Source: an optimization exercise on an open RTL-to-GDS flow (aim: small area, a short achievable clock period and few clock cycles per item). Production flows keep margins and buffers that such runs may drop.
At most, simulation tests tie the RTL to the original design; equivalence was not proved.
The series may have gaps, and a smaller design here may also do less where the tests do not look.
Only the layout flow was run in runs 4 and 13; the RTL was not checked for function there.

File: flow/design.v
`timescale 1ns/1ps
module pe_divrow1 (input r, input abit, input [31:0] b, input hz, output q, output rn);
  assign q = hz & (abit | ~b[0]);
  assign rn = q ? (abit ^ b[0]) : abit;
endmodule
module pe_divrow2 (input [0:0] r, input abit, input [31:0] b, input hz, output q, output [1:0] rn);
  wire [1:0] t = {r, abit};
  wire [1:0] g0 = ~t & b[1:0];
  wire [1:0] p0 = ~(t ^ b[1:0]);
  wire G0 = g0[1] | (p0[1] & g0[0]);
  wire P0 = p0[1] & p0[0];
  wire [1:0] c = {g0[0], 1'b0};
  assign q = ~G0 & hz;
  assign rn = q ? (t ^ b[1:0] ^ c) : t;
endmodule
module pe_divrow3 (input [1:0] r, input abit, input [31:0] b, input hz, output q, output [2:0] rn);
  wire [2:0] t = {r, abit};
  wire [2:0] g0 = ~t & b[2:0];
  wire [2:0] p0 = ~(t ^ b[2:0]);
  wire G0 = g0[1] | (p0[1] & g0[0]);
  wire P0 = p0[1] & p0[0];
  wire G1 = g0[2] | (p0[2] & G0);
  wire P1 = p0[2] & P0;
  wire [2:0] c = {G0, g0[0], 1'b0};
  assign q = ~G1 & hz;
  assign rn = q ? (t ^ b[2:0] ^ c) : t;
endmodule
module pe_divrow4 (input [2:0] r, input abit, input [31:0] b, input hz, output q, output [3:0] rn);
  wire [3:0] t = {r, abit};
  wire [3:0] g0 = ~t & b[3:0];
  wire [3:0] p0 = ~(t ^ b[3:0]);
  wire G0 = g0[1] | (p0[1] & g0[0]);
  wire P0 = p0[1] & p0[0];
  wire G1 = g0[3] | (p0[3] & g0[2]);
  wire P1 = p0[3] & p0[2];
  wire G2 = g0[2] | (p0[2] & G0);
  wire P2 = p0[2] & P0;
  wire G3 = G1 | (P1 & G0);
  wire P3 = P1 & P0;
  wire [3:0] c = {G2, G0, g0[0], 1'b0};
  assign q = ~G3 & hz;
  assign rn = q ? (t ^ b[3:0] ^ c) : t;
endmodule
module pe_divrow5 (input [3:0] r, input abit, input [31:0] b, input hz, output q, output [4:0] rn);
  wire [4:0] t = {r, abit};
  wire [4:0] g0 = ~t & b[4:0];
  wire [4:0] p0 = ~(t ^ b[4:0]);
  wire G0 = g0[1] | (p0[1] & g0[0]);
  wire P0 = p0[1] & p0[0];
  wire G1 = g0[3] | (p0[3] & g0[2]);
  wire P1 = p0[3] & p0[2];
  wire G2 = g0[2] | (p0[2] & G0);
  wire P2 = p0[2] & P0;
  wire G3 = G1 | (P1 & G0);
  wire P3 = P1 & P0;
  wire G4 = g0[4] | (p0[4] & G3);
  wire P4 = p0[4] & P3;
  wire [4:0] c = {G3, G2, G0, g0[0], 1'b0};
  assign q = ~G4 & hz;
  assign rn = q ? (t ^ b[4:0] ^ c) : t;
endmodule
module pe_divrow6 (input [4:0] r, input abit, input [31:0] b, input hz, output q, output [5:0] rn);
  wire [5:0] t = {r, abit};
  wire [5:0] g0 = ~t & b[5:0];
  wire [5:0] p0 = ~(t ^ b[5:0]);
  wire G0 = g0[1] | (p0[1] & g0[0]);
  wire P0 = p0[1] & p0[0];
  wire G1 = g0[3] | (p0[3] & g0[2]);
  wire P1 = p0[3] & p0[2];
  wire G2 = g0[5] | (p0[5] & g0[4]);
  wire P2 = p0[5] & p0[4];
  wire G3 = g0[2] | (p0[2] & G0);
  wire P3 = p0[2] & P0;
  wire G4 = G1 | (P1 & G0);
  wire P4 = P1 & P0;
  wire G5 = g0[4] | (p0[4] & G4);
  wire P5 = p0[4] & P4;
  wire G6 = G2 | (P2 & G4);
  wire P6 = P2 & P4;
  wire [5:0] c = {G5, G4, G3, G0, g0[0], 1'b0};
  assign q = ~G6 & hz;
  assign rn = q ? (t ^ b[5:0] ^ c) : t;
endmodule
module pe_divrow7 (input [5:0] r, input abit, input [31:0] b, input hz, output q, output [6:0] rn);
  wire [6:0] t = {r, abit};
  wire [6:0] g0 = ~t & b[6:0];
  wire [6:0] p0 = ~(t ^ b[6:0]);
  wire G0 = g0[1] | (p0[1] & g0[0]);
  wire P0 = p0[1] & p0[0];
  wire G1 = g0[3] | (p0[3] & g0[2]);
  wire P1 = p0[3] & p0[2];
  wire G2 = g0[5] | (p0[5] & g0[4]);
  wire P2 = p0[5] & p0[4];
  wire G3 = g0[2] | (p0[2] & G0);
  wire P3 = p0[2] & P0;
  wire G4 = G1 | (P1 & G0);
  wire P4 = P1 & P0;
  wire G5 = g0[6] | (p0[6] & G2);
  wire P5 = p0[6] & P2;
  wire G6 = g0[4] | (p0[4] & G4);
  wire P6 = p0[4] & P4;
  wire G7 = G2 | (P2 & G4);
  wire P7 = P2 & P4;
  wire G8 = G5 | (P5 & G4);
  wire P8 = P5 & P4;
  wire [6:0] c = {G7, G6, G4, G3, G0, g0[0], 1'b0};
  assign q = ~G8 & hz;
  assign rn = q ? (t ^ b[6:0] ^ c) : t;
endmodule
module pe_divrow8 (input [6:0] r, input abit, input [31:0] b, input hz, output q, output [7:0] rn);
  wire [7:0] t = {r, abit};
  wire [7:0] g0 = ~t & b[7:0];
  wire [7:0] p0 = ~(t ^ b[7:0]);
  wire G0 = g0[1] | (p0[1] & g0[0]);
  wire P0 = p0[1] & p0[0];
  wire G1 = g0[3] | (p0[3] & g0[2]);
  wire P1 = p0[3] & p0[2];
  wire G2 = g0[5] | (p0[5] & g0[4]);
  wire P2 = p0[5] & p0[4];
  wire G3 = g0[7] | (p0[7] & g0[6]);
  wire P3 = p0[7] & p0[6];
  wire G4 = g0[2] | (p0[2] & G0);
  wire P4 = p0[2] & P0;
  wire G5 = G1 | (P1 & G0);
  wire P5 = P1 & P0;
  wire G6 = g0[6] | (p0[6] & G2);
  wire P6 = p0[6] & P2;
  wire G7 = G3 | (P3 & G2);
  wire P7 = P3 & P2;
  wire G8 = g0[4] | (p0[4] & G5);
  wire P8 = p0[4] & P5;
  wire G9 = G2 | (P2 & G5);
  wire P9 = P2 & P5;
  wire G10 = G6 | (P6 & G5);
  wire P10 = P6 & P5;
  wire G11 = G7 | (P7 & G5);
  wire P11 = P7 & P5;
  wire [7:0] c = {G10, G9, G8, G5, G4, G0, g0[0], 1'b0};
  assign q = ~G11 & hz;
  assign rn = q ? (t ^ b[7:0] ^ c) : t;
endmodule
module pe_divrow9 (input [7:0] r, input abit, input [31:0] b, input hz, output q, output [8:0] rn);
  wire [8:0] t = {r, abit};
  wire [8:0] g0 = ~t & b[8:0];
  wire [8:0] p0 = ~(t ^ b[8:0]);
  wire G0 = g0[1] | (p0[1] & g0[0]);
  wire P0 = p0[1] & p0[0];
  wire G1 = g0[3] | (p0[3] & g0[2]);
  wire P1 = p0[3] & p0[2];
  wire G2 = g0[5] | (p0[5] & g0[4]);
  wire P2 = p0[5] & p0[4];
  wire G3 = g0[7] | (p0[7] & g0[6]);
  wire P3 = p0[7] & p0[6];
  wire G4 = g0[2] | (p0[2] & G0);
  wire P4 = p0[2] & P0;
  wire G5 = G1 | (P1 & G0);
  wire P5 = P1 & P0;
  wire G6 = g0[6] | (p0[6] & G2);
  wire P6 = p0[6] & P2;
  wire G7 = G3 | (P3 & G2);
  wire P7 = P3 & P2;
  wire G8 = g0[4] | (p0[4] & G5);
  wire P8 = p0[4] & P5;
  wire G9 = G2 | (P2 & G5);
  wire P9 = P2 & P5;
  wire G10 = G6 | (P6 & G5);
  wire P10 = P6 & P5;
  wire G11 = G7 | (P7 & G5);
  wire P11 = P7 & P5;
  wire G12 = g0[8] | (p0[8] & G11);
  wire P12 = p0[8] & P11;
  wire [8:0] c = {G11, G10, G9, G8, G5, G4, G0, g0[0], 1'b0};
  assign q = ~G12 & hz;
  assign rn = q ? (t ^ b[8:0] ^ c) : t;
endmodule
module pe_divrow10 (input [8:0] r, input abit, input [31:0] b, input hz, output q, output [9:0] rn);
  wire [9:0] t = {r, abit};
  wire [9:0] g0 = ~t & b[9:0];
  wire [9:0] p0 = ~(t ^ b[9:0]);
  wire G0 = g0[1] | (p0[1] & g0[0]);
  wire P0 = p0[1] & p0[0];
  wire G1 = g0[3] | (p0[3] & g0[2]);
  wire P1 = p0[3] & p0[2];
  wire G2 = g0[5] | (p0[5] & g0[4]);
  wire P2 = p0[5] & p0[4];
  wire G3 = g0[7] | (p0[7] & g0[6]);
  wire P3 = p0[7] & p0[6];
  wire G4 = g0[9] | (p0[9] & g0[8]);
  wire P4 = p0[9] & p0[8];
  wire G5 = g0[2] | (p0[2] & G0);
  wire P5 = p0[2] & P0;
  wire G6 = G1 | (P1 & G0);
  wire P6 = P1 & P0;
  wire G7 = g0[6] | (p0[6] & G2);
  wire P7 = p0[6] & P2;
  wire G8 = G3 | (P3 & G2);
  wire P8 = P3 & P2;
  wire G9 = g0[4] | (p0[4] & G6);
  wire P9 = p0[4] & P6;
  wire G10 = G2 | (P2 & G6);
  wire P10 = P2 & P6;
  wire G11 = G7 | (P7 & G6);
  wire P11 = P7 & P6;
  wire G12 = G8 | (P8 & G6);
  wire P12 = P8 & P6;
  wire G13 = g0[8] | (p0[8] & G12);
  wire P13 = p0[8] & P12;
  wire G14 = G4 | (P4 & G12);
  wire P14 = P4 & P12;
  wire [9:0] c = {G13, G12, G11, G10, G9, G6, G5, G0, g0[0], 1'b0};
  assign q = ~G14 & hz;
  assign rn = q ? (t ^ b[9:0] ^ c) : t;
endmodule
module pe_divrow11 (input [9:0] r, input abit, input [31:0] b, input hz, output q, output [10:0] rn);
  wire [10:0] t = {r, abit};
  wire [10:0] g0 = ~t & b[10:0];
  wire [10:0] p0 = ~(t ^ b[10:0]);
  wire G0 = g0[1] | (p0[1] & g0[0]);
  wire P0 = p0[1] & p0[0];
  wire G1 = g0[3] | (p0[3] & g0[2]);
  wire P1 = p0[3] & p0[2];
  wire G2 = g0[5] | (p0[5] & g0[4]);
  wire P2 = p0[5] & p0[4];
  wire G3 = g0[7] | (p0[7] & g0[6]);
  wire P3 = p0[7] & p0[6];
  wire G4 = g0[9] | (p0[9] & g0[8]);
  wire P4 = p0[9] & p0[8];
  wire G5 = g0[2] | (p0[2] & G0);
  wire P5 = p0[2] & P0;
  wire G6 = G1 | (P1 & G0);
  wire P6 = P1 & P0;
  wire G7 = g0[6] | (p0[6] & G2);
  wire P7 = p0[6] & P2;
  wire G8 = G3 | (P3 & G2);
  wire P8 = P3 & P2;
  wire G9 = g0[10] | (p0[10] & G4);
  wire P9 = p0[10] & P4;
  wire G10 = g0[4] | (p0[4] & G6);
  wire P10 = p0[4] & P6;
  wire G11 = G2 | (P2 & G6);
  wire P11 = P2 & P6;
  wire G12 = G7 | (P7 & G6);
  wire P12 = P7 & P6;
  wire G13 = G8 | (P8 & G6);
  wire P13 = P8 & P6;
  wire G14 = g0[8] | (p0[8] & G13);
  wire P14 = p0[8] & P13;
  wire G15 = G4 | (P4 & G13);
  wire P15 = P4 & P13;
  wire G16 = G9 | (P9 & G13);
  wire P16 = P9 & P13;
  wire [10:0] c = {G15, G14, G13, G12, G11, G10, G6, G5, G0, g0[0], 1'b0};
  assign q = ~G16 & hz;
  assign rn = q ? (t ^ b[10:0] ^ c) : t;
endmodule
module pe_divrow12 (input [10:0] r, input abit, input [31:0] b, input hz, output q, output [11:0] rn);
  wire [11:0] t = {r, abit};
  wire [11:0] g0 = ~t & b[11:0];
  wire [11:0] p0 = ~(t ^ b[11:0]);
  wire G0 = g0[1] | (p0[1] & g0[0]);
  wire P0 = p0[1] & p0[0];
  wire G1 = g0[3] | (p0[3] & g0[2]);
  wire P1 = p0[3] & p0[2];
  wire G2 = g0[5] | (p0[5] & g0[4]);
  wire P2 = p0[5] & p0[4];
  wire G3 = g0[7] | (p0[7] & g0[6]);
  wire P3 = p0[7] & p0[6];
  wire G4 = g0[9] | (p0[9] & g0[8]);
  wire P4 = p0[9] & p0[8];
  wire G5 = g0[11] | (p0[11] & g0[10]);
  wire P5 = p0[11] & p0[10];
  wire G6 = g0[2] | (p0[2] & G0);
  wire P6 = p0[2] & P0;
  wire G7 = G1 | (P1 & G0);
  wire P7 = P1 & P0;
  wire G8 = g0[6] | (p0[6] & G2);
  wire P8 = p0[6] & P2;
  wire G9 = G3 | (P3 & G2);
  wire P9 = P3 & P2;
  wire G10 = g0[10] | (p0[10] & G4);
  wire P10 = p0[10] & P4;
  wire G11 = G5 | (P5 & G4);
  wire P11 = P5 & P4;
  wire G12 = g0[4] | (p0[4] & G7);
  wire P12 = p0[4] & P7;
  wire G13 = G2 | (P2 & G7);
  wire P13 = P2 & P7;
  wire G14 = G8 | (P8 & G7);
  wire P14 = P8 & P7;
  wire G15 = G9 | (P9 & G7);
  wire P15 = P9 & P7;
  wire G16 = g0[8] | (p0[8] & G15);
  wire P16 = p0[8] & P15;
  wire G17 = G4 | (P4 & G15);
  wire P17 = P4 & P15;
  wire G18 = G10 | (P10 & G15);
  wire P18 = P10 & P15;
  wire G19 = G11 | (P11 & G15);
  wire P19 = P11 & P15;
  wire [11:0] c = {G18, G17, G16, G15, G14, G13, G12, G7, G6, G0, g0[0], 1'b0};
  assign q = ~G19 & hz;
  assign rn = q ? (t ^ b[11:0] ^ c) : t;
endmodule
module pe_divrow13 (input [11:0] r, input abit, input [31:0] b, input hz, output q, output [12:0] rn);
  wire [12:0] t = {r, abit};
  wire [12:0] g0 = ~t & b[12:0];
  wire [12:0] p0 = ~(t ^ b[12:0]);
  wire G0 = g0[1] | (p0[1] & g0[0]);
  wire P0 = p0[1] & p0[0];
  wire G1 = g0[3] | (p0[3] & g0[2]);
  wire P1 = p0[3] & p0[2];
  wire G2 = g0[5] | (p0[5] & g0[4]);
  wire P2 = p0[5] & p0[4];
  wire G3 = g0[7] | (p0[7] & g0[6]);
  wire P3 = p0[7] & p0[6];
  wire G4 = g0[9] | (p0[9] & g0[8]);
  wire P4 = p0[9] & p0[8];
  wire G5 = g0[11] | (p0[11] & g0[10]);
  wire P5 = p0[11] & p0[10];
  wire G6 = g0[2] | (p0[2] & G0);
  wire P6 = p0[2] & P0;
  wire G7 = G1 | (P1 & G0);
  wire P7 = P1 & P0;
  wire G8 = g0[6] | (p0[6] & G2);
  wire P8 = p0[6] & P2;
  wire G9 = G3 | (P3 & G2);
  wire P9 = P3 & P2;
  wire G10 = g0[10] | (p0[10] & G4);
  wire P10 = p0[10] & P4;
  wire G11 = G5 | (P5 & G4);
  wire P11 = P5 & P4;
  wire G12 = g0[4] | (p0[4] & G7);
  wire P12 = p0[4] & P7;
  wire G13 = G2 | (P2 & G7);
  wire P13 = P2 & P7;
  wire G14 = G8 | (P8 & G7);
  wire P14 = P8 & P7;
  wire G15 = G9 | (P9 & G7);
  wire P15 = P9 & P7;
  wire G16 = g0[12] | (p0[12] & G11);
  wire P16 = p0[12] & P11;
  wire G17 = g0[8] | (p0[8] & G15);
  wire P17 = p0[8] & P15;
  wire G18 = G4 | (P4 & G15);
  wire P18 = P4 & P15;
  wire G19 = G10 | (P10 & G15);
  wire P19 = P10 & P15;
  wire G20 = G11 | (P11 & G15);
  wire P20 = P11 & P15;
  wire G21 = G16 | (P16 & G15);
  wire P21 = P16 & P15;
  wire [12:0] c = {G20, G19, G18, G17, G15, G14, G13, G12, G7, G6, G0, g0[0], 1'b0};
  assign q = ~G21 & hz;
  assign rn = q ? (t ^ b[12:0] ^ c) : t;
endmodule
module pe_divrow14 (input [12:0] r, input abit, input [31:0] b, input hz, output q, output [13:0] rn);
  wire [13:0] t = {r, abit};
  wire [13:0] g0 = ~t & b[13:0];
  wire [13:0] p0 = ~(t ^ b[13:0]);
  wire G0 = g0[1] | (p0[1] & g0[0]);
  wire P0 = p0[1] & p0[0];
  wire G1 = g0[3] | (p0[3] & g0[2]);
  wire P1 = p0[3] & p0[2];
  wire G2 = g0[5] | (p0[5] & g0[4]);
  wire P2 = p0[5] & p0[4];
  wire G3 = g0[7] | (p0[7] & g0[6]);
  wire P3 = p0[7] & p0[6];
  wire G4 = g0[9] | (p0[9] & g0[8]);
  wire P4 = p0[9] & p0[8];
  wire G5 = g0[11] | (p0[11] & g0[10]);
  wire P5 = p0[11] & p0[10];
  wire G6 = g0[13] | (p0[13] & g0[12]);
  wire P6 = p0[13] & p0[12];
  wire G7 = g0[2] | (p0[2] & G0);
  wire P7 = p0[2] & P0;
  wire G8 = G1 | (P1 & G0);
  wire P8 = P1 & P0;
  wire G9 = g0[6] | (p0[6] & G2);
  wire P9 = p0[6] & P2;
  wire G10 = G3 | (P3 & G2);
  wire P10 = P3 & P2;
  wire G11 = g0[10] | (p0[10] & G4);
  wire P11 = p0[10] & P4;
  wire G12 = G5 | (P5 & G4);
  wire P12 = P5 & P4;
  wire G13 = g0[4] | (p0[4] & G8);
  wire P13 = p0[4] & P8;
  wire G14 = G2 | (P2 & G8);
  wire P14 = P2 & P8;
  wire G15 = G9 | (P9 & G8);
  wire P15 = P9 & P8;
  wire G16 = G10 | (P10 & G8);
  wire P16 = P10 & P8;
  wire G17 = g0[12] | (p0[12] & G12);
  wire P17 = p0[12] & P12;
  wire G18 = G6 | (P6 & G12);
  wire P18 = P6 & P12;
  wire G19 = g0[8] | (p0[8] & G16);
  wire P19 = p0[8] & P16;
  wire G20 = G4 | (P4 & G16);
  wire P20 = P4 & P16;
  wire G21 = G11 | (P11 & G16);
  wire P21 = P11 & P16;
  wire G22 = G12 | (P12 & G16);
  wire P22 = P12 & P16;
  wire G23 = G17 | (P17 & G16);
  wire P23 = P17 & P16;
  wire G24 = G18 | (P18 & G16);
  wire P24 = P18 & P16;
  wire [13:0] c = {G23, G22, G21, G20, G19, G16, G15, G14, G13, G8, G7, G0, g0[0], 1'b0};
  assign q = ~G24 & hz;
  assign rn = q ? (t ^ b[13:0] ^ c) : t;
endmodule
module pe_divrow15 (input [13:0] r, input abit, input [31:0] b, input hz, output q, output [14:0] rn);
  wire [14:0] t = {r, abit};
  wire [14:0] g0 = ~t & b[14:0];
  wire [14:0] p0 = ~(t ^ b[14:0]);
  wire G0 = g0[1] | (p0[1] & g0[0]);
  wire P0 = p0[1] & p0[0];
  wire G1 = g0[3] | (p0[3] & g0[2]);
  wire P1 = p0[3] & p0[2];
  wire G2 = g0[5] | (p0[5] & g0[4]);
  wire P2 = p0[5] & p0[4];
  wire G3 = g0[7] | (p0[7] & g0[6]);
  wire P3 = p0[7] & p0[6];
  wire G4 = g0[9] | (p0[9] & g0[8]);
  wire P4 = p0[9] & p0[8];
  wire G5 = g0[11] | (p0[11] & g0[10]);
  wire P5 = p0[11] & p0[10];
  wire G6 = g0[13] | (p0[13] & g0[12]);
  wire P6 = p0[13] & p0[12];
  wire G7 = g0[2] | (p0[2] & G0);
  wire P7 = p0[2] & P0;
  wire G8 = G1 | (P1 & G0);
  wire P8 = P1 & P0;
  wire G9 = g0[6] | (p0[6] & G2);
  wire P9 = p0[6] & P2;
  wire G10 = G3 | (P3 & G2);
  wire P10 = P3 & P2;
  wire G11 = g0[10] | (p0[10] & G4);
  wire P11 = p0[10] & P4;
  wire G12 = G5 | (P5 & G4);
  wire P12 = P5 & P4;
  wire G13 = g0[14] | (p0[14] & G6);
  wire P13 = p0[14] & P6;
  wire G14 = g0[4] | (p0[4] & G8);
  wire P14 = p0[4] & P8;
  wire G15 = G2 | (P2 & G8);
  wire P15 = P2 & P8;
  wire G16 = G9 | (P9 & G8);
  wire P16 = P9 & P8;
  wire G17 = G10 | (P10 & G8);
  wire P17 = P10 & P8;
  wire G18 = g0[12] | (p0[12] & G12);
  wire P18 = p0[12] & P12;
  wire G19 = G6 | (P6 & G12);
  wire P19 = P6 & P12;
  wire G20 = G13 | (P13 & G12);
  wire P20 = P13 & P12;
  wire G21 = g0[8] | (p0[8] & G17);
  wire P21 = p0[8] & P17;
  wire G22 = G4 | (P4 & G17);
  wire P22 = P4 & P17;
  wire G23 = G11 | (P11 & G17);
  wire P23 = P11 & P17;
  wire G24 = G12 | (P12 & G17);
  wire P24 = P12 & P17;
  wire G25 = G18 | (P18 & G17);
  wire P25 = P18 & P17;
  wire G26 = G19 | (P19 & G17);
  wire P26 = P19 & P17;
  wire G27 = G20 | (P20 & G17);
  wire P27 = P20 & P17;
  wire [14:0] c = {G26, G25, G24, G23, G22, G21, G17, G16, G15, G14, G8, G7, G0, g0[0], 1'b0};
  assign q = ~G27 & hz;
  assign rn = q ? (t ^ b[14:0] ^ c) : t;
endmodule
module pe_divrow16 (input [14:0] r, input abit, input [31:0] b, input hz, output q, output [15:0] rn);
  wire [15:0] t = {r, abit};
  wire [15:0] g0 = ~t & b[15:0];
  wire [15:0] p0 = ~(t ^ b[15:0]);
  wire G0 = g0[1] | (p0[1] & g0[0]);
  wire P0 = p0[1] & p0[0];
  wire G1 = g0[3] | (p0[3] & g0[2]);
  wire P1 = p0[3] & p0[2];
  wire G2 = g0[5] | (p0[5] & g0[4]);
  wire P2 = p0[5] & p0[4];
  wire G3 = g0[7] | (p0[7] & g0[6]);
  wire P3 = p0[7] & p0[6];
  wire G4 = g0[9] | (p0[9] & g0[8]);
  wire P4 = p0[9] & p0[8];
  wire G5 = g0[11] | (p0[11] & g0[10]);
  wire P5 = p0[11] & p0[10];
  wire G6 = g0[13] | (p0[13] & g0[12]);
  wire P6 = p0[13] & p0[12];
  wire G7 = g0[15] | (p0[15] & g0[14]);
  wire P7 = p0[15] & p0[14];
  wire G8 = g0[2] | (p0[2] & G0);
  wire P8 = p0[2] & P0;
  wire G9 = G1 | (P1 & G0);
  wire P9 = P1 & P0;
  wire G10 = g0[6] | (p0[6] & G2);
  wire P10 = p0[6] & P2;
  wire G11 = G3 | (P3 & G2);
  wire P11 = P3 & P2;
  wire G12 = g0[10] | (p0[10] & G4);
  wire P12 = p0[10] & P4;
  wire G13 = G5 | (P5 & G4);
  wire P13 = P5 & P4;
  wire G14 = g0[14] | (p0[14] & G6);
  wire P14 = p0[14] & P6;
  wire G15 = G7 | (P7 & G6);
  wire P15 = P7 & P6;
  wire G16 = g0[4] | (p0[4] & G9);
  wire P16 = p0[4] & P9;
  wire G17 = G2 | (P2 & G9);
  wire P17 = P2 & P9;
  wire G18 = G10 | (P10 & G9);
  wire P18 = P10 & P9;
  wire G19 = G11 | (P11 & G9);
  wire P19 = P11 & P9;
  wire G20 = g0[12] | (p0[12] & G13);
  wire P20 = p0[12] & P13;
  wire G21 = G6 | (P6 & G13);
  wire P21 = P6 & P13;
  wire G22 = G14 | (P14 & G13);
  wire P22 = P14 & P13;
  wire G23 = G15 | (P15 & G13);
  wire P23 = P15 & P13;
  wire G24 = g0[8] | (p0[8] & G19);
  wire P24 = p0[8] & P19;
  wire G25 = G4 | (P4 & G19);
  wire P25 = P4 & P19;
  wire G26 = G12 | (P12 & G19);
  wire P26 = P12 & P19;
  wire G27 = G13 | (P13 & G19);
  wire P27 = P13 & P19;
  wire G28 = G20 | (P20 & G19);
  wire P28 = P20 & P19;
  wire G29 = G21 | (P21 & G19);
  wire P29 = P21 & P19;
  wire G30 = G22 | (P22 & G19);
  wire P30 = P22 & P19;
  wire G31 = G23 | (P23 & G19);
  wire P31 = P23 & P19;
  wire [15:0] c = {G30, G29, G28, G27, G26, G25, G24, G19, G18, G17, G16, G9, G8, G0, g0[0], 1'b0};
  assign q = ~G31 & hz;
  assign rn = q ? (t ^ b[15:0] ^ c) : t;
endmodule
module pe_divrow17 (input [15:0] r, input abit, input [31:0] b, input hz, output q, output [16:0] rn);
  wire [16:0] t = {r, abit};
  wire [16:0] g0 = ~t & b[16:0];
  wire [16:0] p0 = ~(t ^ b[16:0]);
  wire G0 = g0[1] | (p0[1] & g0[0]);
  wire P0 = p0[1] & p0[0];
  wire G1 = g0[3] | (p0[3] & g0[2]);
  wire P1 = p0[3] & p0[2];
  wire G2 = g0[5] | (p0[5] & g0[4]);
  wire P2 = p0[5] & p0[4];
  wire G3 = g0[7] | (p0[7] & g0[6]);
  wire P3 = p0[7] & p0[6];
  wire G4 = g0[9] | (p0[9] & g0[8]);
  wire P4 = p0[9] & p0[8];
  wire G5 = g0[11] | (p0[11] & g0[10]);
  wire P5 = p0[11] & p0[10];
  wire G6 = g0[13] | (p0[13] & g0[12]);
  wire P6 = p0[13] & p0[12];
  wire G7 = g0[15] | (p0[15] & g0[14]);
  wire P7 = p0[15] & p0[14];
  wire G8 = g0[2] | (p0[2] & G0);
  wire P8 = p0[2] & P0;
  wire G9 = G1 | (P1 & G0);
  wire P9 = P1 & P0;
  wire G10 = g0[6] | (p0[6] & G2);
  wire P10 = p0[6] & P2;
  wire G11 = G3 | (P3 & G2);
  wire P11 = P3 & P2;
  wire G12 = g0[10] | (p0[10] & G4);
  wire P12 = p0[10] & P4;
  wire G13 = G5 | (P5 & G4);
  wire P13 = P5 & P4;
  wire G14 = g0[14] | (p0[14] & G6);
  wire P14 = p0[14] & P6;
  wire G15 = G7 | (P7 & G6);
  wire P15 = P7 & P6;
  wire G16 = g0[4] | (p0[4] & G9);
  wire P16 = p0[4] & P9;
  wire G17 = G2 | (P2 & G9);
  wire P17 = P2 & P9;
  wire G18 = G10 | (P10 & G9);
  wire P18 = P10 & P9;
  wire G19 = G11 | (P11 & G9);
  wire P19 = P11 & P9;
  wire G20 = g0[12] | (p0[12] & G13);
  wire P20 = p0[12] & P13;
  wire G21 = G6 | (P6 & G13);
  wire P21 = P6 & P13;
  wire G22 = G14 | (P14 & G13);
  wire P22 = P14 & P13;
  wire G23 = G15 | (P15 & G13);
  wire P23 = P15 & P13;
  wire G24 = g0[8] | (p0[8] & G19);
  wire P24 = p0[8] & P19;
  wire G25 = G4 | (P4 & G19);
  wire P25 = P4 & P19;
  wire G26 = G12 | (P12 & G19);
  wire P26 = P12 & P19;
  wire G27 = G13 | (P13 & G19);
  wire P27 = P13 & P19;
  wire G28 = G20 | (P20 & G19);
  wire P28 = P20 & P19;
  wire G29 = G21 | (P21 & G19);
  wire P29 = P21 & P19;
  wire G30 = G22 | (P22 & G19);
  wire P30 = P22 & P19;
  wire G31 = G23 | (P23 & G19);
  wire P31 = P23 & P19;
  wire G32 = g0[16] | (p0[16] & G31);
  wire P32 = p0[16] & P31;
  wire [16:0] c = {G31, G30, G29, G28, G27, G26, G25, G24, G19, G18, G17, G16, G9, G8, G0, g0[0], 1'b0};
  assign q = ~G32 & hz;
  assign rn = q ? (t ^ b[16:0] ^ c) : t;
endmodule
module pe_divrow18 (input [16:0] r, input abit, input [31:0] b, input hz, output q, output [17:0] rn);
  wire [17:0] t = {r, abit};
  wire [17:0] g0 = ~t & b[17:0];
  wire [17:0] p0 = ~(t ^ b[17:0]);
  wire G0 = g0[1] | (p0[1] & g0[0]);
  wire P0 = p0[1] & p0[0];
  wire G1 = g0[3] | (p0[3] & g0[2]);
  wire P1 = p0[3] & p0[2];
  wire G2 = g0[5] | (p0[5] & g0[4]);
  wire P2 = p0[5] & p0[4];
  wire G3 = g0[7] | (p0[7] & g0[6]);
  wire P3 = p0[7] & p0[6];
  wire G4 = g0[9] | (p0[9] & g0[8]);
  wire P4 = p0[9] & p0[8];
  wire G5 = g0[11] | (p0[11] & g0[10]);
  wire P5 = p0[11] & p0[10];
  wire G6 = g0[13] | (p0[13] & g0[12]);
  wire P6 = p0[13] & p0[12];
  wire G7 = g0[15] | (p0[15] & g0[14]);
  wire P7 = p0[15] & p0[14];
  wire G8 = g0[17] | (p0[17] & g0[16]);
  wire P8 = p0[17] & p0[16];
  wire G9 = g0[2] | (p0[2] & G0);
  wire P9 = p0[2] & P0;
  wire G10 = G1 | (P1 & G0);
  wire P10 = P1 & P0;
  wire G11 = g0[6] | (p0[6] & G2);
  wire P11 = p0[6] & P2;
  wire G12 = G3 | (P3 & G2);
  wire P12 = P3 & P2;
  wire G13 = g0[10] | (p0[10] & G4);
  wire P13 = p0[10] & P4;
  wire G14 = G5 | (P5 & G4);
  wire P14 = P5 & P4;
  wire G15 = g0[14] | (p0[14] & G6);
  wire P15 = p0[14] & P6;
  wire G16 = G7 | (P7 & G6);
  wire P16 = P7 & P6;
  wire G17 = g0[4] | (p0[4] & G10);
  wire P17 = p0[4] & P10;
  wire G18 = G2 | (P2 & G10);
  wire P18 = P2 & P10;
  wire G19 = G11 | (P11 & G10);
  wire P19 = P11 & P10;
  wire G20 = G12 | (P12 & G10);
  wire P20 = P12 & P10;
  wire G21 = g0[12] | (p0[12] & G14);
  wire P21 = p0[12] & P14;
  wire G22 = G6 | (P6 & G14);
  wire P22 = P6 & P14;
  wire G23 = G15 | (P15 & G14);
  wire P23 = P15 & P14;
  wire G24 = G16 | (P16 & G14);
  wire P24 = P16 & P14;
  wire G25 = g0[8] | (p0[8] & G20);
  wire P25 = p0[8] & P20;
  wire G26 = G4 | (P4 & G20);
  wire P26 = P4 & P20;
  wire G27 = G13 | (P13 & G20);
  wire P27 = P13 & P20;
  wire G28 = G14 | (P14 & G20);
  wire P28 = P14 & P20;
  wire G29 = G21 | (P21 & G20);
  wire P29 = P21 & P20;
  wire G30 = G22 | (P22 & G20);
  wire P30 = P22 & P20;
  wire G31 = G23 | (P23 & G20);
  wire P31 = P23 & P20;
  wire G32 = G24 | (P24 & G20);
  wire P32 = P24 & P20;
  wire G33 = g0[16] | (p0[16] & G32);
  wire P33 = p0[16] & P32;
  wire G34 = G8 | (P8 & G32);
  wire P34 = P8 & P32;
  wire [17:0] c = {G33, G32, G31, G30, G29, G28, G27, G26, G25, G20, G19, G18, G17, G10, G9, G0, g0[0], 1'b0};
  assign q = ~G34 & hz;
  assign rn = q ? (t ^ b[17:0] ^ c) : t;
endmodule
module pe_divrow19 (input [17:0] r, input abit, input [31:0] b, input hz, output q, output [18:0] rn);
  wire [18:0] t = {r, abit};
  wire [18:0] g0 = ~t & b[18:0];
  wire [18:0] p0 = ~(t ^ b[18:0]);
  wire G0 = g0[1] | (p0[1] & g0[0]);
  wire P0 = p0[1] & p0[0];
  wire G1 = g0[3] | (p0[3] & g0[2]);
  wire P1 = p0[3] & p0[2];
  wire G2 = g0[5] | (p0[5] & g0[4]);
  wire P2 = p0[5] & p0[4];
  wire G3 = g0[7] | (p0[7] & g0[6]);
  wire P3 = p0[7] & p0[6];
  wire G4 = g0[9] | (p0[9] & g0[8]);
  wire P4 = p0[9] & p0[8];
  wire G5 = g0[11] | (p0[11] & g0[10]);
  wire P5 = p0[11] & p0[10];
  wire G6 = g0[13] | (p0[13] & g0[12]);
  wire P6 = p0[13] & p0[12];
  wire G7 = g0[15] | (p0[15] & g0[14]);
  wire P7 = p0[15] & p0[14];
  wire G8 = g0[17] | (p0[17] & g0[16]);
  wire P8 = p0[17] & p0[16];
  wire G9 = g0[2] | (p0[2] & G0);
  wire P9 = p0[2] & P0;
  wire G10 = G1 | (P1 & G0);
  wire P10 = P1 & P0;
  wire G11 = g0[6] | (p0[6] & G2);
  wire P11 = p0[6] & P2;
  wire G12 = G3 | (P3 & G2);
  wire P12 = P3 & P2;
  wire G13 = g0[10] | (p0[10] & G4);
  wire P13 = p0[10] & P4;
  wire G14 = G5 | (P5 & G4);
  wire P14 = P5 & P4;
  wire G15 = g0[14] | (p0[14] & G6);
  wire P15 = p0[14] & P6;
  wire G16 = G7 | (P7 & G6);
  wire P16 = P7 & P6;
  wire G17 = g0[18] | (p0[18] & G8);
  wire P17 = p0[18] & P8;
  wire G18 = g0[4] | (p0[4] & G10);
  wire P18 = p0[4] & P10;
  wire G19 = G2 | (P2 & G10);
  wire P19 = P2 & P10;
  wire G20 = G11 | (P11 & G10);
  wire P20 = P11 & P10;
  wire G21 = G12 | (P12 & G10);
  wire P21 = P12 & P10;
  wire G22 = g0[12] | (p0[12] & G14);
  wire P22 = p0[12] & P14;
  wire G23 = G6 | (P6 & G14);
  wire P23 = P6 & P14;
  wire G24 = G15 | (P15 & G14);
  wire P24 = P15 & P14;
  wire G25 = G16 | (P16 & G14);
  wire P25 = P16 & P14;
  wire G26 = g0[8] | (p0[8] & G21);
  wire P26 = p0[8] & P21;
  wire G27 = G4 | (P4 & G21);
  wire P27 = P4 & P21;
  wire G28 = G13 | (P13 & G21);
  wire P28 = P13 & P21;
  wire G29 = G14 | (P14 & G21);
  wire P29 = P14 & P21;
  wire G30 = G22 | (P22 & G21);
  wire P30 = P22 & P21;
  wire G31 = G23 | (P23 & G21);
  wire P31 = P23 & P21;
  wire G32 = G24 | (P24 & G21);
  wire P32 = P24 & P21;
  wire G33 = G25 | (P25 & G21);
  wire P33 = P25 & P21;
  wire G34 = g0[16] | (p0[16] & G33);
  wire P34 = p0[16] & P33;
  wire G35 = G8 | (P8 & G33);
  wire P35 = P8 & P33;
  wire G36 = G17 | (P17 & G33);
  wire P36 = P17 & P33;
  wire [18:0] c = {G35, G34, G33, G32, G31, G30, G29, G28, G27, G26, G21, G20, G19, G18, G10, G9, G0, g0[0], 1'b0};
  assign q = ~G36 & hz;
  assign rn = q ? (t ^ b[18:0] ^ c) : t;
endmodule
module pe_divrow20 (input [18:0] r, input abit, input [31:0] b, input hz, output q, output [19:0] rn);
  wire [19:0] t = {r, abit};
  wire [19:0] g0 = ~t & b[19:0];
  wire [19:0] p0 = ~(t ^ b[19:0]);
  wire G0 = g0[1] | (p0[1] & g0[0]);
  wire P0 = p0[1] & p0[0];
  wire G1 = g0[3] | (p0[3] & g0[2]);
  wire P1 = p0[3] & p0[2];
  wire G2 = g0[5] | (p0[5] & g0[4]);
  wire P2 = p0[5] & p0[4];
  wire G3 = g0[7] | (p0[7] & g0[6]);
  wire P3 = p0[7] & p0[6];
  wire G4 = g0[9] | (p0[9] & g0[8]);
  wire P4 = p0[9] & p0[8];
  wire G5 = g0[11] | (p0[11] & g0[10]);
  wire P5 = p0[11] & p0[10];
  wire G6 = g0[13] | (p0[13] & g0[12]);
  wire P6 = p0[13] & p0[12];
  wire G7 = g0[15] | (p0[15] & g0[14]);
  wire P7 = p0[15] & p0[14];
  wire G8 = g0[17] | (p0[17] & g0[16]);
  wire P8 = p0[17] & p0[16];
  wire G9 = g0[19] | (p0[19] & g0[18]);
  wire P9 = p0[19] & p0[18];
  wire G10 = g0[2] | (p0[2] & G0);
  wire P10 = p0[2] & P0;
  wire G11 = G1 | (P1 & G0);
  wire P11 = P1 & P0;
  wire G12 = g0[6] | (p0[6] & G2);
  wire P12 = p0[6] & P2;
  wire G13 = G3 | (P3 & G2);
  wire P13 = P3 & P2;
  wire G14 = g0[10] | (p0[10] & G4);
  wire P14 = p0[10] & P4;
  wire G15 = G5 | (P5 & G4);
  wire P15 = P5 & P4;
  wire G16 = g0[14] | (p0[14] & G6);
  wire P16 = p0[14] & P6;
  wire G17 = G7 | (P7 & G6);
  wire P17 = P7 & P6;
  wire G18 = g0[18] | (p0[18] & G8);
  wire P18 = p0[18] & P8;
  wire G19 = G9 | (P9 & G8);
  wire P19 = P9 & P8;
  wire G20 = g0[4] | (p0[4] & G11);
  wire P20 = p0[4] & P11;
  wire G21 = G2 | (P2 & G11);
  wire P21 = P2 & P11;
  wire G22 = G12 | (P12 & G11);
  wire P22 = P12 & P11;
  wire G23 = G13 | (P13 & G11);
  wire P23 = P13 & P11;
  wire G24 = g0[12] | (p0[12] & G15);
  wire P24 = p0[12] & P15;
  wire G25 = G6 | (P6 & G15);
  wire P25 = P6 & P15;
  wire G26 = G16 | (P16 & G15);
  wire P26 = P16 & P15;
  wire G27 = G17 | (P17 & G15);
  wire P27 = P17 & P15;
  wire G28 = g0[8] | (p0[8] & G23);
  wire P28 = p0[8] & P23;
  wire G29 = G4 | (P4 & G23);
  wire P29 = P4 & P23;
  wire G30 = G14 | (P14 & G23);
  wire P30 = P14 & P23;
  wire G31 = G15 | (P15 & G23);
  wire P31 = P15 & P23;
  wire G32 = G24 | (P24 & G23);
  wire P32 = P24 & P23;
  wire G33 = G25 | (P25 & G23);
  wire P33 = P25 & P23;
  wire G34 = G26 | (P26 & G23);
  wire P34 = P26 & P23;
  wire G35 = G27 | (P27 & G23);
  wire P35 = P27 & P23;
  wire G36 = g0[16] | (p0[16] & G35);
  wire P36 = p0[16] & P35;
  wire G37 = G8 | (P8 & G35);
  wire P37 = P8 & P35;
  wire G38 = G18 | (P18 & G35);
  wire P38 = P18 & P35;
  wire G39 = G19 | (P19 & G35);
  wire P39 = P19 & P35;
  wire [19:0] c = {G38, G37, G36, G35, G34, G33, G32, G31, G30, G29, G28, G23, G22, G21, G20, G11, G10, G0, g0[0], 1'b0};
  assign q = ~G39 & hz;
  assign rn = q ? (t ^ b[19:0] ^ c) : t;
endmodule
module pe_divrow21 (input [19:0] r, input abit, input [31:0] b, input hz, output q, output [20:0] rn);
  wire [20:0] t = {r, abit};
  wire [20:0] g0 = ~t & b[20:0];
  wire [20:0] p0 = ~(t ^ b[20:0]);
  wire G0 = g0[1] | (p0[1] & g0[0]);
  wire P0 = p0[1] & p0[0];
  wire G1 = g0[3] | (p0[3] & g0[2]);
  wire P1 = p0[3] & p0[2];
  wire G2 = g0[5] | (p0[5] & g0[4]);
  wire P2 = p0[5] & p0[4];
  wire G3 = g0[7] | (p0[7] & g0[6]);
  wire P3 = p0[7] & p0[6];
  wire G4 = g0[9] | (p0[9] & g0[8]);
  wire P4 = p0[9] & p0[8];
  wire G5 = g0[11] | (p0[11] & g0[10]);
  wire P5 = p0[11] & p0[10];
  wire G6 = g0[13] | (p0[13] & g0[12]);
  wire P6 = p0[13] & p0[12];
  wire G7 = g0[15] | (p0[15] & g0[14]);
  wire P7 = p0[15] & p0[14];
  wire G8 = g0[17] | (p0[17] & g0[16]);
  wire P8 = p0[17] & p0[16];
  wire G9 = g0[19] | (p0[19] & g0[18]);
  wire P9 = p0[19] & p0[18];
  wire G10 = g0[2] | (p0[2] & G0);
  wire P10 = p0[2] & P0;
  wire G11 = G1 | (P1 & G0);
  wire P11 = P1 & P0;
  wire G12 = g0[6] | (p0[6] & G2);
  wire P12 = p0[6] & P2;
  wire G13 = G3 | (P3 & G2);
  wire P13 = P3 & P2;
  wire G14 = g0[10] | (p0[10] & G4);
  wire P14 = p0[10] & P4;
  wire G15 = G5 | (P5 & G4);
  wire P15 = P5 & P4;
  wire G16 = g0[14] | (p0[14] & G6);
  wire P16 = p0[14] & P6;
  wire G17 = G7 | (P7 & G6);
  wire P17 = P7 & P6;
  wire G18 = g0[18] | (p0[18] & G8);
  wire P18 = p0[18] & P8;
  wire G19 = G9 | (P9 & G8);
  wire P19 = P9 & P8;
  wire G20 = g0[4] | (p0[4] & G11);
  wire P20 = p0[4] & P11;
  wire G21 = G2 | (P2 & G11);
  wire P21 = P2 & P11;
  wire G22 = G12 | (P12 & G11);
  wire P22 = P12 & P11;
  wire G23 = G13 | (P13 & G11);
  wire P23 = P13 & P11;
  wire G24 = g0[12] | (p0[12] & G15);
  wire P24 = p0[12] & P15;
  wire G25 = G6 | (P6 & G15);
  wire P25 = P6 & P15;
  wire G26 = G16 | (P16 & G15);
  wire P26 = P16 & P15;
  wire G27 = G17 | (P17 & G15);
  wire P27 = P17 & P15;
  wire G28 = g0[20] | (p0[20] & G19);
  wire P28 = p0[20] & P19;
  wire G29 = g0[8] | (p0[8] & G23);
  wire P29 = p0[8] & P23;
  wire G30 = G4 | (P4 & G23);
  wire P30 = P4 & P23;
  wire G31 = G14 | (P14 & G23);
  wire P31 = P14 & P23;
  wire G32 = G15 | (P15 & G23);
  wire P32 = P15 & P23;
  wire G33 = G24 | (P24 & G23);
  wire P33 = P24 & P23;
  wire G34 = G25 | (P25 & G23);
  wire P34 = P25 & P23;
  wire G35 = G26 | (P26 & G23);
  wire P35 = P26 & P23;
  wire G36 = G27 | (P27 & G23);
  wire P36 = P27 & P23;
  wire G37 = g0[16] | (p0[16] & G36);
  wire P37 = p0[16] & P36;
  wire G38 = G8 | (P8 & G36);
  wire P38 = P8 & P36;
  wire G39 = G18 | (P18 & G36);
  wire P39 = P18 & P36;
  wire G40 = G19 | (P19 & G36);
  wire P40 = P19 & P36;
  wire G41 = G28 | (P28 & G36);
  wire P41 = P28 & P36;
  wire [20:0] c = {G40, G39, G38, G37, G36, G35, G34, G33, G32, G31, G30, G29, G23, G22, G21, G20, G11, G10, G0, g0[0], 1'b0};
  assign q = ~G41 & hz;
  assign rn = q ? (t ^ b[20:0] ^ c) : t;
endmodule
module pe_divrow22 (input [20:0] r, input abit, input [31:0] b, input hz, output q, output [21:0] rn);
  wire [21:0] t = {r, abit};
  wire [21:0] g0 = ~t & b[21:0];
  wire [21:0] p0 = ~(t ^ b[21:0]);
  wire G0 = g0[1] | (p0[1] & g0[0]);
  wire P0 = p0[1] & p0[0];
  wire G1 = g0[3] | (p0[3] & g0[2]);
  wire P1 = p0[3] & p0[2];
  wire G2 = g0[5] | (p0[5] & g0[4]);
  wire P2 = p0[5] & p0[4];
  wire G3 = g0[7] | (p0[7] & g0[6]);
  wire P3 = p0[7] & p0[6];
  wire G4 = g0[9] | (p0[9] & g0[8]);
  wire P4 = p0[9] & p0[8];
  wire G5 = g0[11] | (p0[11] & g0[10]);
  wire P5 = p0[11] & p0[10];
  wire G6 = g0[13] | (p0[13] & g0[12]);
  wire P6 = p0[13] & p0[12];
  wire G7 = g0[15] | (p0[15] & g0[14]);
  wire P7 = p0[15] & p0[14];
  wire G8 = g0[17] | (p0[17] & g0[16]);
  wire P8 = p0[17] & p0[16];
  wire G9 = g0[19] | (p0[19] & g0[18]);
  wire P9 = p0[19] & p0[18];
  wire G10 = g0[21] | (p0[21] & g0[20]);
  wire P10 = p0[21] & p0[20];
  wire G11 = g0[2] | (p0[2] & G0);
  wire P11 = p0[2] & P0;
  wire G12 = G1 | (P1 & G0);
  wire P12 = P1 & P0;
  wire G13 = g0[6] | (p0[6] & G2);
  wire P13 = p0[6] & P2;
  wire G14 = G3 | (P3 & G2);
  wire P14 = P3 & P2;
  wire G15 = g0[10] | (p0[10] & G4);
  wire P15 = p0[10] & P4;
  wire G16 = G5 | (P5 & G4);
  wire P16 = P5 & P4;
  wire G17 = g0[14] | (p0[14] & G6);
  wire P17 = p0[14] & P6;
  wire G18 = G7 | (P7 & G6);
  wire P18 = P7 & P6;
  wire G19 = g0[18] | (p0[18] & G8);
  wire P19 = p0[18] & P8;
  wire G20 = G9 | (P9 & G8);
  wire P20 = P9 & P8;
  wire G21 = g0[4] | (p0[4] & G12);
  wire P21 = p0[4] & P12;
  wire G22 = G2 | (P2 & G12);
  wire P22 = P2 & P12;
  wire G23 = G13 | (P13 & G12);
  wire P23 = P13 & P12;
  wire G24 = G14 | (P14 & G12);
  wire P24 = P14 & P12;
  wire G25 = g0[12] | (p0[12] & G16);
  wire P25 = p0[12] & P16;
  wire G26 = G6 | (P6 & G16);
  wire P26 = P6 & P16;
  wire G27 = G17 | (P17 & G16);
  wire P27 = P17 & P16;
  wire G28 = G18 | (P18 & G16);
  wire P28 = P18 & P16;
  wire G29 = g0[20] | (p0[20] & G20);
  wire P29 = p0[20] & P20;
  wire G30 = G10 | (P10 & G20);
  wire P30 = P10 & P20;
  wire G31 = g0[8] | (p0[8] & G24);
  wire P31 = p0[8] & P24;
  wire G32 = G4 | (P4 & G24);
  wire P32 = P4 & P24;
  wire G33 = G15 | (P15 & G24);
  wire P33 = P15 & P24;
  wire G34 = G16 | (P16 & G24);
  wire P34 = P16 & P24;
  wire G35 = G25 | (P25 & G24);
  wire P35 = P25 & P24;
  wire G36 = G26 | (P26 & G24);
  wire P36 = P26 & P24;
  wire G37 = G27 | (P27 & G24);
  wire P37 = P27 & P24;
  wire G38 = G28 | (P28 & G24);
  wire P38 = P28 & P24;
  wire G39 = g0[16] | (p0[16] & G38);
  wire P39 = p0[16] & P38;
  wire G40 = G8 | (P8 & G38);
  wire P40 = P8 & P38;
  wire G41 = G19 | (P19 & G38);
  wire P41 = P19 & P38;
  wire G42 = G20 | (P20 & G38);
  wire P42 = P20 & P38;
  wire G43 = G29 | (P29 & G38);
  wire P43 = P29 & P38;
  wire G44 = G30 | (P30 & G38);
  wire P44 = P30 & P38;
  wire [21:0] c = {G43, G42, G41, G40, G39, G38, G37, G36, G35, G34, G33, G32, G31, G24, G23, G22, G21, G12, G11, G0, g0[0], 1'b0};
  assign q = ~G44 & hz;
  assign rn = q ? (t ^ b[21:0] ^ c) : t;
endmodule
module pe_divrow23 (input [21:0] r, input abit, input [31:0] b, input hz, output q, output [22:0] rn);
  wire [22:0] t = {r, abit};
  wire [22:0] g0 = ~t & b[22:0];
  wire [22:0] p0 = ~(t ^ b[22:0]);
  wire G0 = g0[1] | (p0[1] & g0[0]);
  wire P0 = p0[1] & p0[0];
  wire G1 = g0[3] | (p0[3] & g0[2]);
  wire P1 = p0[3] & p0[2];
  wire G2 = g0[5] | (p0[5] & g0[4]);
  wire P2 = p0[5] & p0[4];
  wire G3 = g0[7] | (p0[7] & g0[6]);
  wire P3 = p0[7] & p0[6];
  wire G4 = g0[9] | (p0[9] & g0[8]);
  wire P4 = p0[9] & p0[8];
  wire G5 = g0[11] | (p0[11] & g0[10]);
  wire P5 = p0[11] & p0[10];
  wire G6 = g0[13] | (p0[13] & g0[12]);
  wire P6 = p0[13] & p0[12];
  wire G7 = g0[15] | (p0[15] & g0[14]);
  wire P7 = p0[15] & p0[14];
  wire G8 = g0[17] | (p0[17] & g0[16]);
  wire P8 = p0[17] & p0[16];
  wire G9 = g0[19] | (p0[19] & g0[18]);
  wire P9 = p0[19] & p0[18];
  wire G10 = g0[21] | (p0[21] & g0[20]);
  wire P10 = p0[21] & p0[20];
  wire G11 = g0[2] | (p0[2] & G0);
  wire P11 = p0[2] & P0;
  wire G12 = G1 | (P1 & G0);
  wire P12 = P1 & P0;
  wire G13 = g0[6] | (p0[6] & G2);
  wire P13 = p0[6] & P2;
  wire G14 = G3 | (P3 & G2);
  wire P14 = P3 & P2;
  wire G15 = g0[10] | (p0[10] & G4);
  wire P15 = p0[10] & P4;
  wire G16 = G5 | (P5 & G4);
  wire P16 = P5 & P4;
  wire G17 = g0[14] | (p0[14] & G6);
  wire P17 = p0[14] & P6;
  wire G18 = G7 | (P7 & G6);
  wire P18 = P7 & P6;
  wire G19 = g0[18] | (p0[18] & G8);
  wire P19 = p0[18] & P8;
  wire G20 = G9 | (P9 & G8);
  wire P20 = P9 & P8;
  wire G21 = g0[22] | (p0[22] & G10);
  wire P21 = p0[22] & P10;
  wire G22 = g0[4] | (p0[4] & G12);
  wire P22 = p0[4] & P12;
  wire G23 = G2 | (P2 & G12);
  wire P23 = P2 & P12;
  wire G24 = G13 | (P13 & G12);
  wire P24 = P13 & P12;
  wire G25 = G14 | (P14 & G12);
  wire P25 = P14 & P12;
  wire G26 = g0[12] | (p0[12] & G16);
  wire P26 = p0[12] & P16;
  wire G27 = G6 | (P6 & G16);
  wire P27 = P6 & P16;
  wire G28 = G17 | (P17 & G16);
  wire P28 = P17 & P16;
  wire G29 = G18 | (P18 & G16);
  wire P29 = P18 & P16;
  wire G30 = g0[20] | (p0[20] & G20);
  wire P30 = p0[20] & P20;
  wire G31 = G10 | (P10 & G20);
  wire P31 = P10 & P20;
  wire G32 = G21 | (P21 & G20);
  wire P32 = P21 & P20;
  wire G33 = g0[8] | (p0[8] & G25);
  wire P33 = p0[8] & P25;
  wire G34 = G4 | (P4 & G25);
  wire P34 = P4 & P25;
  wire G35 = G15 | (P15 & G25);
  wire P35 = P15 & P25;
  wire G36 = G16 | (P16 & G25);
  wire P36 = P16 & P25;
  wire G37 = G26 | (P26 & G25);
  wire P37 = P26 & P25;
  wire G38 = G27 | (P27 & G25);
  wire P38 = P27 & P25;
  wire G39 = G28 | (P28 & G25);
  wire P39 = P28 & P25;
  wire G40 = G29 | (P29 & G25);
  wire P40 = P29 & P25;
  wire G41 = g0[16] | (p0[16] & G40);
  wire P41 = p0[16] & P40;
  wire G42 = G8 | (P8 & G40);
  wire P42 = P8 & P40;
  wire G43 = G19 | (P19 & G40);
  wire P43 = P19 & P40;
  wire G44 = G20 | (P20 & G40);
  wire P44 = P20 & P40;
  wire G45 = G30 | (P30 & G40);
  wire P45 = P30 & P40;
  wire G46 = G31 | (P31 & G40);
  wire P46 = P31 & P40;
  wire G47 = G32 | (P32 & G40);
  wire P47 = P32 & P40;
  wire [22:0] c = {G46, G45, G44, G43, G42, G41, G40, G39, G38, G37, G36, G35, G34, G33, G25, G24, G23, G22, G12, G11, G0, g0[0], 1'b0};
  assign q = ~G47 & hz;
  assign rn = q ? (t ^ b[22:0] ^ c) : t;
endmodule
module pe_divrow24 (input [22:0] r, input abit, input [31:0] b, input hz, output q, output [23:0] rn);
  wire [23:0] t = {r, abit};
  wire [23:0] g0 = ~t & b[23:0];
  wire [23:0] p0 = ~(t ^ b[23:0]);
  wire G0 = g0[1] | (p0[1] & g0[0]);
  wire P0 = p0[1] & p0[0];
  wire G1 = g0[3] | (p0[3] & g0[2]);
  wire P1 = p0[3] & p0[2];
  wire G2 = g0[5] | (p0[5] & g0[4]);
  wire P2 = p0[5] & p0[4];
  wire G3 = g0[7] | (p0[7] & g0[6]);
  wire P3 = p0[7] & p0[6];
  wire G4 = g0[9] | (p0[9] & g0[8]);
  wire P4 = p0[9] & p0[8];
  wire G5 = g0[11] | (p0[11] & g0[10]);
  wire P5 = p0[11] & p0[10];
  wire G6 = g0[13] | (p0[13] & g0[12]);
  wire P6 = p0[13] & p0[12];
  wire G7 = g0[15] | (p0[15] & g0[14]);
  wire P7 = p0[15] & p0[14];
  wire G8 = g0[17] | (p0[17] & g0[16]);
  wire P8 = p0[17] & p0[16];
  wire G9 = g0[19] | (p0[19] & g0[18]);
  wire P9 = p0[19] & p0[18];
  wire G10 = g0[21] | (p0[21] & g0[20]);
  wire P10 = p0[21] & p0[20];
  wire G11 = g0[23] | (p0[23] & g0[22]);
  wire P11 = p0[23] & p0[22];
  wire G12 = g0[2] | (p0[2] & G0);
  wire P12 = p0[2] & P0;
  wire G13 = G1 | (P1 & G0);
  wire P13 = P1 & P0;
  wire G14 = g0[6] | (p0[6] & G2);
  wire P14 = p0[6] & P2;
  wire G15 = G3 | (P3 & G2);
  wire P15 = P3 & P2;
  wire G16 = g0[10] | (p0[10] & G4);
  wire P16 = p0[10] & P4;
  wire G17 = G5 | (P5 & G4);
  wire P17 = P5 & P4;
  wire G18 = g0[14] | (p0[14] & G6);
  wire P18 = p0[14] & P6;
  wire G19 = G7 | (P7 & G6);
  wire P19 = P7 & P6;
  wire G20 = g0[18] | (p0[18] & G8);
  wire P20 = p0[18] & P8;
  wire G21 = G9 | (P9 & G8);
  wire P21 = P9 & P8;
  wire G22 = g0[22] | (p0[22] & G10);
  wire P22 = p0[22] & P10;
  wire G23 = G11 | (P11 & G10);
  wire P23 = P11 & P10;
  wire G24 = g0[4] | (p0[4] & G13);
  wire P24 = p0[4] & P13;
  wire G25 = G2 | (P2 & G13);
  wire P25 = P2 & P13;
  wire G26 = G14 | (P14 & G13);
  wire P26 = P14 & P13;
  wire G27 = G15 | (P15 & G13);
  wire P27 = P15 & P13;
  wire G28 = g0[12] | (p0[12] & G17);
  wire P28 = p0[12] & P17;
  wire G29 = G6 | (P6 & G17);
  wire P29 = P6 & P17;
  wire G30 = G18 | (P18 & G17);
  wire P30 = P18 & P17;
  wire G31 = G19 | (P19 & G17);
  wire P31 = P19 & P17;
  wire G32 = g0[20] | (p0[20] & G21);
  wire P32 = p0[20] & P21;
  wire G33 = G10 | (P10 & G21);
  wire P33 = P10 & P21;
  wire G34 = G22 | (P22 & G21);
  wire P34 = P22 & P21;
  wire G35 = G23 | (P23 & G21);
  wire P35 = P23 & P21;
  wire G36 = g0[8] | (p0[8] & G27);
  wire P36 = p0[8] & P27;
  wire G37 = G4 | (P4 & G27);
  wire P37 = P4 & P27;
  wire G38 = G16 | (P16 & G27);
  wire P38 = P16 & P27;
  wire G39 = G17 | (P17 & G27);
  wire P39 = P17 & P27;
  wire G40 = G28 | (P28 & G27);
  wire P40 = P28 & P27;
  wire G41 = G29 | (P29 & G27);
  wire P41 = P29 & P27;
  wire G42 = G30 | (P30 & G27);
  wire P42 = P30 & P27;
  wire G43 = G31 | (P31 & G27);
  wire P43 = P31 & P27;
  wire G44 = g0[16] | (p0[16] & G43);
  wire P44 = p0[16] & P43;
  wire G45 = G8 | (P8 & G43);
  wire P45 = P8 & P43;
  wire G46 = G20 | (P20 & G43);
  wire P46 = P20 & P43;
  wire G47 = G21 | (P21 & G43);
  wire P47 = P21 & P43;
  wire G48 = G32 | (P32 & G43);
  wire P48 = P32 & P43;
  wire G49 = G33 | (P33 & G43);
  wire P49 = P33 & P43;
  wire G50 = G34 | (P34 & G43);
  wire P50 = P34 & P43;
  wire G51 = G35 | (P35 & G43);
  wire P51 = P35 & P43;
  wire [23:0] c = {G50, G49, G48, G47, G46, G45, G44, G43, G42, G41, G40, G39, G38, G37, G36, G27, G26, G25, G24, G13, G12, G0, g0[0], 1'b0};
  assign q = ~G51 & hz;
  assign rn = q ? (t ^ b[23:0] ^ c) : t;
endmodule
module pe_divrow25 (input [23:0] r, input abit, input [31:0] b, input hz, output q, output [24:0] rn);
  wire [24:0] t = {r, abit};
  wire [24:0] g0 = ~t & b[24:0];
  wire [24:0] p0 = ~(t ^ b[24:0]);
  wire G0 = g0[1] | (p0[1] & g0[0]);
  wire P0 = p0[1] & p0[0];
  wire G1 = g0[3] | (p0[3] & g0[2]);
  wire P1 = p0[3] & p0[2];
  wire G2 = g0[5] | (p0[5] & g0[4]);
  wire P2 = p0[5] & p0[4];
  wire G3 = g0[7] | (p0[7] & g0[6]);
  wire P3 = p0[7] & p0[6];
  wire G4 = g0[9] | (p0[9] & g0[8]);
  wire P4 = p0[9] & p0[8];
  wire G5 = g0[11] | (p0[11] & g0[10]);
  wire P5 = p0[11] & p0[10];
  wire G6 = g0[13] | (p0[13] & g0[12]);
  wire P6 = p0[13] & p0[12];
  wire G7 = g0[15] | (p0[15] & g0[14]);
  wire P7 = p0[15] & p0[14];
  wire G8 = g0[17] | (p0[17] & g0[16]);
  wire P8 = p0[17] & p0[16];
  wire G9 = g0[19] | (p0[19] & g0[18]);
  wire P9 = p0[19] & p0[18];
  wire G10 = g0[21] | (p0[21] & g0[20]);
  wire P10 = p0[21] & p0[20];
  wire G11 = g0[23] | (p0[23] & g0[22]);
  wire P11 = p0[23] & p0[22];
  wire G12 = g0[2] | (p0[2] & G0);
  wire P12 = p0[2] & P0;
  wire G13 = G1 | (P1 & G0);
  wire P13 = P1 & P0;
  wire G14 = g0[6] | (p0[6] & G2);
  wire P14 = p0[6] & P2;
  wire G15 = G3 | (P3 & G2);
  wire P15 = P3 & P2;
  wire G16 = g0[10] | (p0[10] & G4);
  wire P16 = p0[10] & P4;
  wire G17 = G5 | (P5 & G4);
  wire P17 = P5 & P4;
  wire G18 = g0[14] | (p0[14] & G6);
  wire P18 = p0[14] & P6;
  wire G19 = G7 | (P7 & G6);
  wire P19 = P7 & P6;
  wire G20 = g0[18] | (p0[18] & G8);
  wire P20 = p0[18] & P8;
  wire G21 = G9 | (P9 & G8);
  wire P21 = P9 & P8;
  wire G22 = g0[22] | (p0[22] & G10);
  wire P22 = p0[22] & P10;
  wire G23 = G11 | (P11 & G10);
  wire P23 = P11 & P10;
  wire G24 = g0[4] | (p0[4] & G13);
  wire P24 = p0[4] & P13;
  wire G25 = G2 | (P2 & G13);
  wire P25 = P2 & P13;
  wire G26 = G14 | (P14 & G13);
  wire P26 = P14 & P13;
  wire G27 = G15 | (P15 & G13);
  wire P27 = P15 & P13;
  wire G28 = g0[12] | (p0[12] & G17);
  wire P28 = p0[12] & P17;
  wire G29 = G6 | (P6 & G17);
  wire P29 = P6 & P17;
  wire G30 = G18 | (P18 & G17);
  wire P30 = P18 & P17;
  wire G31 = G19 | (P19 & G17);
  wire P31 = P19 & P17;
  wire G32 = g0[20] | (p0[20] & G21);
  wire P32 = p0[20] & P21;
  wire G33 = G10 | (P10 & G21);
  wire P33 = P10 & P21;
  wire G34 = G22 | (P22 & G21);
  wire P34 = P22 & P21;
  wire G35 = G23 | (P23 & G21);
  wire P35 = P23 & P21;
  wire G36 = g0[8] | (p0[8] & G27);
  wire P36 = p0[8] & P27;
  wire G37 = G4 | (P4 & G27);
  wire P37 = P4 & P27;
  wire G38 = G16 | (P16 & G27);
  wire P38 = P16 & P27;
  wire G39 = G17 | (P17 & G27);
  wire P39 = P17 & P27;
  wire G40 = G28 | (P28 & G27);
  wire P40 = P28 & P27;
  wire G41 = G29 | (P29 & G27);
  wire P41 = P29 & P27;
  wire G42 = G30 | (P30 & G27);
  wire P42 = P30 & P27;
  wire G43 = G31 | (P31 & G27);
  wire P43 = P31 & P27;
  wire G44 = g0[24] | (p0[24] & G35);
  wire P44 = p0[24] & P35;
  wire G45 = g0[16] | (p0[16] & G43);
  wire P45 = p0[16] & P43;
  wire G46 = G8 | (P8 & G43);
  wire P46 = P8 & P43;
  wire G47 = G20 | (P20 & G43);
  wire P47 = P20 & P43;
  wire G48 = G21 | (P21 & G43);
  wire P48 = P21 & P43;
  wire G49 = G32 | (P32 & G43);
  wire P49 = P32 & P43;
  wire G50 = G33 | (P33 & G43);
  wire P50 = P33 & P43;
  wire G51 = G34 | (P34 & G43);
  wire P51 = P34 & P43;
  wire G52 = G35 | (P35 & G43);
  wire P52 = P35 & P43;
  wire G53 = G44 | (P44 & G43);
  wire P53 = P44 & P43;
  wire [24:0] c = {G52, G51, G50, G49, G48, G47, G46, G45, G43, G42, G41, G40, G39, G38, G37, G36, G27, G26, G25, G24, G13, G12, G0, g0[0], 1'b0};
  assign q = ~G53 & hz;
  assign rn = q ? (t ^ b[24:0] ^ c) : t;
endmodule
module pe_divrow26 (input [24:0] r, input abit, input [31:0] b, input hz, output q, output [25:0] rn);
  wire [25:0] t = {r, abit};
  wire [25:0] g0 = ~t & b[25:0];
  wire [25:0] p0 = ~(t ^ b[25:0]);
  wire G0 = g0[1] | (p0[1] & g0[0]);
  wire P0 = p0[1] & p0[0];
  wire G1 = g0[3] | (p0[3] & g0[2]);
  wire P1 = p0[3] & p0[2];
  wire G2 = g0[5] | (p0[5] & g0[4]);
  wire P2 = p0[5] & p0[4];
  wire G3 = g0[7] | (p0[7] & g0[6]);
  wire P3 = p0[7] & p0[6];
  wire G4 = g0[9] | (p0[9] & g0[8]);
  wire P4 = p0[9] & p0[8];
  wire G5 = g0[11] | (p0[11] & g0[10]);
  wire P5 = p0[11] & p0[10];
  wire G6 = g0[13] | (p0[13] & g0[12]);
  wire P6 = p0[13] & p0[12];
  wire G7 = g0[15] | (p0[15] & g0[14]);
  wire P7 = p0[15] & p0[14];
  wire G8 = g0[17] | (p0[17] & g0[16]);
  wire P8 = p0[17] & p0[16];
  wire G9 = g0[19] | (p0[19] & g0[18]);
  wire P9 = p0[19] & p0[18];
  wire G10 = g0[21] | (p0[21] & g0[20]);
  wire P10 = p0[21] & p0[20];
  wire G11 = g0[23] | (p0[23] & g0[22]);
  wire P11 = p0[23] & p0[22];
  wire G12 = g0[25] | (p0[25] & g0[24]);
  wire P12 = p0[25] & p0[24];
  wire G13 = g0[2] | (p0[2] & G0);
  wire P13 = p0[2] & P0;
  wire G14 = G1 | (P1 & G0);
  wire P14 = P1 & P0;
  wire G15 = g0[6] | (p0[6] & G2);
  wire P15 = p0[6] & P2;
  wire G16 = G3 | (P3 & G2);
  wire P16 = P3 & P2;
  wire G17 = g0[10] | (p0[10] & G4);
  wire P17 = p0[10] & P4;
  wire G18 = G5 | (P5 & G4);
  wire P18 = P5 & P4;
  wire G19 = g0[14] | (p0[14] & G6);
  wire P19 = p0[14] & P6;
  wire G20 = G7 | (P7 & G6);
  wire P20 = P7 & P6;
  wire G21 = g0[18] | (p0[18] & G8);
  wire P21 = p0[18] & P8;
  wire G22 = G9 | (P9 & G8);
  wire P22 = P9 & P8;
  wire G23 = g0[22] | (p0[22] & G10);
  wire P23 = p0[22] & P10;
  wire G24 = G11 | (P11 & G10);
  wire P24 = P11 & P10;
  wire G25 = g0[4] | (p0[4] & G14);
  wire P25 = p0[4] & P14;
  wire G26 = G2 | (P2 & G14);
  wire P26 = P2 & P14;
  wire G27 = G15 | (P15 & G14);
  wire P27 = P15 & P14;
  wire G28 = G16 | (P16 & G14);
  wire P28 = P16 & P14;
  wire G29 = g0[12] | (p0[12] & G18);
  wire P29 = p0[12] & P18;
  wire G30 = G6 | (P6 & G18);
  wire P30 = P6 & P18;
  wire G31 = G19 | (P19 & G18);
  wire P31 = P19 & P18;
  wire G32 = G20 | (P20 & G18);
  wire P32 = P20 & P18;
  wire G33 = g0[20] | (p0[20] & G22);
  wire P33 = p0[20] & P22;
  wire G34 = G10 | (P10 & G22);
  wire P34 = P10 & P22;
  wire G35 = G23 | (P23 & G22);
  wire P35 = P23 & P22;
  wire G36 = G24 | (P24 & G22);
  wire P36 = P24 & P22;
  wire G37 = g0[8] | (p0[8] & G28);
  wire P37 = p0[8] & P28;
  wire G38 = G4 | (P4 & G28);
  wire P38 = P4 & P28;
  wire G39 = G17 | (P17 & G28);
  wire P39 = P17 & P28;
  wire G40 = G18 | (P18 & G28);
  wire P40 = P18 & P28;
  wire G41 = G29 | (P29 & G28);
  wire P41 = P29 & P28;
  wire G42 = G30 | (P30 & G28);
  wire P42 = P30 & P28;
  wire G43 = G31 | (P31 & G28);
  wire P43 = P31 & P28;
  wire G44 = G32 | (P32 & G28);
  wire P44 = P32 & P28;
  wire G45 = g0[24] | (p0[24] & G36);
  wire P45 = p0[24] & P36;
  wire G46 = G12 | (P12 & G36);
  wire P46 = P12 & P36;
  wire G47 = g0[16] | (p0[16] & G44);
  wire P47 = p0[16] & P44;
  wire G48 = G8 | (P8 & G44);
  wire P48 = P8 & P44;
  wire G49 = G21 | (P21 & G44);
  wire P49 = P21 & P44;
  wire G50 = G22 | (P22 & G44);
  wire P50 = P22 & P44;
  wire G51 = G33 | (P33 & G44);
  wire P51 = P33 & P44;
  wire G52 = G34 | (P34 & G44);
  wire P52 = P34 & P44;
  wire G53 = G35 | (P35 & G44);
  wire P53 = P35 & P44;
  wire G54 = G36 | (P36 & G44);
  wire P54 = P36 & P44;
  wire G55 = G45 | (P45 & G44);
  wire P55 = P45 & P44;
  wire G56 = G46 | (P46 & G44);
  wire P56 = P46 & P44;
  wire [25:0] c = {G55, G54, G53, G52, G51, G50, G49, G48, G47, G44, G43, G42, G41, G40, G39, G38, G37, G28, G27, G26, G25, G14, G13, G0, g0[0], 1'b0};
  assign q = ~G56 & hz;
  assign rn = q ? (t ^ b[25:0] ^ c) : t;
endmodule
module pe_divrow27 (input [25:0] r, input abit, input [31:0] b, input hz, output q, output [26:0] rn);
  wire [26:0] t = {r, abit};
  wire [26:0] g0 = ~t & b[26:0];
  wire [26:0] p0 = ~(t ^ b[26:0]);
  wire G0 = g0[1] | (p0[1] & g0[0]);
  wire P0 = p0[1] & p0[0];
  wire G1 = g0[3] | (p0[3] & g0[2]);
  wire P1 = p0[3] & p0[2];
  wire G2 = g0[5] | (p0[5] & g0[4]);
  wire P2 = p0[5] & p0[4];
  wire G3 = g0[7] | (p0[7] & g0[6]);
  wire P3 = p0[7] & p0[6];
  wire G4 = g0[9] | (p0[9] & g0[8]);
  wire P4 = p0[9] & p0[8];
  wire G5 = g0[11] | (p0[11] & g0[10]);
  wire P5 = p0[11] & p0[10];
  wire G6 = g0[13] | (p0[13] & g0[12]);
  wire P6 = p0[13] & p0[12];
  wire G7 = g0[15] | (p0[15] & g0[14]);
  wire P7 = p0[15] & p0[14];
  wire G8 = g0[17] | (p0[17] & g0[16]);
  wire P8 = p0[17] & p0[16];
  wire G9 = g0[19] | (p0[19] & g0[18]);
  wire P9 = p0[19] & p0[18];
  wire G10 = g0[21] | (p0[21] & g0[20]);
  wire P10 = p0[21] & p0[20];
  wire G11 = g0[23] | (p0[23] & g0[22]);
  wire P11 = p0[23] & p0[22];
  wire G12 = g0[25] | (p0[25] & g0[24]);
  wire P12 = p0[25] & p0[24];
  wire G13 = g0[2] | (p0[2] & G0);
  wire P13 = p0[2] & P0;
  wire G14 = G1 | (P1 & G0);
  wire P14 = P1 & P0;
  wire G15 = g0[6] | (p0[6] & G2);
  wire P15 = p0[6] & P2;
  wire G16 = G3 | (P3 & G2);
  wire P16 = P3 & P2;
  wire G17 = g0[10] | (p0[10] & G4);
  wire P17 = p0[10] & P4;
  wire G18 = G5 | (P5 & G4);
  wire P18 = P5 & P4;
  wire G19 = g0[14] | (p0[14] & G6);
  wire P19 = p0[14] & P6;
  wire G20 = G7 | (P7 & G6);
  wire P20 = P7 & P6;
  wire G21 = g0[18] | (p0[18] & G8);
  wire P21 = p0[18] & P8;
  wire G22 = G9 | (P9 & G8);
  wire P22 = P9 & P8;
  wire G23 = g0[22] | (p0[22] & G10);
  wire P23 = p0[22] & P10;
  wire G24 = G11 | (P11 & G10);
  wire P24 = P11 & P10;
  wire G25 = g0[26] | (p0[26] & G12);
  wire P25 = p0[26] & P12;
  wire G26 = g0[4] | (p0[4] & G14);
  wire P26 = p0[4] & P14;
  wire G27 = G2 | (P2 & G14);
  wire P27 = P2 & P14;
  wire G28 = G15 | (P15 & G14);
  wire P28 = P15 & P14;
  wire G29 = G16 | (P16 & G14);
  wire P29 = P16 & P14;
  wire G30 = g0[12] | (p0[12] & G18);
  wire P30 = p0[12] & P18;
  wire G31 = G6 | (P6 & G18);
  wire P31 = P6 & P18;
  wire G32 = G19 | (P19 & G18);
  wire P32 = P19 & P18;
  wire G33 = G20 | (P20 & G18);
  wire P33 = P20 & P18;
  wire G34 = g0[20] | (p0[20] & G22);
  wire P34 = p0[20] & P22;
  wire G35 = G10 | (P10 & G22);
  wire P35 = P10 & P22;
  wire G36 = G23 | (P23 & G22);
  wire P36 = P23 & P22;
  wire G37 = G24 | (P24 & G22);
  wire P37 = P24 & P22;
  wire G38 = g0[8] | (p0[8] & G29);
  wire P38 = p0[8] & P29;
  wire G39 = G4 | (P4 & G29);
  wire P39 = P4 & P29;
  wire G40 = G17 | (P17 & G29);
  wire P40 = P17 & P29;
  wire G41 = G18 | (P18 & G29);
  wire P41 = P18 & P29;
  wire G42 = G30 | (P30 & G29);
  wire P42 = P30 & P29;
  wire G43 = G31 | (P31 & G29);
  wire P43 = P31 & P29;
  wire G44 = G32 | (P32 & G29);
  wire P44 = P32 & P29;
  wire G45 = G33 | (P33 & G29);
  wire P45 = P33 & P29;
  wire G46 = g0[24] | (p0[24] & G37);
  wire P46 = p0[24] & P37;
  wire G47 = G12 | (P12 & G37);
  wire P47 = P12 & P37;
  wire G48 = G25 | (P25 & G37);
  wire P48 = P25 & P37;
  wire G49 = g0[16] | (p0[16] & G45);
  wire P49 = p0[16] & P45;
  wire G50 = G8 | (P8 & G45);
  wire P50 = P8 & P45;
  wire G51 = G21 | (P21 & G45);
  wire P51 = P21 & P45;
  wire G52 = G22 | (P22 & G45);
  wire P52 = P22 & P45;
  wire G53 = G34 | (P34 & G45);
  wire P53 = P34 & P45;
  wire G54 = G35 | (P35 & G45);
  wire P54 = P35 & P45;
  wire G55 = G36 | (P36 & G45);
  wire P55 = P36 & P45;
  wire G56 = G37 | (P37 & G45);
  wire P56 = P37 & P45;
  wire G57 = G46 | (P46 & G45);
  wire P57 = P46 & P45;
  wire G58 = G47 | (P47 & G45);
  wire P58 = P47 & P45;
  wire G59 = G48 | (P48 & G45);
  wire P59 = P48 & P45;
  wire [26:0] c = {G58, G57, G56, G55, G54, G53, G52, G51, G50, G49, G45, G44, G43, G42, G41, G40, G39, G38, G29, G28, G27, G26, G14, G13, G0, g0[0], 1'b0};
  assign q = ~G59 & hz;
  assign rn = q ? (t ^ b[26:0] ^ c) : t;
endmodule
module pe_divrow28 (input [26:0] r, input abit, input [31:0] b, input hz, output q, output [27:0] rn);
  wire [27:0] t = {r, abit};
  wire [27:0] g0 = ~t & b[27:0];
  wire [27:0] p0 = ~(t ^ b[27:0]);
  wire G0 = g0[1] | (p0[1] & g0[0]);
  wire P0 = p0[1] & p0[0];
  wire G1 = g0[3] | (p0[3] & g0[2]);
  wire P1 = p0[3] & p0[2];
  wire G2 = g0[5] | (p0[5] & g0[4]);
  wire P2 = p0[5] & p0[4];
  wire G3 = g0[7] | (p0[7] & g0[6]);
  wire P3 = p0[7] & p0[6];
  wire G4 = g0[9] | (p0[9] & g0[8]);
  wire P4 = p0[9] & p0[8];
  wire G5 = g0[11] | (p0[11] & g0[10]);
  wire P5 = p0[11] & p0[10];
  wire G6 = g0[13] | (p0[13] & g0[12]);
  wire P6 = p0[13] & p0[12];
  wire G7 = g0[15] | (p0[15] & g0[14]);
  wire P7 = p0[15] & p0[14];
  wire G8 = g0[17] | (p0[17] & g0[16]);
  wire P8 = p0[17] & p0[16];
  wire G9 = g0[19] | (p0[19] & g0[18]);
  wire P9 = p0[19] & p0[18];
  wire G10 = g0[21] | (p0[21] & g0[20]);
  wire P10 = p0[21] & p0[20];
  wire G11 = g0[23] | (p0[23] & g0[22]);
  wire P11 = p0[23] & p0[22];
  wire G12 = g0[25] | (p0[25] & g0[24]);
  wire P12 = p0[25] & p0[24];
  wire G13 = g0[27] | (p0[27] & g0[26]);
  wire P13 = p0[27] & p0[26];
  wire G14 = g0[2] | (p0[2] & G0);
  wire P14 = p0[2] & P0;
  wire G15 = G1 | (P1 & G0);
  wire P15 = P1 & P0;
  wire G16 = g0[6] | (p0[6] & G2);
  wire P16 = p0[6] & P2;
  wire G17 = G3 | (P3 & G2);
  wire P17 = P3 & P2;
  wire G18 = g0[10] | (p0[10] & G4);
  wire P18 = p0[10] & P4;
  wire G19 = G5 | (P5 & G4);
  wire P19 = P5 & P4;
  wire G20 = g0[14] | (p0[14] & G6);
  wire P20 = p0[14] & P6;
  wire G21 = G7 | (P7 & G6);
  wire P21 = P7 & P6;
  wire G22 = g0[18] | (p0[18] & G8);
  wire P22 = p0[18] & P8;
  wire G23 = G9 | (P9 & G8);
  wire P23 = P9 & P8;
  wire G24 = g0[22] | (p0[22] & G10);
  wire P24 = p0[22] & P10;
  wire G25 = G11 | (P11 & G10);
  wire P25 = P11 & P10;
  wire G26 = g0[26] | (p0[26] & G12);
  wire P26 = p0[26] & P12;
  wire G27 = G13 | (P13 & G12);
  wire P27 = P13 & P12;
  wire G28 = g0[4] | (p0[4] & G15);
  wire P28 = p0[4] & P15;
  wire G29 = G2 | (P2 & G15);
  wire P29 = P2 & P15;
  wire G30 = G16 | (P16 & G15);
  wire P30 = P16 & P15;
  wire G31 = G17 | (P17 & G15);
  wire P31 = P17 & P15;
  wire G32 = g0[12] | (p0[12] & G19);
  wire P32 = p0[12] & P19;
  wire G33 = G6 | (P6 & G19);
  wire P33 = P6 & P19;
  wire G34 = G20 | (P20 & G19);
  wire P34 = P20 & P19;
  wire G35 = G21 | (P21 & G19);
  wire P35 = P21 & P19;
  wire G36 = g0[20] | (p0[20] & G23);
  wire P36 = p0[20] & P23;
  wire G37 = G10 | (P10 & G23);
  wire P37 = P10 & P23;
  wire G38 = G24 | (P24 & G23);
  wire P38 = P24 & P23;
  wire G39 = G25 | (P25 & G23);
  wire P39 = P25 & P23;
  wire G40 = g0[8] | (p0[8] & G31);
  wire P40 = p0[8] & P31;
  wire G41 = G4 | (P4 & G31);
  wire P41 = P4 & P31;
  wire G42 = G18 | (P18 & G31);
  wire P42 = P18 & P31;
  wire G43 = G19 | (P19 & G31);
  wire P43 = P19 & P31;
  wire G44 = G32 | (P32 & G31);
  wire P44 = P32 & P31;
  wire G45 = G33 | (P33 & G31);
  wire P45 = P33 & P31;
  wire G46 = G34 | (P34 & G31);
  wire P46 = P34 & P31;
  wire G47 = G35 | (P35 & G31);
  wire P47 = P35 & P31;
  wire G48 = g0[24] | (p0[24] & G39);
  wire P48 = p0[24] & P39;
  wire G49 = G12 | (P12 & G39);
  wire P49 = P12 & P39;
  wire G50 = G26 | (P26 & G39);
  wire P50 = P26 & P39;
  wire G51 = G27 | (P27 & G39);
  wire P51 = P27 & P39;
  wire G52 = g0[16] | (p0[16] & G47);
  wire P52 = p0[16] & P47;
  wire G53 = G8 | (P8 & G47);
  wire P53 = P8 & P47;
  wire G54 = G22 | (P22 & G47);
  wire P54 = P22 & P47;
  wire G55 = G23 | (P23 & G47);
  wire P55 = P23 & P47;
  wire G56 = G36 | (P36 & G47);
  wire P56 = P36 & P47;
  wire G57 = G37 | (P37 & G47);
  wire P57 = P37 & P47;
  wire G58 = G38 | (P38 & G47);
  wire P58 = P38 & P47;
  wire G59 = G39 | (P39 & G47);
  wire P59 = P39 & P47;
  wire G60 = G48 | (P48 & G47);
  wire P60 = P48 & P47;
  wire G61 = G49 | (P49 & G47);
  wire P61 = P49 & P47;
  wire G62 = G50 | (P50 & G47);
  wire P62 = P50 & P47;
  wire G63 = G51 | (P51 & G47);
  wire P63 = P51 & P47;
  wire [27:0] c = {G62, G61, G60, G59, G58, G57, G56, G55, G54, G53, G52, G47, G46, G45, G44, G43, G42, G41, G40, G31, G30, G29, G28, G15, G14, G0, g0[0], 1'b0};
  assign q = ~G63 & hz;
  assign rn = q ? (t ^ b[27:0] ^ c) : t;
endmodule
module pe_divrow29 (input [27:0] r, input abit, input [31:0] b, input hz, output q, output [28:0] rn);
  wire [28:0] t = {r, abit};
  wire [28:0] g0 = ~t & b[28:0];
  wire [28:0] p0 = ~(t ^ b[28:0]);
  wire G0 = g0[1] | (p0[1] & g0[0]);
  wire P0 = p0[1] & p0[0];
  wire G1 = g0[3] | (p0[3] & g0[2]);
  wire P1 = p0[3] & p0[2];
  wire G2 = g0[5] | (p0[5] & g0[4]);
  wire P2 = p0[5] & p0[4];
  wire G3 = g0[7] | (p0[7] & g0[6]);
  wire P3 = p0[7] & p0[6];
  wire G4 = g0[9] | (p0[9] & g0[8]);
  wire P4 = p0[9] & p0[8];
  wire G5 = g0[11] | (p0[11] & g0[10]);
  wire P5 = p0[11] & p0[10];
  wire G6 = g0[13] | (p0[13] & g0[12]);
  wire P6 = p0[13] & p0[12];
  wire G7 = g0[15] | (p0[15] & g0[14]);
  wire P7 = p0[15] & p0[14];
  wire G8 = g0[17] | (p0[17] & g0[16]);
  wire P8 = p0[17] & p0[16];
  wire G9 = g0[19] | (p0[19] & g0[18]);
  wire P9 = p0[19] & p0[18];
  wire G10 = g0[21] | (p0[21] & g0[20]);
  wire P10 = p0[21] & p0[20];
  wire G11 = g0[23] | (p0[23] & g0[22]);
  wire P11 = p0[23] & p0[22];
  wire G12 = g0[25] | (p0[25] & g0[24]);
  wire P12 = p0[25] & p0[24];
  wire G13 = g0[27] | (p0[27] & g0[26]);
  wire P13 = p0[27] & p0[26];
  wire G14 = g0[2] | (p0[2] & G0);
  wire P14 = p0[2] & P0;
  wire G15 = G1 | (P1 & G0);
  wire P15 = P1 & P0;
  wire G16 = g0[6] | (p0[6] & G2);
  wire P16 = p0[6] & P2;
  wire G17 = G3 | (P3 & G2);
  wire P17 = P3 & P2;
  wire G18 = g0[10] | (p0[10] & G4);
  wire P18 = p0[10] & P4;
  wire G19 = G5 | (P5 & G4);
  wire P19 = P5 & P4;
  wire G20 = g0[14] | (p0[14] & G6);
  wire P20 = p0[14] & P6;
  wire G21 = G7 | (P7 & G6);
  wire P21 = P7 & P6;
  wire G22 = g0[18] | (p0[18] & G8);
  wire P22 = p0[18] & P8;
  wire G23 = G9 | (P9 & G8);
  wire P23 = P9 & P8;
  wire G24 = g0[22] | (p0[22] & G10);
  wire P24 = p0[22] & P10;
  wire G25 = G11 | (P11 & G10);
  wire P25 = P11 & P10;
  wire G26 = g0[26] | (p0[26] & G12);
  wire P26 = p0[26] & P12;
  wire G27 = G13 | (P13 & G12);
  wire P27 = P13 & P12;
  wire G28 = g0[4] | (p0[4] & G15);
  wire P28 = p0[4] & P15;
  wire G29 = G2 | (P2 & G15);
  wire P29 = P2 & P15;
  wire G30 = G16 | (P16 & G15);
  wire P30 = P16 & P15;
  wire G31 = G17 | (P17 & G15);
  wire P31 = P17 & P15;
  wire G32 = g0[12] | (p0[12] & G19);
  wire P32 = p0[12] & P19;
  wire G33 = G6 | (P6 & G19);
  wire P33 = P6 & P19;
  wire G34 = G20 | (P20 & G19);
  wire P34 = P20 & P19;
  wire G35 = G21 | (P21 & G19);
  wire P35 = P21 & P19;
  wire G36 = g0[20] | (p0[20] & G23);
  wire P36 = p0[20] & P23;
  wire G37 = G10 | (P10 & G23);
  wire P37 = P10 & P23;
  wire G38 = G24 | (P24 & G23);
  wire P38 = P24 & P23;
  wire G39 = G25 | (P25 & G23);
  wire P39 = P25 & P23;
  wire G40 = g0[28] | (p0[28] & G27);
  wire P40 = p0[28] & P27;
  wire G41 = g0[8] | (p0[8] & G31);
  wire P41 = p0[8] & P31;
  wire G42 = G4 | (P4 & G31);
  wire P42 = P4 & P31;
  wire G43 = G18 | (P18 & G31);
  wire P43 = P18 & P31;
  wire G44 = G19 | (P19 & G31);
  wire P44 = P19 & P31;
  wire G45 = G32 | (P32 & G31);
  wire P45 = P32 & P31;
  wire G46 = G33 | (P33 & G31);
  wire P46 = P33 & P31;
  wire G47 = G34 | (P34 & G31);
  wire P47 = P34 & P31;
  wire G48 = G35 | (P35 & G31);
  wire P48 = P35 & P31;
  wire G49 = g0[24] | (p0[24] & G39);
  wire P49 = p0[24] & P39;
  wire G50 = G12 | (P12 & G39);
  wire P50 = P12 & P39;
  wire G51 = G26 | (P26 & G39);
  wire P51 = P26 & P39;
  wire G52 = G27 | (P27 & G39);
  wire P52 = P27 & P39;
  wire G53 = G40 | (P40 & G39);
  wire P53 = P40 & P39;
  wire G54 = g0[16] | (p0[16] & G48);
  wire P54 = p0[16] & P48;
  wire G55 = G8 | (P8 & G48);
  wire P55 = P8 & P48;
  wire G56 = G22 | (P22 & G48);
  wire P56 = P22 & P48;
  wire G57 = G23 | (P23 & G48);
  wire P57 = P23 & P48;
  wire G58 = G36 | (P36 & G48);
  wire P58 = P36 & P48;
  wire G59 = G37 | (P37 & G48);
  wire P59 = P37 & P48;
  wire G60 = G38 | (P38 & G48);
  wire P60 = P38 & P48;
  wire G61 = G39 | (P39 & G48);
  wire P61 = P39 & P48;
  wire G62 = G49 | (P49 & G48);
  wire P62 = P49 & P48;
  wire G63 = G50 | (P50 & G48);
  wire P63 = P50 & P48;
  wire G64 = G51 | (P51 & G48);
  wire P64 = P51 & P48;
  wire G65 = G52 | (P52 & G48);
  wire P65 = P52 & P48;
  wire G66 = G53 | (P53 & G48);
  wire P66 = P53 & P48;
  wire [28:0] c = {G65, G64, G63, G62, G61, G60, G59, G58, G57, G56, G55, G54, G48, G47, G46, G45, G44, G43, G42, G41, G31, G30, G29, G28, G15, G14, G0, g0[0], 1'b0};
  assign q = ~G66 & hz;
  assign rn = q ? (t ^ b[28:0] ^ c) : t;
endmodule
module pe_divrow30 (input [28:0] r, input abit, input [31:0] b, input hz, output q, output [29:0] rn);
  wire [29:0] t = {r, abit};
  wire [29:0] g0 = ~t & b[29:0];
  wire [29:0] p0 = ~(t ^ b[29:0]);
  wire G0 = g0[1] | (p0[1] & g0[0]);
  wire P0 = p0[1] & p0[0];
  wire G1 = g0[3] | (p0[3] & g0[2]);
  wire P1 = p0[3] & p0[2];
  wire G2 = g0[5] | (p0[5] & g0[4]);
  wire P2 = p0[5] & p0[4];
  wire G3 = g0[7] | (p0[7] & g0[6]);
  wire P3 = p0[7] & p0[6];
  wire G4 = g0[9] | (p0[9] & g0[8]);
  wire P4 = p0[9] & p0[8];
  wire G5 = g0[11] | (p0[11] & g0[10]);
  wire P5 = p0[11] & p0[10];
  wire G6 = g0[13] | (p0[13] & g0[12]);
  wire P6 = p0[13] & p0[12];
  wire G7 = g0[15] | (p0[15] & g0[14]);
  wire P7 = p0[15] & p0[14];
  wire G8 = g0[17] | (p0[17] & g0[16]);
  wire P8 = p0[17] & p0[16];
  wire G9 = g0[19] | (p0[19] & g0[18]);
  wire P9 = p0[19] & p0[18];
  wire G10 = g0[21] | (p0[21] & g0[20]);
  wire P10 = p0[21] & p0[20];
  wire G11 = g0[23] | (p0[23] & g0[22]);
  wire P11 = p0[23] & p0[22];
  wire G12 = g0[25] | (p0[25] & g0[24]);
  wire P12 = p0[25] & p0[24];
  wire G13 = g0[27] | (p0[27] & g0[26]);
  wire P13 = p0[27] & p0[26];
  wire G14 = g0[29] | (p0[29] & g0[28]);
  wire P14 = p0[29] & p0[28];
  wire G15 = g0[2] | (p0[2] & G0);
  wire P15 = p0[2] & P0;
  wire G16 = G1 | (P1 & G0);
  wire P16 = P1 & P0;
  wire G17 = g0[6] | (p0[6] & G2);
  wire P17 = p0[6] & P2;
  wire G18 = G3 | (P3 & G2);
  wire P18 = P3 & P2;
  wire G19 = g0[10] | (p0[10] & G4);
  wire P19 = p0[10] & P4;
  wire G20 = G5 | (P5 & G4);
  wire P20 = P5 & P4;
  wire G21 = g0[14] | (p0[14] & G6);
  wire P21 = p0[14] & P6;
  wire G22 = G7 | (P7 & G6);
  wire P22 = P7 & P6;
  wire G23 = g0[18] | (p0[18] & G8);
  wire P23 = p0[18] & P8;
  wire G24 = G9 | (P9 & G8);
  wire P24 = P9 & P8;
  wire G25 = g0[22] | (p0[22] & G10);
  wire P25 = p0[22] & P10;
  wire G26 = G11 | (P11 & G10);
  wire P26 = P11 & P10;
  wire G27 = g0[26] | (p0[26] & G12);
  wire P27 = p0[26] & P12;
  wire G28 = G13 | (P13 & G12);
  wire P28 = P13 & P12;
  wire G29 = g0[4] | (p0[4] & G16);
  wire P29 = p0[4] & P16;
  wire G30 = G2 | (P2 & G16);
  wire P30 = P2 & P16;
  wire G31 = G17 | (P17 & G16);
  wire P31 = P17 & P16;
  wire G32 = G18 | (P18 & G16);
  wire P32 = P18 & P16;
  wire G33 = g0[12] | (p0[12] & G20);
  wire P33 = p0[12] & P20;
  wire G34 = G6 | (P6 & G20);
  wire P34 = P6 & P20;
  wire G35 = G21 | (P21 & G20);
  wire P35 = P21 & P20;
  wire G36 = G22 | (P22 & G20);
  wire P36 = P22 & P20;
  wire G37 = g0[20] | (p0[20] & G24);
  wire P37 = p0[20] & P24;
  wire G38 = G10 | (P10 & G24);
  wire P38 = P10 & P24;
  wire G39 = G25 | (P25 & G24);
  wire P39 = P25 & P24;
  wire G40 = G26 | (P26 & G24);
  wire P40 = P26 & P24;
  wire G41 = g0[28] | (p0[28] & G28);
  wire P41 = p0[28] & P28;
  wire G42 = G14 | (P14 & G28);
  wire P42 = P14 & P28;
  wire G43 = g0[8] | (p0[8] & G32);
  wire P43 = p0[8] & P32;
  wire G44 = G4 | (P4 & G32);
  wire P44 = P4 & P32;
  wire G45 = G19 | (P19 & G32);
  wire P45 = P19 & P32;
  wire G46 = G20 | (P20 & G32);
  wire P46 = P20 & P32;
  wire G47 = G33 | (P33 & G32);
  wire P47 = P33 & P32;
  wire G48 = G34 | (P34 & G32);
  wire P48 = P34 & P32;
  wire G49 = G35 | (P35 & G32);
  wire P49 = P35 & P32;
  wire G50 = G36 | (P36 & G32);
  wire P50 = P36 & P32;
  wire G51 = g0[24] | (p0[24] & G40);
  wire P51 = p0[24] & P40;
  wire G52 = G12 | (P12 & G40);
  wire P52 = P12 & P40;
  wire G53 = G27 | (P27 & G40);
  wire P53 = P27 & P40;
  wire G54 = G28 | (P28 & G40);
  wire P54 = P28 & P40;
  wire G55 = G41 | (P41 & G40);
  wire P55 = P41 & P40;
  wire G56 = G42 | (P42 & G40);
  wire P56 = P42 & P40;
  wire G57 = g0[16] | (p0[16] & G50);
  wire P57 = p0[16] & P50;
  wire G58 = G8 | (P8 & G50);
  wire P58 = P8 & P50;
  wire G59 = G23 | (P23 & G50);
  wire P59 = P23 & P50;
  wire G60 = G24 | (P24 & G50);
  wire P60 = P24 & P50;
  wire G61 = G37 | (P37 & G50);
  wire P61 = P37 & P50;
  wire G62 = G38 | (P38 & G50);
  wire P62 = P38 & P50;
  wire G63 = G39 | (P39 & G50);
  wire P63 = P39 & P50;
  wire G64 = G40 | (P40 & G50);
  wire P64 = P40 & P50;
  wire G65 = G51 | (P51 & G50);
  wire P65 = P51 & P50;
  wire G66 = G52 | (P52 & G50);
  wire P66 = P52 & P50;
  wire G67 = G53 | (P53 & G50);
  wire P67 = P53 & P50;
  wire G68 = G54 | (P54 & G50);
  wire P68 = P54 & P50;
  wire G69 = G55 | (P55 & G50);
  wire P69 = P55 & P50;
  wire G70 = G56 | (P56 & G50);
  wire P70 = P56 & P50;
  wire [29:0] c = {G69, G68, G67, G66, G65, G64, G63, G62, G61, G60, G59, G58, G57, G50, G49, G48, G47, G46, G45, G44, G43, G32, G31, G30, G29, G16, G15, G0, g0[0], 1'b0};
  assign q = ~G70 & hz;
  assign rn = q ? (t ^ b[29:0] ^ c) : t;
endmodule
module pe_divrow31 (input [29:0] r, input abit, input [31:0] b, input hz, output q, output [30:0] rn);
  wire [30:0] t = {r, abit};
  wire [30:0] g0 = ~t & b[30:0];
  wire [30:0] p0 = ~(t ^ b[30:0]);
  wire G0 = g0[1] | (p0[1] & g0[0]);
  wire P0 = p0[1] & p0[0];
  wire G1 = g0[3] | (p0[3] & g0[2]);
  wire P1 = p0[3] & p0[2];
  wire G2 = g0[5] | (p0[5] & g0[4]);
  wire P2 = p0[5] & p0[4];
  wire G3 = g0[7] | (p0[7] & g0[6]);
  wire P3 = p0[7] & p0[6];
  wire G4 = g0[9] | (p0[9] & g0[8]);
  wire P4 = p0[9] & p0[8];
  wire G5 = g0[11] | (p0[11] & g0[10]);
  wire P5 = p0[11] & p0[10];
  wire G6 = g0[13] | (p0[13] & g0[12]);
  wire P6 = p0[13] & p0[12];
  wire G7 = g0[15] | (p0[15] & g0[14]);
  wire P7 = p0[15] & p0[14];
  wire G8 = g0[17] | (p0[17] & g0[16]);
  wire P8 = p0[17] & p0[16];
  wire G9 = g0[19] | (p0[19] & g0[18]);
  wire P9 = p0[19] & p0[18];
  wire G10 = g0[21] | (p0[21] & g0[20]);
  wire P10 = p0[21] & p0[20];
  wire G11 = g0[23] | (p0[23] & g0[22]);
  wire P11 = p0[23] & p0[22];
  wire G12 = g0[25] | (p0[25] & g0[24]);
  wire P12 = p0[25] & p0[24];
  wire G13 = g0[27] | (p0[27] & g0[26]);
  wire P13 = p0[27] & p0[26];
  wire G14 = g0[29] | (p0[29] & g0[28]);
  wire P14 = p0[29] & p0[28];
  wire G15 = g0[2] | (p0[2] & G0);
  wire P15 = p0[2] & P0;
  wire G16 = G1 | (P1 & G0);
  wire P16 = P1 & P0;
  wire G17 = g0[6] | (p0[6] & G2);
  wire P17 = p0[6] & P2;
  wire G18 = G3 | (P3 & G2);
  wire P18 = P3 & P2;
  wire G19 = g0[10] | (p0[10] & G4);
  wire P19 = p0[10] & P4;
  wire G20 = G5 | (P5 & G4);
  wire P20 = P5 & P4;
  wire G21 = g0[14] | (p0[14] & G6);
  wire P21 = p0[14] & P6;
  wire G22 = G7 | (P7 & G6);
  wire P22 = P7 & P6;
  wire G23 = g0[18] | (p0[18] & G8);
  wire P23 = p0[18] & P8;
  wire G24 = G9 | (P9 & G8);
  wire P24 = P9 & P8;
  wire G25 = g0[22] | (p0[22] & G10);
  wire P25 = p0[22] & P10;
  wire G26 = G11 | (P11 & G10);
  wire P26 = P11 & P10;
  wire G27 = g0[26] | (p0[26] & G12);
  wire P27 = p0[26] & P12;
  wire G28 = G13 | (P13 & G12);
  wire P28 = P13 & P12;
  wire G29 = g0[30] | (p0[30] & G14);
  wire P29 = p0[30] & P14;
  wire G30 = g0[4] | (p0[4] & G16);
  wire P30 = p0[4] & P16;
  wire G31 = G2 | (P2 & G16);
  wire P31 = P2 & P16;
  wire G32 = G17 | (P17 & G16);
  wire P32 = P17 & P16;
  wire G33 = G18 | (P18 & G16);
  wire P33 = P18 & P16;
  wire G34 = g0[12] | (p0[12] & G20);
  wire P34 = p0[12] & P20;
  wire G35 = G6 | (P6 & G20);
  wire P35 = P6 & P20;
  wire G36 = G21 | (P21 & G20);
  wire P36 = P21 & P20;
  wire G37 = G22 | (P22 & G20);
  wire P37 = P22 & P20;
  wire G38 = g0[20] | (p0[20] & G24);
  wire P38 = p0[20] & P24;
  wire G39 = G10 | (P10 & G24);
  wire P39 = P10 & P24;
  wire G40 = G25 | (P25 & G24);
  wire P40 = P25 & P24;
  wire G41 = G26 | (P26 & G24);
  wire P41 = P26 & P24;
  wire G42 = g0[28] | (p0[28] & G28);
  wire P42 = p0[28] & P28;
  wire G43 = G14 | (P14 & G28);
  wire P43 = P14 & P28;
  wire G44 = G29 | (P29 & G28);
  wire P44 = P29 & P28;
  wire G45 = g0[8] | (p0[8] & G33);
  wire P45 = p0[8] & P33;
  wire G46 = G4 | (P4 & G33);
  wire P46 = P4 & P33;
  wire G47 = G19 | (P19 & G33);
  wire P47 = P19 & P33;
  wire G48 = G20 | (P20 & G33);
  wire P48 = P20 & P33;
  wire G49 = G34 | (P34 & G33);
  wire P49 = P34 & P33;
  wire G50 = G35 | (P35 & G33);
  wire P50 = P35 & P33;
  wire G51 = G36 | (P36 & G33);
  wire P51 = P36 & P33;
  wire G52 = G37 | (P37 & G33);
  wire P52 = P37 & P33;
  wire G53 = g0[24] | (p0[24] & G41);
  wire P53 = p0[24] & P41;
  wire G54 = G12 | (P12 & G41);
  wire P54 = P12 & P41;
  wire G55 = G27 | (P27 & G41);
  wire P55 = P27 & P41;
  wire G56 = G28 | (P28 & G41);
  wire P56 = P28 & P41;
  wire G57 = G42 | (P42 & G41);
  wire P57 = P42 & P41;
  wire G58 = G43 | (P43 & G41);
  wire P58 = P43 & P41;
  wire G59 = G44 | (P44 & G41);
  wire P59 = P44 & P41;
  wire G60 = g0[16] | (p0[16] & G52);
  wire P60 = p0[16] & P52;
  wire G61 = G8 | (P8 & G52);
  wire P61 = P8 & P52;
  wire G62 = G23 | (P23 & G52);
  wire P62 = P23 & P52;
  wire G63 = G24 | (P24 & G52);
  wire P63 = P24 & P52;
  wire G64 = G38 | (P38 & G52);
  wire P64 = P38 & P52;
  wire G65 = G39 | (P39 & G52);
  wire P65 = P39 & P52;
  wire G66 = G40 | (P40 & G52);
  wire P66 = P40 & P52;
  wire G67 = G41 | (P41 & G52);
  wire P67 = P41 & P52;
  wire G68 = G53 | (P53 & G52);
  wire P68 = P53 & P52;
  wire G69 = G54 | (P54 & G52);
  wire P69 = P54 & P52;
  wire G70 = G55 | (P55 & G52);
  wire P70 = P55 & P52;
  wire G71 = G56 | (P56 & G52);
  wire P71 = P56 & P52;
  wire G72 = G57 | (P57 & G52);
  wire P72 = P57 & P52;
  wire G73 = G58 | (P58 & G52);
  wire P73 = P58 & P52;
  wire G74 = G59 | (P59 & G52);
  wire P74 = P59 & P52;
  wire [30:0] c = {G73, G72, G71, G70, G69, G68, G67, G66, G65, G64, G63, G62, G61, G60, G52, G51, G50, G49, G48, G47, G46, G45, G33, G32, G31, G30, G16, G15, G0, g0[0], 1'b0};
  assign q = ~G74 & hz;
  assign rn = q ? (t ^ b[30:0] ^ c) : t;
endmodule
module pe_divrow32 (input [30:0] r, input abit, input [31:0] b, input hz, output q, output [31:0] rn);
  wire [31:0] t = {r, abit};
  wire [31:0] g0 = ~t & b[31:0];
  wire [31:0] p0 = ~(t ^ b[31:0]);
  wire G0 = g0[1] | (p0[1] & g0[0]);
  wire P0 = p0[1] & p0[0];
  wire G1 = g0[3] | (p0[3] & g0[2]);
  wire P1 = p0[3] & p0[2];
  wire G2 = g0[5] | (p0[5] & g0[4]);
  wire P2 = p0[5] & p0[4];
  wire G3 = g0[7] | (p0[7] & g0[6]);
  wire P3 = p0[7] & p0[6];
  wire G4 = g0[9] | (p0[9] & g0[8]);
  wire P4 = p0[9] & p0[8];
  wire G5 = g0[11] | (p0[11] & g0[10]);
  wire P5 = p0[11] & p0[10];
  wire G6 = g0[13] | (p0[13] & g0[12]);
  wire P6 = p0[13] & p0[12];
  wire G7 = g0[15] | (p0[15] & g0[14]);
  wire P7 = p0[15] & p0[14];
  wire G8 = g0[17] | (p0[17] & g0[16]);
  wire P8 = p0[17] & p0[16];
  wire G9 = g0[19] | (p0[19] & g0[18]);
  wire P9 = p0[19] & p0[18];
  wire G10 = g0[21] | (p0[21] & g0[20]);
  wire P10 = p0[21] & p0[20];
  wire G11 = g0[23] | (p0[23] & g0[22]);
  wire P11 = p0[23] & p0[22];
  wire G12 = g0[25] | (p0[25] & g0[24]);
  wire P12 = p0[25] & p0[24];
  wire G13 = g0[27] | (p0[27] & g0[26]);
  wire P13 = p0[27] & p0[26];
  wire G14 = g0[29] | (p0[29] & g0[28]);
  wire P14 = p0[29] & p0[28];
  wire G15 = g0[31] | (p0[31] & g0[30]);
  wire P15 = p0[31] & p0[30];
  wire G16 = g0[2] | (p0[2] & G0);
  wire P16 = p0[2] & P0;
  wire G17 = G1 | (P1 & G0);
  wire P17 = P1 & P0;
  wire G18 = g0[6] | (p0[6] & G2);
  wire P18 = p0[6] & P2;
  wire G19 = G3 | (P3 & G2);
  wire P19 = P3 & P2;
  wire G20 = g0[10] | (p0[10] & G4);
  wire P20 = p0[10] & P4;
  wire G21 = G5 | (P5 & G4);
  wire P21 = P5 & P4;
  wire G22 = g0[14] | (p0[14] & G6);
  wire P22 = p0[14] & P6;
  wire G23 = G7 | (P7 & G6);
  wire P23 = P7 & P6;
  wire G24 = g0[18] | (p0[18] & G8);
  wire P24 = p0[18] & P8;
  wire G25 = G9 | (P9 & G8);
  wire P25 = P9 & P8;
  wire G26 = g0[22] | (p0[22] & G10);
  wire P26 = p0[22] & P10;
  wire G27 = G11 | (P11 & G10);
  wire P27 = P11 & P10;
  wire G28 = g0[26] | (p0[26] & G12);
  wire P28 = p0[26] & P12;
  wire G29 = G13 | (P13 & G12);
  wire P29 = P13 & P12;
  wire G30 = g0[30] | (p0[30] & G14);
  wire P30 = p0[30] & P14;
  wire G31 = G15 | (P15 & G14);
  wire P31 = P15 & P14;
  wire G32 = g0[4] | (p0[4] & G17);
  wire P32 = p0[4] & P17;
  wire G33 = G2 | (P2 & G17);
  wire P33 = P2 & P17;
  wire G34 = G18 | (P18 & G17);
  wire P34 = P18 & P17;
  wire G35 = G19 | (P19 & G17);
  wire P35 = P19 & P17;
  wire G36 = g0[12] | (p0[12] & G21);
  wire P36 = p0[12] & P21;
  wire G37 = G6 | (P6 & G21);
  wire P37 = P6 & P21;
  wire G38 = G22 | (P22 & G21);
  wire P38 = P22 & P21;
  wire G39 = G23 | (P23 & G21);
  wire P39 = P23 & P21;
  wire G40 = g0[20] | (p0[20] & G25);
  wire P40 = p0[20] & P25;
  wire G41 = G10 | (P10 & G25);
  wire P41 = P10 & P25;
  wire G42 = G26 | (P26 & G25);
  wire P42 = P26 & P25;
  wire G43 = G27 | (P27 & G25);
  wire P43 = P27 & P25;
  wire G44 = g0[28] | (p0[28] & G29);
  wire P44 = p0[28] & P29;
  wire G45 = G14 | (P14 & G29);
  wire P45 = P14 & P29;
  wire G46 = G30 | (P30 & G29);
  wire P46 = P30 & P29;
  wire G47 = G31 | (P31 & G29);
  wire P47 = P31 & P29;
  wire G48 = g0[8] | (p0[8] & G35);
  wire P48 = p0[8] & P35;
  wire G49 = G4 | (P4 & G35);
  wire P49 = P4 & P35;
  wire G50 = G20 | (P20 & G35);
  wire P50 = P20 & P35;
  wire G51 = G21 | (P21 & G35);
  wire P51 = P21 & P35;
  wire G52 = G36 | (P36 & G35);
  wire P52 = P36 & P35;
  wire G53 = G37 | (P37 & G35);
  wire P53 = P37 & P35;
  wire G54 = G38 | (P38 & G35);
  wire P54 = P38 & P35;
  wire G55 = G39 | (P39 & G35);
  wire P55 = P39 & P35;
  wire G56 = g0[24] | (p0[24] & G43);
  wire P56 = p0[24] & P43;
  wire G57 = G12 | (P12 & G43);
  wire P57 = P12 & P43;
  wire G58 = G28 | (P28 & G43);
  wire P58 = P28 & P43;
  wire G59 = G29 | (P29 & G43);
  wire P59 = P29 & P43;
  wire G60 = G44 | (P44 & G43);
  wire P60 = P44 & P43;
  wire G61 = G45 | (P45 & G43);
  wire P61 = P45 & P43;
  wire G62 = G46 | (P46 & G43);
  wire P62 = P46 & P43;
  wire G63 = G47 | (P47 & G43);
  wire P63 = P47 & P43;
  wire G64 = g0[16] | (p0[16] & G55);
  wire P64 = p0[16] & P55;
  wire G65 = G8 | (P8 & G55);
  wire P65 = P8 & P55;
  wire G66 = G24 | (P24 & G55);
  wire P66 = P24 & P55;
  wire G67 = G25 | (P25 & G55);
  wire P67 = P25 & P55;
  wire G68 = G40 | (P40 & G55);
  wire P68 = P40 & P55;
  wire G69 = G41 | (P41 & G55);
  wire P69 = P41 & P55;
  wire G70 = G42 | (P42 & G55);
  wire P70 = P42 & P55;
  wire G71 = G43 | (P43 & G55);
  wire P71 = P43 & P55;
  wire G72 = G56 | (P56 & G55);
  wire P72 = P56 & P55;
  wire G73 = G57 | (P57 & G55);
  wire P73 = P57 & P55;
  wire G74 = G58 | (P58 & G55);
  wire P74 = P58 & P55;
  wire G75 = G59 | (P59 & G55);
  wire P75 = P59 & P55;
  wire G76 = G60 | (P60 & G55);
  wire P76 = P60 & P55;
  wire G77 = G61 | (P61 & G55);
  wire P77 = P61 & P55;
  wire G78 = G62 | (P62 & G55);
  wire P78 = P62 & P55;
  wire G79 = G63 | (P63 & G55);
  wire P79 = P63 & P55;
  wire [31:0] c = {G78, G77, G76, G75, G74, G73, G72, G71, G70, G69, G68, G67, G66, G65, G64, G55, G54, G53, G52, G51, G50, G49, G48, G35, G34, G33, G32, G17, G16, G0, g0[0], 1'b0};
  assign q = ~G79 & 1'b1;
  assign rn = q ? (t ^ b[31:0] ^ c) : t;
endmodule
module pe_mac (input [31:0] a, input [31:0] b, input [31:0] c, input ci, output [31:0] y);
  wire [32:0] bx = {b, 1'b0};
  wire [32:0] ax = {a, 1'b0};
  wire [31:0] pp [0:15];
  wire [31:0] negv;
  genvar j, k;
  generate for (j = 0; j < 16; j = j + 1) begin : g
    wire b0 = bx[2*j], b1 = bx[2*j+1], b2 = bx[2*j+2];
    wire one = b0 ^ b1;
    wire two = (b2 & ~b1 & ~b0) | (~b2 & b1 & b0);
    wire neg = b2 & ~(b1 & b0);
    wire [31:0] sel;
    for (k = 0; k < 32; k = k + 1) begin : s
      assign sel[k] = ((one & ax[k+1]) | (two & ax[k])) ^ neg;
    end
    assign pp[j] = sel << (2*j);
    assign negv[2*j] = neg;
    if (j == 0) begin : c0
      assign negv[1] = 1'b0;
    end else begin : cn
      assign negv[2*j+1] = 1'b0;
    end
  end endgenerate
  assign y = pp[0] + pp[1] + pp[2] + pp[3] + pp[4] + pp[5] + pp[6] + pp[7]
           + pp[8] + pp[9] + pp[10] + pp[11] + pp[12] + pp[13] + pp[14] + pp[15]
           + negv + c + {31'd0, ci};
endmodule
module pe_core_v3 (
    input clk,
    input rst_n,
    input [31:0] opcode,
    input [31:0] op1,
    input [31:0] op2,
    input [31:0] op3,
    input valid_in,
    output reg [31:0] result_out,
    output reg result_valid
);
    reg        v0;
    reg [11:0] op0;
    reg [31:0] a0, b0, c0;
    always @(posedge clk or negedge rst_n)
        if (!rst_n) v0 <= 1'b0;
        else        v0 <= valid_in;
    always @(posedge clk) begin
        op0 <= opcode[31:20];
        a0  <= op1;
        b0  <= op2;
        c0  <= op3;
    end
    wire [6:0] cls = op0[11:5];
    wire [4:0] fn  = op0[4:0];
    wire c_ar  = (cls == 7'b0000001);
    wire c_fp  = (cls == 7'b0000010);
    wire c_cmp = (cls == 7'b0010000);
    wire vld1  = v0 & (c_ar | c_fp | c_cmp);
    wire isdiv1 = c_ar & (fn == 5'b00100);
    wire f_add = c_ar & (fn == 5'b00001);
    wire f_sub = c_ar & (fn == 5'b00010);
    wire f_mul = c_ar & (fn == 5'b00011);
    wire f_mad = (c_ar & ((fn == 5'b00101) | (fn == 5'b00110))) | (c_fp & (fn == 5'b00001));
    wire f_and = c_ar & (fn == 5'b01001);
    wire f_or  = c_ar & (fn == 5'b01010);
    wire f_xor = c_ar & (fn == 5'b01011);
    wire f_shl = c_ar & (fn == 5'b01100);
    wire f_shr = c_ar & (fn == 5'b01101);
    wire f_relu = c_fp & (fn == 5'b01011);
    wire f_abs = c_fp & (fn == 5'b01101);
    wire f_neg = c_fp & (fn == 5'b01110);
    wire f_min = c_fp & (fn == 5'b10000);
    wire f_max = c_fp & (fn == 5'b10001);
    wire f_eq = c_cmp & (fn == 5'b00001);
    wire f_ne = c_cmp & (fn == 5'b00010);
    wire f_lt = c_cmp & (fn == 5'b00011);
    wire f_le = c_cmp & (fn == 5'b00100);
    wire f_gt = c_cmp & (fn == 5'b00101);
    wire f_ge = c_cmp & (fn == 5'b00110);
    wire [31:0] a_rev;
    genvar gi;
    generate for (gi = 0; gi < 32; gi = gi + 1) begin : rv
        assign a_rev[gi] = a0[31 - gi];
    end endgenerate
    wire [31:0] dec = 32'd1 << b0[4:0];
    wire y_b    = f_mul | f_mad;
    wire y_dec  = f_shl | f_shr;
    wire y_one  = f_add | f_sub | (f_abs & ~a0[31]);
    wire y_ones = f_neg | (f_abs & a0[31]);
    wire [31:0] mx = f_shr ? a_rev : a0;
    wire [31:0] my = ({32{y_b}} & b0) | ({32{y_dec}} & dec) | {{31{y_ones}}, y_ones | y_one};
    wire [31:0] mz = ({32{f_mad}} & c0) | ({32{f_add | f_sub}} & (b0 ^ {32{f_sub}}));
    wire [31:0] mac;
    pe_mac u_mac (.a(mx), .b(my), .c(mz), .ci(f_sub), .y(mac));
    wire [31:0] mac_rev;
    generate for (gi = 0; gi < 32; gi = gi + 1) begin : rv2
        assign mac_rev[gi] = mac[31 - gi];
    end endgenerate
    wire lt = a0 < b0;
    wire eq = a0 == b0;
    wire cmp = (f_eq & eq) | (f_ne & ~eq) | (f_lt & lt) | (f_le & (lt | eq)) | (f_gt & ~lt & ~eq) | (f_ge & ~lt);
    wire s_mac = f_add | f_sub | f_mul | f_mad | f_neg | f_abs | f_shl;
    wire s_a = f_relu & ~a0[31] | f_min & lt | f_max & ~lt;
    wire s_b = f_min & ~lt | f_max & lt;
    wire [31:0] oth = ({32{s_mac}} & mac) | ({32{f_shr}} & mac_rev)
                    | ({32{f_and}} & (a0 & b0)) | ({32{f_or}} & (a0 | b0)) | ({32{f_xor}} & (a0 ^ b0))
                    | ({32{s_a}} & a0) | ({32{s_b}} & b0) | {31'd0, cmp};
    wire hz1_8 = ~|b0[31:8];
    wire hz1_7 = ~|b0[31:7];
    wire hz1_6 = ~|b0[31:6];
    wire hz1_5 = ~|b0[31:5];
    wire hz1_4 = ~|b0[31:4];
    wire hz1_3 = ~|b0[31:3];
    wire hz1_2 = ~|b0[31:2];
    wire hz1_1 = ~|b0[31:1];
    wire q_31; wire [0:0] rn_31;
    pe_divrow1 row_31 (.r(1'b0), .abit(a0[31]), .b(b0), .hz(hz1_1), .q(q_31), .rn(rn_31));
    wire [31:0] aq_31 = {a0[30:0], q_31};
    wire q_30; wire [1:0] rn_30;
    pe_divrow2 row_30 (.r(rn_31), .abit(aq_31[31]), .b(b0), .hz(hz1_2), .q(q_30), .rn(rn_30));
    wire [31:0] aq_30 = {aq_31[30:0], q_30};
    wire q_29; wire [2:0] rn_29;
    pe_divrow3 row_29 (.r(rn_30), .abit(aq_30[31]), .b(b0), .hz(hz1_3), .q(q_29), .rn(rn_29));
    wire [31:0] aq_29 = {aq_30[30:0], q_29};
    wire q_28; wire [3:0] rn_28;
    pe_divrow4 row_28 (.r(rn_29), .abit(aq_29[31]), .b(b0), .hz(hz1_4), .q(q_28), .rn(rn_28));
    wire [31:0] aq_28 = {aq_29[30:0], q_28};
    wire q_27; wire [4:0] rn_27;
    pe_divrow5 row_27 (.r(rn_28), .abit(aq_28[31]), .b(b0), .hz(hz1_5), .q(q_27), .rn(rn_27));
    wire [31:0] aq_27 = {aq_28[30:0], q_27};
    wire q_26; wire [5:0] rn_26;
    pe_divrow6 row_26 (.r(rn_27), .abit(aq_27[31]), .b(b0), .hz(hz1_6), .q(q_26), .rn(rn_26));
    wire [31:0] aq_26 = {aq_27[30:0], q_26};
    wire q_25; wire [6:0] rn_25;
    pe_divrow7 row_25 (.r(rn_26), .abit(aq_26[31]), .b(b0), .hz(hz1_7), .q(q_25), .rn(rn_25));
    wire [31:0] aq_25 = {aq_26[30:0], q_25};
    wire q_24; wire [7:0] rn_24;
    pe_divrow8 row_24 (.r(rn_25), .abit(aq_25[31]), .b(b0), .hz(hz1_8), .q(q_24), .rn(rn_24));
    wire [31:0] aq_24 = {aq_25[30:0], q_24};
    reg [7:0] R1; reg [31:0] AQ1, B1; reg isd1; reg v1;
    always @(posedge clk or negedge rst_n)
        if (!rst_n) v1 <= 1'b0;
        else        v1 <= vld1;
    always @(posedge clk) begin
        R1 <= rn_24;
        AQ1 <= aq_24;
        B1 <= (isdiv1 ? b0 : oth);
        isd1 <= isdiv1;
    end
    wire hz2_12 = ~|B1[31:12];
    wire hz2_11 = ~|B1[31:11];
    wire hz2_10 = ~|B1[31:10];
    wire hz2_9 = ~|B1[31:9];
    wire q_23; wire [8:0] rn_23;
    pe_divrow9 row_23 (.r(R1), .abit(AQ1[31]), .b(B1), .hz(hz2_9), .q(q_23), .rn(rn_23));
    wire [31:0] aq_23 = {AQ1[30:0], q_23};
    wire q_22; wire [9:0] rn_22;
    pe_divrow10 row_22 (.r(rn_23), .abit(aq_23[31]), .b(B1), .hz(hz2_10), .q(q_22), .rn(rn_22));
    wire [31:0] aq_22 = {aq_23[30:0], q_22};
    wire q_21; wire [10:0] rn_21;
    pe_divrow11 row_21 (.r(rn_22), .abit(aq_22[31]), .b(B1), .hz(hz2_11), .q(q_21), .rn(rn_21));
    wire [31:0] aq_21 = {aq_22[30:0], q_21};
    wire q_20; wire [11:0] rn_20;
    pe_divrow12 row_20 (.r(rn_21), .abit(aq_21[31]), .b(B1), .hz(hz2_12), .q(q_20), .rn(rn_20));
    wire [31:0] aq_20 = {aq_21[30:0], q_20};
    reg [11:0] R2; reg [31:0] AQ2, B2; reg isd2; reg v2;
    always @(posedge clk or negedge rst_n)
        if (!rst_n) v2 <= 1'b0;
        else        v2 <= v1;
    always @(posedge clk) begin
        R2 <= rn_20;
        AQ2 <= aq_20;
        B2 <= B1;
        isd2 <= isd1;
    end
    wire hz3_16 = ~|B2[31:16];
    wire hz3_15 = ~|B2[31:15];
    wire hz3_14 = ~|B2[31:14];
    wire hz3_13 = ~|B2[31:13];
    wire q_19; wire [12:0] rn_19;
    pe_divrow13 row_19 (.r(R2), .abit(AQ2[31]), .b(B2), .hz(hz3_13), .q(q_19), .rn(rn_19));
    wire [31:0] aq_19 = {AQ2[30:0], q_19};
    wire q_18; wire [13:0] rn_18;
    pe_divrow14 row_18 (.r(rn_19), .abit(aq_19[31]), .b(B2), .hz(hz3_14), .q(q_18), .rn(rn_18));
    wire [31:0] aq_18 = {aq_19[30:0], q_18};
    wire q_17; wire [14:0] rn_17;
    pe_divrow15 row_17 (.r(rn_18), .abit(aq_18[31]), .b(B2), .hz(hz3_15), .q(q_17), .rn(rn_17));
    wire [31:0] aq_17 = {aq_18[30:0], q_17};
    wire q_16; wire [15:0] rn_16;
    pe_divrow16 row_16 (.r(rn_17), .abit(aq_17[31]), .b(B2), .hz(hz3_16), .q(q_16), .rn(rn_16));
    wire [31:0] aq_16 = {aq_17[30:0], q_16};
    reg [15:0] R3; reg [31:0] AQ3, B3; reg isd3; reg v3;
    always @(posedge clk or negedge rst_n)
        if (!rst_n) v3 <= 1'b0;
        else        v3 <= v2;
    always @(posedge clk) begin
        R3 <= rn_16;
        AQ3 <= aq_16;
        B3 <= B2;
        isd3 <= isd2;
    end
    wire hz4_20 = ~|B3[31:20];
    wire hz4_19 = ~|B3[31:19];
    wire hz4_18 = ~|B3[31:18];
    wire hz4_17 = ~|B3[31:17];
    wire q_15; wire [16:0] rn_15;
    pe_divrow17 row_15 (.r(R3), .abit(AQ3[31]), .b(B3), .hz(hz4_17), .q(q_15), .rn(rn_15));
    wire [31:0] aq_15 = {AQ3[30:0], q_15};
    wire q_14; wire [17:0] rn_14;
    pe_divrow18 row_14 (.r(rn_15), .abit(aq_15[31]), .b(B3), .hz(hz4_18), .q(q_14), .rn(rn_14));
    wire [31:0] aq_14 = {aq_15[30:0], q_14};
    wire q_13; wire [18:0] rn_13;
    pe_divrow19 row_13 (.r(rn_14), .abit(aq_14[31]), .b(B3), .hz(hz4_19), .q(q_13), .rn(rn_13));
    wire [31:0] aq_13 = {aq_14[30:0], q_13};
    wire q_12; wire [19:0] rn_12;
    pe_divrow20 row_12 (.r(rn_13), .abit(aq_13[31]), .b(B3), .hz(hz4_20), .q(q_12), .rn(rn_12));
    wire [31:0] aq_12 = {aq_13[30:0], q_12};
    reg [19:0] R4; reg [31:0] AQ4, B4; reg isd4; reg v4;
    always @(posedge clk or negedge rst_n)
        if (!rst_n) v4 <= 1'b0;
        else        v4 <= v3;
    always @(posedge clk) begin
        R4 <= rn_12;
        AQ4 <= aq_12;
        B4 <= B3;
        isd4 <= isd3;
    end
    wire hz5_23 = ~|B4[31:23];
    wire hz5_22 = ~|B4[31:22];
    wire hz5_21 = ~|B4[31:21];
    wire q_11; wire [20:0] rn_11;
    pe_divrow21 row_11 (.r(R4), .abit(AQ4[31]), .b(B4), .hz(hz5_21), .q(q_11), .rn(rn_11));
    wire [31:0] aq_11 = {AQ4[30:0], q_11};
    wire q_10; wire [21:0] rn_10;
    pe_divrow22 row_10 (.r(rn_11), .abit(aq_11[31]), .b(B4), .hz(hz5_22), .q(q_10), .rn(rn_10));
    wire [31:0] aq_10 = {aq_11[30:0], q_10};
    wire q_9; wire [22:0] rn_9;
    pe_divrow23 row_9 (.r(rn_10), .abit(aq_10[31]), .b(B4), .hz(hz5_23), .q(q_9), .rn(rn_9));
    wire [31:0] aq_9 = {aq_10[30:0], q_9};
    reg [22:0] R5; reg [31:0] AQ5, B5; reg isd5; reg v5;
    always @(posedge clk or negedge rst_n)
        if (!rst_n) v5 <= 1'b0;
        else        v5 <= v4;
    always @(posedge clk) begin
        R5 <= rn_9;
        AQ5 <= aq_9;
        B5 <= B4;
        isd5 <= isd4;
    end
    wire hz6_26 = ~|B5[31:26];
    wire hz6_25 = ~|B5[31:25];
    wire hz6_24 = ~|B5[31:24];
    wire q_8; wire [23:0] rn_8;
    pe_divrow24 row_8 (.r(R5), .abit(AQ5[31]), .b(B5), .hz(hz6_24), .q(q_8), .rn(rn_8));
    wire [31:0] aq_8 = {AQ5[30:0], q_8};
    wire q_7; wire [24:0] rn_7;
    pe_divrow25 row_7 (.r(rn_8), .abit(aq_8[31]), .b(B5), .hz(hz6_25), .q(q_7), .rn(rn_7));
    wire [31:0] aq_7 = {aq_8[30:0], q_7};
    wire q_6; wire [25:0] rn_6;
    pe_divrow26 row_6 (.r(rn_7), .abit(aq_7[31]), .b(B5), .hz(hz6_26), .q(q_6), .rn(rn_6));
    wire [31:0] aq_6 = {aq_7[30:0], q_6};
    reg [25:0] R6; reg [31:0] AQ6, B6; reg isd6; reg v6;
    always @(posedge clk or negedge rst_n)
        if (!rst_n) v6 <= 1'b0;
        else        v6 <= v5;
    always @(posedge clk) begin
        R6 <= rn_6;
        AQ6 <= aq_6;
        B6 <= B5;
        isd6 <= isd5;
    end
    wire hz7_29 = ~|B6[31:29];
    wire hz7_28 = ~|B6[31:28];
    wire hz7_27 = ~|B6[31:27];
    wire q_5; wire [26:0] rn_5;
    pe_divrow27 row_5 (.r(R6), .abit(AQ6[31]), .b(B6), .hz(hz7_27), .q(q_5), .rn(rn_5));
    wire [31:0] aq_5 = {AQ6[30:0], q_5};
    wire q_4; wire [27:0] rn_4;
    pe_divrow28 row_4 (.r(rn_5), .abit(aq_5[31]), .b(B6), .hz(hz7_28), .q(q_4), .rn(rn_4));
    wire [31:0] aq_4 = {aq_5[30:0], q_4};
    wire q_3; wire [28:0] rn_3;
    pe_divrow29 row_3 (.r(rn_4), .abit(aq_4[31]), .b(B6), .hz(hz7_29), .q(q_3), .rn(rn_3));
    wire [31:0] aq_3 = {aq_4[30:0], q_3};
    reg [28:0] R7; reg [31:0] AQ7, B7; reg isd7; reg v7;
    always @(posedge clk or negedge rst_n)
        if (!rst_n) v7 <= 1'b0;
        else        v7 <= v6;
    always @(posedge clk) begin
        R7 <= rn_3;
        AQ7 <= aq_3;
        B7 <= B6;
        isd7 <= isd6;
    end
    wire hz8_32 = 1'b1;
    wire hz8_31 = ~|B7[31:31];
    wire hz8_30 = ~|B7[31:30];
    wire q_2; wire [29:0] rn_2;
    pe_divrow30 row_2 (.r(R7), .abit(AQ7[31]), .b(B7), .hz(hz8_30), .q(q_2), .rn(rn_2));
    wire [31:0] aq_2 = {AQ7[30:0], q_2};
    wire q_1; wire [30:0] rn_1;
    pe_divrow31 row_1 (.r(rn_2), .abit(aq_2[31]), .b(B7), .hz(hz8_31), .q(q_1), .rn(rn_1));
    wire [31:0] aq_1 = {aq_2[30:0], q_1};
    wire q_0; wire [31:0] rn_0;
    pe_divrow32 row_0 (.r(rn_1), .abit(aq_1[31]), .b(B7), .hz(hz8_32), .q(q_0), .rn(rn_0));
    wire [31:0] aq_0 = {aq_1[30:0], q_0};
    always @(posedge clk or negedge rst_n)
        if (!rst_n) result_valid <= 1'b0;
        else        result_valid <= v7;
    always @(posedge clk)
        result_out <= isd7 ? aq_0 : B7;
endmodule
File: flow/run.sh
#!/bin/bash
# synth_recipe.tcl (not shown) runs the flow's synth.tcl, then flattens the netlist and writes it again
# the make line also repeats each setting of config.mk as NAME=value (left out here)
make -C /OpenROAD-flow-scripts/flow DESIGN_CONFIG=/design/flow/config.mk WORK_HOME=/design/flow/orfs CLKGATE_MAP_FILE= SYNTH_SCRIPT=/design/flow/synth_recipe.tcl finish
File: flow/config.mk
export PLATFORM = sky130hd
export DESIGN_NAME = pe_core_v3
export DESIGN_NICKNAME = pe_core_v3
export VERILOG_FILES = /design/flow/design.v
export SDC_FILE = /design/flow/constraint.sdc
export NUM_CORES = 4
export LEC_CHECK = 0
export CAP_MARGIN = 35
export CORE_MARGIN = 2
export CORE_UTILIZATION = 55
export SLEW_MARGIN = 35
File: flow/constraint.sdc
create_clock -name core_clock -period 65.0 [get_ports {clk}]
set_input_delay 13.0000 -clock core_clock [delete_from_list [all_inputs] [get_ports {clk}]]
set_output_delay 13.0000 -clock core_clock [all_outputs]
set_load 0.01 [all_outputs]
==> notes.md, run 1 <==
* Placed inst area at about 61,000 µm²
* Initial antenna violation count at 10
* # H-tree levels at 3
* Status: no timing/DRC/antenna violations
* Routed wl met3 at around 11 mm
* Fin worst setup slack at 50,470 ps
* Post-route DRC violation count at 0
* Tmin final at roughly 15,000 ps
* Max-cap violation count at 0
* Multi-input logic area at just under 40,000 µm²
* Cell Count, Final, Fillers Out at slightly below 8,000
* Chip width at between 300 and 400 µm
* Startpoint Class: flop
* Setup bufs post-CTS at 0
* Sequential element share of the synthesized area at 0.258
* Crit path DAT at between 1500 and 2000 ps
* Setup_tns at 0 ps
* Worst-case clock buffer depth at 3
* Critical path start-end classification: flop to primary output
* Routed Antenna Nets at 0
* Synthesis Warnings at 2
* Cells along the critical path: clkdlybuf4s50_1
* Largest cell class: multi-input gates
* Largest net degree at the start of global routing at between 70 and 80
* Met2 wire length at between 80 and 90 mm
* P&R area growth vs syn at 10.8%
* DRT Pass-1 Iters at 7
* Total CTS buffers at 81
* FF+latch count, synth at 738
* Setup Skew at around 43 ps
* Clock-pin transition on the worst setup and hold timing paths at approximately 60 ps
* Logic inverters at a little over 600
* Highest-delay cell along the critical path: clkdlybuf4s50_1
* Fillers at 9,025
* Commonest cells after routing, fill and taps aside: 728 x dfxtp_1, 706 x ha_1, 594 x inv_1
* Die Span Y at between 300 and 400 µm
* #MultiIn Comb at between 4,000 and 5,000
* Top FF cell, synth: dfxtp_1
* Dpl ws at a little over 50,000 ps
* CTS tree: built
* Ys async rst share at 0.0122
* Worst path required time at between 50,000 and 60,000 ps
* Clock buffer count at ~100
* Drt wl/cell at 22.3 µm
* N_diodes at 13
* Wl on met1 at approximately 68 mm
* Total GRT Usage at 0.324
* RSZ-0062 raised after global routing: no
* Max-slew violations at 0
* Distinct cell type count after synthesis at slightly above 90
* Hpwl dp at between 100 and 150 mm
* Tcrit/Tclk final at 0.224
* Top Layer Used: met5
* Cell count after placement at around 7,600
Testbench counts for the RTL of run 1, summed over its fixed seeds: cycles 160,062, items 160,000.
-- run 1: worst paths after layout --
check,start,end,slack (ps),cells past startpoint
setup / recovery,result_valid,result_valid,50470,1
hold / removal,isd6,isd7,310,0
setup reg to reg,B3[0],R4[4],51280,55
hold reg to reg,isd6,isd7,310,0
max in group asynchronous,rst_n,v0,52110,1
min in group asynchronous,rst_n,result_valid,12620,1
-- run 1: cell families after synthesis --
| group | synth area share |
|---|---|
| xor+xnor | 0.0898 |
| flops | 0.258 |
| buf+inv | 0.0566 |
| simple gates | 0.0993 |
| mux | 0.0485 |
| compound gates | 0.170 |
| fa+ha+maj | 0.277 |
-- run 1: synth_stat cells, types with 19 or more instances --
cell	count	area [µm²]
o21ai_0	319	1600
o21a_1	50	375
dfxtp_1	729	14600
a21o_1	146	1100
fa_1	353	7070
and2_1	19	119
buf_1	35	131
nand2b_1	53	332
nand2_1	339	1270
a211oi_1	20	150
mux2i_1	131	1310
xnor2_1	402	3520
or3_1	31	194
nor4_1	45	282
a22oi_1	211	1580
mux2_2	131	1480
a31oi_1	31	194
xor2_1	169	1480
a221oi_1	33	289
and3_1	25	156
o21bai_1	48	360
a21oi_1	410	2050
nor3_1	64	320
clkbuf_1	181	679
a221o_1	44	440
nand3_1	57	285
ha_1	707	8850
nor2_1	404	1520
nor2b_1	67	419
inv_1	594	2230
-- run 1: registers in the layout (all words and copies together) (netlist names), 23 cells and up --
signal      cells
B2             32
AQ4            32
R6             26
result_out     32
B4             32
AQ3            32
R7             29
R5             23
a0             32
AQ7            32
AQ6            32
B5             32
B6             32
c0             32
B7             32
AQ2            32
b0             32
B1             32
AQ5            32
AQ1            32
B3             32
-- run 1: layer usage --
layer  up-vias  GRT usage
met5         -          0
met4         4      0.196
met3       470     0.0486
met2      1529      0.556
met1     21400      0.383
li1      21700          -
-- run 1: worst register-to-register path: cells and delay by family, from the launching register on --
family          cells  cell delay, ps
flops               1             410
simple gates        7             830
fa+ha+maj           6            1950
compound gates     35            8000
buf+inv             4            1230
mux                 3            1200
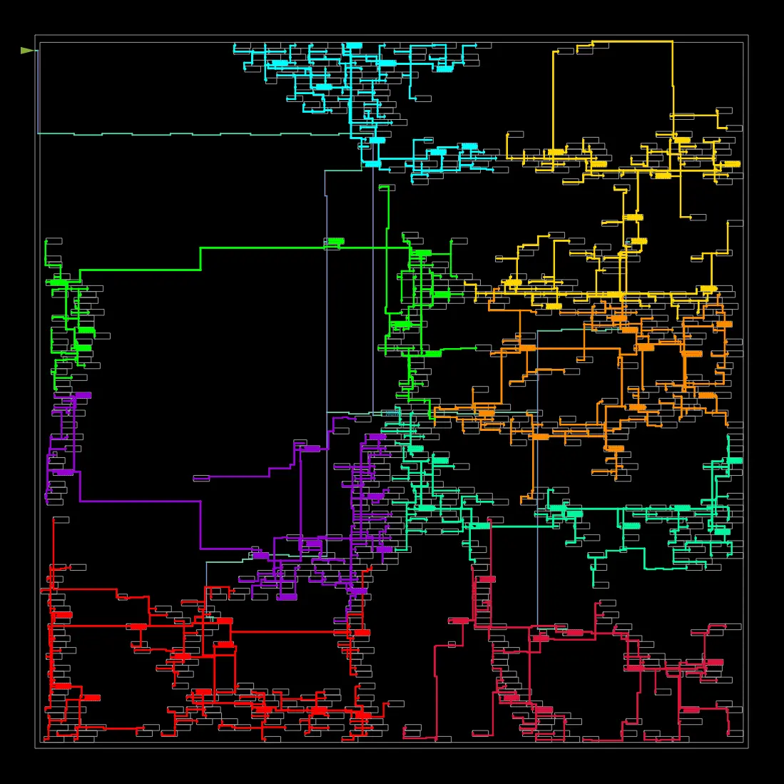
Figure 1: run 1, clock tree branches.
CTS root buffer: clkbuf_16
num sequential: 738

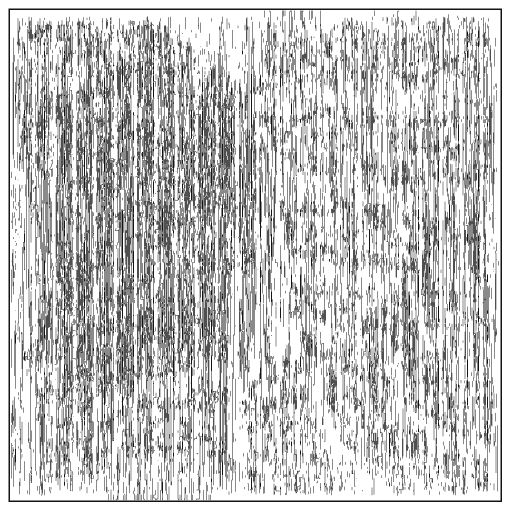
Figure 2: run 1, met2 routing.
Drawn at 1.5 px/µm.
6,078 nets have wire on it. The wires run mostly vertical. The layer holds 47% of the routed length. The longest straight run is 157 µm.
final WL: 173 mm
via count: 45,100
grt met2 use: 0.556

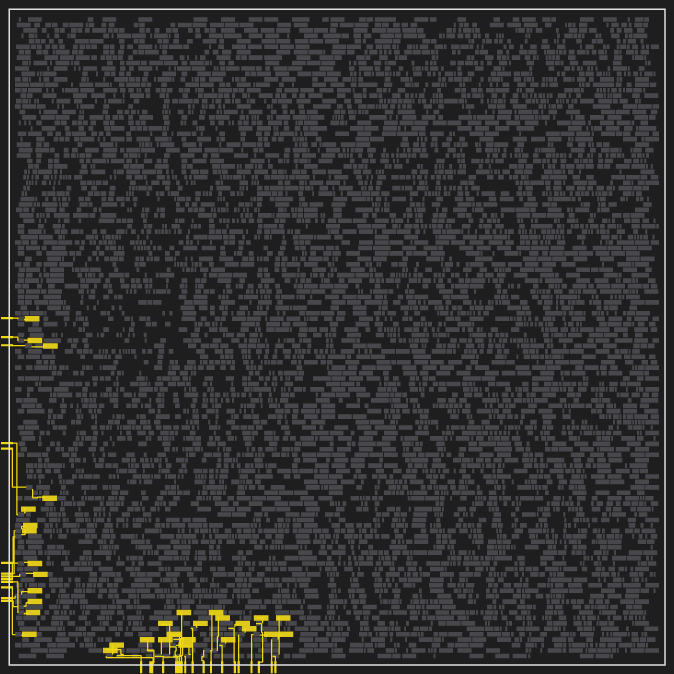
Figure 3: run 1, nets reached from selected ports.
Drawn at 2 px/µm.
Yellow is op2, bits 32, direction input, edge 19 south, 13 west, end cells 32, wire 681 µm.
Port Buf Inserts: 143
Ports: 164

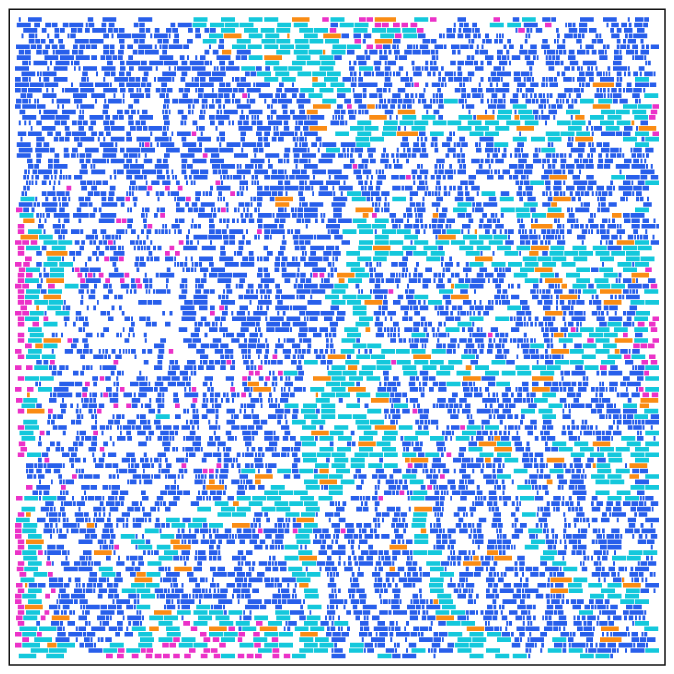
Figure 4: run 1, cell classes on the final placement.
Drawn at 2 px/µm.
Magenta is remaining buffers and delay cells, cells 253, share of their area 3.6%. Orange is clock drivers and dummy loads, cells 149, share of their area 4.7%. Blue is remaining logic cells, cells 5,214, share of their area 68%. Cyan is registers, cells 738, share of their area 24%.
Seq/total area: 0.233
row count: 118
final core occ: 0.615
core area: 103,000 µm²

Figure 5. Full-chip view from the flow's report step (run 1).
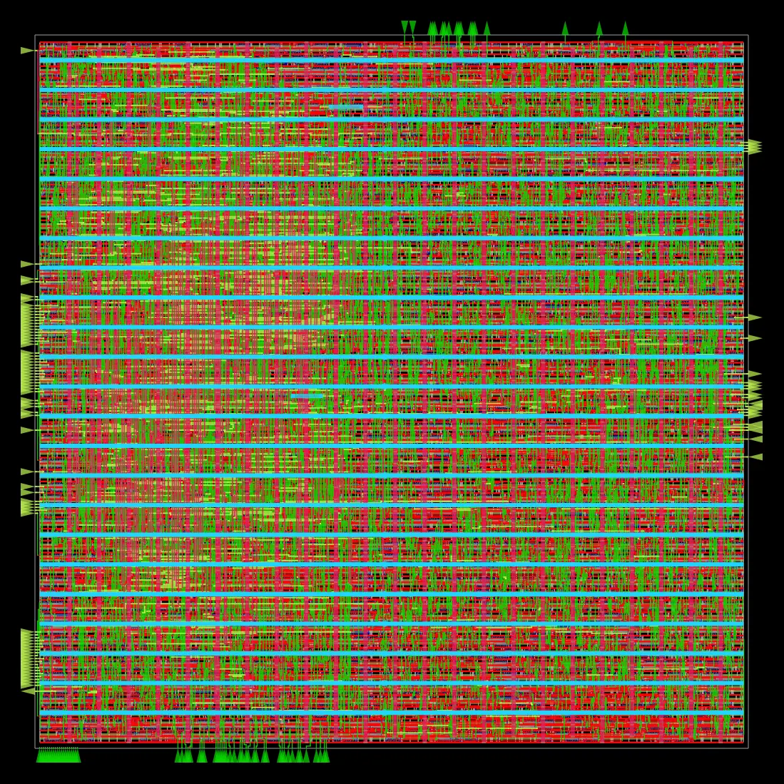

==> run 1 -> run 2 <==
--- a/flow/config.mk
+++ b/flow/config.mk
@@ -10,2 +10,3 @@
 export CORE_UTILIZATION = 55
+export CTS_BUF_LIST = sky130_fd_sc_hd__clkbuf_4
 export SLEW_MARGIN = 35
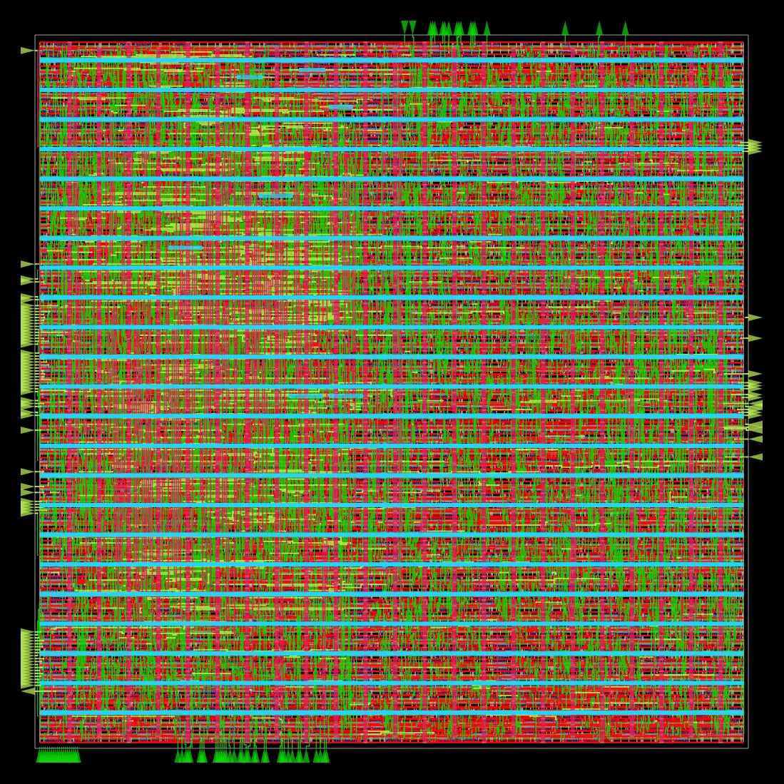
Figure 6: run 2, full-chip view from the flow's report step.
chip width: 327 µm
Design Area, Final: 63,300 µm²
Die Span Y: 327 µm
final core occ: 0.612
Cell Count, Final, Fillers Out: 7,948

==> run 2 against run 1 <==
Compared with the run above:
- wire length grew 0.48%
- global-route usage is 0.28 points higher
- critical path type unchanged
- synthesized cell count did not move
- first-iteration DRC count is 6.9% lower
==> notes.md, run 2 <==
* Largest net degree at the start of global routing at 75 (unchanged)
* Via count at 45,700 (+1.5%)
* Ys async rst share at 0.0122 (unchanged)
* Worst-case clock buffer depth at 3 (unchanged)
* Cells along the critical path: clkdlybuf4s50_1
* Core area at 103,000 µm² (unchanged)
* Routed Antenna Nets at 0 (unchanged)
* Status: no timing/DRC/antenna violations
* Synthesis Warnings at 2 (unchanged)
* Most frequent cell after synthesis: dfxtp_1
* Hpwl dp at 135 mm (unchanged)
* Final WL at 173 mm (+0.48%)
* Tmin final at 14,990 ps (+454 ps)
* Highest-delay cell along the critical path: clkdlybuf4s50_1
* Sequential element share of the synthesized area at 0.258 (unchanged)
* Synth area leaders: dfxtp_1 25%, ha_1 15%, fa_1 12%, xnor2_1 6.1%, inv_1 3.9%
* Setup bufs post-CTS at 0 (unchanged)
* Setup Skew at 108 ps (+64.8 ps)
* Commonest cells in the netlist: 729 x dfxtp_1, 707 x ha_1, 594 x inv_1
* FF+latch count, synth at 738 (unchanged)
* Cell accounting for the most synthesized area: dfxtp_1
* DRT Pass-1 Iters at 6 (-1)
* Ports at 164 (unchanged)
* Row count at 118 (unchanged)
* Max-slew violations at 0 (unchanged)
* Commonest cells after routing, fill and taps aside: 728 x dfxtp_1, 706 x ha_1, 594 x inv_1
* Startpoint Class: flop
* Port Buf Inserts at 143 (unchanged)
* Critical path start-end classification: flop to primary output
* Drt wl/cell at 21.8 µm (-2.1%)
* Cell count after placement at 7,585 (unchanged)
* Total GRT Usage at 0.327 (+0.00279)
* Multi-input logic area at 39,600 µm² (unchanged)
* Setup_tns at 0 ps (unchanged)
* Synth top area share at 0.254 (unchanged)
* Post-route DRC violation count at 0 (unchanged)
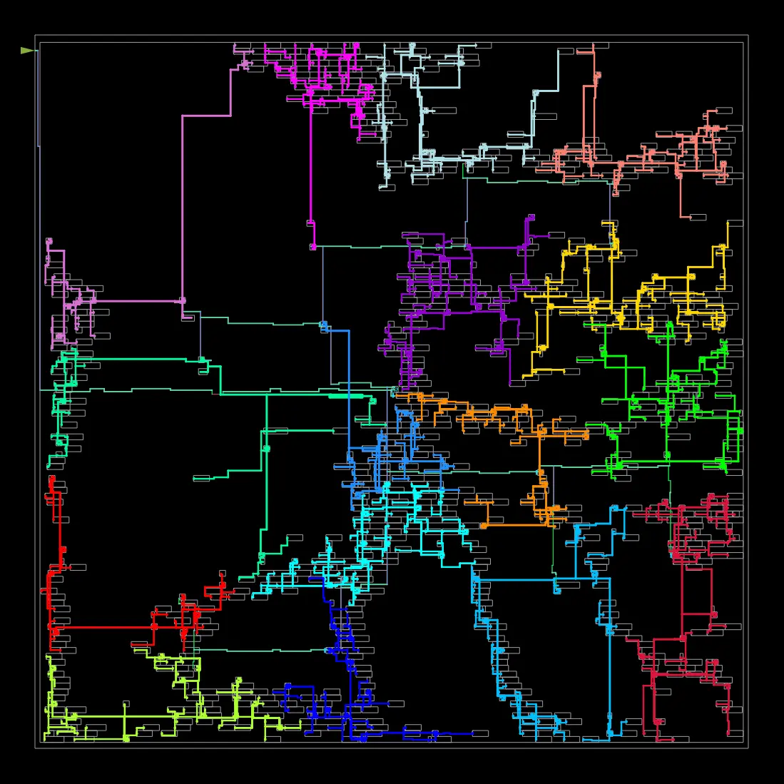
Figure 7: run 2, clock tree branches.
# H-tree levels: 4
CTS root buffer: clkbuf_4
CTS Sinks: 738
total CTS buffers: 190

==> run 2: routing by layer <==
layer,up-vias,part of all wire,global-route usage
li1,22000,-,-
met1,21600,0.39,0.381
met2,1598,0.47,0.553
met3,542,0.063,0.0591
met4,14,0.075,0.210
met5,-,0.00048,0
==> run 2: worst paths after layout <==
path / cells past startpoint / slack (ps) / from / end
setup / recovery: 1 / 50010 / result_out[10] / result_out[10]
hold / removal: 0 / 260 / AQ2[3] / AQ3[7]
setup reg to reg: 55 / 51340 / B3[0] / R4[16]
hold reg to reg: 0 / 260 / AQ2[3] / AQ3[7]
max in group asynchronous: 1 / 52540 / rst_n / v0
min in group asynchronous: 1 / 12190 / rst_n / result_valid
==> run 2: cells by family (layout without fill, tap and decap cells) <==
| group | count (synthesis) | after routing | synth area share |
|---|---|---|---|
| AO/OA/AOI/OAI | 1503 | 1503 | 0.170 |
| XOR/XNOR | 578 | 578 | 0.0898 |
| adder cells (fa/ha/maj) | 1060 | 1060 | 0.277 |
| buffers and inverters | 848 | 1203 | 0.0566 |
| flip-flops | 738 | 738 | 0.258 |
| multiplexers | 262 | 262 | 0.0485 |
| other | 0 | 19 | 0 |
| AND/OR/NAND/NOR | 1205 | 1205 | 0.0993 |
==> run 2: layout make-up <==
class | instances | share of cell area
clock buffers | 259 | 0.0307
multi-input cells | 4608 | 0.625
diodes | 19 | 0.000751
flip-flops and latches | 738 | 0.234
clock inverters | 85 | 0.0113
repair buffers | 253 | 0.0356
inverters | 606 | 0.0359
well taps | 1380 | 0.0273
==> run 2: per-stage QoR <==
step                      worst slack (ps)  instance area, µm²
final                                50010               63300
after global routing                 49890               63300
after CTS                            49890               63300
after detailed placement             51150               60600
after global placement               51140               60600
after floorplan                      51620               57400
Figure 8. Nets reached from selected ports (run 2).
Drawn at 2 px/µm.
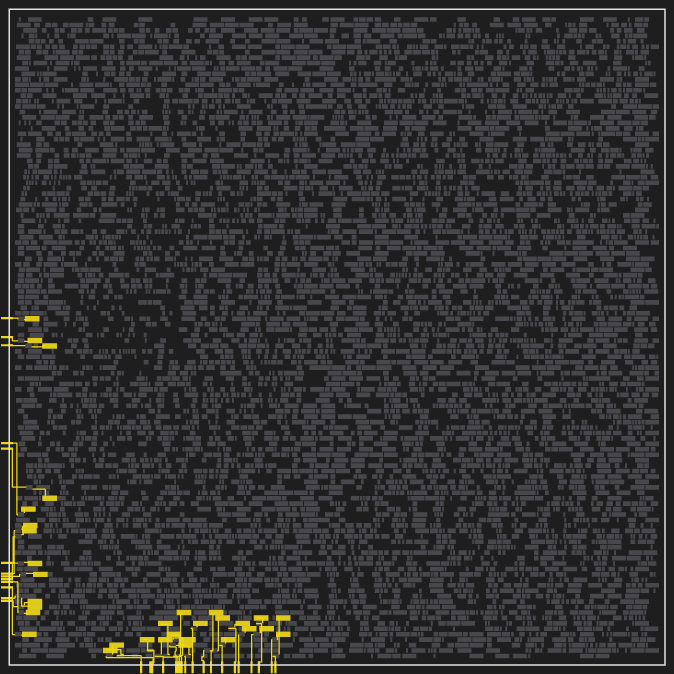

==> run 2 -> run 3 <==
==> flow/flow/run.sh (new file) <==
#!/bin/bash
# Own flow: the standard layout (standard.sh), with plain buf_2 cells as the port buffers
# in place of the default delay buffer. Everything else is the standard flow.
set -euo pipefail
bash standard.sh "BUFFER_PORTS_ARGS=-buffer_cell sky130_fd_sc_hd__buf_2" finish > standard_flow.log 2>&1
==> flow/standard.sh (new file) <==
#!/bin/bash
# synth_recipe.tcl (not shown) runs the flow's synth.tcl, then flattens the netlist and writes it again
# the make line also repeats each setting of config.mk as NAME=value (left out here)
make -C /OpenROAD-flow-scripts/flow DESIGN_CONFIG=/design/flow/config.mk WORK_HOME=/design/flow/orfs CLKGATE_MAP_FILE= SYNTH_SCRIPT=/design/flow/synth_recipe.tcl "${@:-finish}"
--- a/flow/config.mk
+++ b/flow/config.mk
@@ -10,3 +10,2 @@
 export CORE_UTILIZATION = 55
-export CTS_BUF_LIST = sky130_fd_sc_hd__clkbuf_4
 export SLEW_MARGIN = 35
removed: flow/run.sh
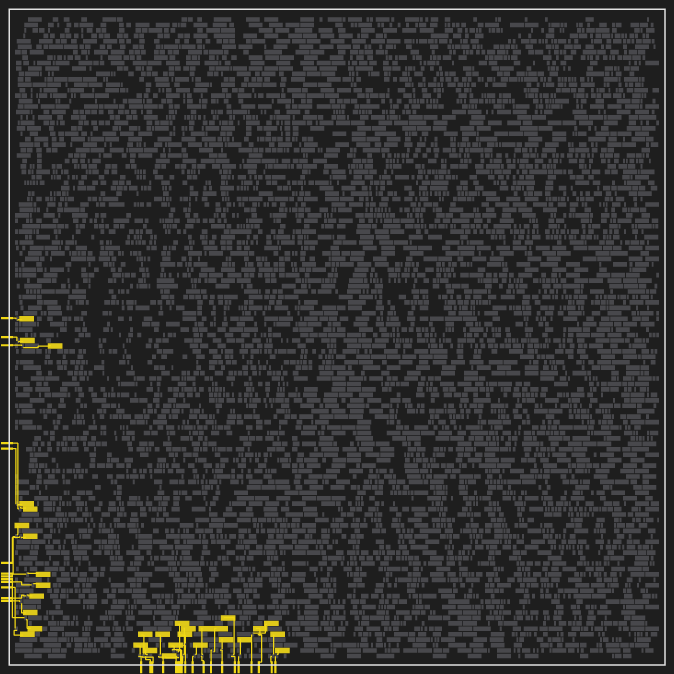
Figure 9: run 3, nets reached from selected ports.
Drawn at 2 px/µm.
Yellow is op2, bits 32, direction input, edge 19 south, 13 west, end cells 32, wire 580 µm.

==> run 3 against run 2 <==
Compared with the run above:
- non-clock buffer count is 6 higher
- critical path type unchanged
- sequential share of layout area is 0.21 points higher
- wire length hardly changed
- register-to-register slack better by 170 ps
==> notes.md, run 3 <==
* Status: no timing/DRC/antenna violations
* Chip width at 327 µm (unchanged)
* Highest-delay cell along the critical path: dfrtp_1
* Post-route DRC violation count at 0 (unchanged)
* Die Span Y at 327 µm (unchanged)
* Via count at 45,000 (-1.5%)
* Commonest cells in the netlist: 729 x dfxtp_1, 707 x ha_1, 594 x inv_1
* Total GRT Usage at 0.324 (-0.00254)
* Cell accounting for the most synthesized area: dfxtp_1
* Largest net degree at the start of global routing at 58 (-23%)
* Dpl ws at 51,510 ps (+359 ps)
* Startpoint Class: flop
* Sequential element share of the synthesized area at 0.258 (unchanged)
* Drt wl/cell at 22.4 µm (+2.5%)
* Critical path start-end classification: flop to primary output
* Fin worst setup slack at 50,850 ps (+835 ps)
* Synthesis Warnings at 2 (unchanged)
* Routed Antenna Nets at 0 (unchanged)
* Row count at 118 (unchanged)
* DRT Pass-1 Iters at 6 (unchanged)
* Most frequent cell after synthesis: dfxtp_1
* Synth area leaders: dfxtp_1 25%, ha_1 15%, fa_1 12%, xnor2_1 6.1%, inv_1 3.9%
* Setup bufs post-CTS at 0 (unchanged)
* Final core occ at 0.607 (-0.00538)
* Setup Skew at 51.7 ps (-56.3 ps)
* Hpwl dp at 136 mm (+0.73%)
* Cell count after placement at 7,590 (+0.066%)
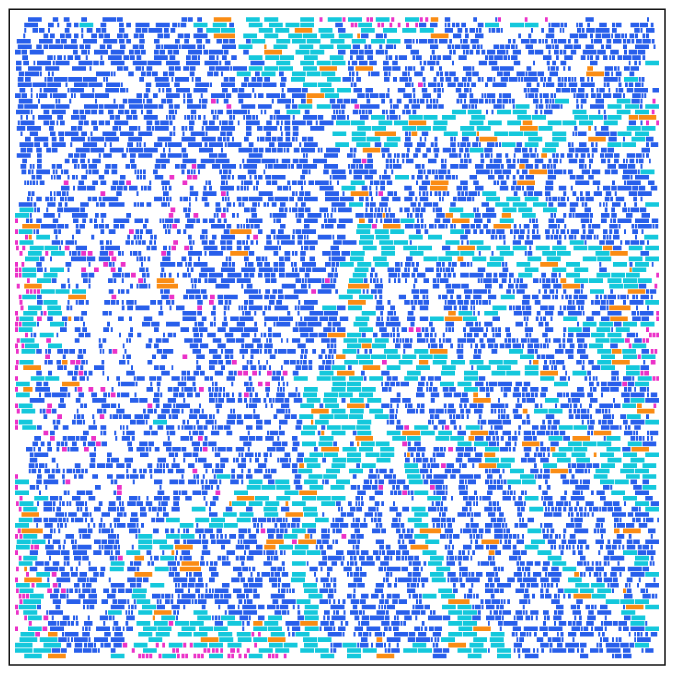
Figure 10: run 3, cell classes on the final placement.
Drawn at 2 px/µm.
Cyan is registers, cells 738, share of their area 24%. Blue is remaining logic cells, cells 5,214, share of their area 69%. Orange is clock drivers and dummy loads, cells 147, share of their area 4.6%. Magenta is remaining buffers and delay cells, cells 259, share of their area 2.6%.
Design Area, Final: 62,800 µm²
Seq/total area: 0.236

-- run 3: cell counts after synthesis --
No cell type changed its count.
-- run 3: routing by layer --
layer  track usage  vias to the layer above  wire, µm
met4         0.201                        6     12800
li1              -                    21700         -
met3        0.0469                      495      9970
met1         0.385                    21400     69000
met2         0.553                     1505     81600
met5             0                        -        41
-- run 3: final cells by class --
class                      instances  area (µm²)  share of cell area
inverter                         606        2270              0.0362
timing repair buffer             259        1590              0.0253
sequential                       738       14800               0.236
tap                             1380        1730              0.0275
antenna                           15        37.5            0.000598
clock buffer                     100        2200              0.0350
multi-input combinational       4608       39600               0.630
clock inverter                    47         597             0.00950
-- run 3: through the flow --
stage / cell area, µm² / hold WS [ps]
after floorplan: 57400 / 310
after global placement: 59900 / 310
after detailed placement: 59900 / 312
after CTS: 62700 / 309
after global routing: 62800 / 325
final: 62800 / 309
-- run 3: path summary, 6_finish.rpt --
check                                  start           end  slack, ps  cells after the start
worst max-delay path            result_valid  result_valid      50850                      1
worst min-delay path                  AQ4[6]        AQ5[9]        310                      0
worst max register to register         B3[0]        R4[16]      51510                     55
worst min register to register        AQ4[6]        AQ5[9]        310                      0
max in group asynchronous              rst_n            v0      52650                      1
min in group asynchronous              rst_n  result_valid      12180                      1
-- run 3: kinds of logic after synthesis --
family,Yosys count,share of synthesized area
AOI/OAI and AO/OA,1503,0.170
and+or+nand+nor,1205,0.0993
adders and majority gates,1060,0.277
buffers and inverters,848,0.0566
DFF,738,0.258
xor gates and xnor gates,578,0.0898
muxes,262,0.0485
Figure 11. Met2 routing (run 3).
Drawn at 1.5 px/µm.
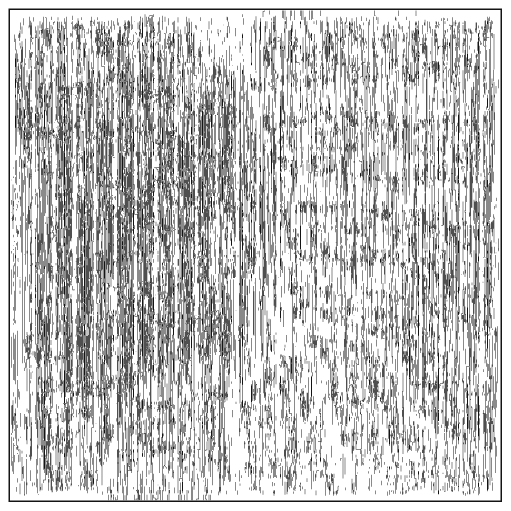

## Run 4: large edit since run 3, in outline
flow/design.v: 2706 -> 3707 lines; modules unchanged: 32
  pe_mac: edited, 27 -> 1026 lines
  pe_core_v3: edited, 282 -> 284 lines
==> module pe_core_v3 as of run 4 <==
module pe_core_v3 (
    input clk,
    input rst_n,
    input [31:0] opcode,
    input [31:0] op1,
    input [31:0] op2,
    input [31:0] op3,
    input valid_in,
    output reg [31:0] result_out,
    output reg result_valid
);
    reg        v0;
    reg [11:0] op0;
    reg [31:0] a0, b0, c0;
    always @(posedge clk or negedge rst_n)
        if (!rst_n) v0 <= 1'b0;
        else        v0 <= valid_in;
    always @(posedge clk) begin
        op0 <= opcode[31:20];
        a0  <= op1;
        b0  <= op2;
        c0  <= op3;
    end
    wire [6:0] cls = op0[11:5];
    wire [4:0] fn  = op0[4:0];
    wire c_ar  = (cls == 7'b0000001);
    wire c_fp  = (cls == 7'b0000010);
    wire c_cmp = (cls == 7'b0010000);
    wire vld1  = v0 & (c_ar | c_fp | c_cmp);
    wire isdiv1 = c_ar & (fn == 5'b00100);
    wire f_add = c_ar & (fn == 5'b00001);
    wire f_sub = c_ar & (fn == 5'b00010);
    wire f_mul = c_ar & (fn == 5'b00011);
    wire f_mad = (c_ar & ((fn == 5'b00101) | (fn == 5'b00110))) | (c_fp & (fn == 5'b00001));
    wire f_and = c_ar & (fn == 5'b01001);
    wire f_or  = c_ar & (fn == 5'b01010);
    wire f_xor = c_ar & (fn == 5'b01011);
    wire f_shl = c_ar & (fn == 5'b01100);
    wire f_shr = c_ar & (fn == 5'b01101);
    wire f_relu = c_fp & (fn == 5'b01011);
    wire f_abs = c_fp & (fn == 5'b01101);
    wire f_neg = c_fp & (fn == 5'b01110);
    wire f_min = c_fp & (fn == 5'b10000);
    wire f_max = c_fp & (fn == 5'b10001);
    wire f_eq = c_cmp & (fn == 5'b00001);
    wire f_ne = c_cmp & (fn == 5'b00010);
    wire f_lt = c_cmp & (fn == 5'b00011);
    wire f_le = c_cmp & (fn == 5'b00100);
    wire f_gt = c_cmp & (fn == 5'b00101);
    wire f_ge = c_cmp & (fn == 5'b00110);
    wire [31:0] a_rev;
    genvar gi;
    generate for (gi = 0; gi < 32; gi = gi + 1) begin : rv
        assign a_rev[gi] = a0[31 - gi];
    end endgenerate
    wire [31:0] dec = 32'd1 << b0[4:0];
    wire y_b    = f_mul | f_mad;
    wire y_dec  = f_shl | f_shr;
    wire f_subm = f_sub | c_cmp | f_min | f_max;
    wire y_one  = f_add | f_subm | (f_abs & ~a0[31]);
    wire y_ones = f_neg | (f_abs & a0[31]);
    wire [31:0] mx = f_shr ? a_rev : a0;
    wire [31:0] my = ({32{y_b}} & b0) | ({32{y_dec}} & dec) | {{31{y_ones}}, y_ones | y_one};
    wire [31:0] mz = ({32{f_mad}} & c0) | ({32{f_add | f_subm}} & (b0 ^ {32{f_subm}}));
    wire [31:0] mac;
    pe_mac u_mac (.a(mx), .b(my), .c(mz), .ci(f_subm), .y(mac));
    wire [31:0] mac_rev;
    generate for (gi = 0; gi < 32; gi = gi + 1) begin : rv2
        assign mac_rev[gi] = mac[31 - gi];
    end endgenerate
    wire c31 = mac[31] ^ a0[31] ^ ~b0[31];
    wire lt = ~((a0[31] & ~b0[31]) | (a0[31] & c31) | (~b0[31] & c31));
    wire eq = ~|mac;
    wire cmp = (f_eq & eq) | (f_ne & ~eq) | (f_lt & lt) | (f_le & (lt | eq)) | (f_gt & ~lt & ~eq) | (f_ge & ~lt);
    wire s_mac = f_add | f_sub | f_mul | f_mad | f_neg | f_abs | f_shl;
    wire s_a = f_relu & ~a0[31] | f_min & lt | f_max & ~lt;
    wire s_b = f_min & ~lt | f_max & lt;
    wire [31:0] oth = ({32{s_mac}} & mac) | ({32{f_shr}} & mac_rev)
                    | ({32{f_and}} & (a0 & b0)) | ({32{f_or}} & (a0 | b0)) | ({32{f_xor}} & (a0 ^ b0))
                    | ({32{s_a}} & a0) | ({32{s_b}} & b0) | {31'd0, cmp};
    wire hz1_8 = ~|b0[31:8];
    wire hz1_7 = ~|b0[31:7];
    wire hz1_6 = ~|b0[31:6];
    wire hz1_5 = ~|b0[31:5];
    wire hz1_4 = ~|b0[31:4];
    wire hz1_3 = ~|b0[31:3];
    wire hz1_2 = ~|b0[31:2];
    wire hz1_1 = ~|b0[31:1];
    wire q_31; wire [0:0] rn_31;
    pe_divrow1 row_31 (.r(1'b0), .abit(a0[31]), .b(b0), .hz(hz1_1), .q(q_31), .rn(rn_31));
    wire [31:0] aq_31 = {a0[30:0], q_31};
    wire q_30; wire [1:0] rn_30;
    pe_divrow2 row_30 (.r(rn_31), .abit(aq_31[31]), .b(b0), .hz(hz1_2), .q(q_30), .rn(rn_30));
    wire [31:0] aq_30 = {aq_31[30:0], q_30};
    wire q_29; wire [2:0] rn_29;
    pe_divrow3 row_29 (.r(rn_30), .abit(aq_30[31]), .b(b0), .hz(hz1_3), .q(q_29), .rn(rn_29));
    wire [31:0] aq_29 = {aq_30[30:0], q_29};
    wire q_28; wire [3:0] rn_28;
    pe_divrow4 row_28 (.r(rn_29), .abit(aq_29[31]), .b(b0), .hz(hz1_4), .q(q_28), .rn(rn_28));
    wire [31:0] aq_28 = {aq_29[30:0], q_28};
    wire q_27; wire [4:0] rn_27;
    pe_divrow5 row_27 (.r(rn_28), .abit(aq_28[31]), .b(b0), .hz(hz1_5), .q(q_27), .rn(rn_27));
    wire [31:0] aq_27 = {aq_28[30:0], q_27};
    wire q_26; wire [5:0] rn_26;
    pe_divrow6 row_26 (.r(rn_27), .abit(aq_27[31]), .b(b0), .hz(hz1_6), .q(q_26), .rn(rn_26));
    wire [31:0] aq_26 = {aq_27[30:0], q_26};
    wire q_25; wire [6:0] rn_25;
    pe_divrow7 row_25 (.r(rn_26), .abit(aq_26[31]), .b(b0), .hz(hz1_7), .q(q_25), .rn(rn_25));
    wire [31:0] aq_25 = {aq_26[30:0], q_25};
    wire q_24; wire [7:0] rn_24;
    pe_divrow8 row_24 (.r(rn_25), .abit(aq_25[31]), .b(b0), .hz(hz1_8), .q(q_24), .rn(rn_24));
    wire [31:0] aq_24 = {aq_25[30:0], q_24};
    reg [7:0] R1; reg [31:0] AQ1, B1; reg isd1; reg v1;
    always @(posedge clk or negedge rst_n)
        if (!rst_n) v1 <= 1'b0;
        else        v1 <= vld1;
    always @(posedge clk) begin
        R1 <= rn_24;
        AQ1 <= aq_24;
        B1 <= (isdiv1 ? b0 : oth);
        isd1 <= isdiv1;
    end
    wire hz2_12 = ~|B1[31:12];
    wire hz2_11 = ~|B1[31:11];
    wire hz2_10 = ~|B1[31:10];
    wire hz2_9 = ~|B1[31:9];
    wire q_23; wire [8:0] rn_23;
    pe_divrow9 row_23 (.r(R1), .abit(AQ1[31]), .b(B1), .hz(hz2_9), .q(q_23), .rn(rn_23));
    wire [31:0] aq_23 = {AQ1[30:0], q_23};
    wire q_22; wire [9:0] rn_22;
    pe_divrow10 row_22 (.r(rn_23), .abit(aq_23[31]), .b(B1), .hz(hz2_10), .q(q_22), .rn(rn_22));
    wire [31:0] aq_22 = {aq_23[30:0], q_22};
    wire q_21; wire [10:0] rn_21;
    pe_divrow11 row_21 (.r(rn_22), .abit(aq_22[31]), .b(B1), .hz(hz2_11), .q(q_21), .rn(rn_21));
    wire [31:0] aq_21 = {aq_22[30:0], q_21};
    wire q_20; wire [11:0] rn_20;
    pe_divrow12 row_20 (.r(rn_21), .abit(aq_21[31]), .b(B1), .hz(hz2_12), .q(q_20), .rn(rn_20));
    wire [31:0] aq_20 = {aq_21[30:0], q_20};
    reg [11:0] R2; reg [31:0] AQ2, B2; reg isd2; reg v2;
    always @(posedge clk or negedge rst_n)
        if (!rst_n) v2 <= 1'b0;
        else        v2 <= v1;
    always @(posedge clk) begin
        R2 <= rn_20;
        AQ2 <= aq_20;
        B2 <= B1;
        isd2 <= isd1;
    end
    wire hz3_16 = ~|B2[31:16];
    wire hz3_15 = ~|B2[31:15];
    wire hz3_14 = ~|B2[31:14];
    wire hz3_13 = ~|B2[31:13];
    wire q_19; wire [12:0] rn_19;
    pe_divrow13 row_19 (.r(R2), .abit(AQ2[31]), .b(B2), .hz(hz3_13), .q(q_19), .rn(rn_19));
    wire [31:0] aq_19 = {AQ2[30:0], q_19};
    wire q_18; wire [13:0] rn_18;
    pe_divrow14 row_18 (.r(rn_19), .abit(aq_19[31]), .b(B2), .hz(hz3_14), .q(q_18), .rn(rn_18));
    wire [31:0] aq_18 = {aq_19[30:0], q_18};
    wire q_17; wire [14:0] rn_17;
    pe_divrow15 row_17 (.r(rn_18), .abit(aq_18[31]), .b(B2), .hz(hz3_15), .q(q_17), .rn(rn_17));
    wire [31:0] aq_17 = {aq_18[30:0], q_17};
    wire q_16; wire [15:0] rn_16;
    pe_divrow16 row_16 (.r(rn_17), .abit(aq_17[31]), .b(B2), .hz(hz3_16), .q(q_16), .rn(rn_16));
    wire [31:0] aq_16 = {aq_17[30:0], q_16};
    reg [15:0] R3; reg [31:0] AQ3, B3; reg isd3; reg v3;
    always @(posedge clk or negedge rst_n)
        if (!rst_n) v3 <= 1'b0;
        else        v3 <= v2;
    always @(posedge clk) begin
        R3 <= rn_16;
        AQ3 <= aq_16;
        B3 <= B2;
        isd3 <= isd2;
    end
    wire hz4_20 = ~|B3[31:20];
    wire hz4_19 = ~|B3[31:19];
    wire hz4_18 = ~|B3[31:18];
    wire hz4_17 = ~|B3[31:17];
    wire q_15; wire [16:0] rn_15;
    pe_divrow17 row_15 (.r(R3), .abit(AQ3[31]), .b(B3), .hz(hz4_17), .q(q_15), .rn(rn_15));
    wire [31:0] aq_15 = {AQ3[30:0], q_15};
    wire q_14; wire [17:0] rn_14;
    pe_divrow18 row_14 (.r(rn_15), .abit(aq_15[31]), .b(B3), .hz(hz4_18), .q(q_14), .rn(rn_14));
    wire [31:0] aq_14 = {aq_15[30:0], q_14};
    wire q_13; wire [18:0] rn_13;
    pe_divrow19 row_13 (.r(rn_14), .abit(aq_14[31]), .b(B3), .hz(hz4_19), .q(q_13), .rn(rn_13));
    wire [31:0] aq_13 = {aq_14[30:0], q_13};
    wire q_12; wire [19:0] rn_12;
    pe_divrow20 row_12 (.r(rn_13), .abit(aq_13[31]), .b(B3), .hz(hz4_20), .q(q_12), .rn(rn_12));
    wire [31:0] aq_12 = {aq_13[30:0], q_12};
    reg [19:0] R4; reg [31:0] AQ4, B4; reg isd4; reg v4;
    always @(posedge clk or negedge rst_n)
        if (!rst_n) v4 <= 1'b0;
        else        v4 <= v3;
    always @(posedge clk) begin
        R4 <= rn_12;
        AQ4 <= aq_12;
        B4 <= B3;
        isd4 <= isd3;
    end
    wire hz5_23 = ~|B4[31:23];
    wire hz5_22 = ~|B4[31:22];
    wire hz5_21 = ~|B4[31:21];
    wire q_11; wire [20:0] rn_11;
    pe_divrow21 row_11 (.r(R4), .abit(AQ4[31]), .b(B4), .hz(hz5_21), .q(q_11), .rn(rn_11));
    wire [31:0] aq_11 = {AQ4[30:0], q_11};
    wire q_10; wire [21:0] rn_10;
    pe_divrow22 row_10 (.r(rn_11), .abit(aq_11[31]), .b(B4), .hz(hz5_22), .q(q_10), .rn(rn_10));
    wire [31:0] aq_10 = {aq_11[30:0], q_10};
    wire q_9; wire [22:0] rn_9;
    pe_divrow23 row_9 (.r(rn_10), .abit(aq_10[31]), .b(B4), .hz(hz5_23), .q(q_9), .rn(rn_9));
    wire [31:0] aq_9 = {aq_10[30:0], q_9};
    reg [22:0] R5; reg [31:0] AQ5, B5; reg isd5; reg v5;
    always @(posedge clk or negedge rst_n)
        if (!rst_n) v5 <= 1'b0;
        else        v5 <= v4;
    always @(posedge clk) begin
        R5 <= rn_9;
        AQ5 <= aq_9;
        B5 <= B4;
        isd5 <= isd4;
    end
    wire hz6_26 = ~|B5[31:26];
    wire hz6_25 = ~|B5[31:25];
    wire hz6_24 = ~|B5[31:24];
    wire q_8; wire [23:0] rn_8;
    pe_divrow24 row_8 (.r(R5), .abit(AQ5[31]), .b(B5), .hz(hz6_24), .q(q_8), .rn(rn_8));
    wire [31:0] aq_8 = {AQ5[30:0], q_8};
    wire q_7; wire [24:0] rn_7;
    pe_divrow25 row_7 (.r(rn_8), .abit(aq_8[31]), .b(B5), .hz(hz6_25), .q(q_7), .rn(rn_7));
    wire [31:0] aq_7 = {aq_8[30:0], q_7};
    wire q_6; wire [25:0] rn_6;
    pe_divrow26 row_6 (.r(rn_7), .abit(aq_7[31]), .b(B5), .hz(hz6_26), .q(q_6), .rn(rn_6));
    wire [31:0] aq_6 = {aq_7[30:0], q_6};
    reg [25:0] R6; reg [31:0] AQ6, B6; reg isd6; reg v6;
    always @(posedge clk or negedge rst_n)
        if (!rst_n) v6 <= 1'b0;
        else        v6 <= v5;
    always @(posedge clk) begin
        R6 <= rn_6;
        AQ6 <= aq_6;
        B6 <= B5;
        isd6 <= isd5;
    end
    wire hz7_29 = ~|B6[31:29];
    wire hz7_28 = ~|B6[31:28];
    wire hz7_27 = ~|B6[31:27];
    wire q_5; wire [26:0] rn_5;
    pe_divrow27 row_5 (.r(R6), .abit(AQ6[31]), .b(B6), .hz(hz7_27), .q(q_5), .rn(rn_5));
    wire [31:0] aq_5 = {AQ6[30:0], q_5};
    wire q_4; wire [27:0] rn_4;
    pe_divrow28 row_4 (.r(rn_5), .abit(aq_5[31]), .b(B6), .hz(hz7_28), .q(q_4), .rn(rn_4));
    wire [31:0] aq_4 = {aq_5[30:0], q_4};
    wire q_3; wire [28:0] rn_3;
    pe_divrow29 row_3 (.r(rn_4), .abit(aq_4[31]), .b(B6), .hz(hz7_29), .q(q_3), .rn(rn_3));
    wire [31:0] aq_3 = {aq_4[30:0], q_3};
    reg [28:0] R7; reg [31:0] AQ7, B7; reg isd7; reg v7;
    always @(posedge clk or negedge rst_n)
        if (!rst_n) v7 <= 1'b0;
        else        v7 <= v6;
    always @(posedge clk) begin
        R7 <= rn_3;
        AQ7 <= aq_3;
        B7 <= B6;
        isd7 <= isd6;
    end
    wire hz8_32 = 1'b1;
    wire hz8_31 = ~|B7[31:31];
    wire hz8_30 = ~|B7[31:30];
    wire q_2; wire [29:0] rn_2;
    pe_divrow30 row_2 (.r(R7), .abit(AQ7[31]), .b(B7), .hz(hz8_30), .q(q_2), .rn(rn_2));
    wire [31:0] aq_2 = {AQ7[30:0], q_2};
    wire q_1; wire [30:0] rn_1;
    pe_divrow31 row_1 (.r(rn_2), .abit(aq_2[31]), .b(B7), .hz(hz8_31), .q(q_1), .rn(rn_1));
    wire [31:0] aq_1 = {aq_2[30:0], q_1};
    wire q_0; wire [31:0] rn_0;
    pe_divrow32 row_0 (.r(rn_1), .abit(aq_1[31]), .b(B7), .hz(hz8_32), .q(q_0), .rn(rn_0));
    wire [31:0] aq_0 = {aq_1[30:0], q_0};
    always @(posedge clk or negedge rst_n)
        if (!rst_n) result_valid <= 1'b0;
        else        result_valid <= v7;
    always @(posedge clk)
        result_out <= isd7 ? aq_0 : B7;
endmodule
==> flow/flow/run.sh (replaced) <==
#!/bin/bash
set -euo pipefail
bash standard.sh "BUFFER_PORTS_ARGS=-buffer_cell sky130_fd_sc_hd__buf_2" \
  "SETUP_SLACK_MARGIN=50.9" finish > standard_flow.log 2>&1
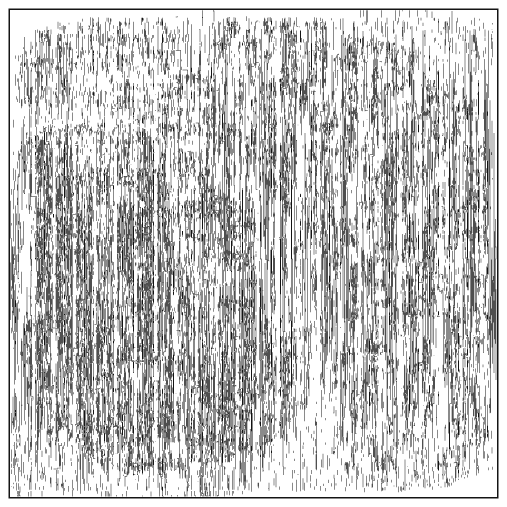
Figure 12: run 4, met2 routing.
Drawn at 1.5 px/µm.
The layer carries 79.0 mm of wire. The wires run mostly vertical. The longest straight run is 200 µm. The layer holds 44% of the routed length.
final WL: 178 mm
grt met2 use: 0.537

==> run 4 against run 3 <==
Compared with the run above:
- cell area down 0.52%
- critical path depth unchanged
- critical endpoint unchanged
- highest routed layer unchanged
- first-iteration DRC count up 18%
- cell count down 1.2%
- register-to-register slack better by 220 ps
==> notes.md, run 4 <==
* Largest net degree at the start of global routing at 58 (unchanged)
* Status: no timing/DRC/antenna violations
* Sequential standard cell area at 14,900 µm² (+0.22%)
* Hpwl dp at 137 mm (+0.42%)
* Cell Count, Final, Fillers Out at about 7,700
* RSZ-0062 raised after global routing: yes
* Die Span Y at 325 µm (-0.74%)
* Most frequent cell after synthesis: dfxtp_1
* Syn nets at just over 7,000
* CTS tree: built
* Cell accounting for the most synthesized area: dfxtp_1
* Multi-input logic area at 38,700 µm² (-2.2%)
* Hold_ws at 306 ps (-3.23 ps)
* Via count at 45,400 (+0.76%)
* DRT Pass-1 Iters at 8 (+2)
* Synthesis Warnings at 1 (-1)
* Sequential element share of the synthesized area at 0.262 (+0.00392)
* Total GRT Usage at 0.335 (+0.0111)
* Commonest cells in the netlist: 729 x dfxtp_1, 660 x inv_1, 633 x ha_1
* Synth area leaders: dfxtp_1 26%, ha_1 14%, fa_1 12%, xnor2_1 4.7%, inv_1 4.4%
* Setup Skew at 48.8 ps (-2.92 ps)
* Fin worst setup slack at 50,840 ps (-7.40 ps)
* Drt wl/cell at 23.2 µm (+3.8%)
* Post-route DRC violation count at 0 (unchanged)
* Highest-delay cell along the critical path: dfrtp_1
* Critical path start-end classification: flop to primary output
* Startpoint Class: flop
* Chip width at 325 µm (-0.74%)
* Cell count after placement at 7,496 (-1.2%)
* Hold crit path type: flop to flop
* Row count at 117 (-0.85%)
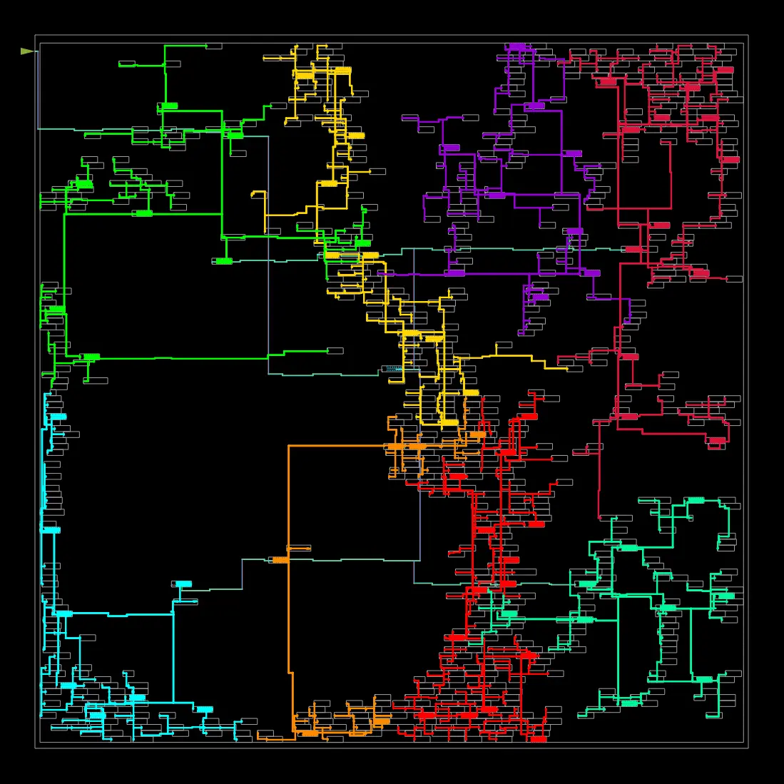
Figure 13: run 4, clock tree branches.
CTS root buffer: clkbuf_16
total CTS buffers: 78

-- run 4: cells by family after synthesis --
logic type,count (synthesis),share of synthesized area
flops,738,0.262
fa+ha+maj,980,0.263
simple gates,1220,0.103
xor+xnor,568,0.0901
compound gates,1424,0.170
mux,269,0.0501
buf+inv,918,0.0619
-- run 4: metal layers --
layer	up-vias	global-route usage	wire length, µm
li1	21500	-	-
met1	21600	0.417	71600
met2	1811	0.537	79000
met3	479	0.0724	14600
met4	2	0.194	12500
met5	-	0	13
-- run 4: metrics by stage --
step | utilization | instance area, µm²
after floorplan | - | 56500
after global placement | 0.580 | 59100
after detailed placement | 0.580 | 59100
after CTS | 0.610 | 62100
after global routing | 0.613 | 62500
final | 0.613 | 62500
-- run 4: timing repair --
action                                 4_1_cts  5_1_grt
pin swaps                                    5       11
resized for setup                           53       71
buffers inserted                             4       13
cloned                                       2        3
endpoints found under the hold margin        0        0
setup endpoints to repair                   66       85
-- run 4: worst paths after layout --
path                                   start      endpoint  slack [ps]  cells past startpoint
worst max-delay path            result_valid  result_valid       50840                      1
worst min-delay path                 AQ1[18]       AQ2[22]         310                      0
worst max register to register         B3[0]        R4[11]       51730                     66
worst min register to register       AQ1[18]       AQ2[22]         310                      0
max in group asynchronous              rst_n            v7       52650                      1
min in group asynchronous              rst_n            v0       12170                      1
-- run 4: final cells by class --
type / instances / share of cell area
Multi-Input combinational cell: 4463 / 0.620
Sequential cell: 738 / 0.238
Inverter: 667 / 0.0403
Clock buffer: 97 / 0.0345
Timing Repair Buffer: 280 / 0.0304
Tap cell: 1368 / 0.0274
Clock inverter: 44 / 0.00990
Timing Repair inverter: 2 / 0.000200
Antenna cell: 1 / 0.0000401
Figure 14. Cell classes on the final placement (run 4).
Drawn at 2 px/µm.
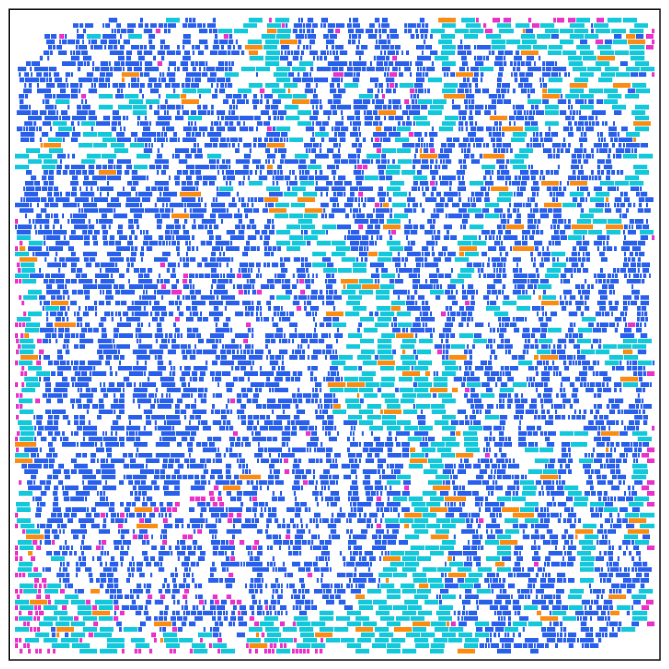

==> run 4 -> run 5 <==
--- a/flow/design.v
+++ b/flow/design.v
@@ -3623,2 +3623,3 @@
     end
+    wire hz5_24 = ~|B4[31:24];
     wire hz5_23 = ~|B4[31:23];
@@ -3635,3 +3636,6 @@
     wire [31:0] aq_9 = {aq_10[30:0], q_9};
-    reg [22:0] R5; reg [31:0] AQ5, B5; reg isd5; reg v5;
+    wire q_8; wire [23:0] rn_8;
+    pe_divrow24 row_8 (.r(rn_9), .abit(aq_9[31]), .b(B4), .hz(hz5_24), .q(q_8), .rn(rn_8));
+    wire [31:0] aq_8 = {aq_9[30:0], q_8};
+    reg [23:0] R5; reg [31:0] AQ5, B5; reg isd5; reg v5;
     always @(posedge clk or negedge rst_n)
@@ -3640,4 +3644,4 @@
     always @(posedge clk) begin
-        R5 <= rn_9;
-        AQ5 <= aq_9;
+        R5 <= rn_8;
+        AQ5 <= aq_8;
         B5 <= B4;
@@ -3645,11 +3649,9 @@
     end
+    wire hz6_28 = ~|B5[31:28];
+    wire hz6_27 = ~|B5[31:27];
     wire hz6_26 = ~|B5[31:26];
     wire hz6_25 = ~|B5[31:25];
-    wire hz6_24 = ~|B5[31:24];
-    wire q_8; wire [23:0] rn_8;
-    pe_divrow24 row_8 (.r(R5), .abit(AQ5[31]), .b(B5), .hz(hz6_24), .q(q_8), .rn(rn_8));
-    wire [31:0] aq_8 = {AQ5[30:0], q_8};
     wire q_7; wire [24:0] rn_7;
-    pe_divrow25 row_7 (.r(rn_8), .abit(aq_8[31]), .b(B5), .hz(hz6_25), .q(q_7), .rn(rn_7));
-    wire [31:0] aq_7 = {aq_8[30:0], q_7};
+    pe_divrow25 row_7 (.r(R5), .abit(AQ5[31]), .b(B5), .hz(hz6_25), .q(q_7), .rn(rn_7));
+    wire [31:0] aq_7 = {AQ5[30:0], q_7};
     wire q_6; wire [25:0] rn_6;
@@ -3657,3 +3659,9 @@
     wire [31:0] aq_6 = {aq_7[30:0], q_6};
-    reg [25:0] R6; reg [31:0] AQ6, B6; reg isd6; reg v6;
+    wire q_5; wire [26:0] rn_5;
+    pe_divrow27 row_5 (.r(rn_6), .abit(aq_6[31]), .b(B5), .hz(hz6_27), .q(q_5), .rn(rn_5));
+    wire [31:0] aq_5 = {aq_6[30:0], q_5};
+    wire q_4; wire [27:0] rn_4;
+    pe_divrow28 row_4 (.r(rn_5), .abit(aq_5[31]), .b(B5), .hz(hz6_28), .q(q_4), .rn(rn_4));
+    wire [31:0] aq_4 = {aq_5[30:0], q_4};
+    reg [27:0] R6; reg [31:0] AQ6, B6; reg isd6; reg v6;
     always @(posedge clk or negedge rst_n)
@@ -3662,4 +3670,4 @@
     always @(posedge clk) begin
-        R6 <= rn_6;
-        AQ6 <= aq_6;
+        R6 <= rn_4;
+        AQ6 <= aq_4;
         B6 <= B5;
@@ -3667,35 +3675,17 @@
     end
+    wire hz7_32 = 1'b1;
+    wire hz7_31 = ~|B6[31:31];
+    wire hz7_30 = ~|B6[31:30];
     wire hz7_29 = ~|B6[31:29];
-    wire hz7_28 = ~|B6[31:28];
-    wire hz7_27 = ~|B6[31:27];
-    wire q_5; wire [26:0] rn_5;
-    pe_divrow27 row_5 (.r(R6), .abit(AQ6[31]), .b(B6), .hz(hz7_27), .q(q_5), .rn(rn_5));
-    wire [31:0] aq_5 = {AQ6[30:0], q_5};
-    wire q_4; wire [27:0] rn_4;
-    pe_divrow28 row_4 (.r(rn_5), .abit(aq_5[31]), .b(B6), .hz(hz7_28), .q(q_4), .rn(rn_4));
-    wire [31:0] aq_4 = {aq_5[30:0], q_4};
     wire q_3; wire [28:0] rn_3;
-    pe_divrow29 row_3 (.r(rn_4), .abit(aq_4[31]), .b(B6), .hz(hz7_29), .q(q_3), .rn(rn_3));
-    wire [31:0] aq_3 = {aq_4[30:0], q_3};
-    reg [28:0] R7; reg [31:0] AQ7, B7; reg isd7; reg v7;
-    always @(posedge clk or negedge rst_n)
-        if (!rst_n) v7 <= 1'b0;
-        else        v7 <= v6;
-    always @(posedge clk) begin
-        R7 <= rn_3;
-        AQ7 <= aq_3;
-        B7 <= B6;
-        isd7 <= isd6;
-    end
-    wire hz8_32 = 1'b1;
-    wire hz8_31 = ~|B7[31:31];
-    wire hz8_30 = ~|B7[31:30];
+    pe_divrow29 row_3 (.r(R6), .abit(AQ6[31]), .b(B6), .hz(hz7_29), .q(q_3), .rn(rn_3));
+    wire [31:0] aq_3 = {AQ6[30:0], q_3};
     wire q_2; wire [29:0] rn_2;
-    pe_divrow30 row_2 (.r(R7), .abit(AQ7[31]), .b(B7), .hz(hz8_30), .q(q_2), .rn(rn_2));
-    wire [31:0] aq_2 = {AQ7[30:0], q_2};
+    pe_divrow30 row_2 (.r(rn_3), .abit(aq_3[31]), .b(B6), .hz(hz7_30), .q(q_2), .rn(rn_2));
+    wire [31:0] aq_2 = {aq_3[30:0], q_2};
     wire q_1; wire [30:0] rn_1;
-    pe_divrow31 row_1 (.r(rn_2), .abit(aq_2[31]), .b(B7), .hz(hz8_31), .q(q_1), .rn(rn_1));
+    pe_divrow31 row_1 (.r(rn_2), .abit(aq_2[31]), .b(B6), .hz(hz7_31), .q(q_1), .rn(rn_1));
     wire [31:0] aq_1 = {aq_2[30:0], q_1};
     wire q_0; wire [31:0] rn_0;
-    pe_divrow32 row_0 (.r(rn_1), .abit(aq_1[31]), .b(B7), .hz(hz8_32), .q(q_0), .rn(rn_0));
+    pe_divrow32 row_0 (.r(rn_1), .abit(aq_1[31]), .b(B6), .hz(hz7_32), .q(q_0), .rn(rn_0));
     wire [31:0] aq_0 = {aq_1[30:0], q_0};
@@ -3703,5 +3693,5 @@
         if (!rst_n) result_valid <= 1'b0;
-        else        result_valid <= v7;
+        else        result_valid <= v6;
     always @(posedge clk)
-        result_out <= isd7 ? aq_0 : B7;
+        result_out <= isd6 ? aq_0 : B6;
 endmodule
--- a/flow/config.mk
+++ b/flow/config.mk
@@ -10,2 +10,4 @@
 export CORE_UTILIZATION = 55
+export CTS_CLUSTER_DIAMETER = 120
+export CTS_CLUSTER_SIZE = 30
 export SLEW_MARGIN = 35
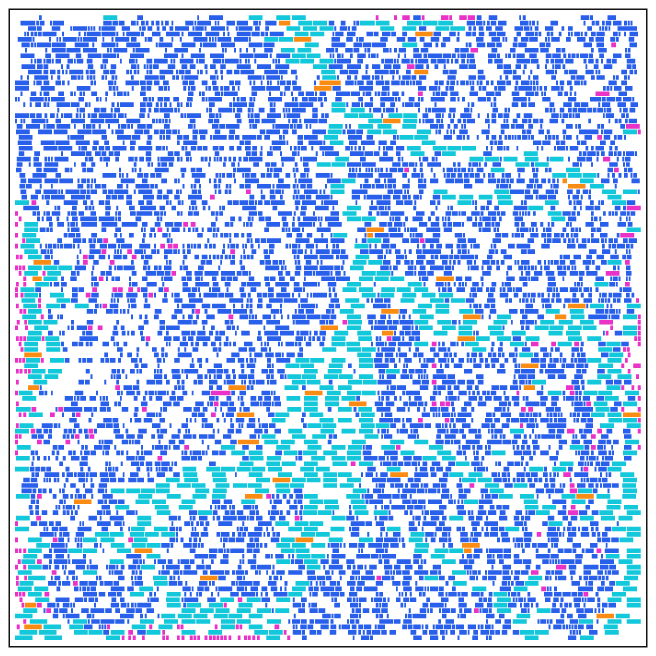
Figure 15: run 5, cell classes on the final placement.
Drawn at 2 px/µm.
Cyan is registers, cells 646, share of their area 23%. Magenta is remaining buffers and delay cells, cells 264, share of their area 3.2%. Orange is clock drivers and dummy loads, cells 44, share of their area 1.7%. Blue is remaining logic cells, cells 5,103, share of their area 72%.
core area: 98,000 µm²
final core occ: 0.597
Design Area, Final: 58,500 µm²
Seq/total area: 0.222

==> run 5 against run 4 <==
Compared with the run above:
- critical path depth stayed put
- cell area shrank 6.3%
- die area down 4.1%
- maximum frequency about the same
- hold slack improved by 4.2 ps
==> notes.md, run 5 <==
* Worst path required time at about 52,000 ps
* Hold crit path type: flop to flop
* Largest net degree at the start of global routing at 81 (+40%)
* Setup_tns at 0 ps
* Met1 Resource Use GR at 0.400 (-0.0174)
* RSZ-0062 raised after global routing: yes
* Critical path start-end classification: flop to primary output
* CTS root buffer: clkbuf_16
* Synthesized area per cell at a little over 9 µm²
* Distinct cell type count after synthesis at around 100
* CTS tree: built
* DRT Pass-1 Iters at 6 (-2)
* Synthesis Warnings at 1 (unchanged)
* Routed Antenna Nets at 0
* Row count at 115 (-1.7%)
* Startpoint Class: flop
* Top Layer Used: met4
* Grt met2 use at 0.549 (+0.0116)
* Final WL at 165 mm (-7.0%)
* Wl on met1 at 67.5 mm (-5.6%)
* Grt total ovfl at 0
* Fillers at between 8,000 and 9,000
* Synthesized instance count at about 6,000
* GR Util met3 at 0.0374 (-0.0349)
* Critical path peak fanout at 1
* Worst-case clock buffer depth at 3
* Total GRT Usage at 0.322 (-0.0129)
* Routed wl met3 at 9.80 mm (-33%)
* Syn nets at 7,086 (-2.0%)
* Via count at 43,300 (-4.7%)
* Met2 wire length at 77.3 mm (-2.1%)
* Share of cells above drive strength 1 at 0.110
* Highest-delay cell along the critical path: dfrtp_1
* Cell count after placement at 7,259 (-3.2%)
* Post-route DRC violation count at 0 (unchanged)
* Sequential element share of the synthesized area at 0.239 (-0.0228)
* Synth area leaders: dfxtp_1 24%, ha_1 15%, fa_1 13%, xnor2_1 4.9%, inv_1 4.4%
* Crit path DAT at 1170 ps
* Cell Count, Final, Fillers Out at 7,351 (-4.0%)
* Most frequent cell after synthesis: dfxtp_1
* Hpwl dp at 132 mm (-3.9%)
* Commonest cells in the netlist: 638 x dfxtp_1, 633 x ha_1, 631 x inv_1
* GR peak layer: met2
* Drt wl/cell at 22.5 µm (-3.1%)
* Cell accounting for the most synthesized area: dfxtp_1
* Die area at 101,000 µm²
* Setup Skew at 26.6 ps (-22.2 ps)
* Chip width at 318 µm (-2.1%)
* Die Span Y at 318 µm (-2.1%)
* Status: no timing/DRC/antenna violations
* Total CTS buffers at 30 (-62%)
Testbench counts for the RTL of run 5, summed over its fixed seeds: cycles 160,054, items 160,000.
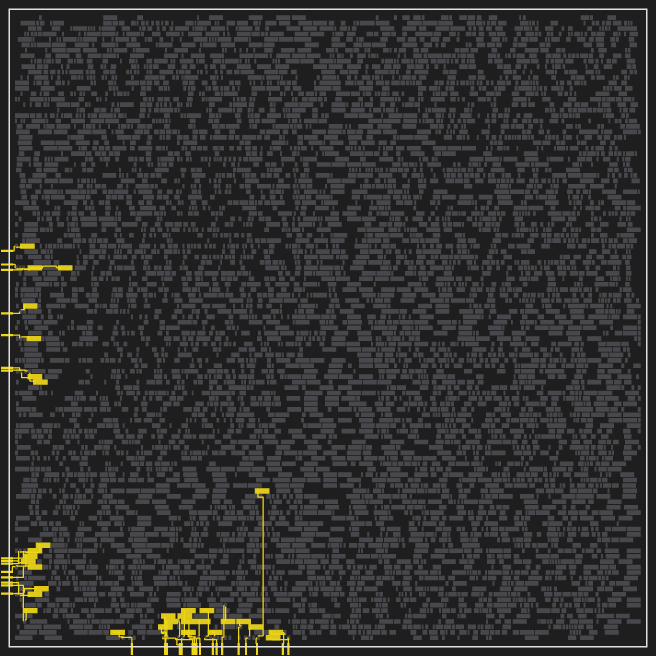
Figure 16: run 5, nets reached from selected ports.
Drawn at 2 px/µm.
Yellow is op2, bits 32, direction input, edge 17 south, 15 west, end cells 32, wire 569 µm.

run 5: cell types whose count changed after synthesis, moves of 23 or more:
cell	change
clkbuf_1	-35
mux2_2	+63
o22ai_1	+29
a221o_1	-23
o211ai_1	-23
inv_1	-29
dfxtp_1	-91
xor2_1	-38
a22oi_1	-92
a221oi_1	-29
o21ai_0	+129
run 5: final cells by class:
class / count / area [µm²] / share of cell area
multi-input combinational: 4464 / 38700 / 0.661
tap: 1287 / 1610 / 0.0275
inverter: 638 / 2400 / 0.0411
clock buffer: 32 / 790 / 0.0135
clock inverter: 12 / 205 / 0.00351
antenna: 7 / 17.5 / 0.000299
timing repair inverter: 1 / 5.00 / 0.0000855
sequential: 646 / 13000 / 0.222
timing repair buffer: 264 / 1800 / 0.0307
run 5: logic make-up (layout without fill, tap and decap cells):
family	after synthesis	after routing	synth area share
xor gates and xnor gates	528	528	0.0875
buffers and inverters	866	947	0.0612
adders and majority gates	980	980	0.274
and+or+nand+nor	1197	1197	0.104
AOI/OAI and AO/OA	1419	1419	0.167
muxes	340	340	0.0668
other	0	7	0
DFF	646	646	0.239
run 5: stage by stage:
stage               setup slack (ps)  cell area (µm²)  hold WS [ps]
finish                         50830            58500           310
global route                   50780            58500           309
CTS                            50780            57800           313
detailed placement             48960            56500           312
global placement               48950            56400           309
floorplan                      50910            54200           310
run 5: final timing paths:
path / depth (start not counted) / start / slack, ps / end
worst max-delay path: 1 / result_valid / 50830 / result_valid
worst min register to register: 0 / AQ1[18] / 310 / AQ2[22]
max in group asynchronous: 1 / rst_n / 52680 / v3
worst max register to register: 60 / B4[0] / 51660 / R5[8]
min in group asynchronous: 1 / rst_n / 12150 / v0
worst min-delay path: 0 / AQ1[18] / 310 / AQ2[22]
run 5: what timing repair did:
| item | 4_1_cts | 5_1_grt |
|---|---|---|
| gates cloned | 2 | 1 |
| buffers inserted | 11 | 26 |
| pin swaps | 6 | 24 |
| resized for setup | 77 | 107 |
| hold buffers | 0 | 0 |
| setup endpoints to repair | 109 | 135 |
Figure 17. Full-chip view from the flow's report step (run 5).
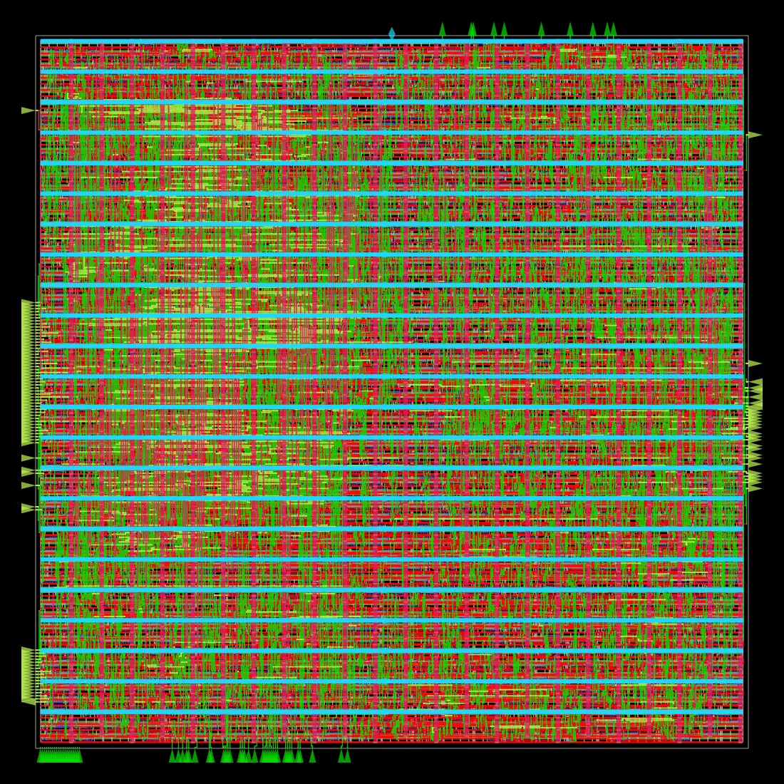

==> run 5 -> run 6 <==
--- a/flow/config.mk
+++ b/flow/config.mk
@@ -10,4 +10,2 @@
 export CORE_UTILIZATION = 55
-export CTS_CLUSTER_DIAMETER = 120
-export CTS_CLUSTER_SIZE = 30
 export SLEW_MARGIN = 35
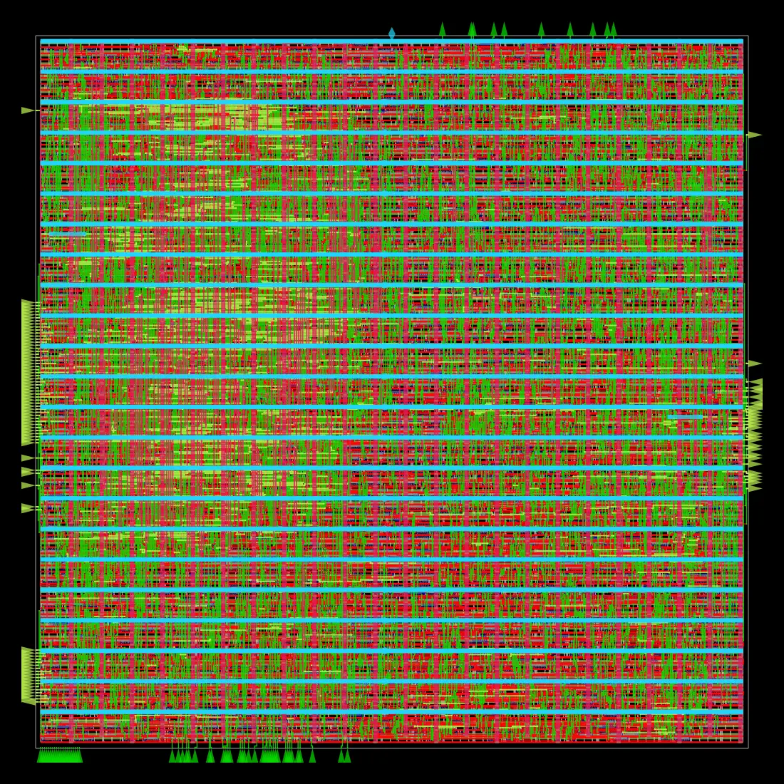
Figure 18: run 6, full-chip view from the flow's report step.
chip width: 318 µm
row count: 115

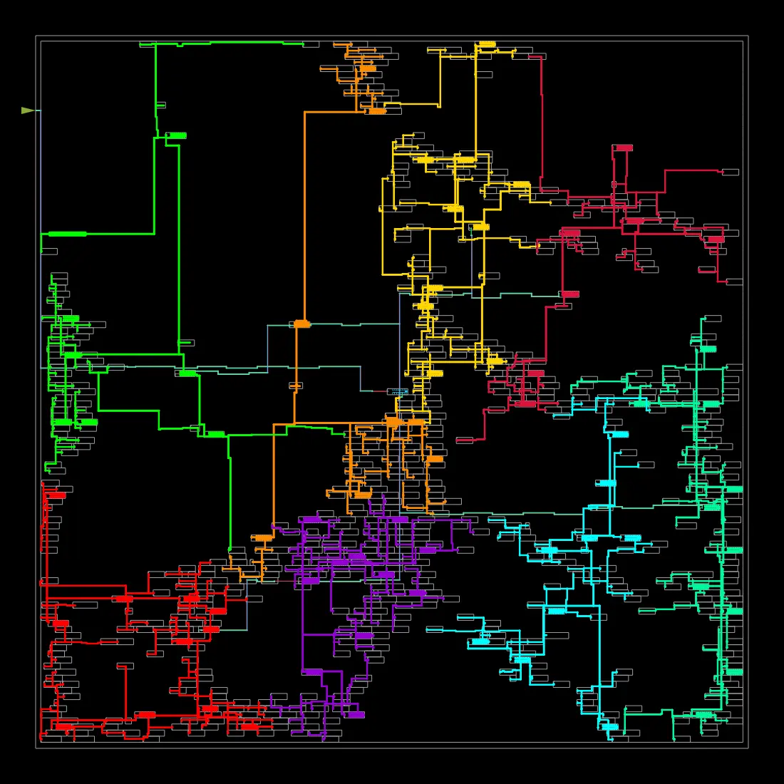
Figure 19: run 6, clock tree branches.
# H-tree levels: 3
total CTS buffers: 74

==> run 6 against run 5 <==
Compared with the run above:
- wire length is 1.0% higher
- register-to-register slack lost 50 ps
- hold slack improved by 1.3 ps
- worst setup slack gained 23 ps
- count of clock-buffer cells in the layout is 54 higher
- sequential share of layout area is 0.57 points lower
- clock skew is 6.3 ps higher
- still clean on timing, DRC and antenna
- non-clock buffer count down 3
- die area did not move
- first-iteration DRC count is 6.8% higher
- largest cell class unchanged
==> notes.md, run 6 <==
* Synthesized area per cell at 9.07 µm² (unchanged)
* Sequential element share of the synthesized area at 0.239 (unchanged)
* RSZ-0062 raised after global routing: yes
* Synthesized instance count at 5,976 (unchanged)
* Worst skew pair latency at about 660 ps
* Setup Skew at 32.9 ps (+6.32 ps)
* Share of cells above drive strength 1 at 0.121 (+0.0115)
* Tmin final at about 14,000 ps
* Design Area, Final at 60,000 µm² (+2.6%)
* Critical path peak fanout at 1 (unchanged)
* CTS tree: built
* Final WL at 167 mm (+1.0%)
* Critical path start-end classification: flop to primary output
* Hold crit path type: flop to flop
* Worst-case clock buffer depth at 3 (unchanged)
* Startpoint Class: flop
* Via count at 43,700 (+0.92%)
* Core area at 98,000 µm² (unchanged)
* Vias in the first global route at about 43,000
* Worst-margin pin slew at about 1000 ps
* Setup_tns at 0 ps (unchanged)
* Cell accounting for the most synthesized area: dfxtp_1
* Worst Path Buf+Inv at 1
* Ports at between 150 and 200
* Multi-input logic area at 38,700 µm² (about the same)
* Grt total ovfl at 0 (unchanged)
* Status: no timing/DRC/antenna violations
* Global-route wire length before repair at between 200 and 300 mm
* Post-route DRC violation count at 0 (unchanged)
* Fillers at 8,679 (-1.6%)
* Drt wl/cell at 22.5 µm (-0.12%)
* CTS root buffer: clkbuf_16
* Commonest cells in the netlist: 638 x dfxtp_1, 633 x ha_1, 631 x inv_1
* Final setup violation count at 0
* Most frequent cell after synthesis: dfxtp_1
* Total GRT Usage at 0.328 (+0.00564)
* Hpwl dp at 132 mm (unchanged)
* Synthesis Warnings at 1 (unchanged)
* P&R area growth vs syn at 10.7%
* Die area at 101,000 µm² (unchanged)
* Worst path required time at 52,000 ps (about the same)
* Highest-delay cell along the critical path: dfrtp_1
* Synth area leaders: dfxtp_1 24%, ha_1 15%, fa_1 13%, xnor2_1 4.9%, inv_1 4.4%
* Sequential standard cell area at 13,000 µm² (about the same)
* Placed inst area at 56,500 µm² (unchanged)
* Syn nets at 7,086 (unchanged)
* Max-cap violation count at 0
* Top FF cell, synth: dfxtp_1
* Routed Antenna Nets at 0 (unchanged)
* Largest net degree at the start of global routing at 81 (unchanged)
* Crit path DAT at 1150 ps (-20 ps)
* Cts hold-fix bufs at 0 (unchanged)
* Distinct cell type count after synthesis at 104 (unchanged)
* DRT Pass-1 Iters at 6 (unchanged)
[run 6: cell counts after synthesis]
No cell type changed its count.
[run 6: final timing paths]
kind | slack, ps | from | endpoint | cells past startpoint
setup / recovery | 50850 | result_valid | result_valid | 1
hold / removal | 310 | AQ3[14] | AQ4[18] | 0
setup reg to reg | 51610 | B4[0] | R5[8] | 60
hold reg to reg | 310 | AQ3[14] | AQ4[18] | 0
max in group asynchronous | 52660 | rst_n | v4 | 1
min in group asynchronous | 12180 | rst_n | v5 | 1
[run 6: cell families after synthesis]
logic type,share of synthesized area
buffers and inverters,0.0612
AO/OA/AOI/OAI,0.167
XOR/XNOR,0.0875
flip-flops,0.239
adder cells (fa/ha/maj),0.274
AND/OR/NAND/NOR,0.104
multiplexers,0.0668
[run 6: metal layers]
metal,GRT usage,part of all wire,vias up
li1,-,-,20900
met1,0.400,0.41,20800
met2,0.556,0.47,1548
met3,0.0495,0.062,466
met5,0,0.00017,-
met4,0.182,0.066,4
[run 6: through the flow]
step	utilization	std cells	worst slack [ps]	hold WS [ps]
global route	0.613	7432	50800	328
finish	0.613	7437	50850	312
global placement	0.575	7258	48950	309
CTS	0.606	7405	50810	315
floorplan	-	5976	50910	310
detailed placement	0.576	7259	48960	312
[run 6: area by class of cell]
class | count | share of cell area
antenna | 6 | 0.000250
clock inverter | 48 | 0.00946
timing repair inverter | 1 | 0.0000834
inverter | 638 | 0.0400
multi-input combinational | 4464 | 0.645
tap | 1287 | 0.0268
timing repair buffer | 261 | 0.0295
sequential | 646 | 0.216
clock buffer | 86 | 0.0330
[run 6: repair_timing]
action,in CTS,in global routing
gates cloned,2,1
endpoints found under the hold margin,0,0
pin swaps,6,25
gates resized for setup,77,109
buffers inserted,10,24
setup endpoints to repair,109,134
Figure 20. Nets reached from selected ports (run 6).
Drawn at 2 px/µm.
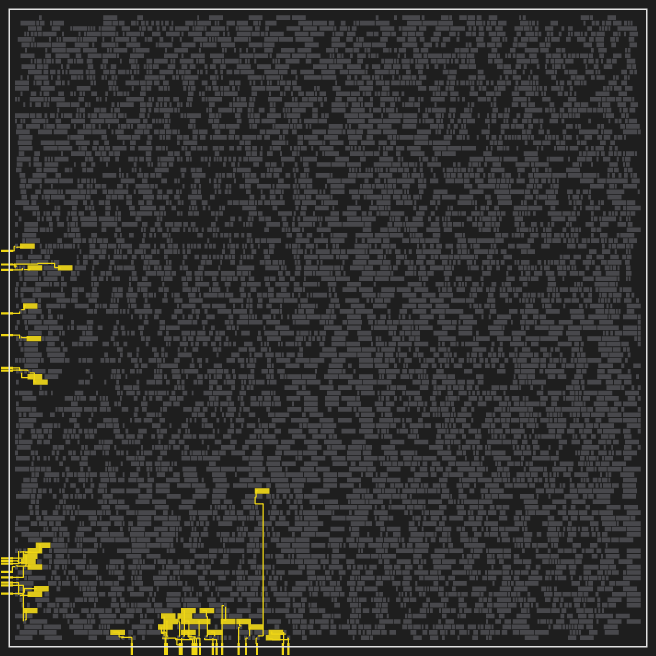

==> run 6 -> run 7 <==
--- a/flow/config.mk
+++ b/flow/config.mk
@@ -10,2 +10,4 @@
 export CORE_UTILIZATION = 55
+export CTS_CLUSTER_DIAMETER = 160
+export CTS_CLUSTER_SIZE = 26
 export SLEW_MARGIN = 35
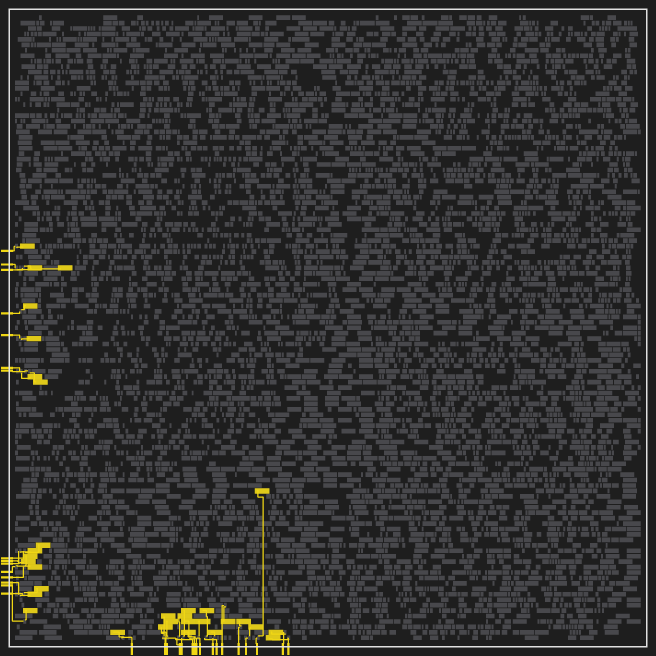
Figure 21: run 7, nets reached from selected ports.
Drawn at 2 px/µm.
Yellow is op2, bits 32, direction input, edge 17 south, 15 west, end cells 32, wire 566 µm.

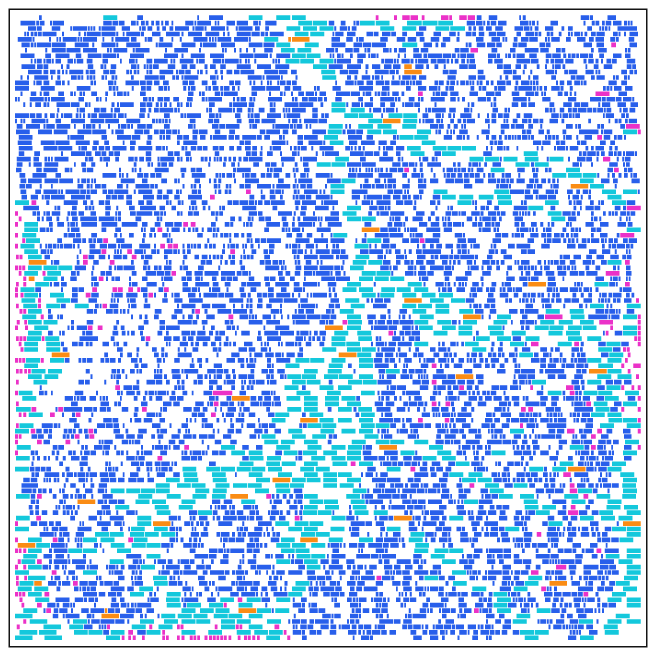
Figure 22: run 7, cell classes on the final placement.
Drawn at 2 px/µm.
Magenta is remaining buffers and delay cells, cells 263, share of their area 3.2%. Blue is remaining logic cells, cells 5,103, share of their area 73%. Orange is clock drivers and dummy loads, cells 34, share of their area 1.4%. Cyan is registers, cells 646, share of their area 23%.
Design Area, Final: 58,300 µm²
Seq/total area: 0.223

==> run 7 against run 6 <==
Compared with the run above:
- via count is 0.77% lower
- critical endpoint unchanged
- highest routed layer is now met4
- wire length is 0.89% lower
- die area stayed put
- synthesized cell count stayed put
- cell area is 2.9% lower
==> notes.md, run 7 <==
* Syn nets at 7,086 (unchanged)
* Non-clk buf share at 0.0310 (+0.00144)
* Largest cell class: multi-input gates
* #MultiIn Comb at 4,464 (unchanged)
* Crit path DAT at 1180 ps (+30 ps)
* Vias in the first global route at 42,600 (-1.5%)
* Cts hold-fix bufs at 0 (unchanged)
* Worst-margin pin slew at 1030 ps (-0.185 ps)
* Hpwl dp at 132 mm (unchanged)
* Largest net degree at the start of global routing at 81 (unchanged)
* Setup_tns at 0 ps (unchanged)
* CTS root buffer: clkbuf_16
* Worst path required time at 52,000 ps (about the same)
* Multi-input logic area at 38,700 µm² (about the same)
* Logic inverters at 639 (unchanged)
* Global-route wire length before repair at 251 mm (-1.2%)
* Top FF cell, synth: dfxtp_1
* Hold_ws at 322 ps (+10.5 ps)
* Worst Path Buf+Inv at 1 (unchanged)
* Tmin final at 14,180 ps (+36.1 ps)
* Synthesis Warnings at 1 (unchanged)
* Fin worst setup slack at 50,820 ps (-36.1 ps)
* Total GRT Usage at 0.322 (-0.00591)
* CTS tree: built
* Status: no timing/DRC/antenna violations
* Drt wl/cell at 22.5 µm (+0.41%)
* Max-cap violation count at 0 (unchanged)
* Num sequential at 646 (unchanged)
* Most frequent cell after synthesis: dfxtp_1
* Grt total ovfl at 0 (unchanged)
* Final WL at 165 mm (-0.89%)
* Hold crit path type: flop to flop
* Routed Antenna Nets at 0 (unchanged)
* Die area at 101,000 µm² (unchanged)
* # H-tree levels at 1 (-2)
* Commonest cells in the netlist: 638 x dfxtp_1, 633 x ha_1, 631 x inv_1
* Dpl ws at 48,960 ps (unchanged)
* Sequential element share of the synthesized area at 0.239 (unchanged)
* RSZ-0062 raised after global routing: yes
* Via count at 43,300 (-0.77%)
* Multi-input logic portion of the cell area at 0.664 (+0.0193)
* Ports at 164 (unchanged)
* Fillers at 8,862 (+2.1%)
* Share of cells above drive strength 1 at 0.108 (-0.0129)
* Non-CTS buffers at 263 (+0.77%)
* Critical path peak fanout at 1 (unchanged)
* Worst skew pair latency at 670 ps (about the same)
[run 7: cell counts after synthesis]
No cell type changed its count.
[run 7: repair_timing]
action | CTS | global route
setup buffers | 10 | 25
resized for setup | 79 | 108
pin swaps | 6 | 24
setup endpoints to repair | 109 | 132
cloned | 2 | 2
[run 7: worst reg2reg max path: cells and delay by family, from the launching register on]
kind | cells | cell delay, ps
simple gates | 5 | 800
mux | 4 | 1160
flops | 1 | 390
buf+inv | 5 | 890
fa+ha+maj | 5 | 1520
compound gates | 41 | 8500
[run 7: through the flow]
step	instances	cell area (µm²)	utilization
floorplan	5976	54200	-
global placement	7258	56400	0.575
detailed placement	7259	56500	0.576
CTS	7305	57600	0.588
global route	7335	58300	0.595
finish	7341	58300	0.595
[run 7: kinds of logic after synthesis]
group	after synthesis	share of synthesized area
muxes	340	0.0668
buffers and inverters	866	0.0612
DFF	646	0.239
xor gates and xnor gates	528	0.0875
AOI/OAI and AO/OA	1419	0.167
adders and majority gates	980	0.274
and+or+nand+nor	1197	0.104
[run 7: routing by layer]
| metal | share of wire | vias up | routed length (µm) | global-route usage |
|---|---|---|---|---|
| met5 | 0 | - | 0 | 0 |
| met4 | 0.066 | 0 | 10800 | 0.173 |
| met3 | 0.060 | 437 | 10000 | 0.0385 |
| met2 | 0.46 | 1461 | 76900 | 0.548 |
| met1 | 0.41 | 20700 | 67700 | 0.399 |
| li1 | - | 20700 | - | - |
[run 7: path summary, 6_finish.rpt]
path / start / endpoint / slack, ps / depth (start not counted)
setup / recovery: result_valid / result_valid / 50820 / 1
hold / removal: AQ2[7] / AQ3[11] / 320 / 0
setup reg to reg: B4[0] / R5[8] / 51590 / 60
hold reg to reg: AQ2[7] / AQ3[11] / 320 / 0
max in group asynchronous: rst_n / v0 / 52670 / 1
min in group asynchronous: rst_n / v2 / 12150 / 1
Figure 23. Full-chip view from the flow's report step (run 7).
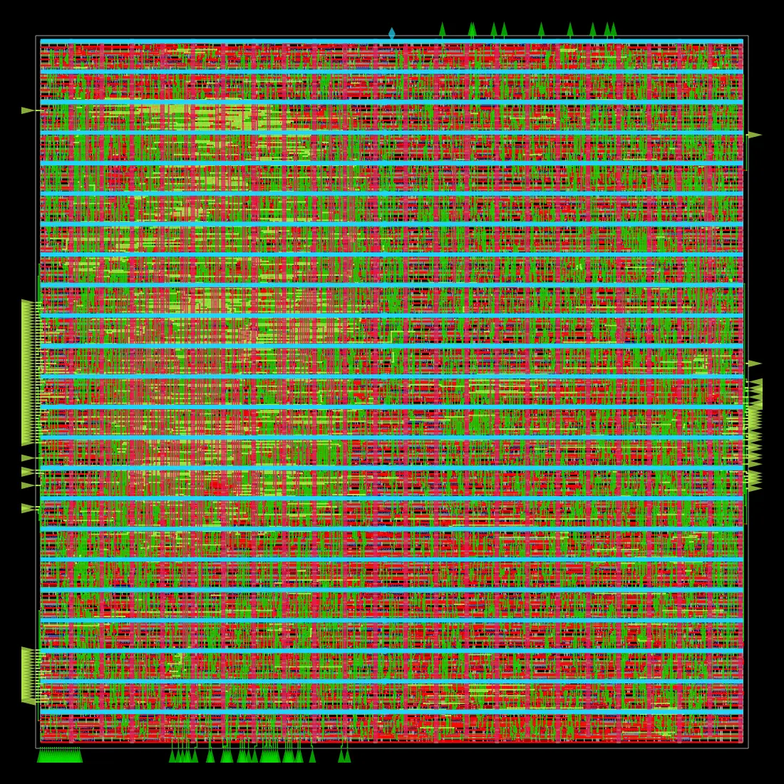

==> run 7 -> run 8 <==
--- a/flow/config.mk
+++ b/flow/config.mk
@@ -9,5 +9,5 @@
 export CORE_MARGIN = 2
-export CORE_UTILIZATION = 55
-export CTS_CLUSTER_DIAMETER = 160
-export CTS_CLUSTER_SIZE = 26
+export CORE_UTILIZATION = 65
+export CTS_CLUSTER_DIAMETER = 200
+export CTS_CLUSTER_SIZE = 22
 export SLEW_MARGIN = 35
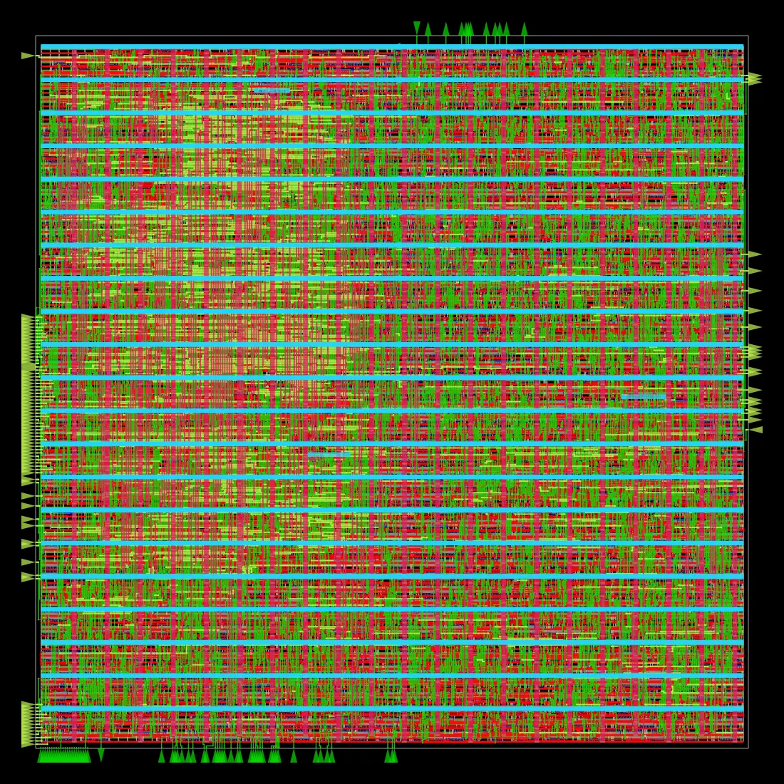
Figure 24: run 8, full-chip view from the flow's report step.
final core occ: 0.705
Cell Count, Final, Fillers Out: 7,131
row count: 105

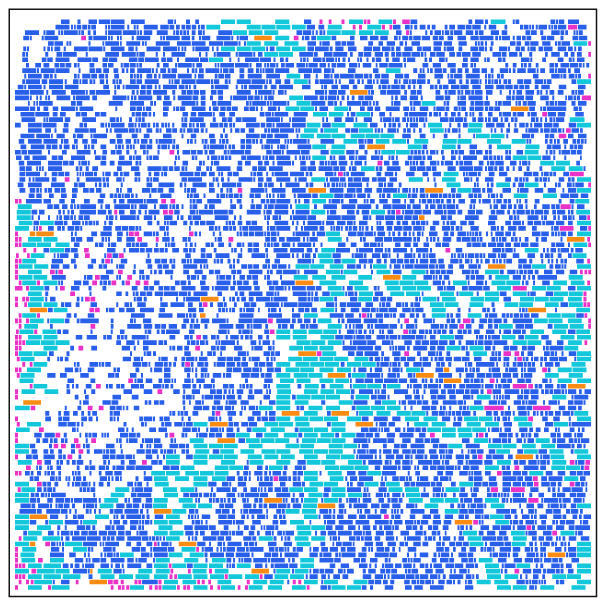
Figure 25: run 8, cell classes on the final placement.
Drawn at 2 px/µm.
Cyan is registers, cells 646, share of their area 23%. Orange is clock drivers and dummy loads, cells 41, share of their area 1.6%. Magenta is remaining buffers and delay cells, cells 265, share of their area 3.1%. Blue is remaining logic cells, cells 5,103, share of their area 72%.
Design Area, Final: 58,100 µm²
core area: 82,400 µm²
Seq/total area: 0.223

==> run 8 against run 7 <==
Compared with the run above:
- wire length increased by 1.6%
- die area shrank 15%
- cell count is 2.9% lower
- via count grew 2.6%
- clock skew decreased by 15 ps
- cell area fell by 0.36%
- area after synthesis is the same
- global-route usage increased by 6.8 points
- maximum frequency is 0.19% higher
- sequential cell count did not move
- critical path type unchanged
- largest cell class unchanged
- highest routed layer is now met5
==> notes.md, run 8 <==
* Sequential element share of the synthesized area at 0.239 (unchanged)
* Top FF cell, synth: dfxtp_1
* Via count at 44,400 (+2.6%)
* Vias in the first global route at 44,300 (+3.9%)
* Largest net degree at the start of global routing at 81 (unchanged)
* Status: no timing/DRC/antenna violations
* CTS tree: built
* Commonest cells in the netlist: 638 x dfxtp_1, 633 x ha_1, 631 x inv_1
* Die area at 85,700 µm² (-15%)
* Most frequent cell after synthesis: dfxtp_1
* HP Start: AQ2[25]
* Ports at 164 (unchanged)
* Crit path DAT at 1150 ps (-30 ps)
* Final setup violation count at 0
* Hold_ws at 330 ps (+8.22 ps)
* Max-cap violation count at 0 (unchanged)
* Synthesis Warnings at 1 (unchanged)
* Setup_tns at 0 ps (unchanged)
* Share of cells above drive strength 1 at 0.108 (-0.000326)
* Worst Path Buf+Inv at 1 (unchanged)
* Worst R2R Start: b0[11]
* Critical path start-end classification: flop to primary output
* Drt wl/cell at 23.6 µm (+4.6%)
* Worst skew pair latency at 620 ps (-50 ps)
* Hpwl dp at 129 mm (-2.0%)
* Global-route wire length before repair at 256 mm (+1.9%)
* Worst-margin pin slew at 1060 ps (+21.6 ps)
* Routed Antenna Nets at 0 (unchanged)
* # H-tree levels at 2 (+1)
* Worst path required time at 52,000 ps (about the same)
* RSZ-0062 raised after global routing: yes
* Tmin final at 14,150 ps (-27.0 ps)
* CP startpoint: result_out[21]
* Post-route DRC violation count at 0
* Hold crit path type: flop to flop
* Port Buf Inserts at between 100 and 150
* Grt total ovfl at 0 (unchanged)
* Setup Skew at just under 30 ps
* Syn nets at 7,086 (unchanged)
* Total GRT Usage at 0.390 (+0.0683)
* Critical path peak fanout at 1 (unchanged)
* CTS root buffer: clkbuf_16
* Clock-pin transition on the worst setup and hold timing paths at approximately 100 ps
* Final WL at 168 mm (+1.6%)
==> run 8: area by class of cell <==
| type | count | area (µm²) |
|---|---|---|
| flip-flops and latches | 646 | 13000 |
| repair inverters | 1 | 5.00 |
| repair buffers | 265 | 1780 |
| fillers | 6485 | 24300 |
| diodes | 6 | 15.0 |
| multi-input cells | 4464 | 38700 |
| clock buffers | 36 | 880 |
| clock inverters | 5 | 43.8 |
| inverters | 638 | 2400 |
| well taps | 1070 | 1340 |
==> run 8: path summary, 6_finish.rpt <==
check	to	slack (ps)	cells after the start
min in group asynchronous	v5	12200	1
setup reg to reg	R1[5]	51650	52
hold / removal	AQ3[29]	330	0
hold reg to reg	AQ3[29]	330	0
max in group asynchronous	v4	52620	1
setup / recovery	result_out[21]	50850	1
==> run 8: logic make-up after synthesis <==
group / after synthesis / share of synthesized area
muxes: 340 / 0.0668
xor gates and xnor gates: 528 / 0.0875
buffers and inverters: 866 / 0.0612
DFF: 646 / 0.239
adders and majority gates: 980 / 0.274
and+or+nand+nor: 1197 / 0.104
AOI/OAI and AO/OA: 1419 / 0.167
==> run 8: stage by stage <==
| stage | std cells | cell area, µm² | worst slack [ps] |
|---|---|---|---|
| 2_1_floorplan | 5976 | 54200 | 50910 |
| 3_3_place_gp | 7049 | 56200 | 49100 |
| 3_5_place_dp | 7049 | 56200 | 48980 |
| 4_1_cts | 7098 | 57400 | 50850 |
| 5_1_grt | 7126 | 58100 | 50790 |
| 6_report | 7131 | 58100 | 50850 |
==> run 8: timing repair <==
item	4_1_cts	5_1_grt
cloned	2	1
setup endpoints to repair	80	103
resized for setup	68	106
buffers inserted	6	24
pin swaps	6	23
hold buffers	0	0
==> run 8: per-layer routing <==
metal / vias to the layer above / share of wire / global-route usage
met5: - / 0.00027 / 0
met4: 6 / 0.083 / 0.278
li1: 20700 / - / -
met1: 21100 / 0.38 / 0.457
met2: 2003 / 0.45 / 0.634
met3: 629 / 0.091 / 0.0869
Figure 26. Met2 routing (run 8).
Drawn at 1.5 px/µm.
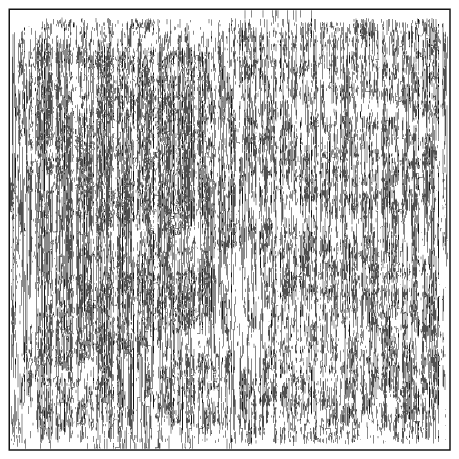

==> run 8 -> run 9 <==
--- a/flow/config.mk
+++ b/flow/config.mk
@@ -7,5 +7,6 @@
 export LEC_CHECK = 0
+export ABC_AREA = 1
 export CAP_MARGIN = 35
 export CORE_MARGIN = 2
-export CORE_UTILIZATION = 65
+export CORE_UTILIZATION = 55
 export CTS_CLUSTER_DIAMETER = 200
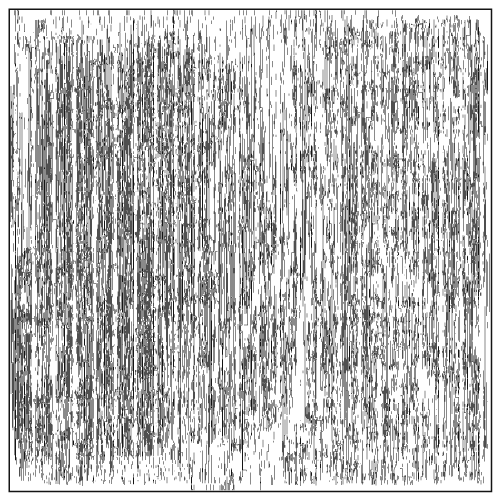
Figure 27: run 9, met2 routing.
Drawn at 1.5 px/µm.
The wires run mostly vertical. The layer holds 48% of the routed length.
grt met2 use: 0.608
final WL: 181 mm
via count: 48,100

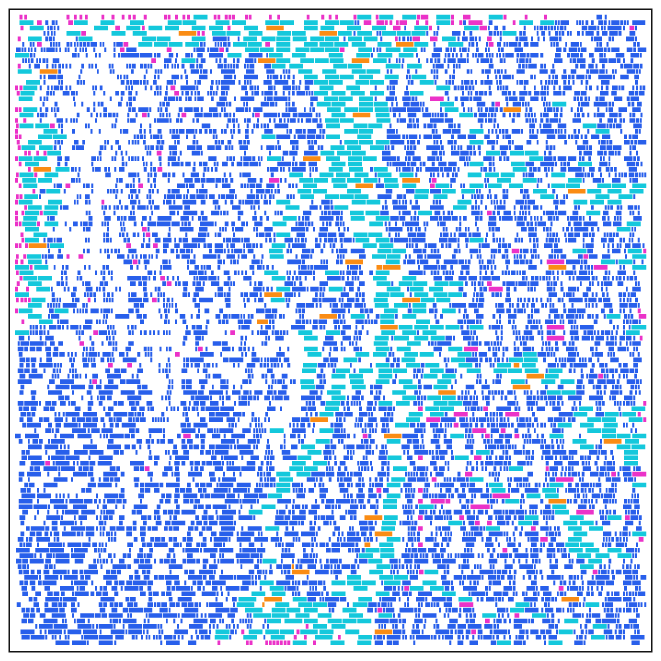
Figure 28: run 9, cell classes on the final placement.
Drawn at 2 px/µm.
Cyan is registers, cells 646, share of their area 23%. Blue is remaining logic cells, cells 6,283, share of their area 72%. Orange is clock drivers and dummy loads, cells 41, share of their area 1.6%. Magenta is remaining buffers and delay cells, cells 256, share of their area 3.3%.
Seq/total area: 0.220
final core occ: 0.593

==> run 9 against run 8 <==
Compared with the run above:
- first-iteration DRC count down 12%
- maximum frequency up 0.42%
- cell area up 1.7%
- wire length up 7.6%
- critical path depth unchanged
- worst setup slack better by 59 ps
- core utilization down 11 points
- critical path type unchanged
- critical endpoint is now result_valid
- largest cell class unchanged
==> notes.md, run 9 <==
* Status: no timing/DRC/antenna violations
* HP Start: AQ4[22]
* Core area at 99,700 µm² (+21%)
* Setup_tns at 0 ps (unchanged)
* Hold_ws at 318 ps (-12.5 ps)
* Share of cells above drive strength 1 at 0.0765 (-0.0315)
* Cts hold-fix bufs at 0 (unchanged)
* Final setup violation count at 0 (unchanged)
* Commonest cells in the netlist: 1,617 x nand2_1, 1,018 x inv_1, 638 x dfxtp_1
* Placed inst area at 57,000 µm² (+1.5%)
* Worst R2R Start: b0[13]
* Routed Antenna Nets at 0 (unchanged)
* Synthesis Warnings at 1 (unchanged)
* Chip width at roughly 320 µm
* Ports at 164 (unchanged)
* NumNets Final at about 8,300
* FMAX at between 70 and 80 MHz
* Design Area, Final at 59,100 µm² (+1.7%)
* Vias in the first global route at 46,900 (+5.8%)
* Cell Count, Final, Fillers Out at 8,524 (+20%)
* Die area at 103,000 µm² (+20%)
* Tmin final at 14,100 ps (-58.5 ps)
* Clock-pin transition on the worst setup and hold timing paths at 90 ps (about the same)
* # H-tree levels at 2 (unchanged)
* Sequential element share of the synthesized area at 0.236 (-0.00371)
* Setup Skew at 42.1 ps (+12.3 ps)
* Post-route DRC violation count at 0 (unchanged)
* CTS root buffer: clkbuf_16
* Hold crit path type: flop to flop
* CP startpoint: result_valid
* Largest net degree at the start of global routing at 57 (-30%)
* Worst Path Buf+Inv at 1 (unchanged)
* Critical path start-end classification: flop to primary output
* Most frequent cell after synthesis: nand2_1
* Critical path peak fanout at 1 (unchanged)
* Max-cap violation count at 0 (unchanged)
* Global-route wire length before repair at 273 mm (+6.8%)
* Crit path DAT at 1100 ps (-50 ps)
* Cell count after placement at 8,431 (+20%)
* CTS tree: built
* RSZ-0062 raised after global routing: yes
* Row count at 116 (+10%)
* Worst-margin pin slew at 1050 ps (-4.55 ps)
run 9: changes by cell type after synthesis, moves of 150 or more:
| cell | before | now |
|---|---|---|
| inv_1 | 631 | 1018 |
| mux2_2 | 176 | 0 |
| nand2_1 | 375 | 1617 |
| nand3_1 | 65 | 342 |
| o22ai_1 | 35 | 222 |
| xor2_1 | 217 | 367 |
run 9: metal layers:
| layer | GRT usage | part of all wire |
|---|---|---|
| met5 | 0 | 0 |
| met4 | 0.249 | 0.085 |
| met3 | 0.0443 | 0.059 |
| met2 | 0.608 | 0.48 |
| met1 | 0.394 | 0.38 |
run 9: layout make-up:
class,count,area [µm²]
clock inverters,4,42.5
inverters,1065,4070
repair inverters,3,23.8
flip-flops and latches,646,13000
fillers,9315,40600
multi-input cells,5215,37500
well taps,1298,1620
repair buffers,256,1920
clock buffers,37,883
run 9: what timing repair did:
item / 4_1_cts / 5_1_grt
resized for setup: 43 / 155
pin swaps: 6 / 20
cloned: 1 / 9
endpoints found under the setup margin: 89 / 112
buffers inserted: 12 / 29
run 9: logic make-up after synthesis:
logic type / synth area share
flip-flops: 0.236
buffers and inverters: 0.0899
AO/OA/AOI/OAI: 0.125
XOR/XNOR: 0.0843
AND/OR/NAND/NOR: 0.193
adder cells (fa/ha/maj): 0.270
multiplexers: 0.00273
run 9: path summary, 6_finish.rpt:
path / end / slack (ps) / cells after the start
worst max-delay path: result_valid / 50900 / 1
worst min-delay path: AQ5[26] / 320 / 0
worst max register to register: R1[0] / 52050 / 63
max in group asynchronous: v4 / 52610 / 1
min in group asynchronous: result_valid / 12210 / 1
worst min register to register: AQ5[26] / 320 / 0
run 9: through the flow:
stage	setup slack, ps	utilization
floorplan	51620	-
global placement	49420	0.571
detailed placement	49170	0.572
CTS	50870	0.584
global route	50720	0.593
finish	50900	0.593
Figure 29. Full-chip view from the flow's report step (run 9).
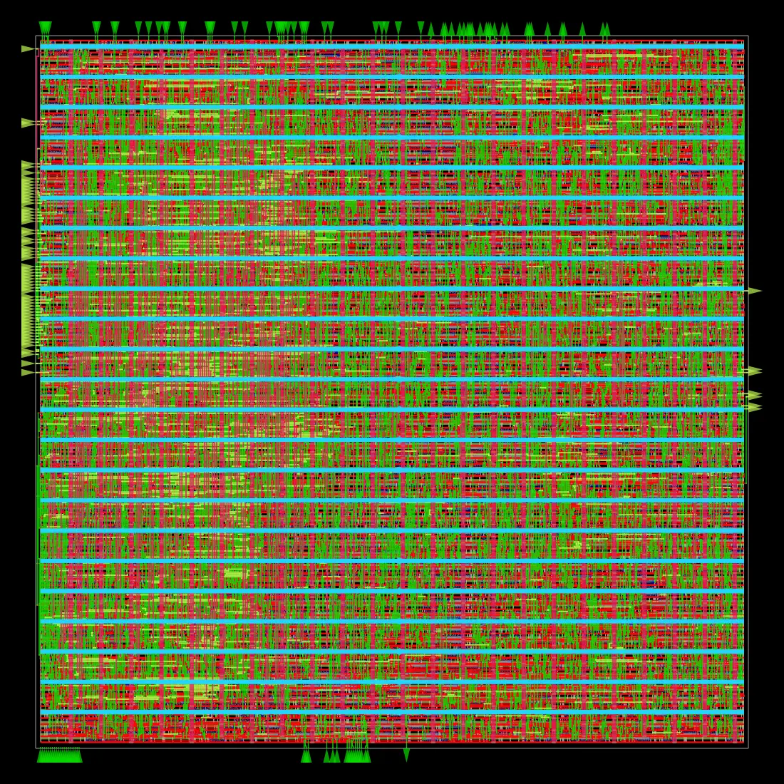

==> run 9 -> run 10 <==
--- a/flow/config.mk
+++ b/flow/config.mk
@@ -7,3 +7,2 @@
 export LEC_CHECK = 0
-export ABC_AREA = 1
 export CAP_MARGIN = 35
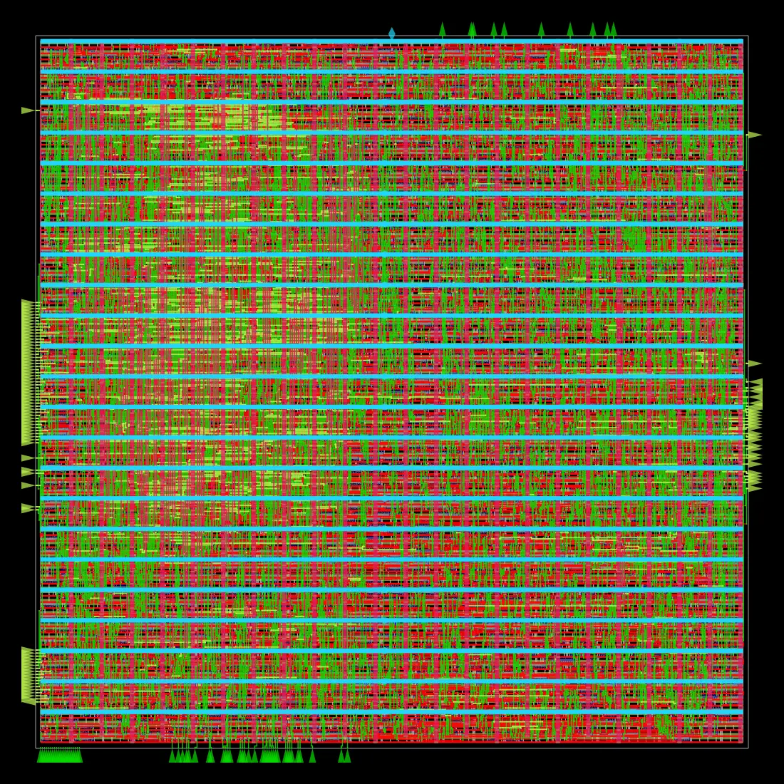
Figure 30: run 10, full-chip view from the flow's report step.
final core occ: 0.596
final WL: 166 mm

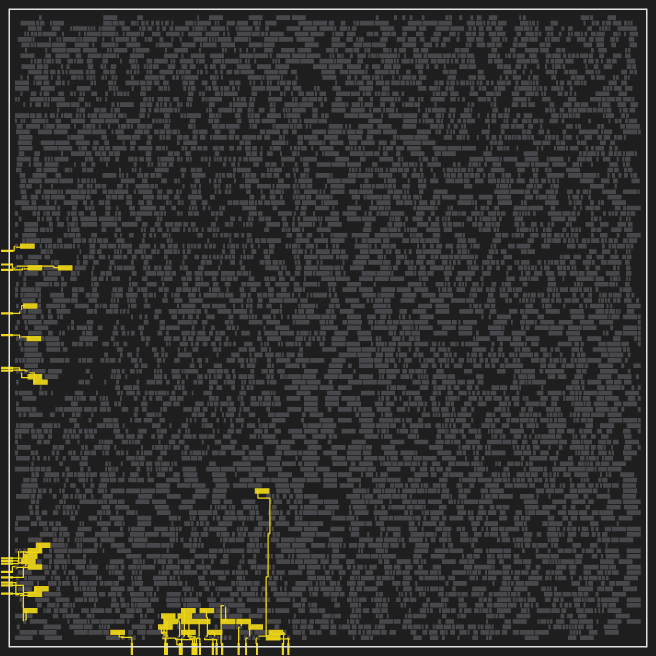
Figure 31: run 10, nets reached from selected ports.
Drawn at 2 px/µm.
Yellow is op2, bits 32, direction input, edge 17 south, 15 west, end cells 32, wire 574 µm.

==> run 10 against run 9 <==
Compared with the run above:
- still clean
- register-to-register slack got worse by 460 ps
- critical path depth unchanged
- global-route usage decreased by 2.4 points
- clock skew grew 20 ps
- synthesized cell count fell by 16%
- non-clock buffer count up 5
- via count decreased by 10%
- die area is 1.5% lower
- critical path type unchanged
==> notes.md, run 10 <==
* Cell depth of the worst min-delay path at 0 (unchanged)
* Die area at 101,000 µm² (-1.5%)
* Mux cell area share after synthesis at 0.0668 (+0.0641)
* Final setup violation count at 0 (unchanged)
* Critical path start-end classification: flop to primary output
* Ports at 164 (unchanged)
* # H-tree levels at 2 (unchanged)
* Hold Path End: AQ4[18]
* Largest net degree at the start of global routing at 81 (+42%)
* Worst-margin pin slew at 1070 ps (+17.1 ps)
* Fillers at 8,857 (-4.9%)
* Top FF cell, synth: dfxtp_1
* RSZ-0062 raised after global routing: yes
* Row count at 115 (-0.86%)
* CTS root buffer: clkbuf_16
* Sequential element share of the synthesized area at 0.239 (+0.00371)
* Synth Area in Adders at 0.274 (+0.00445)
* Setup_tns at 0 ps (unchanged)
* Crit path DAT at 1100 ps (about the same)
* Post-route DRC violation count at 0 (unchanged)
* NumNets Final at 7,157 (-14%)
* Most frequent cell after synthesis: dfxtp_1
* Hold crit path type: flop to flop
* Share of cells above drive strength 1 at 0.108 (+0.0311)
* Xor and xnor area share after synthesis at 0.0875 (+0.00320)
* Max-slew violations at 0
* Clock-pin transition on the worst setup and hold timing paths at 90 ps (about the same)
* Ys async rst share at 0.0124
* FMAX at 70.9 MHz (about the same)
* Commonest cells in the netlist: 638 x dfxtp_1, 633 x ha_1, 631 x inv_1
* Critical path peak fanout at 1 (unchanged)
* Fraction of the mapped netlist area in compound gates at 0.167 (+0.0421)
* Flop2flop setup slack at 51,590 ps (-460 ps)
* Synth Area in Simple Gates at 0.104 (-0.0889)
* Worst R2R Start: B4[0]
* Synthesis Warnings at 1 (unchanged)
* Largest family of logic cells by synthesized area: adder cells
* Routed Antenna Nets at 0 (unchanged)
* CTS tree: built
* Hpwl dp at between 100 and 150 mm
* Status: no timing/DRC/antenna violations
* Worst Reg-to-Reg Cells at 60 (-4.8%)
* Max-cap violation count at 0 (unchanged)
* Routed vias/inst at 5.90
* Vias in the first global route at 42,700 (-8.9%)
* HP Start: AQ3[14]
* EDFF count, synth at 0
* Chip width at 318 µm (-0.77%)
* Tmin final at 14,100 ps (+9.10 ps)
* Via count at 43,300 (-10%)
* Worst R2R End: R5[8]
* Worst Path Buf+Inv at 1 (unchanged)
[run 10: worst max path at each step]
stage,start,endpoint,slack [ps],cells after the start
2_1_floorplan,B3[0],R4[16],50910,69
3_3_place_gp,B3[0],R4[2],48950,66
3_5_place_dp,B3[0],R4[2],48960,66
4_1_cts,result_valid,result_valid,50840,1
5_1_grt,B4[0],R5[8],50740,57
6_report,result_valid,result_valid,50900,1
[run 10: per-stage QoR]
| stage | setup WS [ps] | instances | instance area (µm²) | hold slack (ps) |
|---|---|---|---|---|
| final | 50900 | 7342 | 58400 | 310 |
| after global routing | 50740 | 7337 | 58400 | 321 |
| after CTS | 50840 | 7311 | 57700 | 303 |
| after detailed placement | 48960 | 7259 | 56500 | 312 |
| after global placement | 48950 | 7258 | 56400 | 309 |
| after floorplan | 50910 | 5976 | 54200 | 310 |
[run 10: cell families (layout without fill, tap and decap cells)]
kind of cell | count (synthesis) | in the layout
fa+ha+maj | 980 | 980
other cells | 0 | 5
flops | 646 | 646
mux | 340 | 340
simple gates | 1197 | 1197
compound gates | 1419 | 1419
buf+inv | 866 | 940
xor+xnor | 528 | 528
[run 10: per-layer routing]
metal	track usage	vias to the layer above	share of wire
met2	0.549	1540	0.47
met4	0.180	0	0.066
met1	0.401	20600	0.41
li1	-	20700	-
met3	0.0418	438	0.060
met5	0	-	0
[run 10: what timing repair did]
item / CTS / global route
buffers inserted: 10 / 25
pin swaps: 6 / 25
hold buffers: 0 / 0
gates resized for setup: 72 / 102
cloned: 2 / 1
setup endpoints to repair: 79 / 105
[run 10: layout make-up]
class	count	area (µm²)	share of cell area
sequential	646	13000	0.222
antenna	5	12.5	0.000214
clock buffer	37	905	0.0155
timing repair buffer	261	1720	0.0294
inverter	638	2400	0.0412
timing repair inverter	1	5.00	0.0000857
multi-input combinational	4464	38700	0.663
tap	1287	1610	0.0276
clock inverter	3	41.3	0.000707
Figure 32. Cell classes on the final placement (run 10).
Drawn at 2 px/µm.
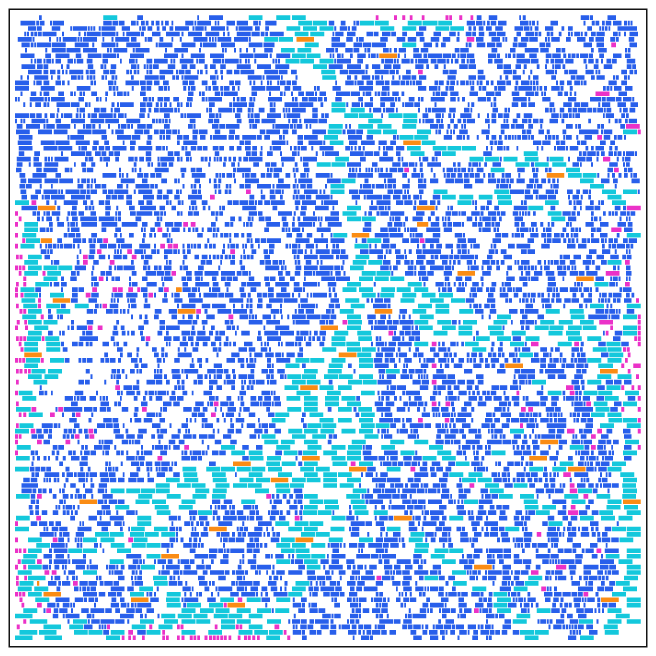

==> run 10 -> run 11 <==
--- a/flow/config.mk
+++ b/flow/config.mk
@@ -10,2 +10,3 @@
 export CORE_UTILIZATION = 55
+export CTS_BUF_LIST = sky130_fd_sc_hd__clkbuf_16 sky130_fd_sc_hd__clkbuf_8 sky130_fd_sc_hd__clkbuf_4
 export CTS_CLUSTER_DIAMETER = 200
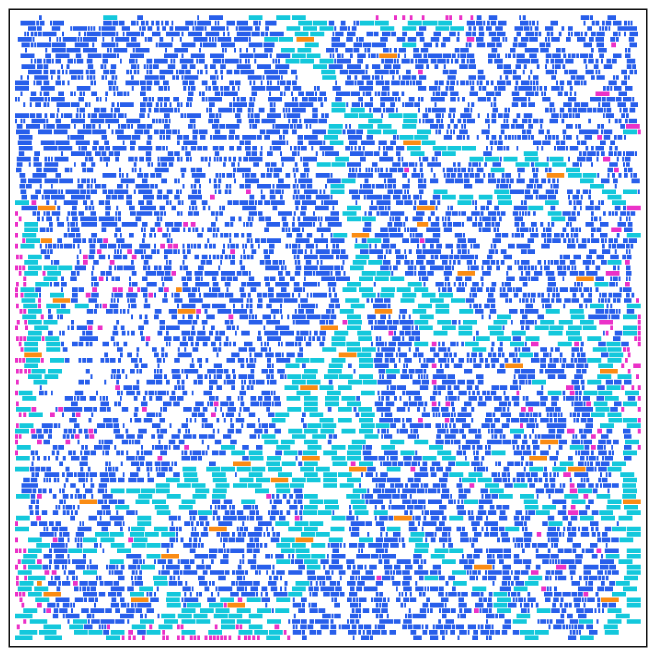
Figure 33: run 11, cell classes on the final placement.
Drawn at 2 px/µm.
Blue is remaining logic cells, cells 5,103, share of their area 72%. Cyan is registers, cells 646, share of their area 23%. Orange is clock drivers and dummy loads, cells 40, share of their area 1.7%. Magenta is remaining buffers and delay cells, cells 261, share of their area 3.0%.
core area: 98,000 µm²
Seq/total area: 0.222
final core occ: 0.596

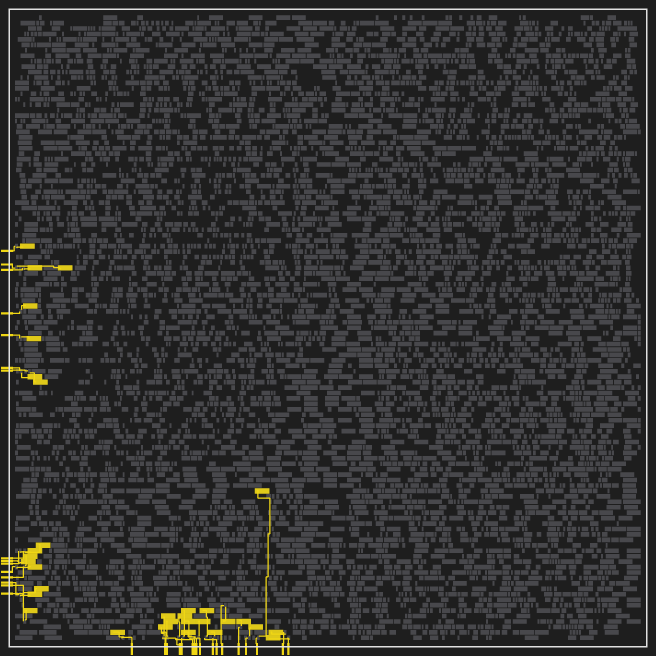
Figure 34: run 11, nets reached from selected ports.
Drawn at 2 px/µm.
Yellow is op2, bits 32, direction input, edge 17 south, 15 west, end cells 32, wire 574 µm.

==> run 11 against run 10 <==
Compared with the run above:
- worst setup slack is essentially flat
- synthesized cell count did not move
- clock skew barely moved
- sequential cell count did not move
- via count about the same
- core utilization hardly changed
- critical path type unchanged
- critical endpoint unchanged
==> notes.md, run 11 <==
* Status: no timing/DRC/antenna violations
* CTS tree: built
* Cell count after placement at 7,259 (unchanged)
* Routed wl met3 at 9.98 mm (about the same)
* Synth Area in Adders at 0.274 (unchanged)
* Via count at 43,300 (+0.023%)
* Setup_tns at 0 ps (unchanged)
* Largest net degree at the start of global routing at 81 (unchanged)
* RSZ-0062 raised after global routing: yes
* NumNets Final at 7,157 (unchanged)
* Xor and xnor area share after synthesis at 0.0875 (unchanged)
* Synthesis Warnings at 1 (unchanged)
* Cts hold-fix bufs at 0 (unchanged)
* Cell Count, Final, Fillers Out at 7,342 (unchanged)
* WP depth at 1 (unchanged)
* Die area at 101,000 µm² (unchanged)
* Dpl ws at 48,960 ps (unchanged)
* Mux cell area share after synthesis at 0.0668 (unchanged)
* Hpwl dp at 132 mm (unchanged)
* Final WL at 166 mm (unchanged)
* Crit path DAT at 1100 ps (about the same)
* EDFF count, synth at 0 (unchanged)
* Worst R2R End: R5[8]
* Ys async rst share at 0.0124 (unchanged)
* Chip width at 318 µm (unchanged)
* Hold crit path type: flop to flop
* Synth Area in Simple Gates at 0.104 (unchanged)
* Worst Reg-to-Reg Cells at 60 (unchanged)
* Fin worst setup slack at 50,900 ps (+0.100 ps)
* Largest family of logic cells by synthesized area: adder cells
* Critical path start-end classification: flop to primary output
* Routed Antenna Nets at 0 (unchanged)
* Critical Path Sink: result_valid
* Commonest cells in the netlist: 638 x dfxtp_1, 633 x ha_1, 631 x inv_1
* Clock-pin transition on the worst setup and hold timing paths at 90 ps (about the same)
* Wl on met1 at 67.8 mm (about the same)
* Top FF cell, synth: dfxtp_1
* Sequential element share of the synthesized area at 0.239 (unchanged)
* Routed vias/inst at 5.90 (about the same)
* Critical path peak fanout at 1 (unchanged)
* Flop2flop setup slack at 51,590 ps (about the same)
* Met2 wire length at 77.2 mm (about the same)
* Max-slew violations at 0 (unchanged)
* CTS root buffer: clkbuf_16
* # H-tree levels at 2 (unchanged)
* Post-route DRC violation count at 0 (unchanged)
* Final setup violation count at 0 (unchanged)
* Most frequent cell after synthesis: dfxtp_1
* FMAX at 70.9 MHz (about the same)
* Fraction of the mapped netlist area in compound gates at 0.167 (unchanged)
[run 11: cell counts after synthesis]
Identical to the previous run, type by type.
[run 11: through the flow]
step                hold slack (ps)
detailed placement              312
CTS                             303
floorplan                       310
finish                          310
global placement                309
global route                    321
[run 11: final cells by class]
type | count | area, µm²
tap | 1287 | 1610
fill | 8855 | 39600
multi-input combinational | 4464 | 38700
timing repair buffer | 261 | 1720
inverter | 638 | 2400
sequential | 646 | 13000
clock buffer | 37 | 908
clock inverter | 3 | 41.3
timing repair inverter | 1 | 5.00
antenna | 5 | 12.5
[run 11: how the worst min path moves through the flow]
stage                       start      end  slack [ps]  cells past startpoint
after global placement    AQ2[12]  AQ3[16]         310                      0
after detailed placement   AQ2[8]  AQ3[12]         310                      0
after global routing      AQ1[26]  AQ2[30]         320                      0
after CTS                 AQ5[27]  AQ6[31]         300                      0
after floorplan            AQ1[6]  AQ2[10]         310                      0
final                     AQ3[14]  AQ4[18]         310                      0
[run 11: what timing repair did]
action,CTS,global route
setup endpoints to repair,79,105
buffers inserted,10,25
gates cloned,2,1
resized for setup,72,102
pin swaps,6,25
[run 11: kinds of logic (layout without fill, tap and decap cells)]
| kind of cell | Yosys count | after routing |
|---|---|---|
| buffers and inverters | 866 | 940 |
| xor gates and xnor gates | 528 | 528 |
| DFF | 646 | 646 |
| and+or+nand+nor | 1197 | 1197 |
| muxes | 340 | 340 |
| other | 0 | 5 |
| AOI/OAI and AO/OA | 1419 | 1419 |
| adders and majority gates | 980 | 980 |
[run 11: layer usage]
layer,vias up,track usage
met5,-,0
met4,0,0.180
met3,440,0.0418
met2,1547,0.549
met1,20600,0.401
li1,20700,-
Figure 35. Met2 routing (run 11).
Drawn at 1.5 px/µm.
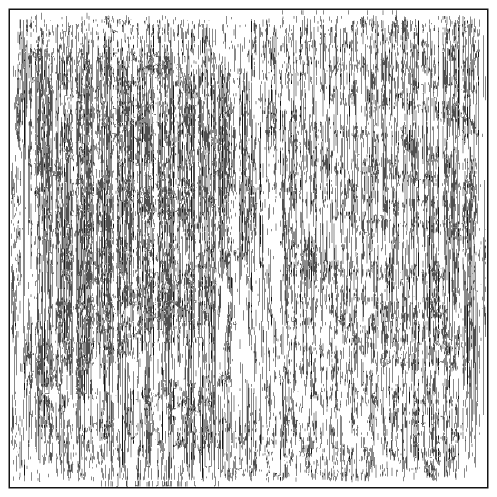

==> run 11 -> run 12 <==
==> flow/flow/run.sh (replaced) <==
#!/bin/bash
set -euo pipefail
bash standard.sh "BUFFER_PORTS_ARGS=-buffer_cell sky130_fd_sc_hd__buf_2" \
  "SETUP_SLACK_MARGIN=50.75" finish > standard_flow.log 2>&1
--- a/flow/config.mk
+++ b/flow/config.mk
@@ -10,3 +10,2 @@
 export CORE_UTILIZATION = 55
-export CTS_BUF_LIST = sky130_fd_sc_hd__clkbuf_16 sky130_fd_sc_hd__clkbuf_8 sky130_fd_sc_hd__clkbuf_4
 export CTS_CLUSTER_DIAMETER = 200
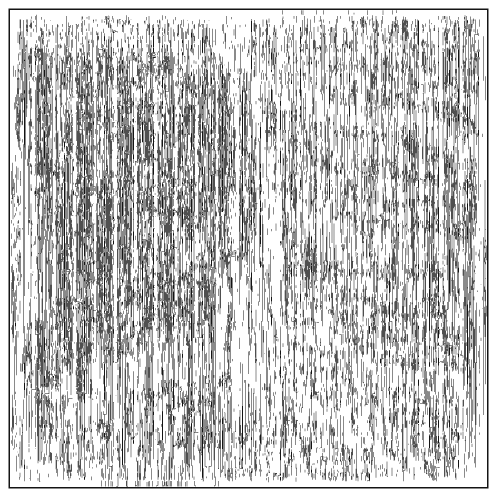
Figure 36: run 12, met2 routing.
Drawn at 1.5 px/µm.
The wires run mostly vertical. 5,792 nets have wire on it. The layer holds 47% of the routed length. The longest straight run is 126 µm. The layer carries 77.0 mm of wire.
via count: 43,200
grt met2 use: 0.548
final WL: 165 mm

==> run 12 against run 11 <==
Compared with the run above:
- still clean
- synthesized cell count unchanged
- first-iteration DRC count rose by 7.0%
- maximum frequency about the same
==> notes.md, run 12 <==
* Commonest cells in the netlist: 638 x dfxtp_1, 633 x ha_1, 631 x inv_1
* Hold crit path type: flop to flop
* Post-route DRC violation count at 0 (unchanged)
* Multi-input logic area at 38,600 µm² (-0.16%)
* Synth Area in Adders at 0.274 (unchanged)
* Crit path DAT at 1110 ps (about the same)
* Synthesis Warnings at 1 (unchanged)
* Largest family of logic cells by synthesized area: adder cells
* Routed vias/inst at 5.90 (about the same)
* RSZ-0062 raised after global routing: no
* Syn nets at approximately 7,100
* Xor and xnor area share after synthesis at 0.0875 (unchanged)
* Hpwl dp at 132 mm (unchanged)
* Initial DRC Count at around 3,300
* Global-route wire length before repair at 252 mm
* EDFF count, synth at 0 (unchanged)
* Largest net degree at the start of global routing at 81 (unchanged)
* Synth Area in Simple Gates at 0.104 (unchanged)
* Fraction of the mapped netlist area in compound gates at 0.167 (unchanged)
* Cts hold-fix bufs at 0 (unchanged)
* Core area at 98,000 µm² (unchanged)
* Sequential element share of the synthesized area at 0.239 (unchanged)
* CTS root buffer: clkbuf_16
* Mux cell area share after synthesis at 0.0668 (unchanged)
* Clock-pin transition on the worst setup and hold timing paths at 90 ps (about the same)
* FMAX at 70.9 MHz (about the same)
* Status: no timing/DRC/antenna violations
* Setup_tns at 0 ps (unchanged)
* Max-slew violations at 0 (unchanged)
* Grt total ovfl at 0
* CTS tree: built
* Critical path start-end classification: flop to primary output
* Die area at 101,000 µm² (unchanged)
* Highest-delay cell along the critical path: dfrtp_1
* Ys async rst share at 0.0124 (unchanged)
* Final setup violation count at 0 (unchanged)
* Post-Synthesis Cell Area at 54,200 µm²
* Most frequent cell after synthesis: dfxtp_1
* P&R area growth vs syn at 7.30%
* Chip width at 318 µm (unchanged)
* Synth top area share at 0.236
* Vias in the first global route at around 43,000
* Fillers at 8,860 (+0.056%)
* Delay-heaviest family, CP: flip-flops
* Critical path peak fanout at 1 (unchanged)
* Top FF cell, synth: dfxtp_1
* NumNets Final at 7,142 (-0.21%)
* Sequential standard cell area at 13,000 µm² (about the same)
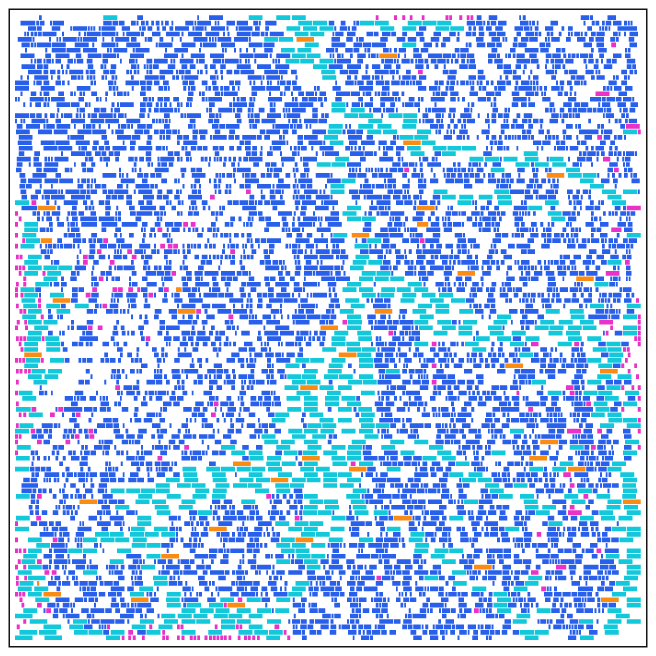
Figure 37: run 12, cell classes on the final placement.
Drawn at 2 px/µm.
Orange is clock drivers and dummy loads, cells 40, share of their area 1.7%. Cyan is registers, cells 646, share of their area 23%. Magenta is remaining buffers and delay cells, cells 246, share of their area 2.8%. Blue is remaining logic cells, cells 5,103, share of their area 73%.
row count: 115
Seq/total area: 0.223
final core occ: 0.594
Design Area, Final: 58,200 µm²

run 12: worst paths after layout:
check	end	slack [ps]	cells past startpoint	start
max	result_valid	50890	1	result_valid
min	AQ4[12]	310	0	AQ3[8]
max reg2reg	R5[8]	51460	60	B4[0]
min reg2reg	AQ4[12]	310	0	AQ3[8]
max in group asynchronous	v0	52620	1	rst_n
min in group asynchronous	v6	12220	1	rst_n
run 12: metal layers:
metal / GRT usage / up-vias / part of all wire
met2: 0.548 / 1491 / 0.47
met5: 0 / - / 0
li1: - / 20700 / -
met1: 0.400 / 20600 / 0.41
met3: 0.0417 / 423 / 0.060
met4: 0.180 / 0 / 0.065
run 12: layout make-up:
type                            instances  share of cell area
Clock inverter                          3            0.000710
Timing Repair inverter                  1           0.0000860
Tap cell                             1287              0.0277
Antenna cell                            3            0.000129
Timing Repair Buffer                  246              0.0276
Inverter                              638              0.0412
Clock buffer                           37              0.0155
Multi-Input combinational cell       4464               0.664
Sequential cell                       646               0.223
run 12: repair_timing:
item	4_1_cts	5_1_grt
pin swaps	6	22
setup buffers	5	16
resized for setup	60	95
endpoints found under the setup margin	76	98
gates cloned	1	1
run 12: cell families (layout without fill, tap and decap cells):
| logic type | after synthesis | after routing |
|---|---|---|
| AO/OA/AOI/OAI | 1419 | 1419 |
| XOR/XNOR | 528 | 528 |
| adder cells (fa/ha/maj) | 980 | 980 |
| buffers and inverters | 866 | 925 |
| flip-flops | 646 | 646 |
| multiplexers | 340 | 340 |
| other | 0 | 3 |
| AND/OR/NAND/NOR | 1197 | 1197 |
run 12: stage by stage:
step	hold slack [ps]	cell area [µm²]	utilization	instances	worst slack (ps)
5_1_grt	321	58200	0.594	7322	50600
6_report	310	58200	0.594	7325	50890
4_1_cts	303	57700	0.588	7305	50760
2_1_floorplan	310	54200	-	5976	50910
3_5_place_dp	312	56500	0.576	7259	48960
3_3_place_gp	309	56400	0.575	7258	48950
Figure 38. Clock tree branches (run 12).
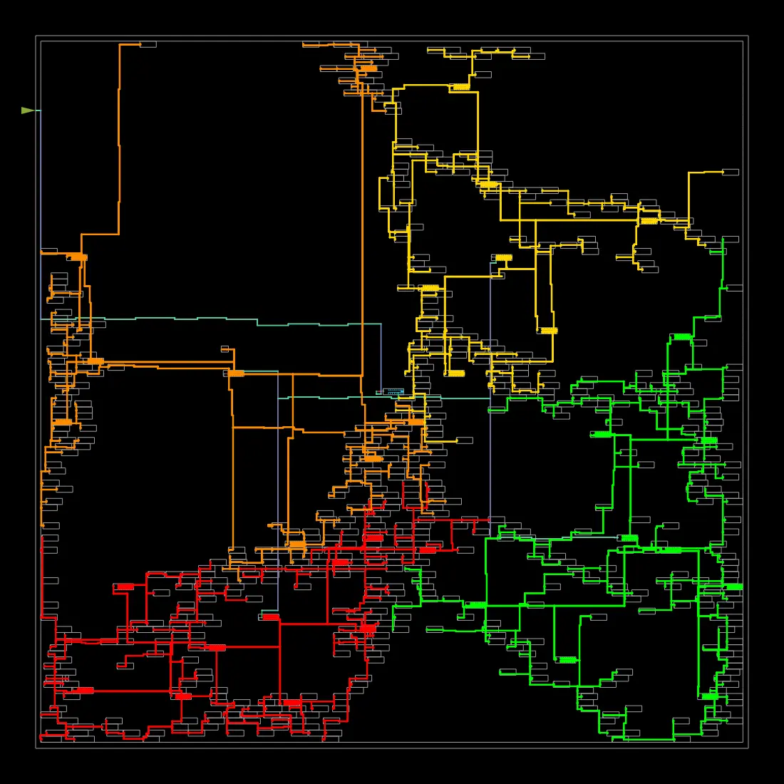

==> run 12 -> run 13 <==
--- a/flow/design.v
+++ b/flow/design.v
@@ -3503,3 +3503,2 @@
                     | ({32{s_a}} & a0) | ({32{s_b}} & b0) | {31'd0, cmp};
-    wire hz1_8 = ~|b0[31:8];
     wire hz1_7 = ~|b0[31:7];
@@ -3532,6 +3531,3 @@
     wire [31:0] aq_25 = {aq_26[30:0], q_25};
-    wire q_24; wire [7:0] rn_24;
-    pe_divrow8 row_24 (.r(rn_25), .abit(aq_25[31]), .b(b0), .hz(hz1_8), .q(q_24), .rn(rn_24));
-    wire [31:0] aq_24 = {aq_25[30:0], q_24};
-    reg [7:0] R1; reg [31:0] AQ1, B1; reg isd1; reg v1;
+    reg [6:0] R1; reg [31:0] AQ1, B1; reg isd1; reg v1;
     always @(posedge clk or negedge rst_n)
@@ -3540,4 +3536,4 @@
     always @(posedge clk) begin
-        R1 <= rn_24;
-        AQ1 <= aq_24;
+        R1 <= rn_25;
+        AQ1 <= aq_25;
         B1 <= (isdiv1 ? b0 : oth);
@@ -3549,5 +3545,9 @@
     wire hz2_9 = ~|B1[31:9];
+    wire hz2_8 = ~|B1[31:8];
+    wire q_24; wire [7:0] rn_24;
+    pe_divrow8 row_24 (.r(R1), .abit(AQ1[31]), .b(B1), .hz(hz2_8), .q(q_24), .rn(rn_24));
+    wire [31:0] aq_24 = {AQ1[30:0], q_24};
     wire q_23; wire [8:0] rn_23;
-    pe_divrow9 row_23 (.r(R1), .abit(AQ1[31]), .b(B1), .hz(hz2_9), .q(q_23), .rn(rn_23));
-    wire [31:0] aq_23 = {AQ1[30:0], q_23};
+    pe_divrow9 row_23 (.r(rn_24), .abit(aq_24[31]), .b(B1), .hz(hz2_9), .q(q_23), .rn(rn_23));
+    wire [31:0] aq_23 = {aq_24[30:0], q_23};
     wire q_22; wire [9:0] rn_22;
@@ -3571,2 +3571,3 @@
     end
+    wire hz3_17 = ~|B2[31:17];
     wire hz3_16 = ~|B2[31:16];
@@ -3587,3 +3588,6 @@
     wire [31:0] aq_16 = {aq_17[30:0], q_16};
-    reg [15:0] R3; reg [31:0] AQ3, B3; reg isd3; reg v3;
+    wire q_15; wire [16:0] rn_15;
+    pe_divrow17 row_15 (.r(rn_16), .abit(aq_16[31]), .b(B2), .hz(hz3_17), .q(q_15), .rn(rn_15));
+    wire [31:0] aq_15 = {aq_16[30:0], q_15};
+    reg [16:0] R3; reg [31:0] AQ3, B3; reg isd3; reg v3;
     always @(posedge clk or negedge rst_n)
@@ -3592,4 +3596,4 @@
     always @(posedge clk) begin
-        R3 <= rn_16;
-        AQ3 <= aq_16;
+        R3 <= rn_15;
+        AQ3 <= aq_15;
         B3 <= B2;
@@ -3597,2 +3601,4 @@
     end
+    wire hz4_22 = ~|B3[31:22];
+    wire hz4_21 = ~|B3[31:21];
     wire hz4_20 = ~|B3[31:20];
@@ -3600,9 +3606,5 @@
     wire hz4_18 = ~|B3[31:18];
-    wire hz4_17 = ~|B3[31:17];
-    wire q_15; wire [16:0] rn_15;
-    pe_divrow17 row_15 (.r(R3), .abit(AQ3[31]), .b(B3), .hz(hz4_17), .q(q_15), .rn(rn_15));
-    wire [31:0] aq_15 = {AQ3[30:0], q_15};
     wire q_14; wire [17:0] rn_14;
-    pe_divrow18 row_14 (.r(rn_15), .abit(aq_15[31]), .b(B3), .hz(hz4_18), .q(q_14), .rn(rn_14));
-    wire [31:0] aq_14 = {aq_15[30:0], q_14};
+    pe_divrow18 row_14 (.r(R3), .abit(AQ3[31]), .b(B3), .hz(hz4_18), .q(q_14), .rn(rn_14));
+    wire [31:0] aq_14 = {AQ3[30:0], q_14};
     wire q_13; wire [18:0] rn_13;
@@ -3613,3 +3615,9 @@
     wire [31:0] aq_12 = {aq_13[30:0], q_12};
-    reg [19:0] R4; reg [31:0] AQ4, B4; reg isd4; reg v4;
+    wire q_11; wire [20:0] rn_11;
+    pe_divrow21 row_11 (.r(rn_12), .abit(aq_12[31]), .b(B3), .hz(hz4_21), .q(q_11), .rn(rn_11));
+    wire [31:0] aq_11 = {aq_12[30:0], q_11};
+    wire q_10; wire [21:0] rn_10;
+    pe_divrow22 row_10 (.r(rn_11), .abit(aq_11[31]), .b(B3), .hz(hz4_22), .q(q_10), .rn(rn_10));
+    wire [31:0] aq_10 = {aq_11[30:0], q_10};
+    reg [21:0] R4; reg [31:0] AQ4, B4; reg isd4; reg v4;
     always @(posedge clk or negedge rst_n)
@@ -3618,4 +3626,4 @@
     always @(posedge clk) begin
-        R4 <= rn_12;
-        AQ4 <= aq_12;
+        R4 <= rn_10;
+        AQ4 <= aq_10;
         B4 <= B3;
@@ -3623,15 +3631,10 @@
     end
+    wire hz5_27 = ~|B4[31:27];
+    wire hz5_26 = ~|B4[31:26];
+    wire hz5_25 = ~|B4[31:25];
     wire hz5_24 = ~|B4[31:24];
     wire hz5_23 = ~|B4[31:23];
-    wire hz5_22 = ~|B4[31:22];
-    wire hz5_21 = ~|B4[31:21];
-    wire q_11; wire [20:0] rn_11;
-    pe_divrow21 row_11 (.r(R4), .abit(AQ4[31]), .b(B4), .hz(hz5_21), .q(q_11), .rn(rn_11));
-    wire [31:0] aq_11 = {AQ4[30:0], q_11};
-    wire q_10; wire [21:0] rn_10;
-    pe_divrow22 row_10 (.r(rn_11), .abit(aq_11[31]), .b(B4), .hz(hz5_22), .q(q_10), .rn(rn_10));
-    wire [31:0] aq_10 = {aq_11[30:0], q_10};
     wire q_9; wire [22:0] rn_9;
-    pe_divrow23 row_9 (.r(rn_10), .abit(aq_10[31]), .b(B4), .hz(hz5_23), .q(q_9), .rn(rn_9));
-    wire [31:0] aq_9 = {aq_10[30:0], q_9};
+    pe_divrow23 row_9 (.r(R4), .abit(AQ4[31]), .b(B4), .hz(hz5_23), .q(q_9), .rn(rn_9));
+    wire [31:0] aq_9 = {AQ4[30:0], q_9};
     wire q_8; wire [23:0] rn_8;
@@ -3639,3 +3642,12 @@
     wire [31:0] aq_8 = {aq_9[30:0], q_8};
-    reg [23:0] R5; reg [31:0] AQ5, B5; reg isd5; reg v5;
+    wire q_7; wire [24:0] rn_7;
+    pe_divrow25 row_7 (.r(rn_8), .abit(aq_8[31]), .b(B4), .hz(hz5_25), .q(q_7), .rn(rn_7));
+    wire [31:0] aq_7 = {aq_8[30:0], q_7};
+    wire q_6; wire [25:0] rn_6;
+    pe_divrow26 row_6 (.r(rn_7), .abit(aq_7[31]), .b(B4), .hz(hz5_26), .q(q_6), .rn(rn_6));
+    wire [31:0] aq_6 = {aq_7[30:0], q_6};
+    wire q_5; wire [26:0] rn_5;
+    pe_divrow27 row_5 (.r(rn_6), .abit(aq_6[31]), .b(B4), .hz(hz5_27), .q(q_5), .rn(rn_5));
+    wire [31:0] aq_5 = {aq_6[30:0], q_5};
+    reg [26:0] R5; reg [31:0] AQ5, B5; reg isd5; reg v5;
     always @(posedge clk or negedge rst_n)
@@ -3644,4 +3656,4 @@
     always @(posedge clk) begin
-        R5 <= rn_8;
-        AQ5 <= aq_8;
+        R5 <= rn_5;
+        AQ5 <= aq_5;
         B5 <= B4;
@@ -3649,43 +3661,21 @@
     end
+    wire hz6_32 = 1'b1;
+    wire hz6_31 = ~|B5[31:31];
+    wire hz6_30 = ~|B5[31:30];
+    wire hz6_29 = ~|B5[31:29];
     wire hz6_28 = ~|B5[31:28];
-    wire hz6_27 = ~|B5[31:27];
-    wire hz6_26 = ~|B5[31:26];
-    wire hz6_25 = ~|B5[31:25];
-    wire q_7; wire [24:0] rn_7;
-    pe_divrow25 row_7 (.r(R5), .abit(AQ5[31]), .b(B5), .hz(hz6_25), .q(q_7), .rn(rn_7));
-    wire [31:0] aq_7 = {AQ5[30:0], q_7};
-    wire q_6; wire [25:0] rn_6;
-    pe_divrow26 row_6 (.r(rn_7), .abit(aq_7[31]), .b(B5), .hz(hz6_26), .q(q_6), .rn(rn_6));
-    wire [31:0] aq_6 = {aq_7[30:0], q_6};
-    wire q_5; wire [26:0] rn_5;
-    pe_divrow27 row_5 (.r(rn_6), .abit(aq_6[31]), .b(B5), .hz(hz6_27), .q(q_5), .rn(rn_5));
-    wire [31:0] aq_5 = {aq_6[30:0], q_5};
     wire q_4; wire [27:0] rn_4;
-    pe_divrow28 row_4 (.r(rn_5), .abit(aq_5[31]), .b(B5), .hz(hz6_28), .q(q_4), .rn(rn_4));
-    wire [31:0] aq_4 = {aq_5[30:0], q_4};
-    reg [27:0] R6; reg [31:0] AQ6, B6; reg isd6; reg v6;
-    always @(posedge clk or negedge rst_n)
-        if (!rst_n) v6 <= 1'b0;
-        else        v6 <= v5;
-    always @(posedge clk) begin
-        R6 <= rn_4;
-        AQ6 <= aq_4;
-        B6 <= B5;
-        isd6 <= isd5;
-    end
-    wire hz7_32 = 1'b1;
-    wire hz7_31 = ~|B6[31:31];
-    wire hz7_30 = ~|B6[31:30];
-    wire hz7_29 = ~|B6[31:29];
+    pe_divrow28 row_4 (.r(R5), .abit(AQ5[31]), .b(B5), .hz(hz6_28), .q(q_4), .rn(rn_4));
+    wire [31:0] aq_4 = {AQ5[30:0], q_4};
     wire q_3; wire [28:0] rn_3;
-    pe_divrow29 row_3 (.r(R6), .abit(AQ6[31]), .b(B6), .hz(hz7_29), .q(q_3), .rn(rn_3));
-    wire [31:0] aq_3 = {AQ6[30:0], q_3};
+    pe_divrow29 row_3 (.r(rn_4), .abit(aq_4[31]), .b(B5), .hz(hz6_29), .q(q_3), .rn(rn_3));
+    wire [31:0] aq_3 = {aq_4[30:0], q_3};
     wire q_2; wire [29:0] rn_2;
-    pe_divrow30 row_2 (.r(rn_3), .abit(aq_3[31]), .b(B6), .hz(hz7_30), .q(q_2), .rn(rn_2));
+    pe_divrow30 row_2 (.r(rn_3), .abit(aq_3[31]), .b(B5), .hz(hz6_30), .q(q_2), .rn(rn_2));
     wire [31:0] aq_2 = {aq_3[30:0], q_2};
     wire q_1; wire [30:0] rn_1;
-    pe_divrow31 row_1 (.r(rn_2), .abit(aq_2[31]), .b(B6), .hz(hz7_31), .q(q_1), .rn(rn_1));
+    pe_divrow31 row_1 (.r(rn_2), .abit(aq_2[31]), .b(B5), .hz(hz6_31), .q(q_1), .rn(rn_1));
     wire [31:0] aq_1 = {aq_2[30:0], q_1};
     wire q_0; wire [31:0] rn_0;
-    pe_divrow32 row_0 (.r(rn_1), .abit(aq_1[31]), .b(B6), .hz(hz7_32), .q(q_0), .rn(rn_0));
+    pe_divrow32 row_0 (.r(rn_1), .abit(aq_1[31]), .b(B5), .hz(hz6_32), .q(q_0), .rn(rn_0));
     wire [31:0] aq_0 = {aq_1[30:0], q_0};
@@ -3693,5 +3683,5 @@
         if (!rst_n) result_valid <= 1'b0;
-        else        result_valid <= v6;
+        else        result_valid <= v5;
     always @(posedge clk)
-        result_out <= isd6 ? aq_0 : B6;
+        result_out <= isd5 ? aq_0 : B5;
 endmodule
==> flow/flow/run.sh (replaced) <==
#!/bin/bash
set -euo pipefail
bash standard.sh "BUFFER_PORTS_ARGS=-buffer_cell sky130_fd_sc_hd__buf_2" \
  "SETUP_SLACK_MARGIN=50.9" finish > standard_flow.log 2>&1
--- a/flow/config.mk
+++ b/flow/config.mk
@@ -7,2 +7,3 @@
 export LEC_CHECK = 0
+export ABC_AREA = 1
 export CAP_MARGIN = 35
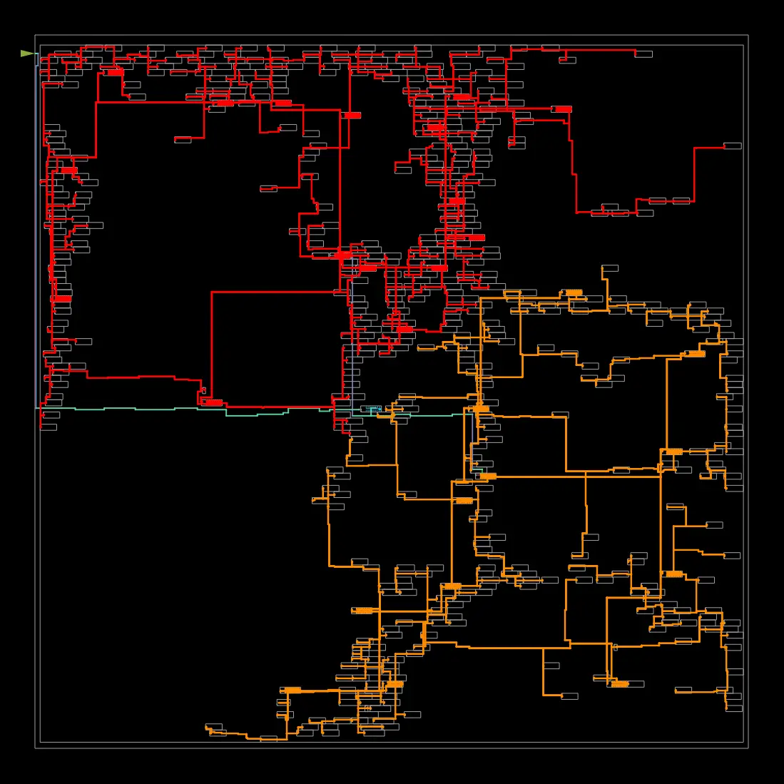
Figure 39: run 13, clock tree branches.
# H-tree levels: 1
num sequential: 557

==> run 13 against run 12 <==
Compared with the run above:
- still clean on timing, DRC and antenna
- hold slack better by 8.1 ps
- sequential share of layout area decreased by 3.2 points
- clock skew is 22 ps lower
- critical path depth is the same
- die area fell by 0.44%
- via count grew 14%
- sequential cell count decreased by 89
- first-iteration DRC count increased by 20%
- maximum frequency down 0.24%
- synthesized cell count rose by 21%
- critical path type unchanged
- highest routed layer is now met5
==> notes.md, run 13 <==
* Status: no timing/DRC/antenna violations
* CTS tree: built
* Met1 Resource Use GR at 0.428 (+0.0279)
* GR Util met3 at 0.0517 (+0.0100)
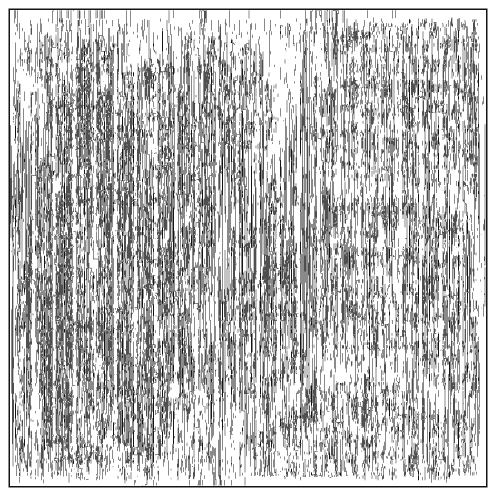
Figure 40: run 13, met2 routing.
Drawn at 1.5 px/µm.
The layer holds 46% of the routed length. The longest straight run is 159 µm. 6,703 nets have wire on it. The layer carries 85.9 mm of wire.
final WL: 186 mm
via count: 49,200
grt met2 use: 0.607

run 13: cell count changes after synthesis, moves of 86 or more:
cell,change
a21o_1,-86
o22ai_1,+199
a22oi_1,-132
xnor2_1,-135
xor2_1,+133
nand3_1,+218
mux2i_1,-147
inv_1,+424
nand2_1,+1267
mux2_2,-176
dfxtp_1,-88
run 13: repair_timing:
| action | in CTS | in global routing |
|---|---|---|
| setup endpoints to repair | 104 | 112 |
| gates cloned | 7 | 15 |
| pin swaps | 13 | 38 |
| setup buffers | 18 | 71 |
| hold buffers | 0 | 0 |
| gates resized for setup | 103 | 178 |

## static timing again, ports no longer ideal
In the flow no input, the clock included, has a driving cell. The finished layouts below were timed again as built, in two steps. Step 1 sets driving cells, clkbuf_16 on the clock port and buf_2 on the other inputs (assumed; they add their load-dependent delay and slew). Step 2 also shifts input and output timing later by t, the mid clock arrival at the registers, as if the neighbouring blocks saw the same clock. Slacks: ideal ports / drivers / drivers and shift; pairs: ideal ports / drivers.
run	shift t [ns]	setup WS [ns]	worst setup path after step 2	slew at the worst register clock pin (ns)
run 1	0.738	50.466 / 50.384 / 51.122	register to output	0.07 / 0.07
run 2	1.193	50.011 / 49.934 / 51.128	register to output	0.09 / 0.09
run 3	0.736	50.846 / 50.766 / 51.501	register to output	0.09 / 0.09
run 4	0.736	50.839 / 50.766 / 51.501	register to output	0.07 / 0.07
run 5	0.738	50.832 / 50.757 / 51.494	register to output	0.11 / 0.11
run 6	0.720	50.855 / 50.780 / 51.500	register to output	0.08 / 0.08
run 7	0.728	50.819 / 50.742 / 51.469	register to output	0.12 / 0.12
run 8	0.674	50.846 / 50.774 / 51.449	register to output	0.10 / 0.10
run 9	0.684	50.904 / 50.830 / 51.515	register to output	0.11 / 0.11
run 10	0.707	50.895 / 50.817 / 51.524	register to output	0.11 / 0.11
run 11	0.707	50.895 / 50.817 / 51.524	register to output	0.11 / 0.11
run 12	0.706	50.892 / 50.814 / 51.459	register to register	0.11 / 0.11
run 13	0.728	50.858 / 50.783 / 51.511	register to output	0.12 / 0.12
After both steps every run listed still meets setup and hold.
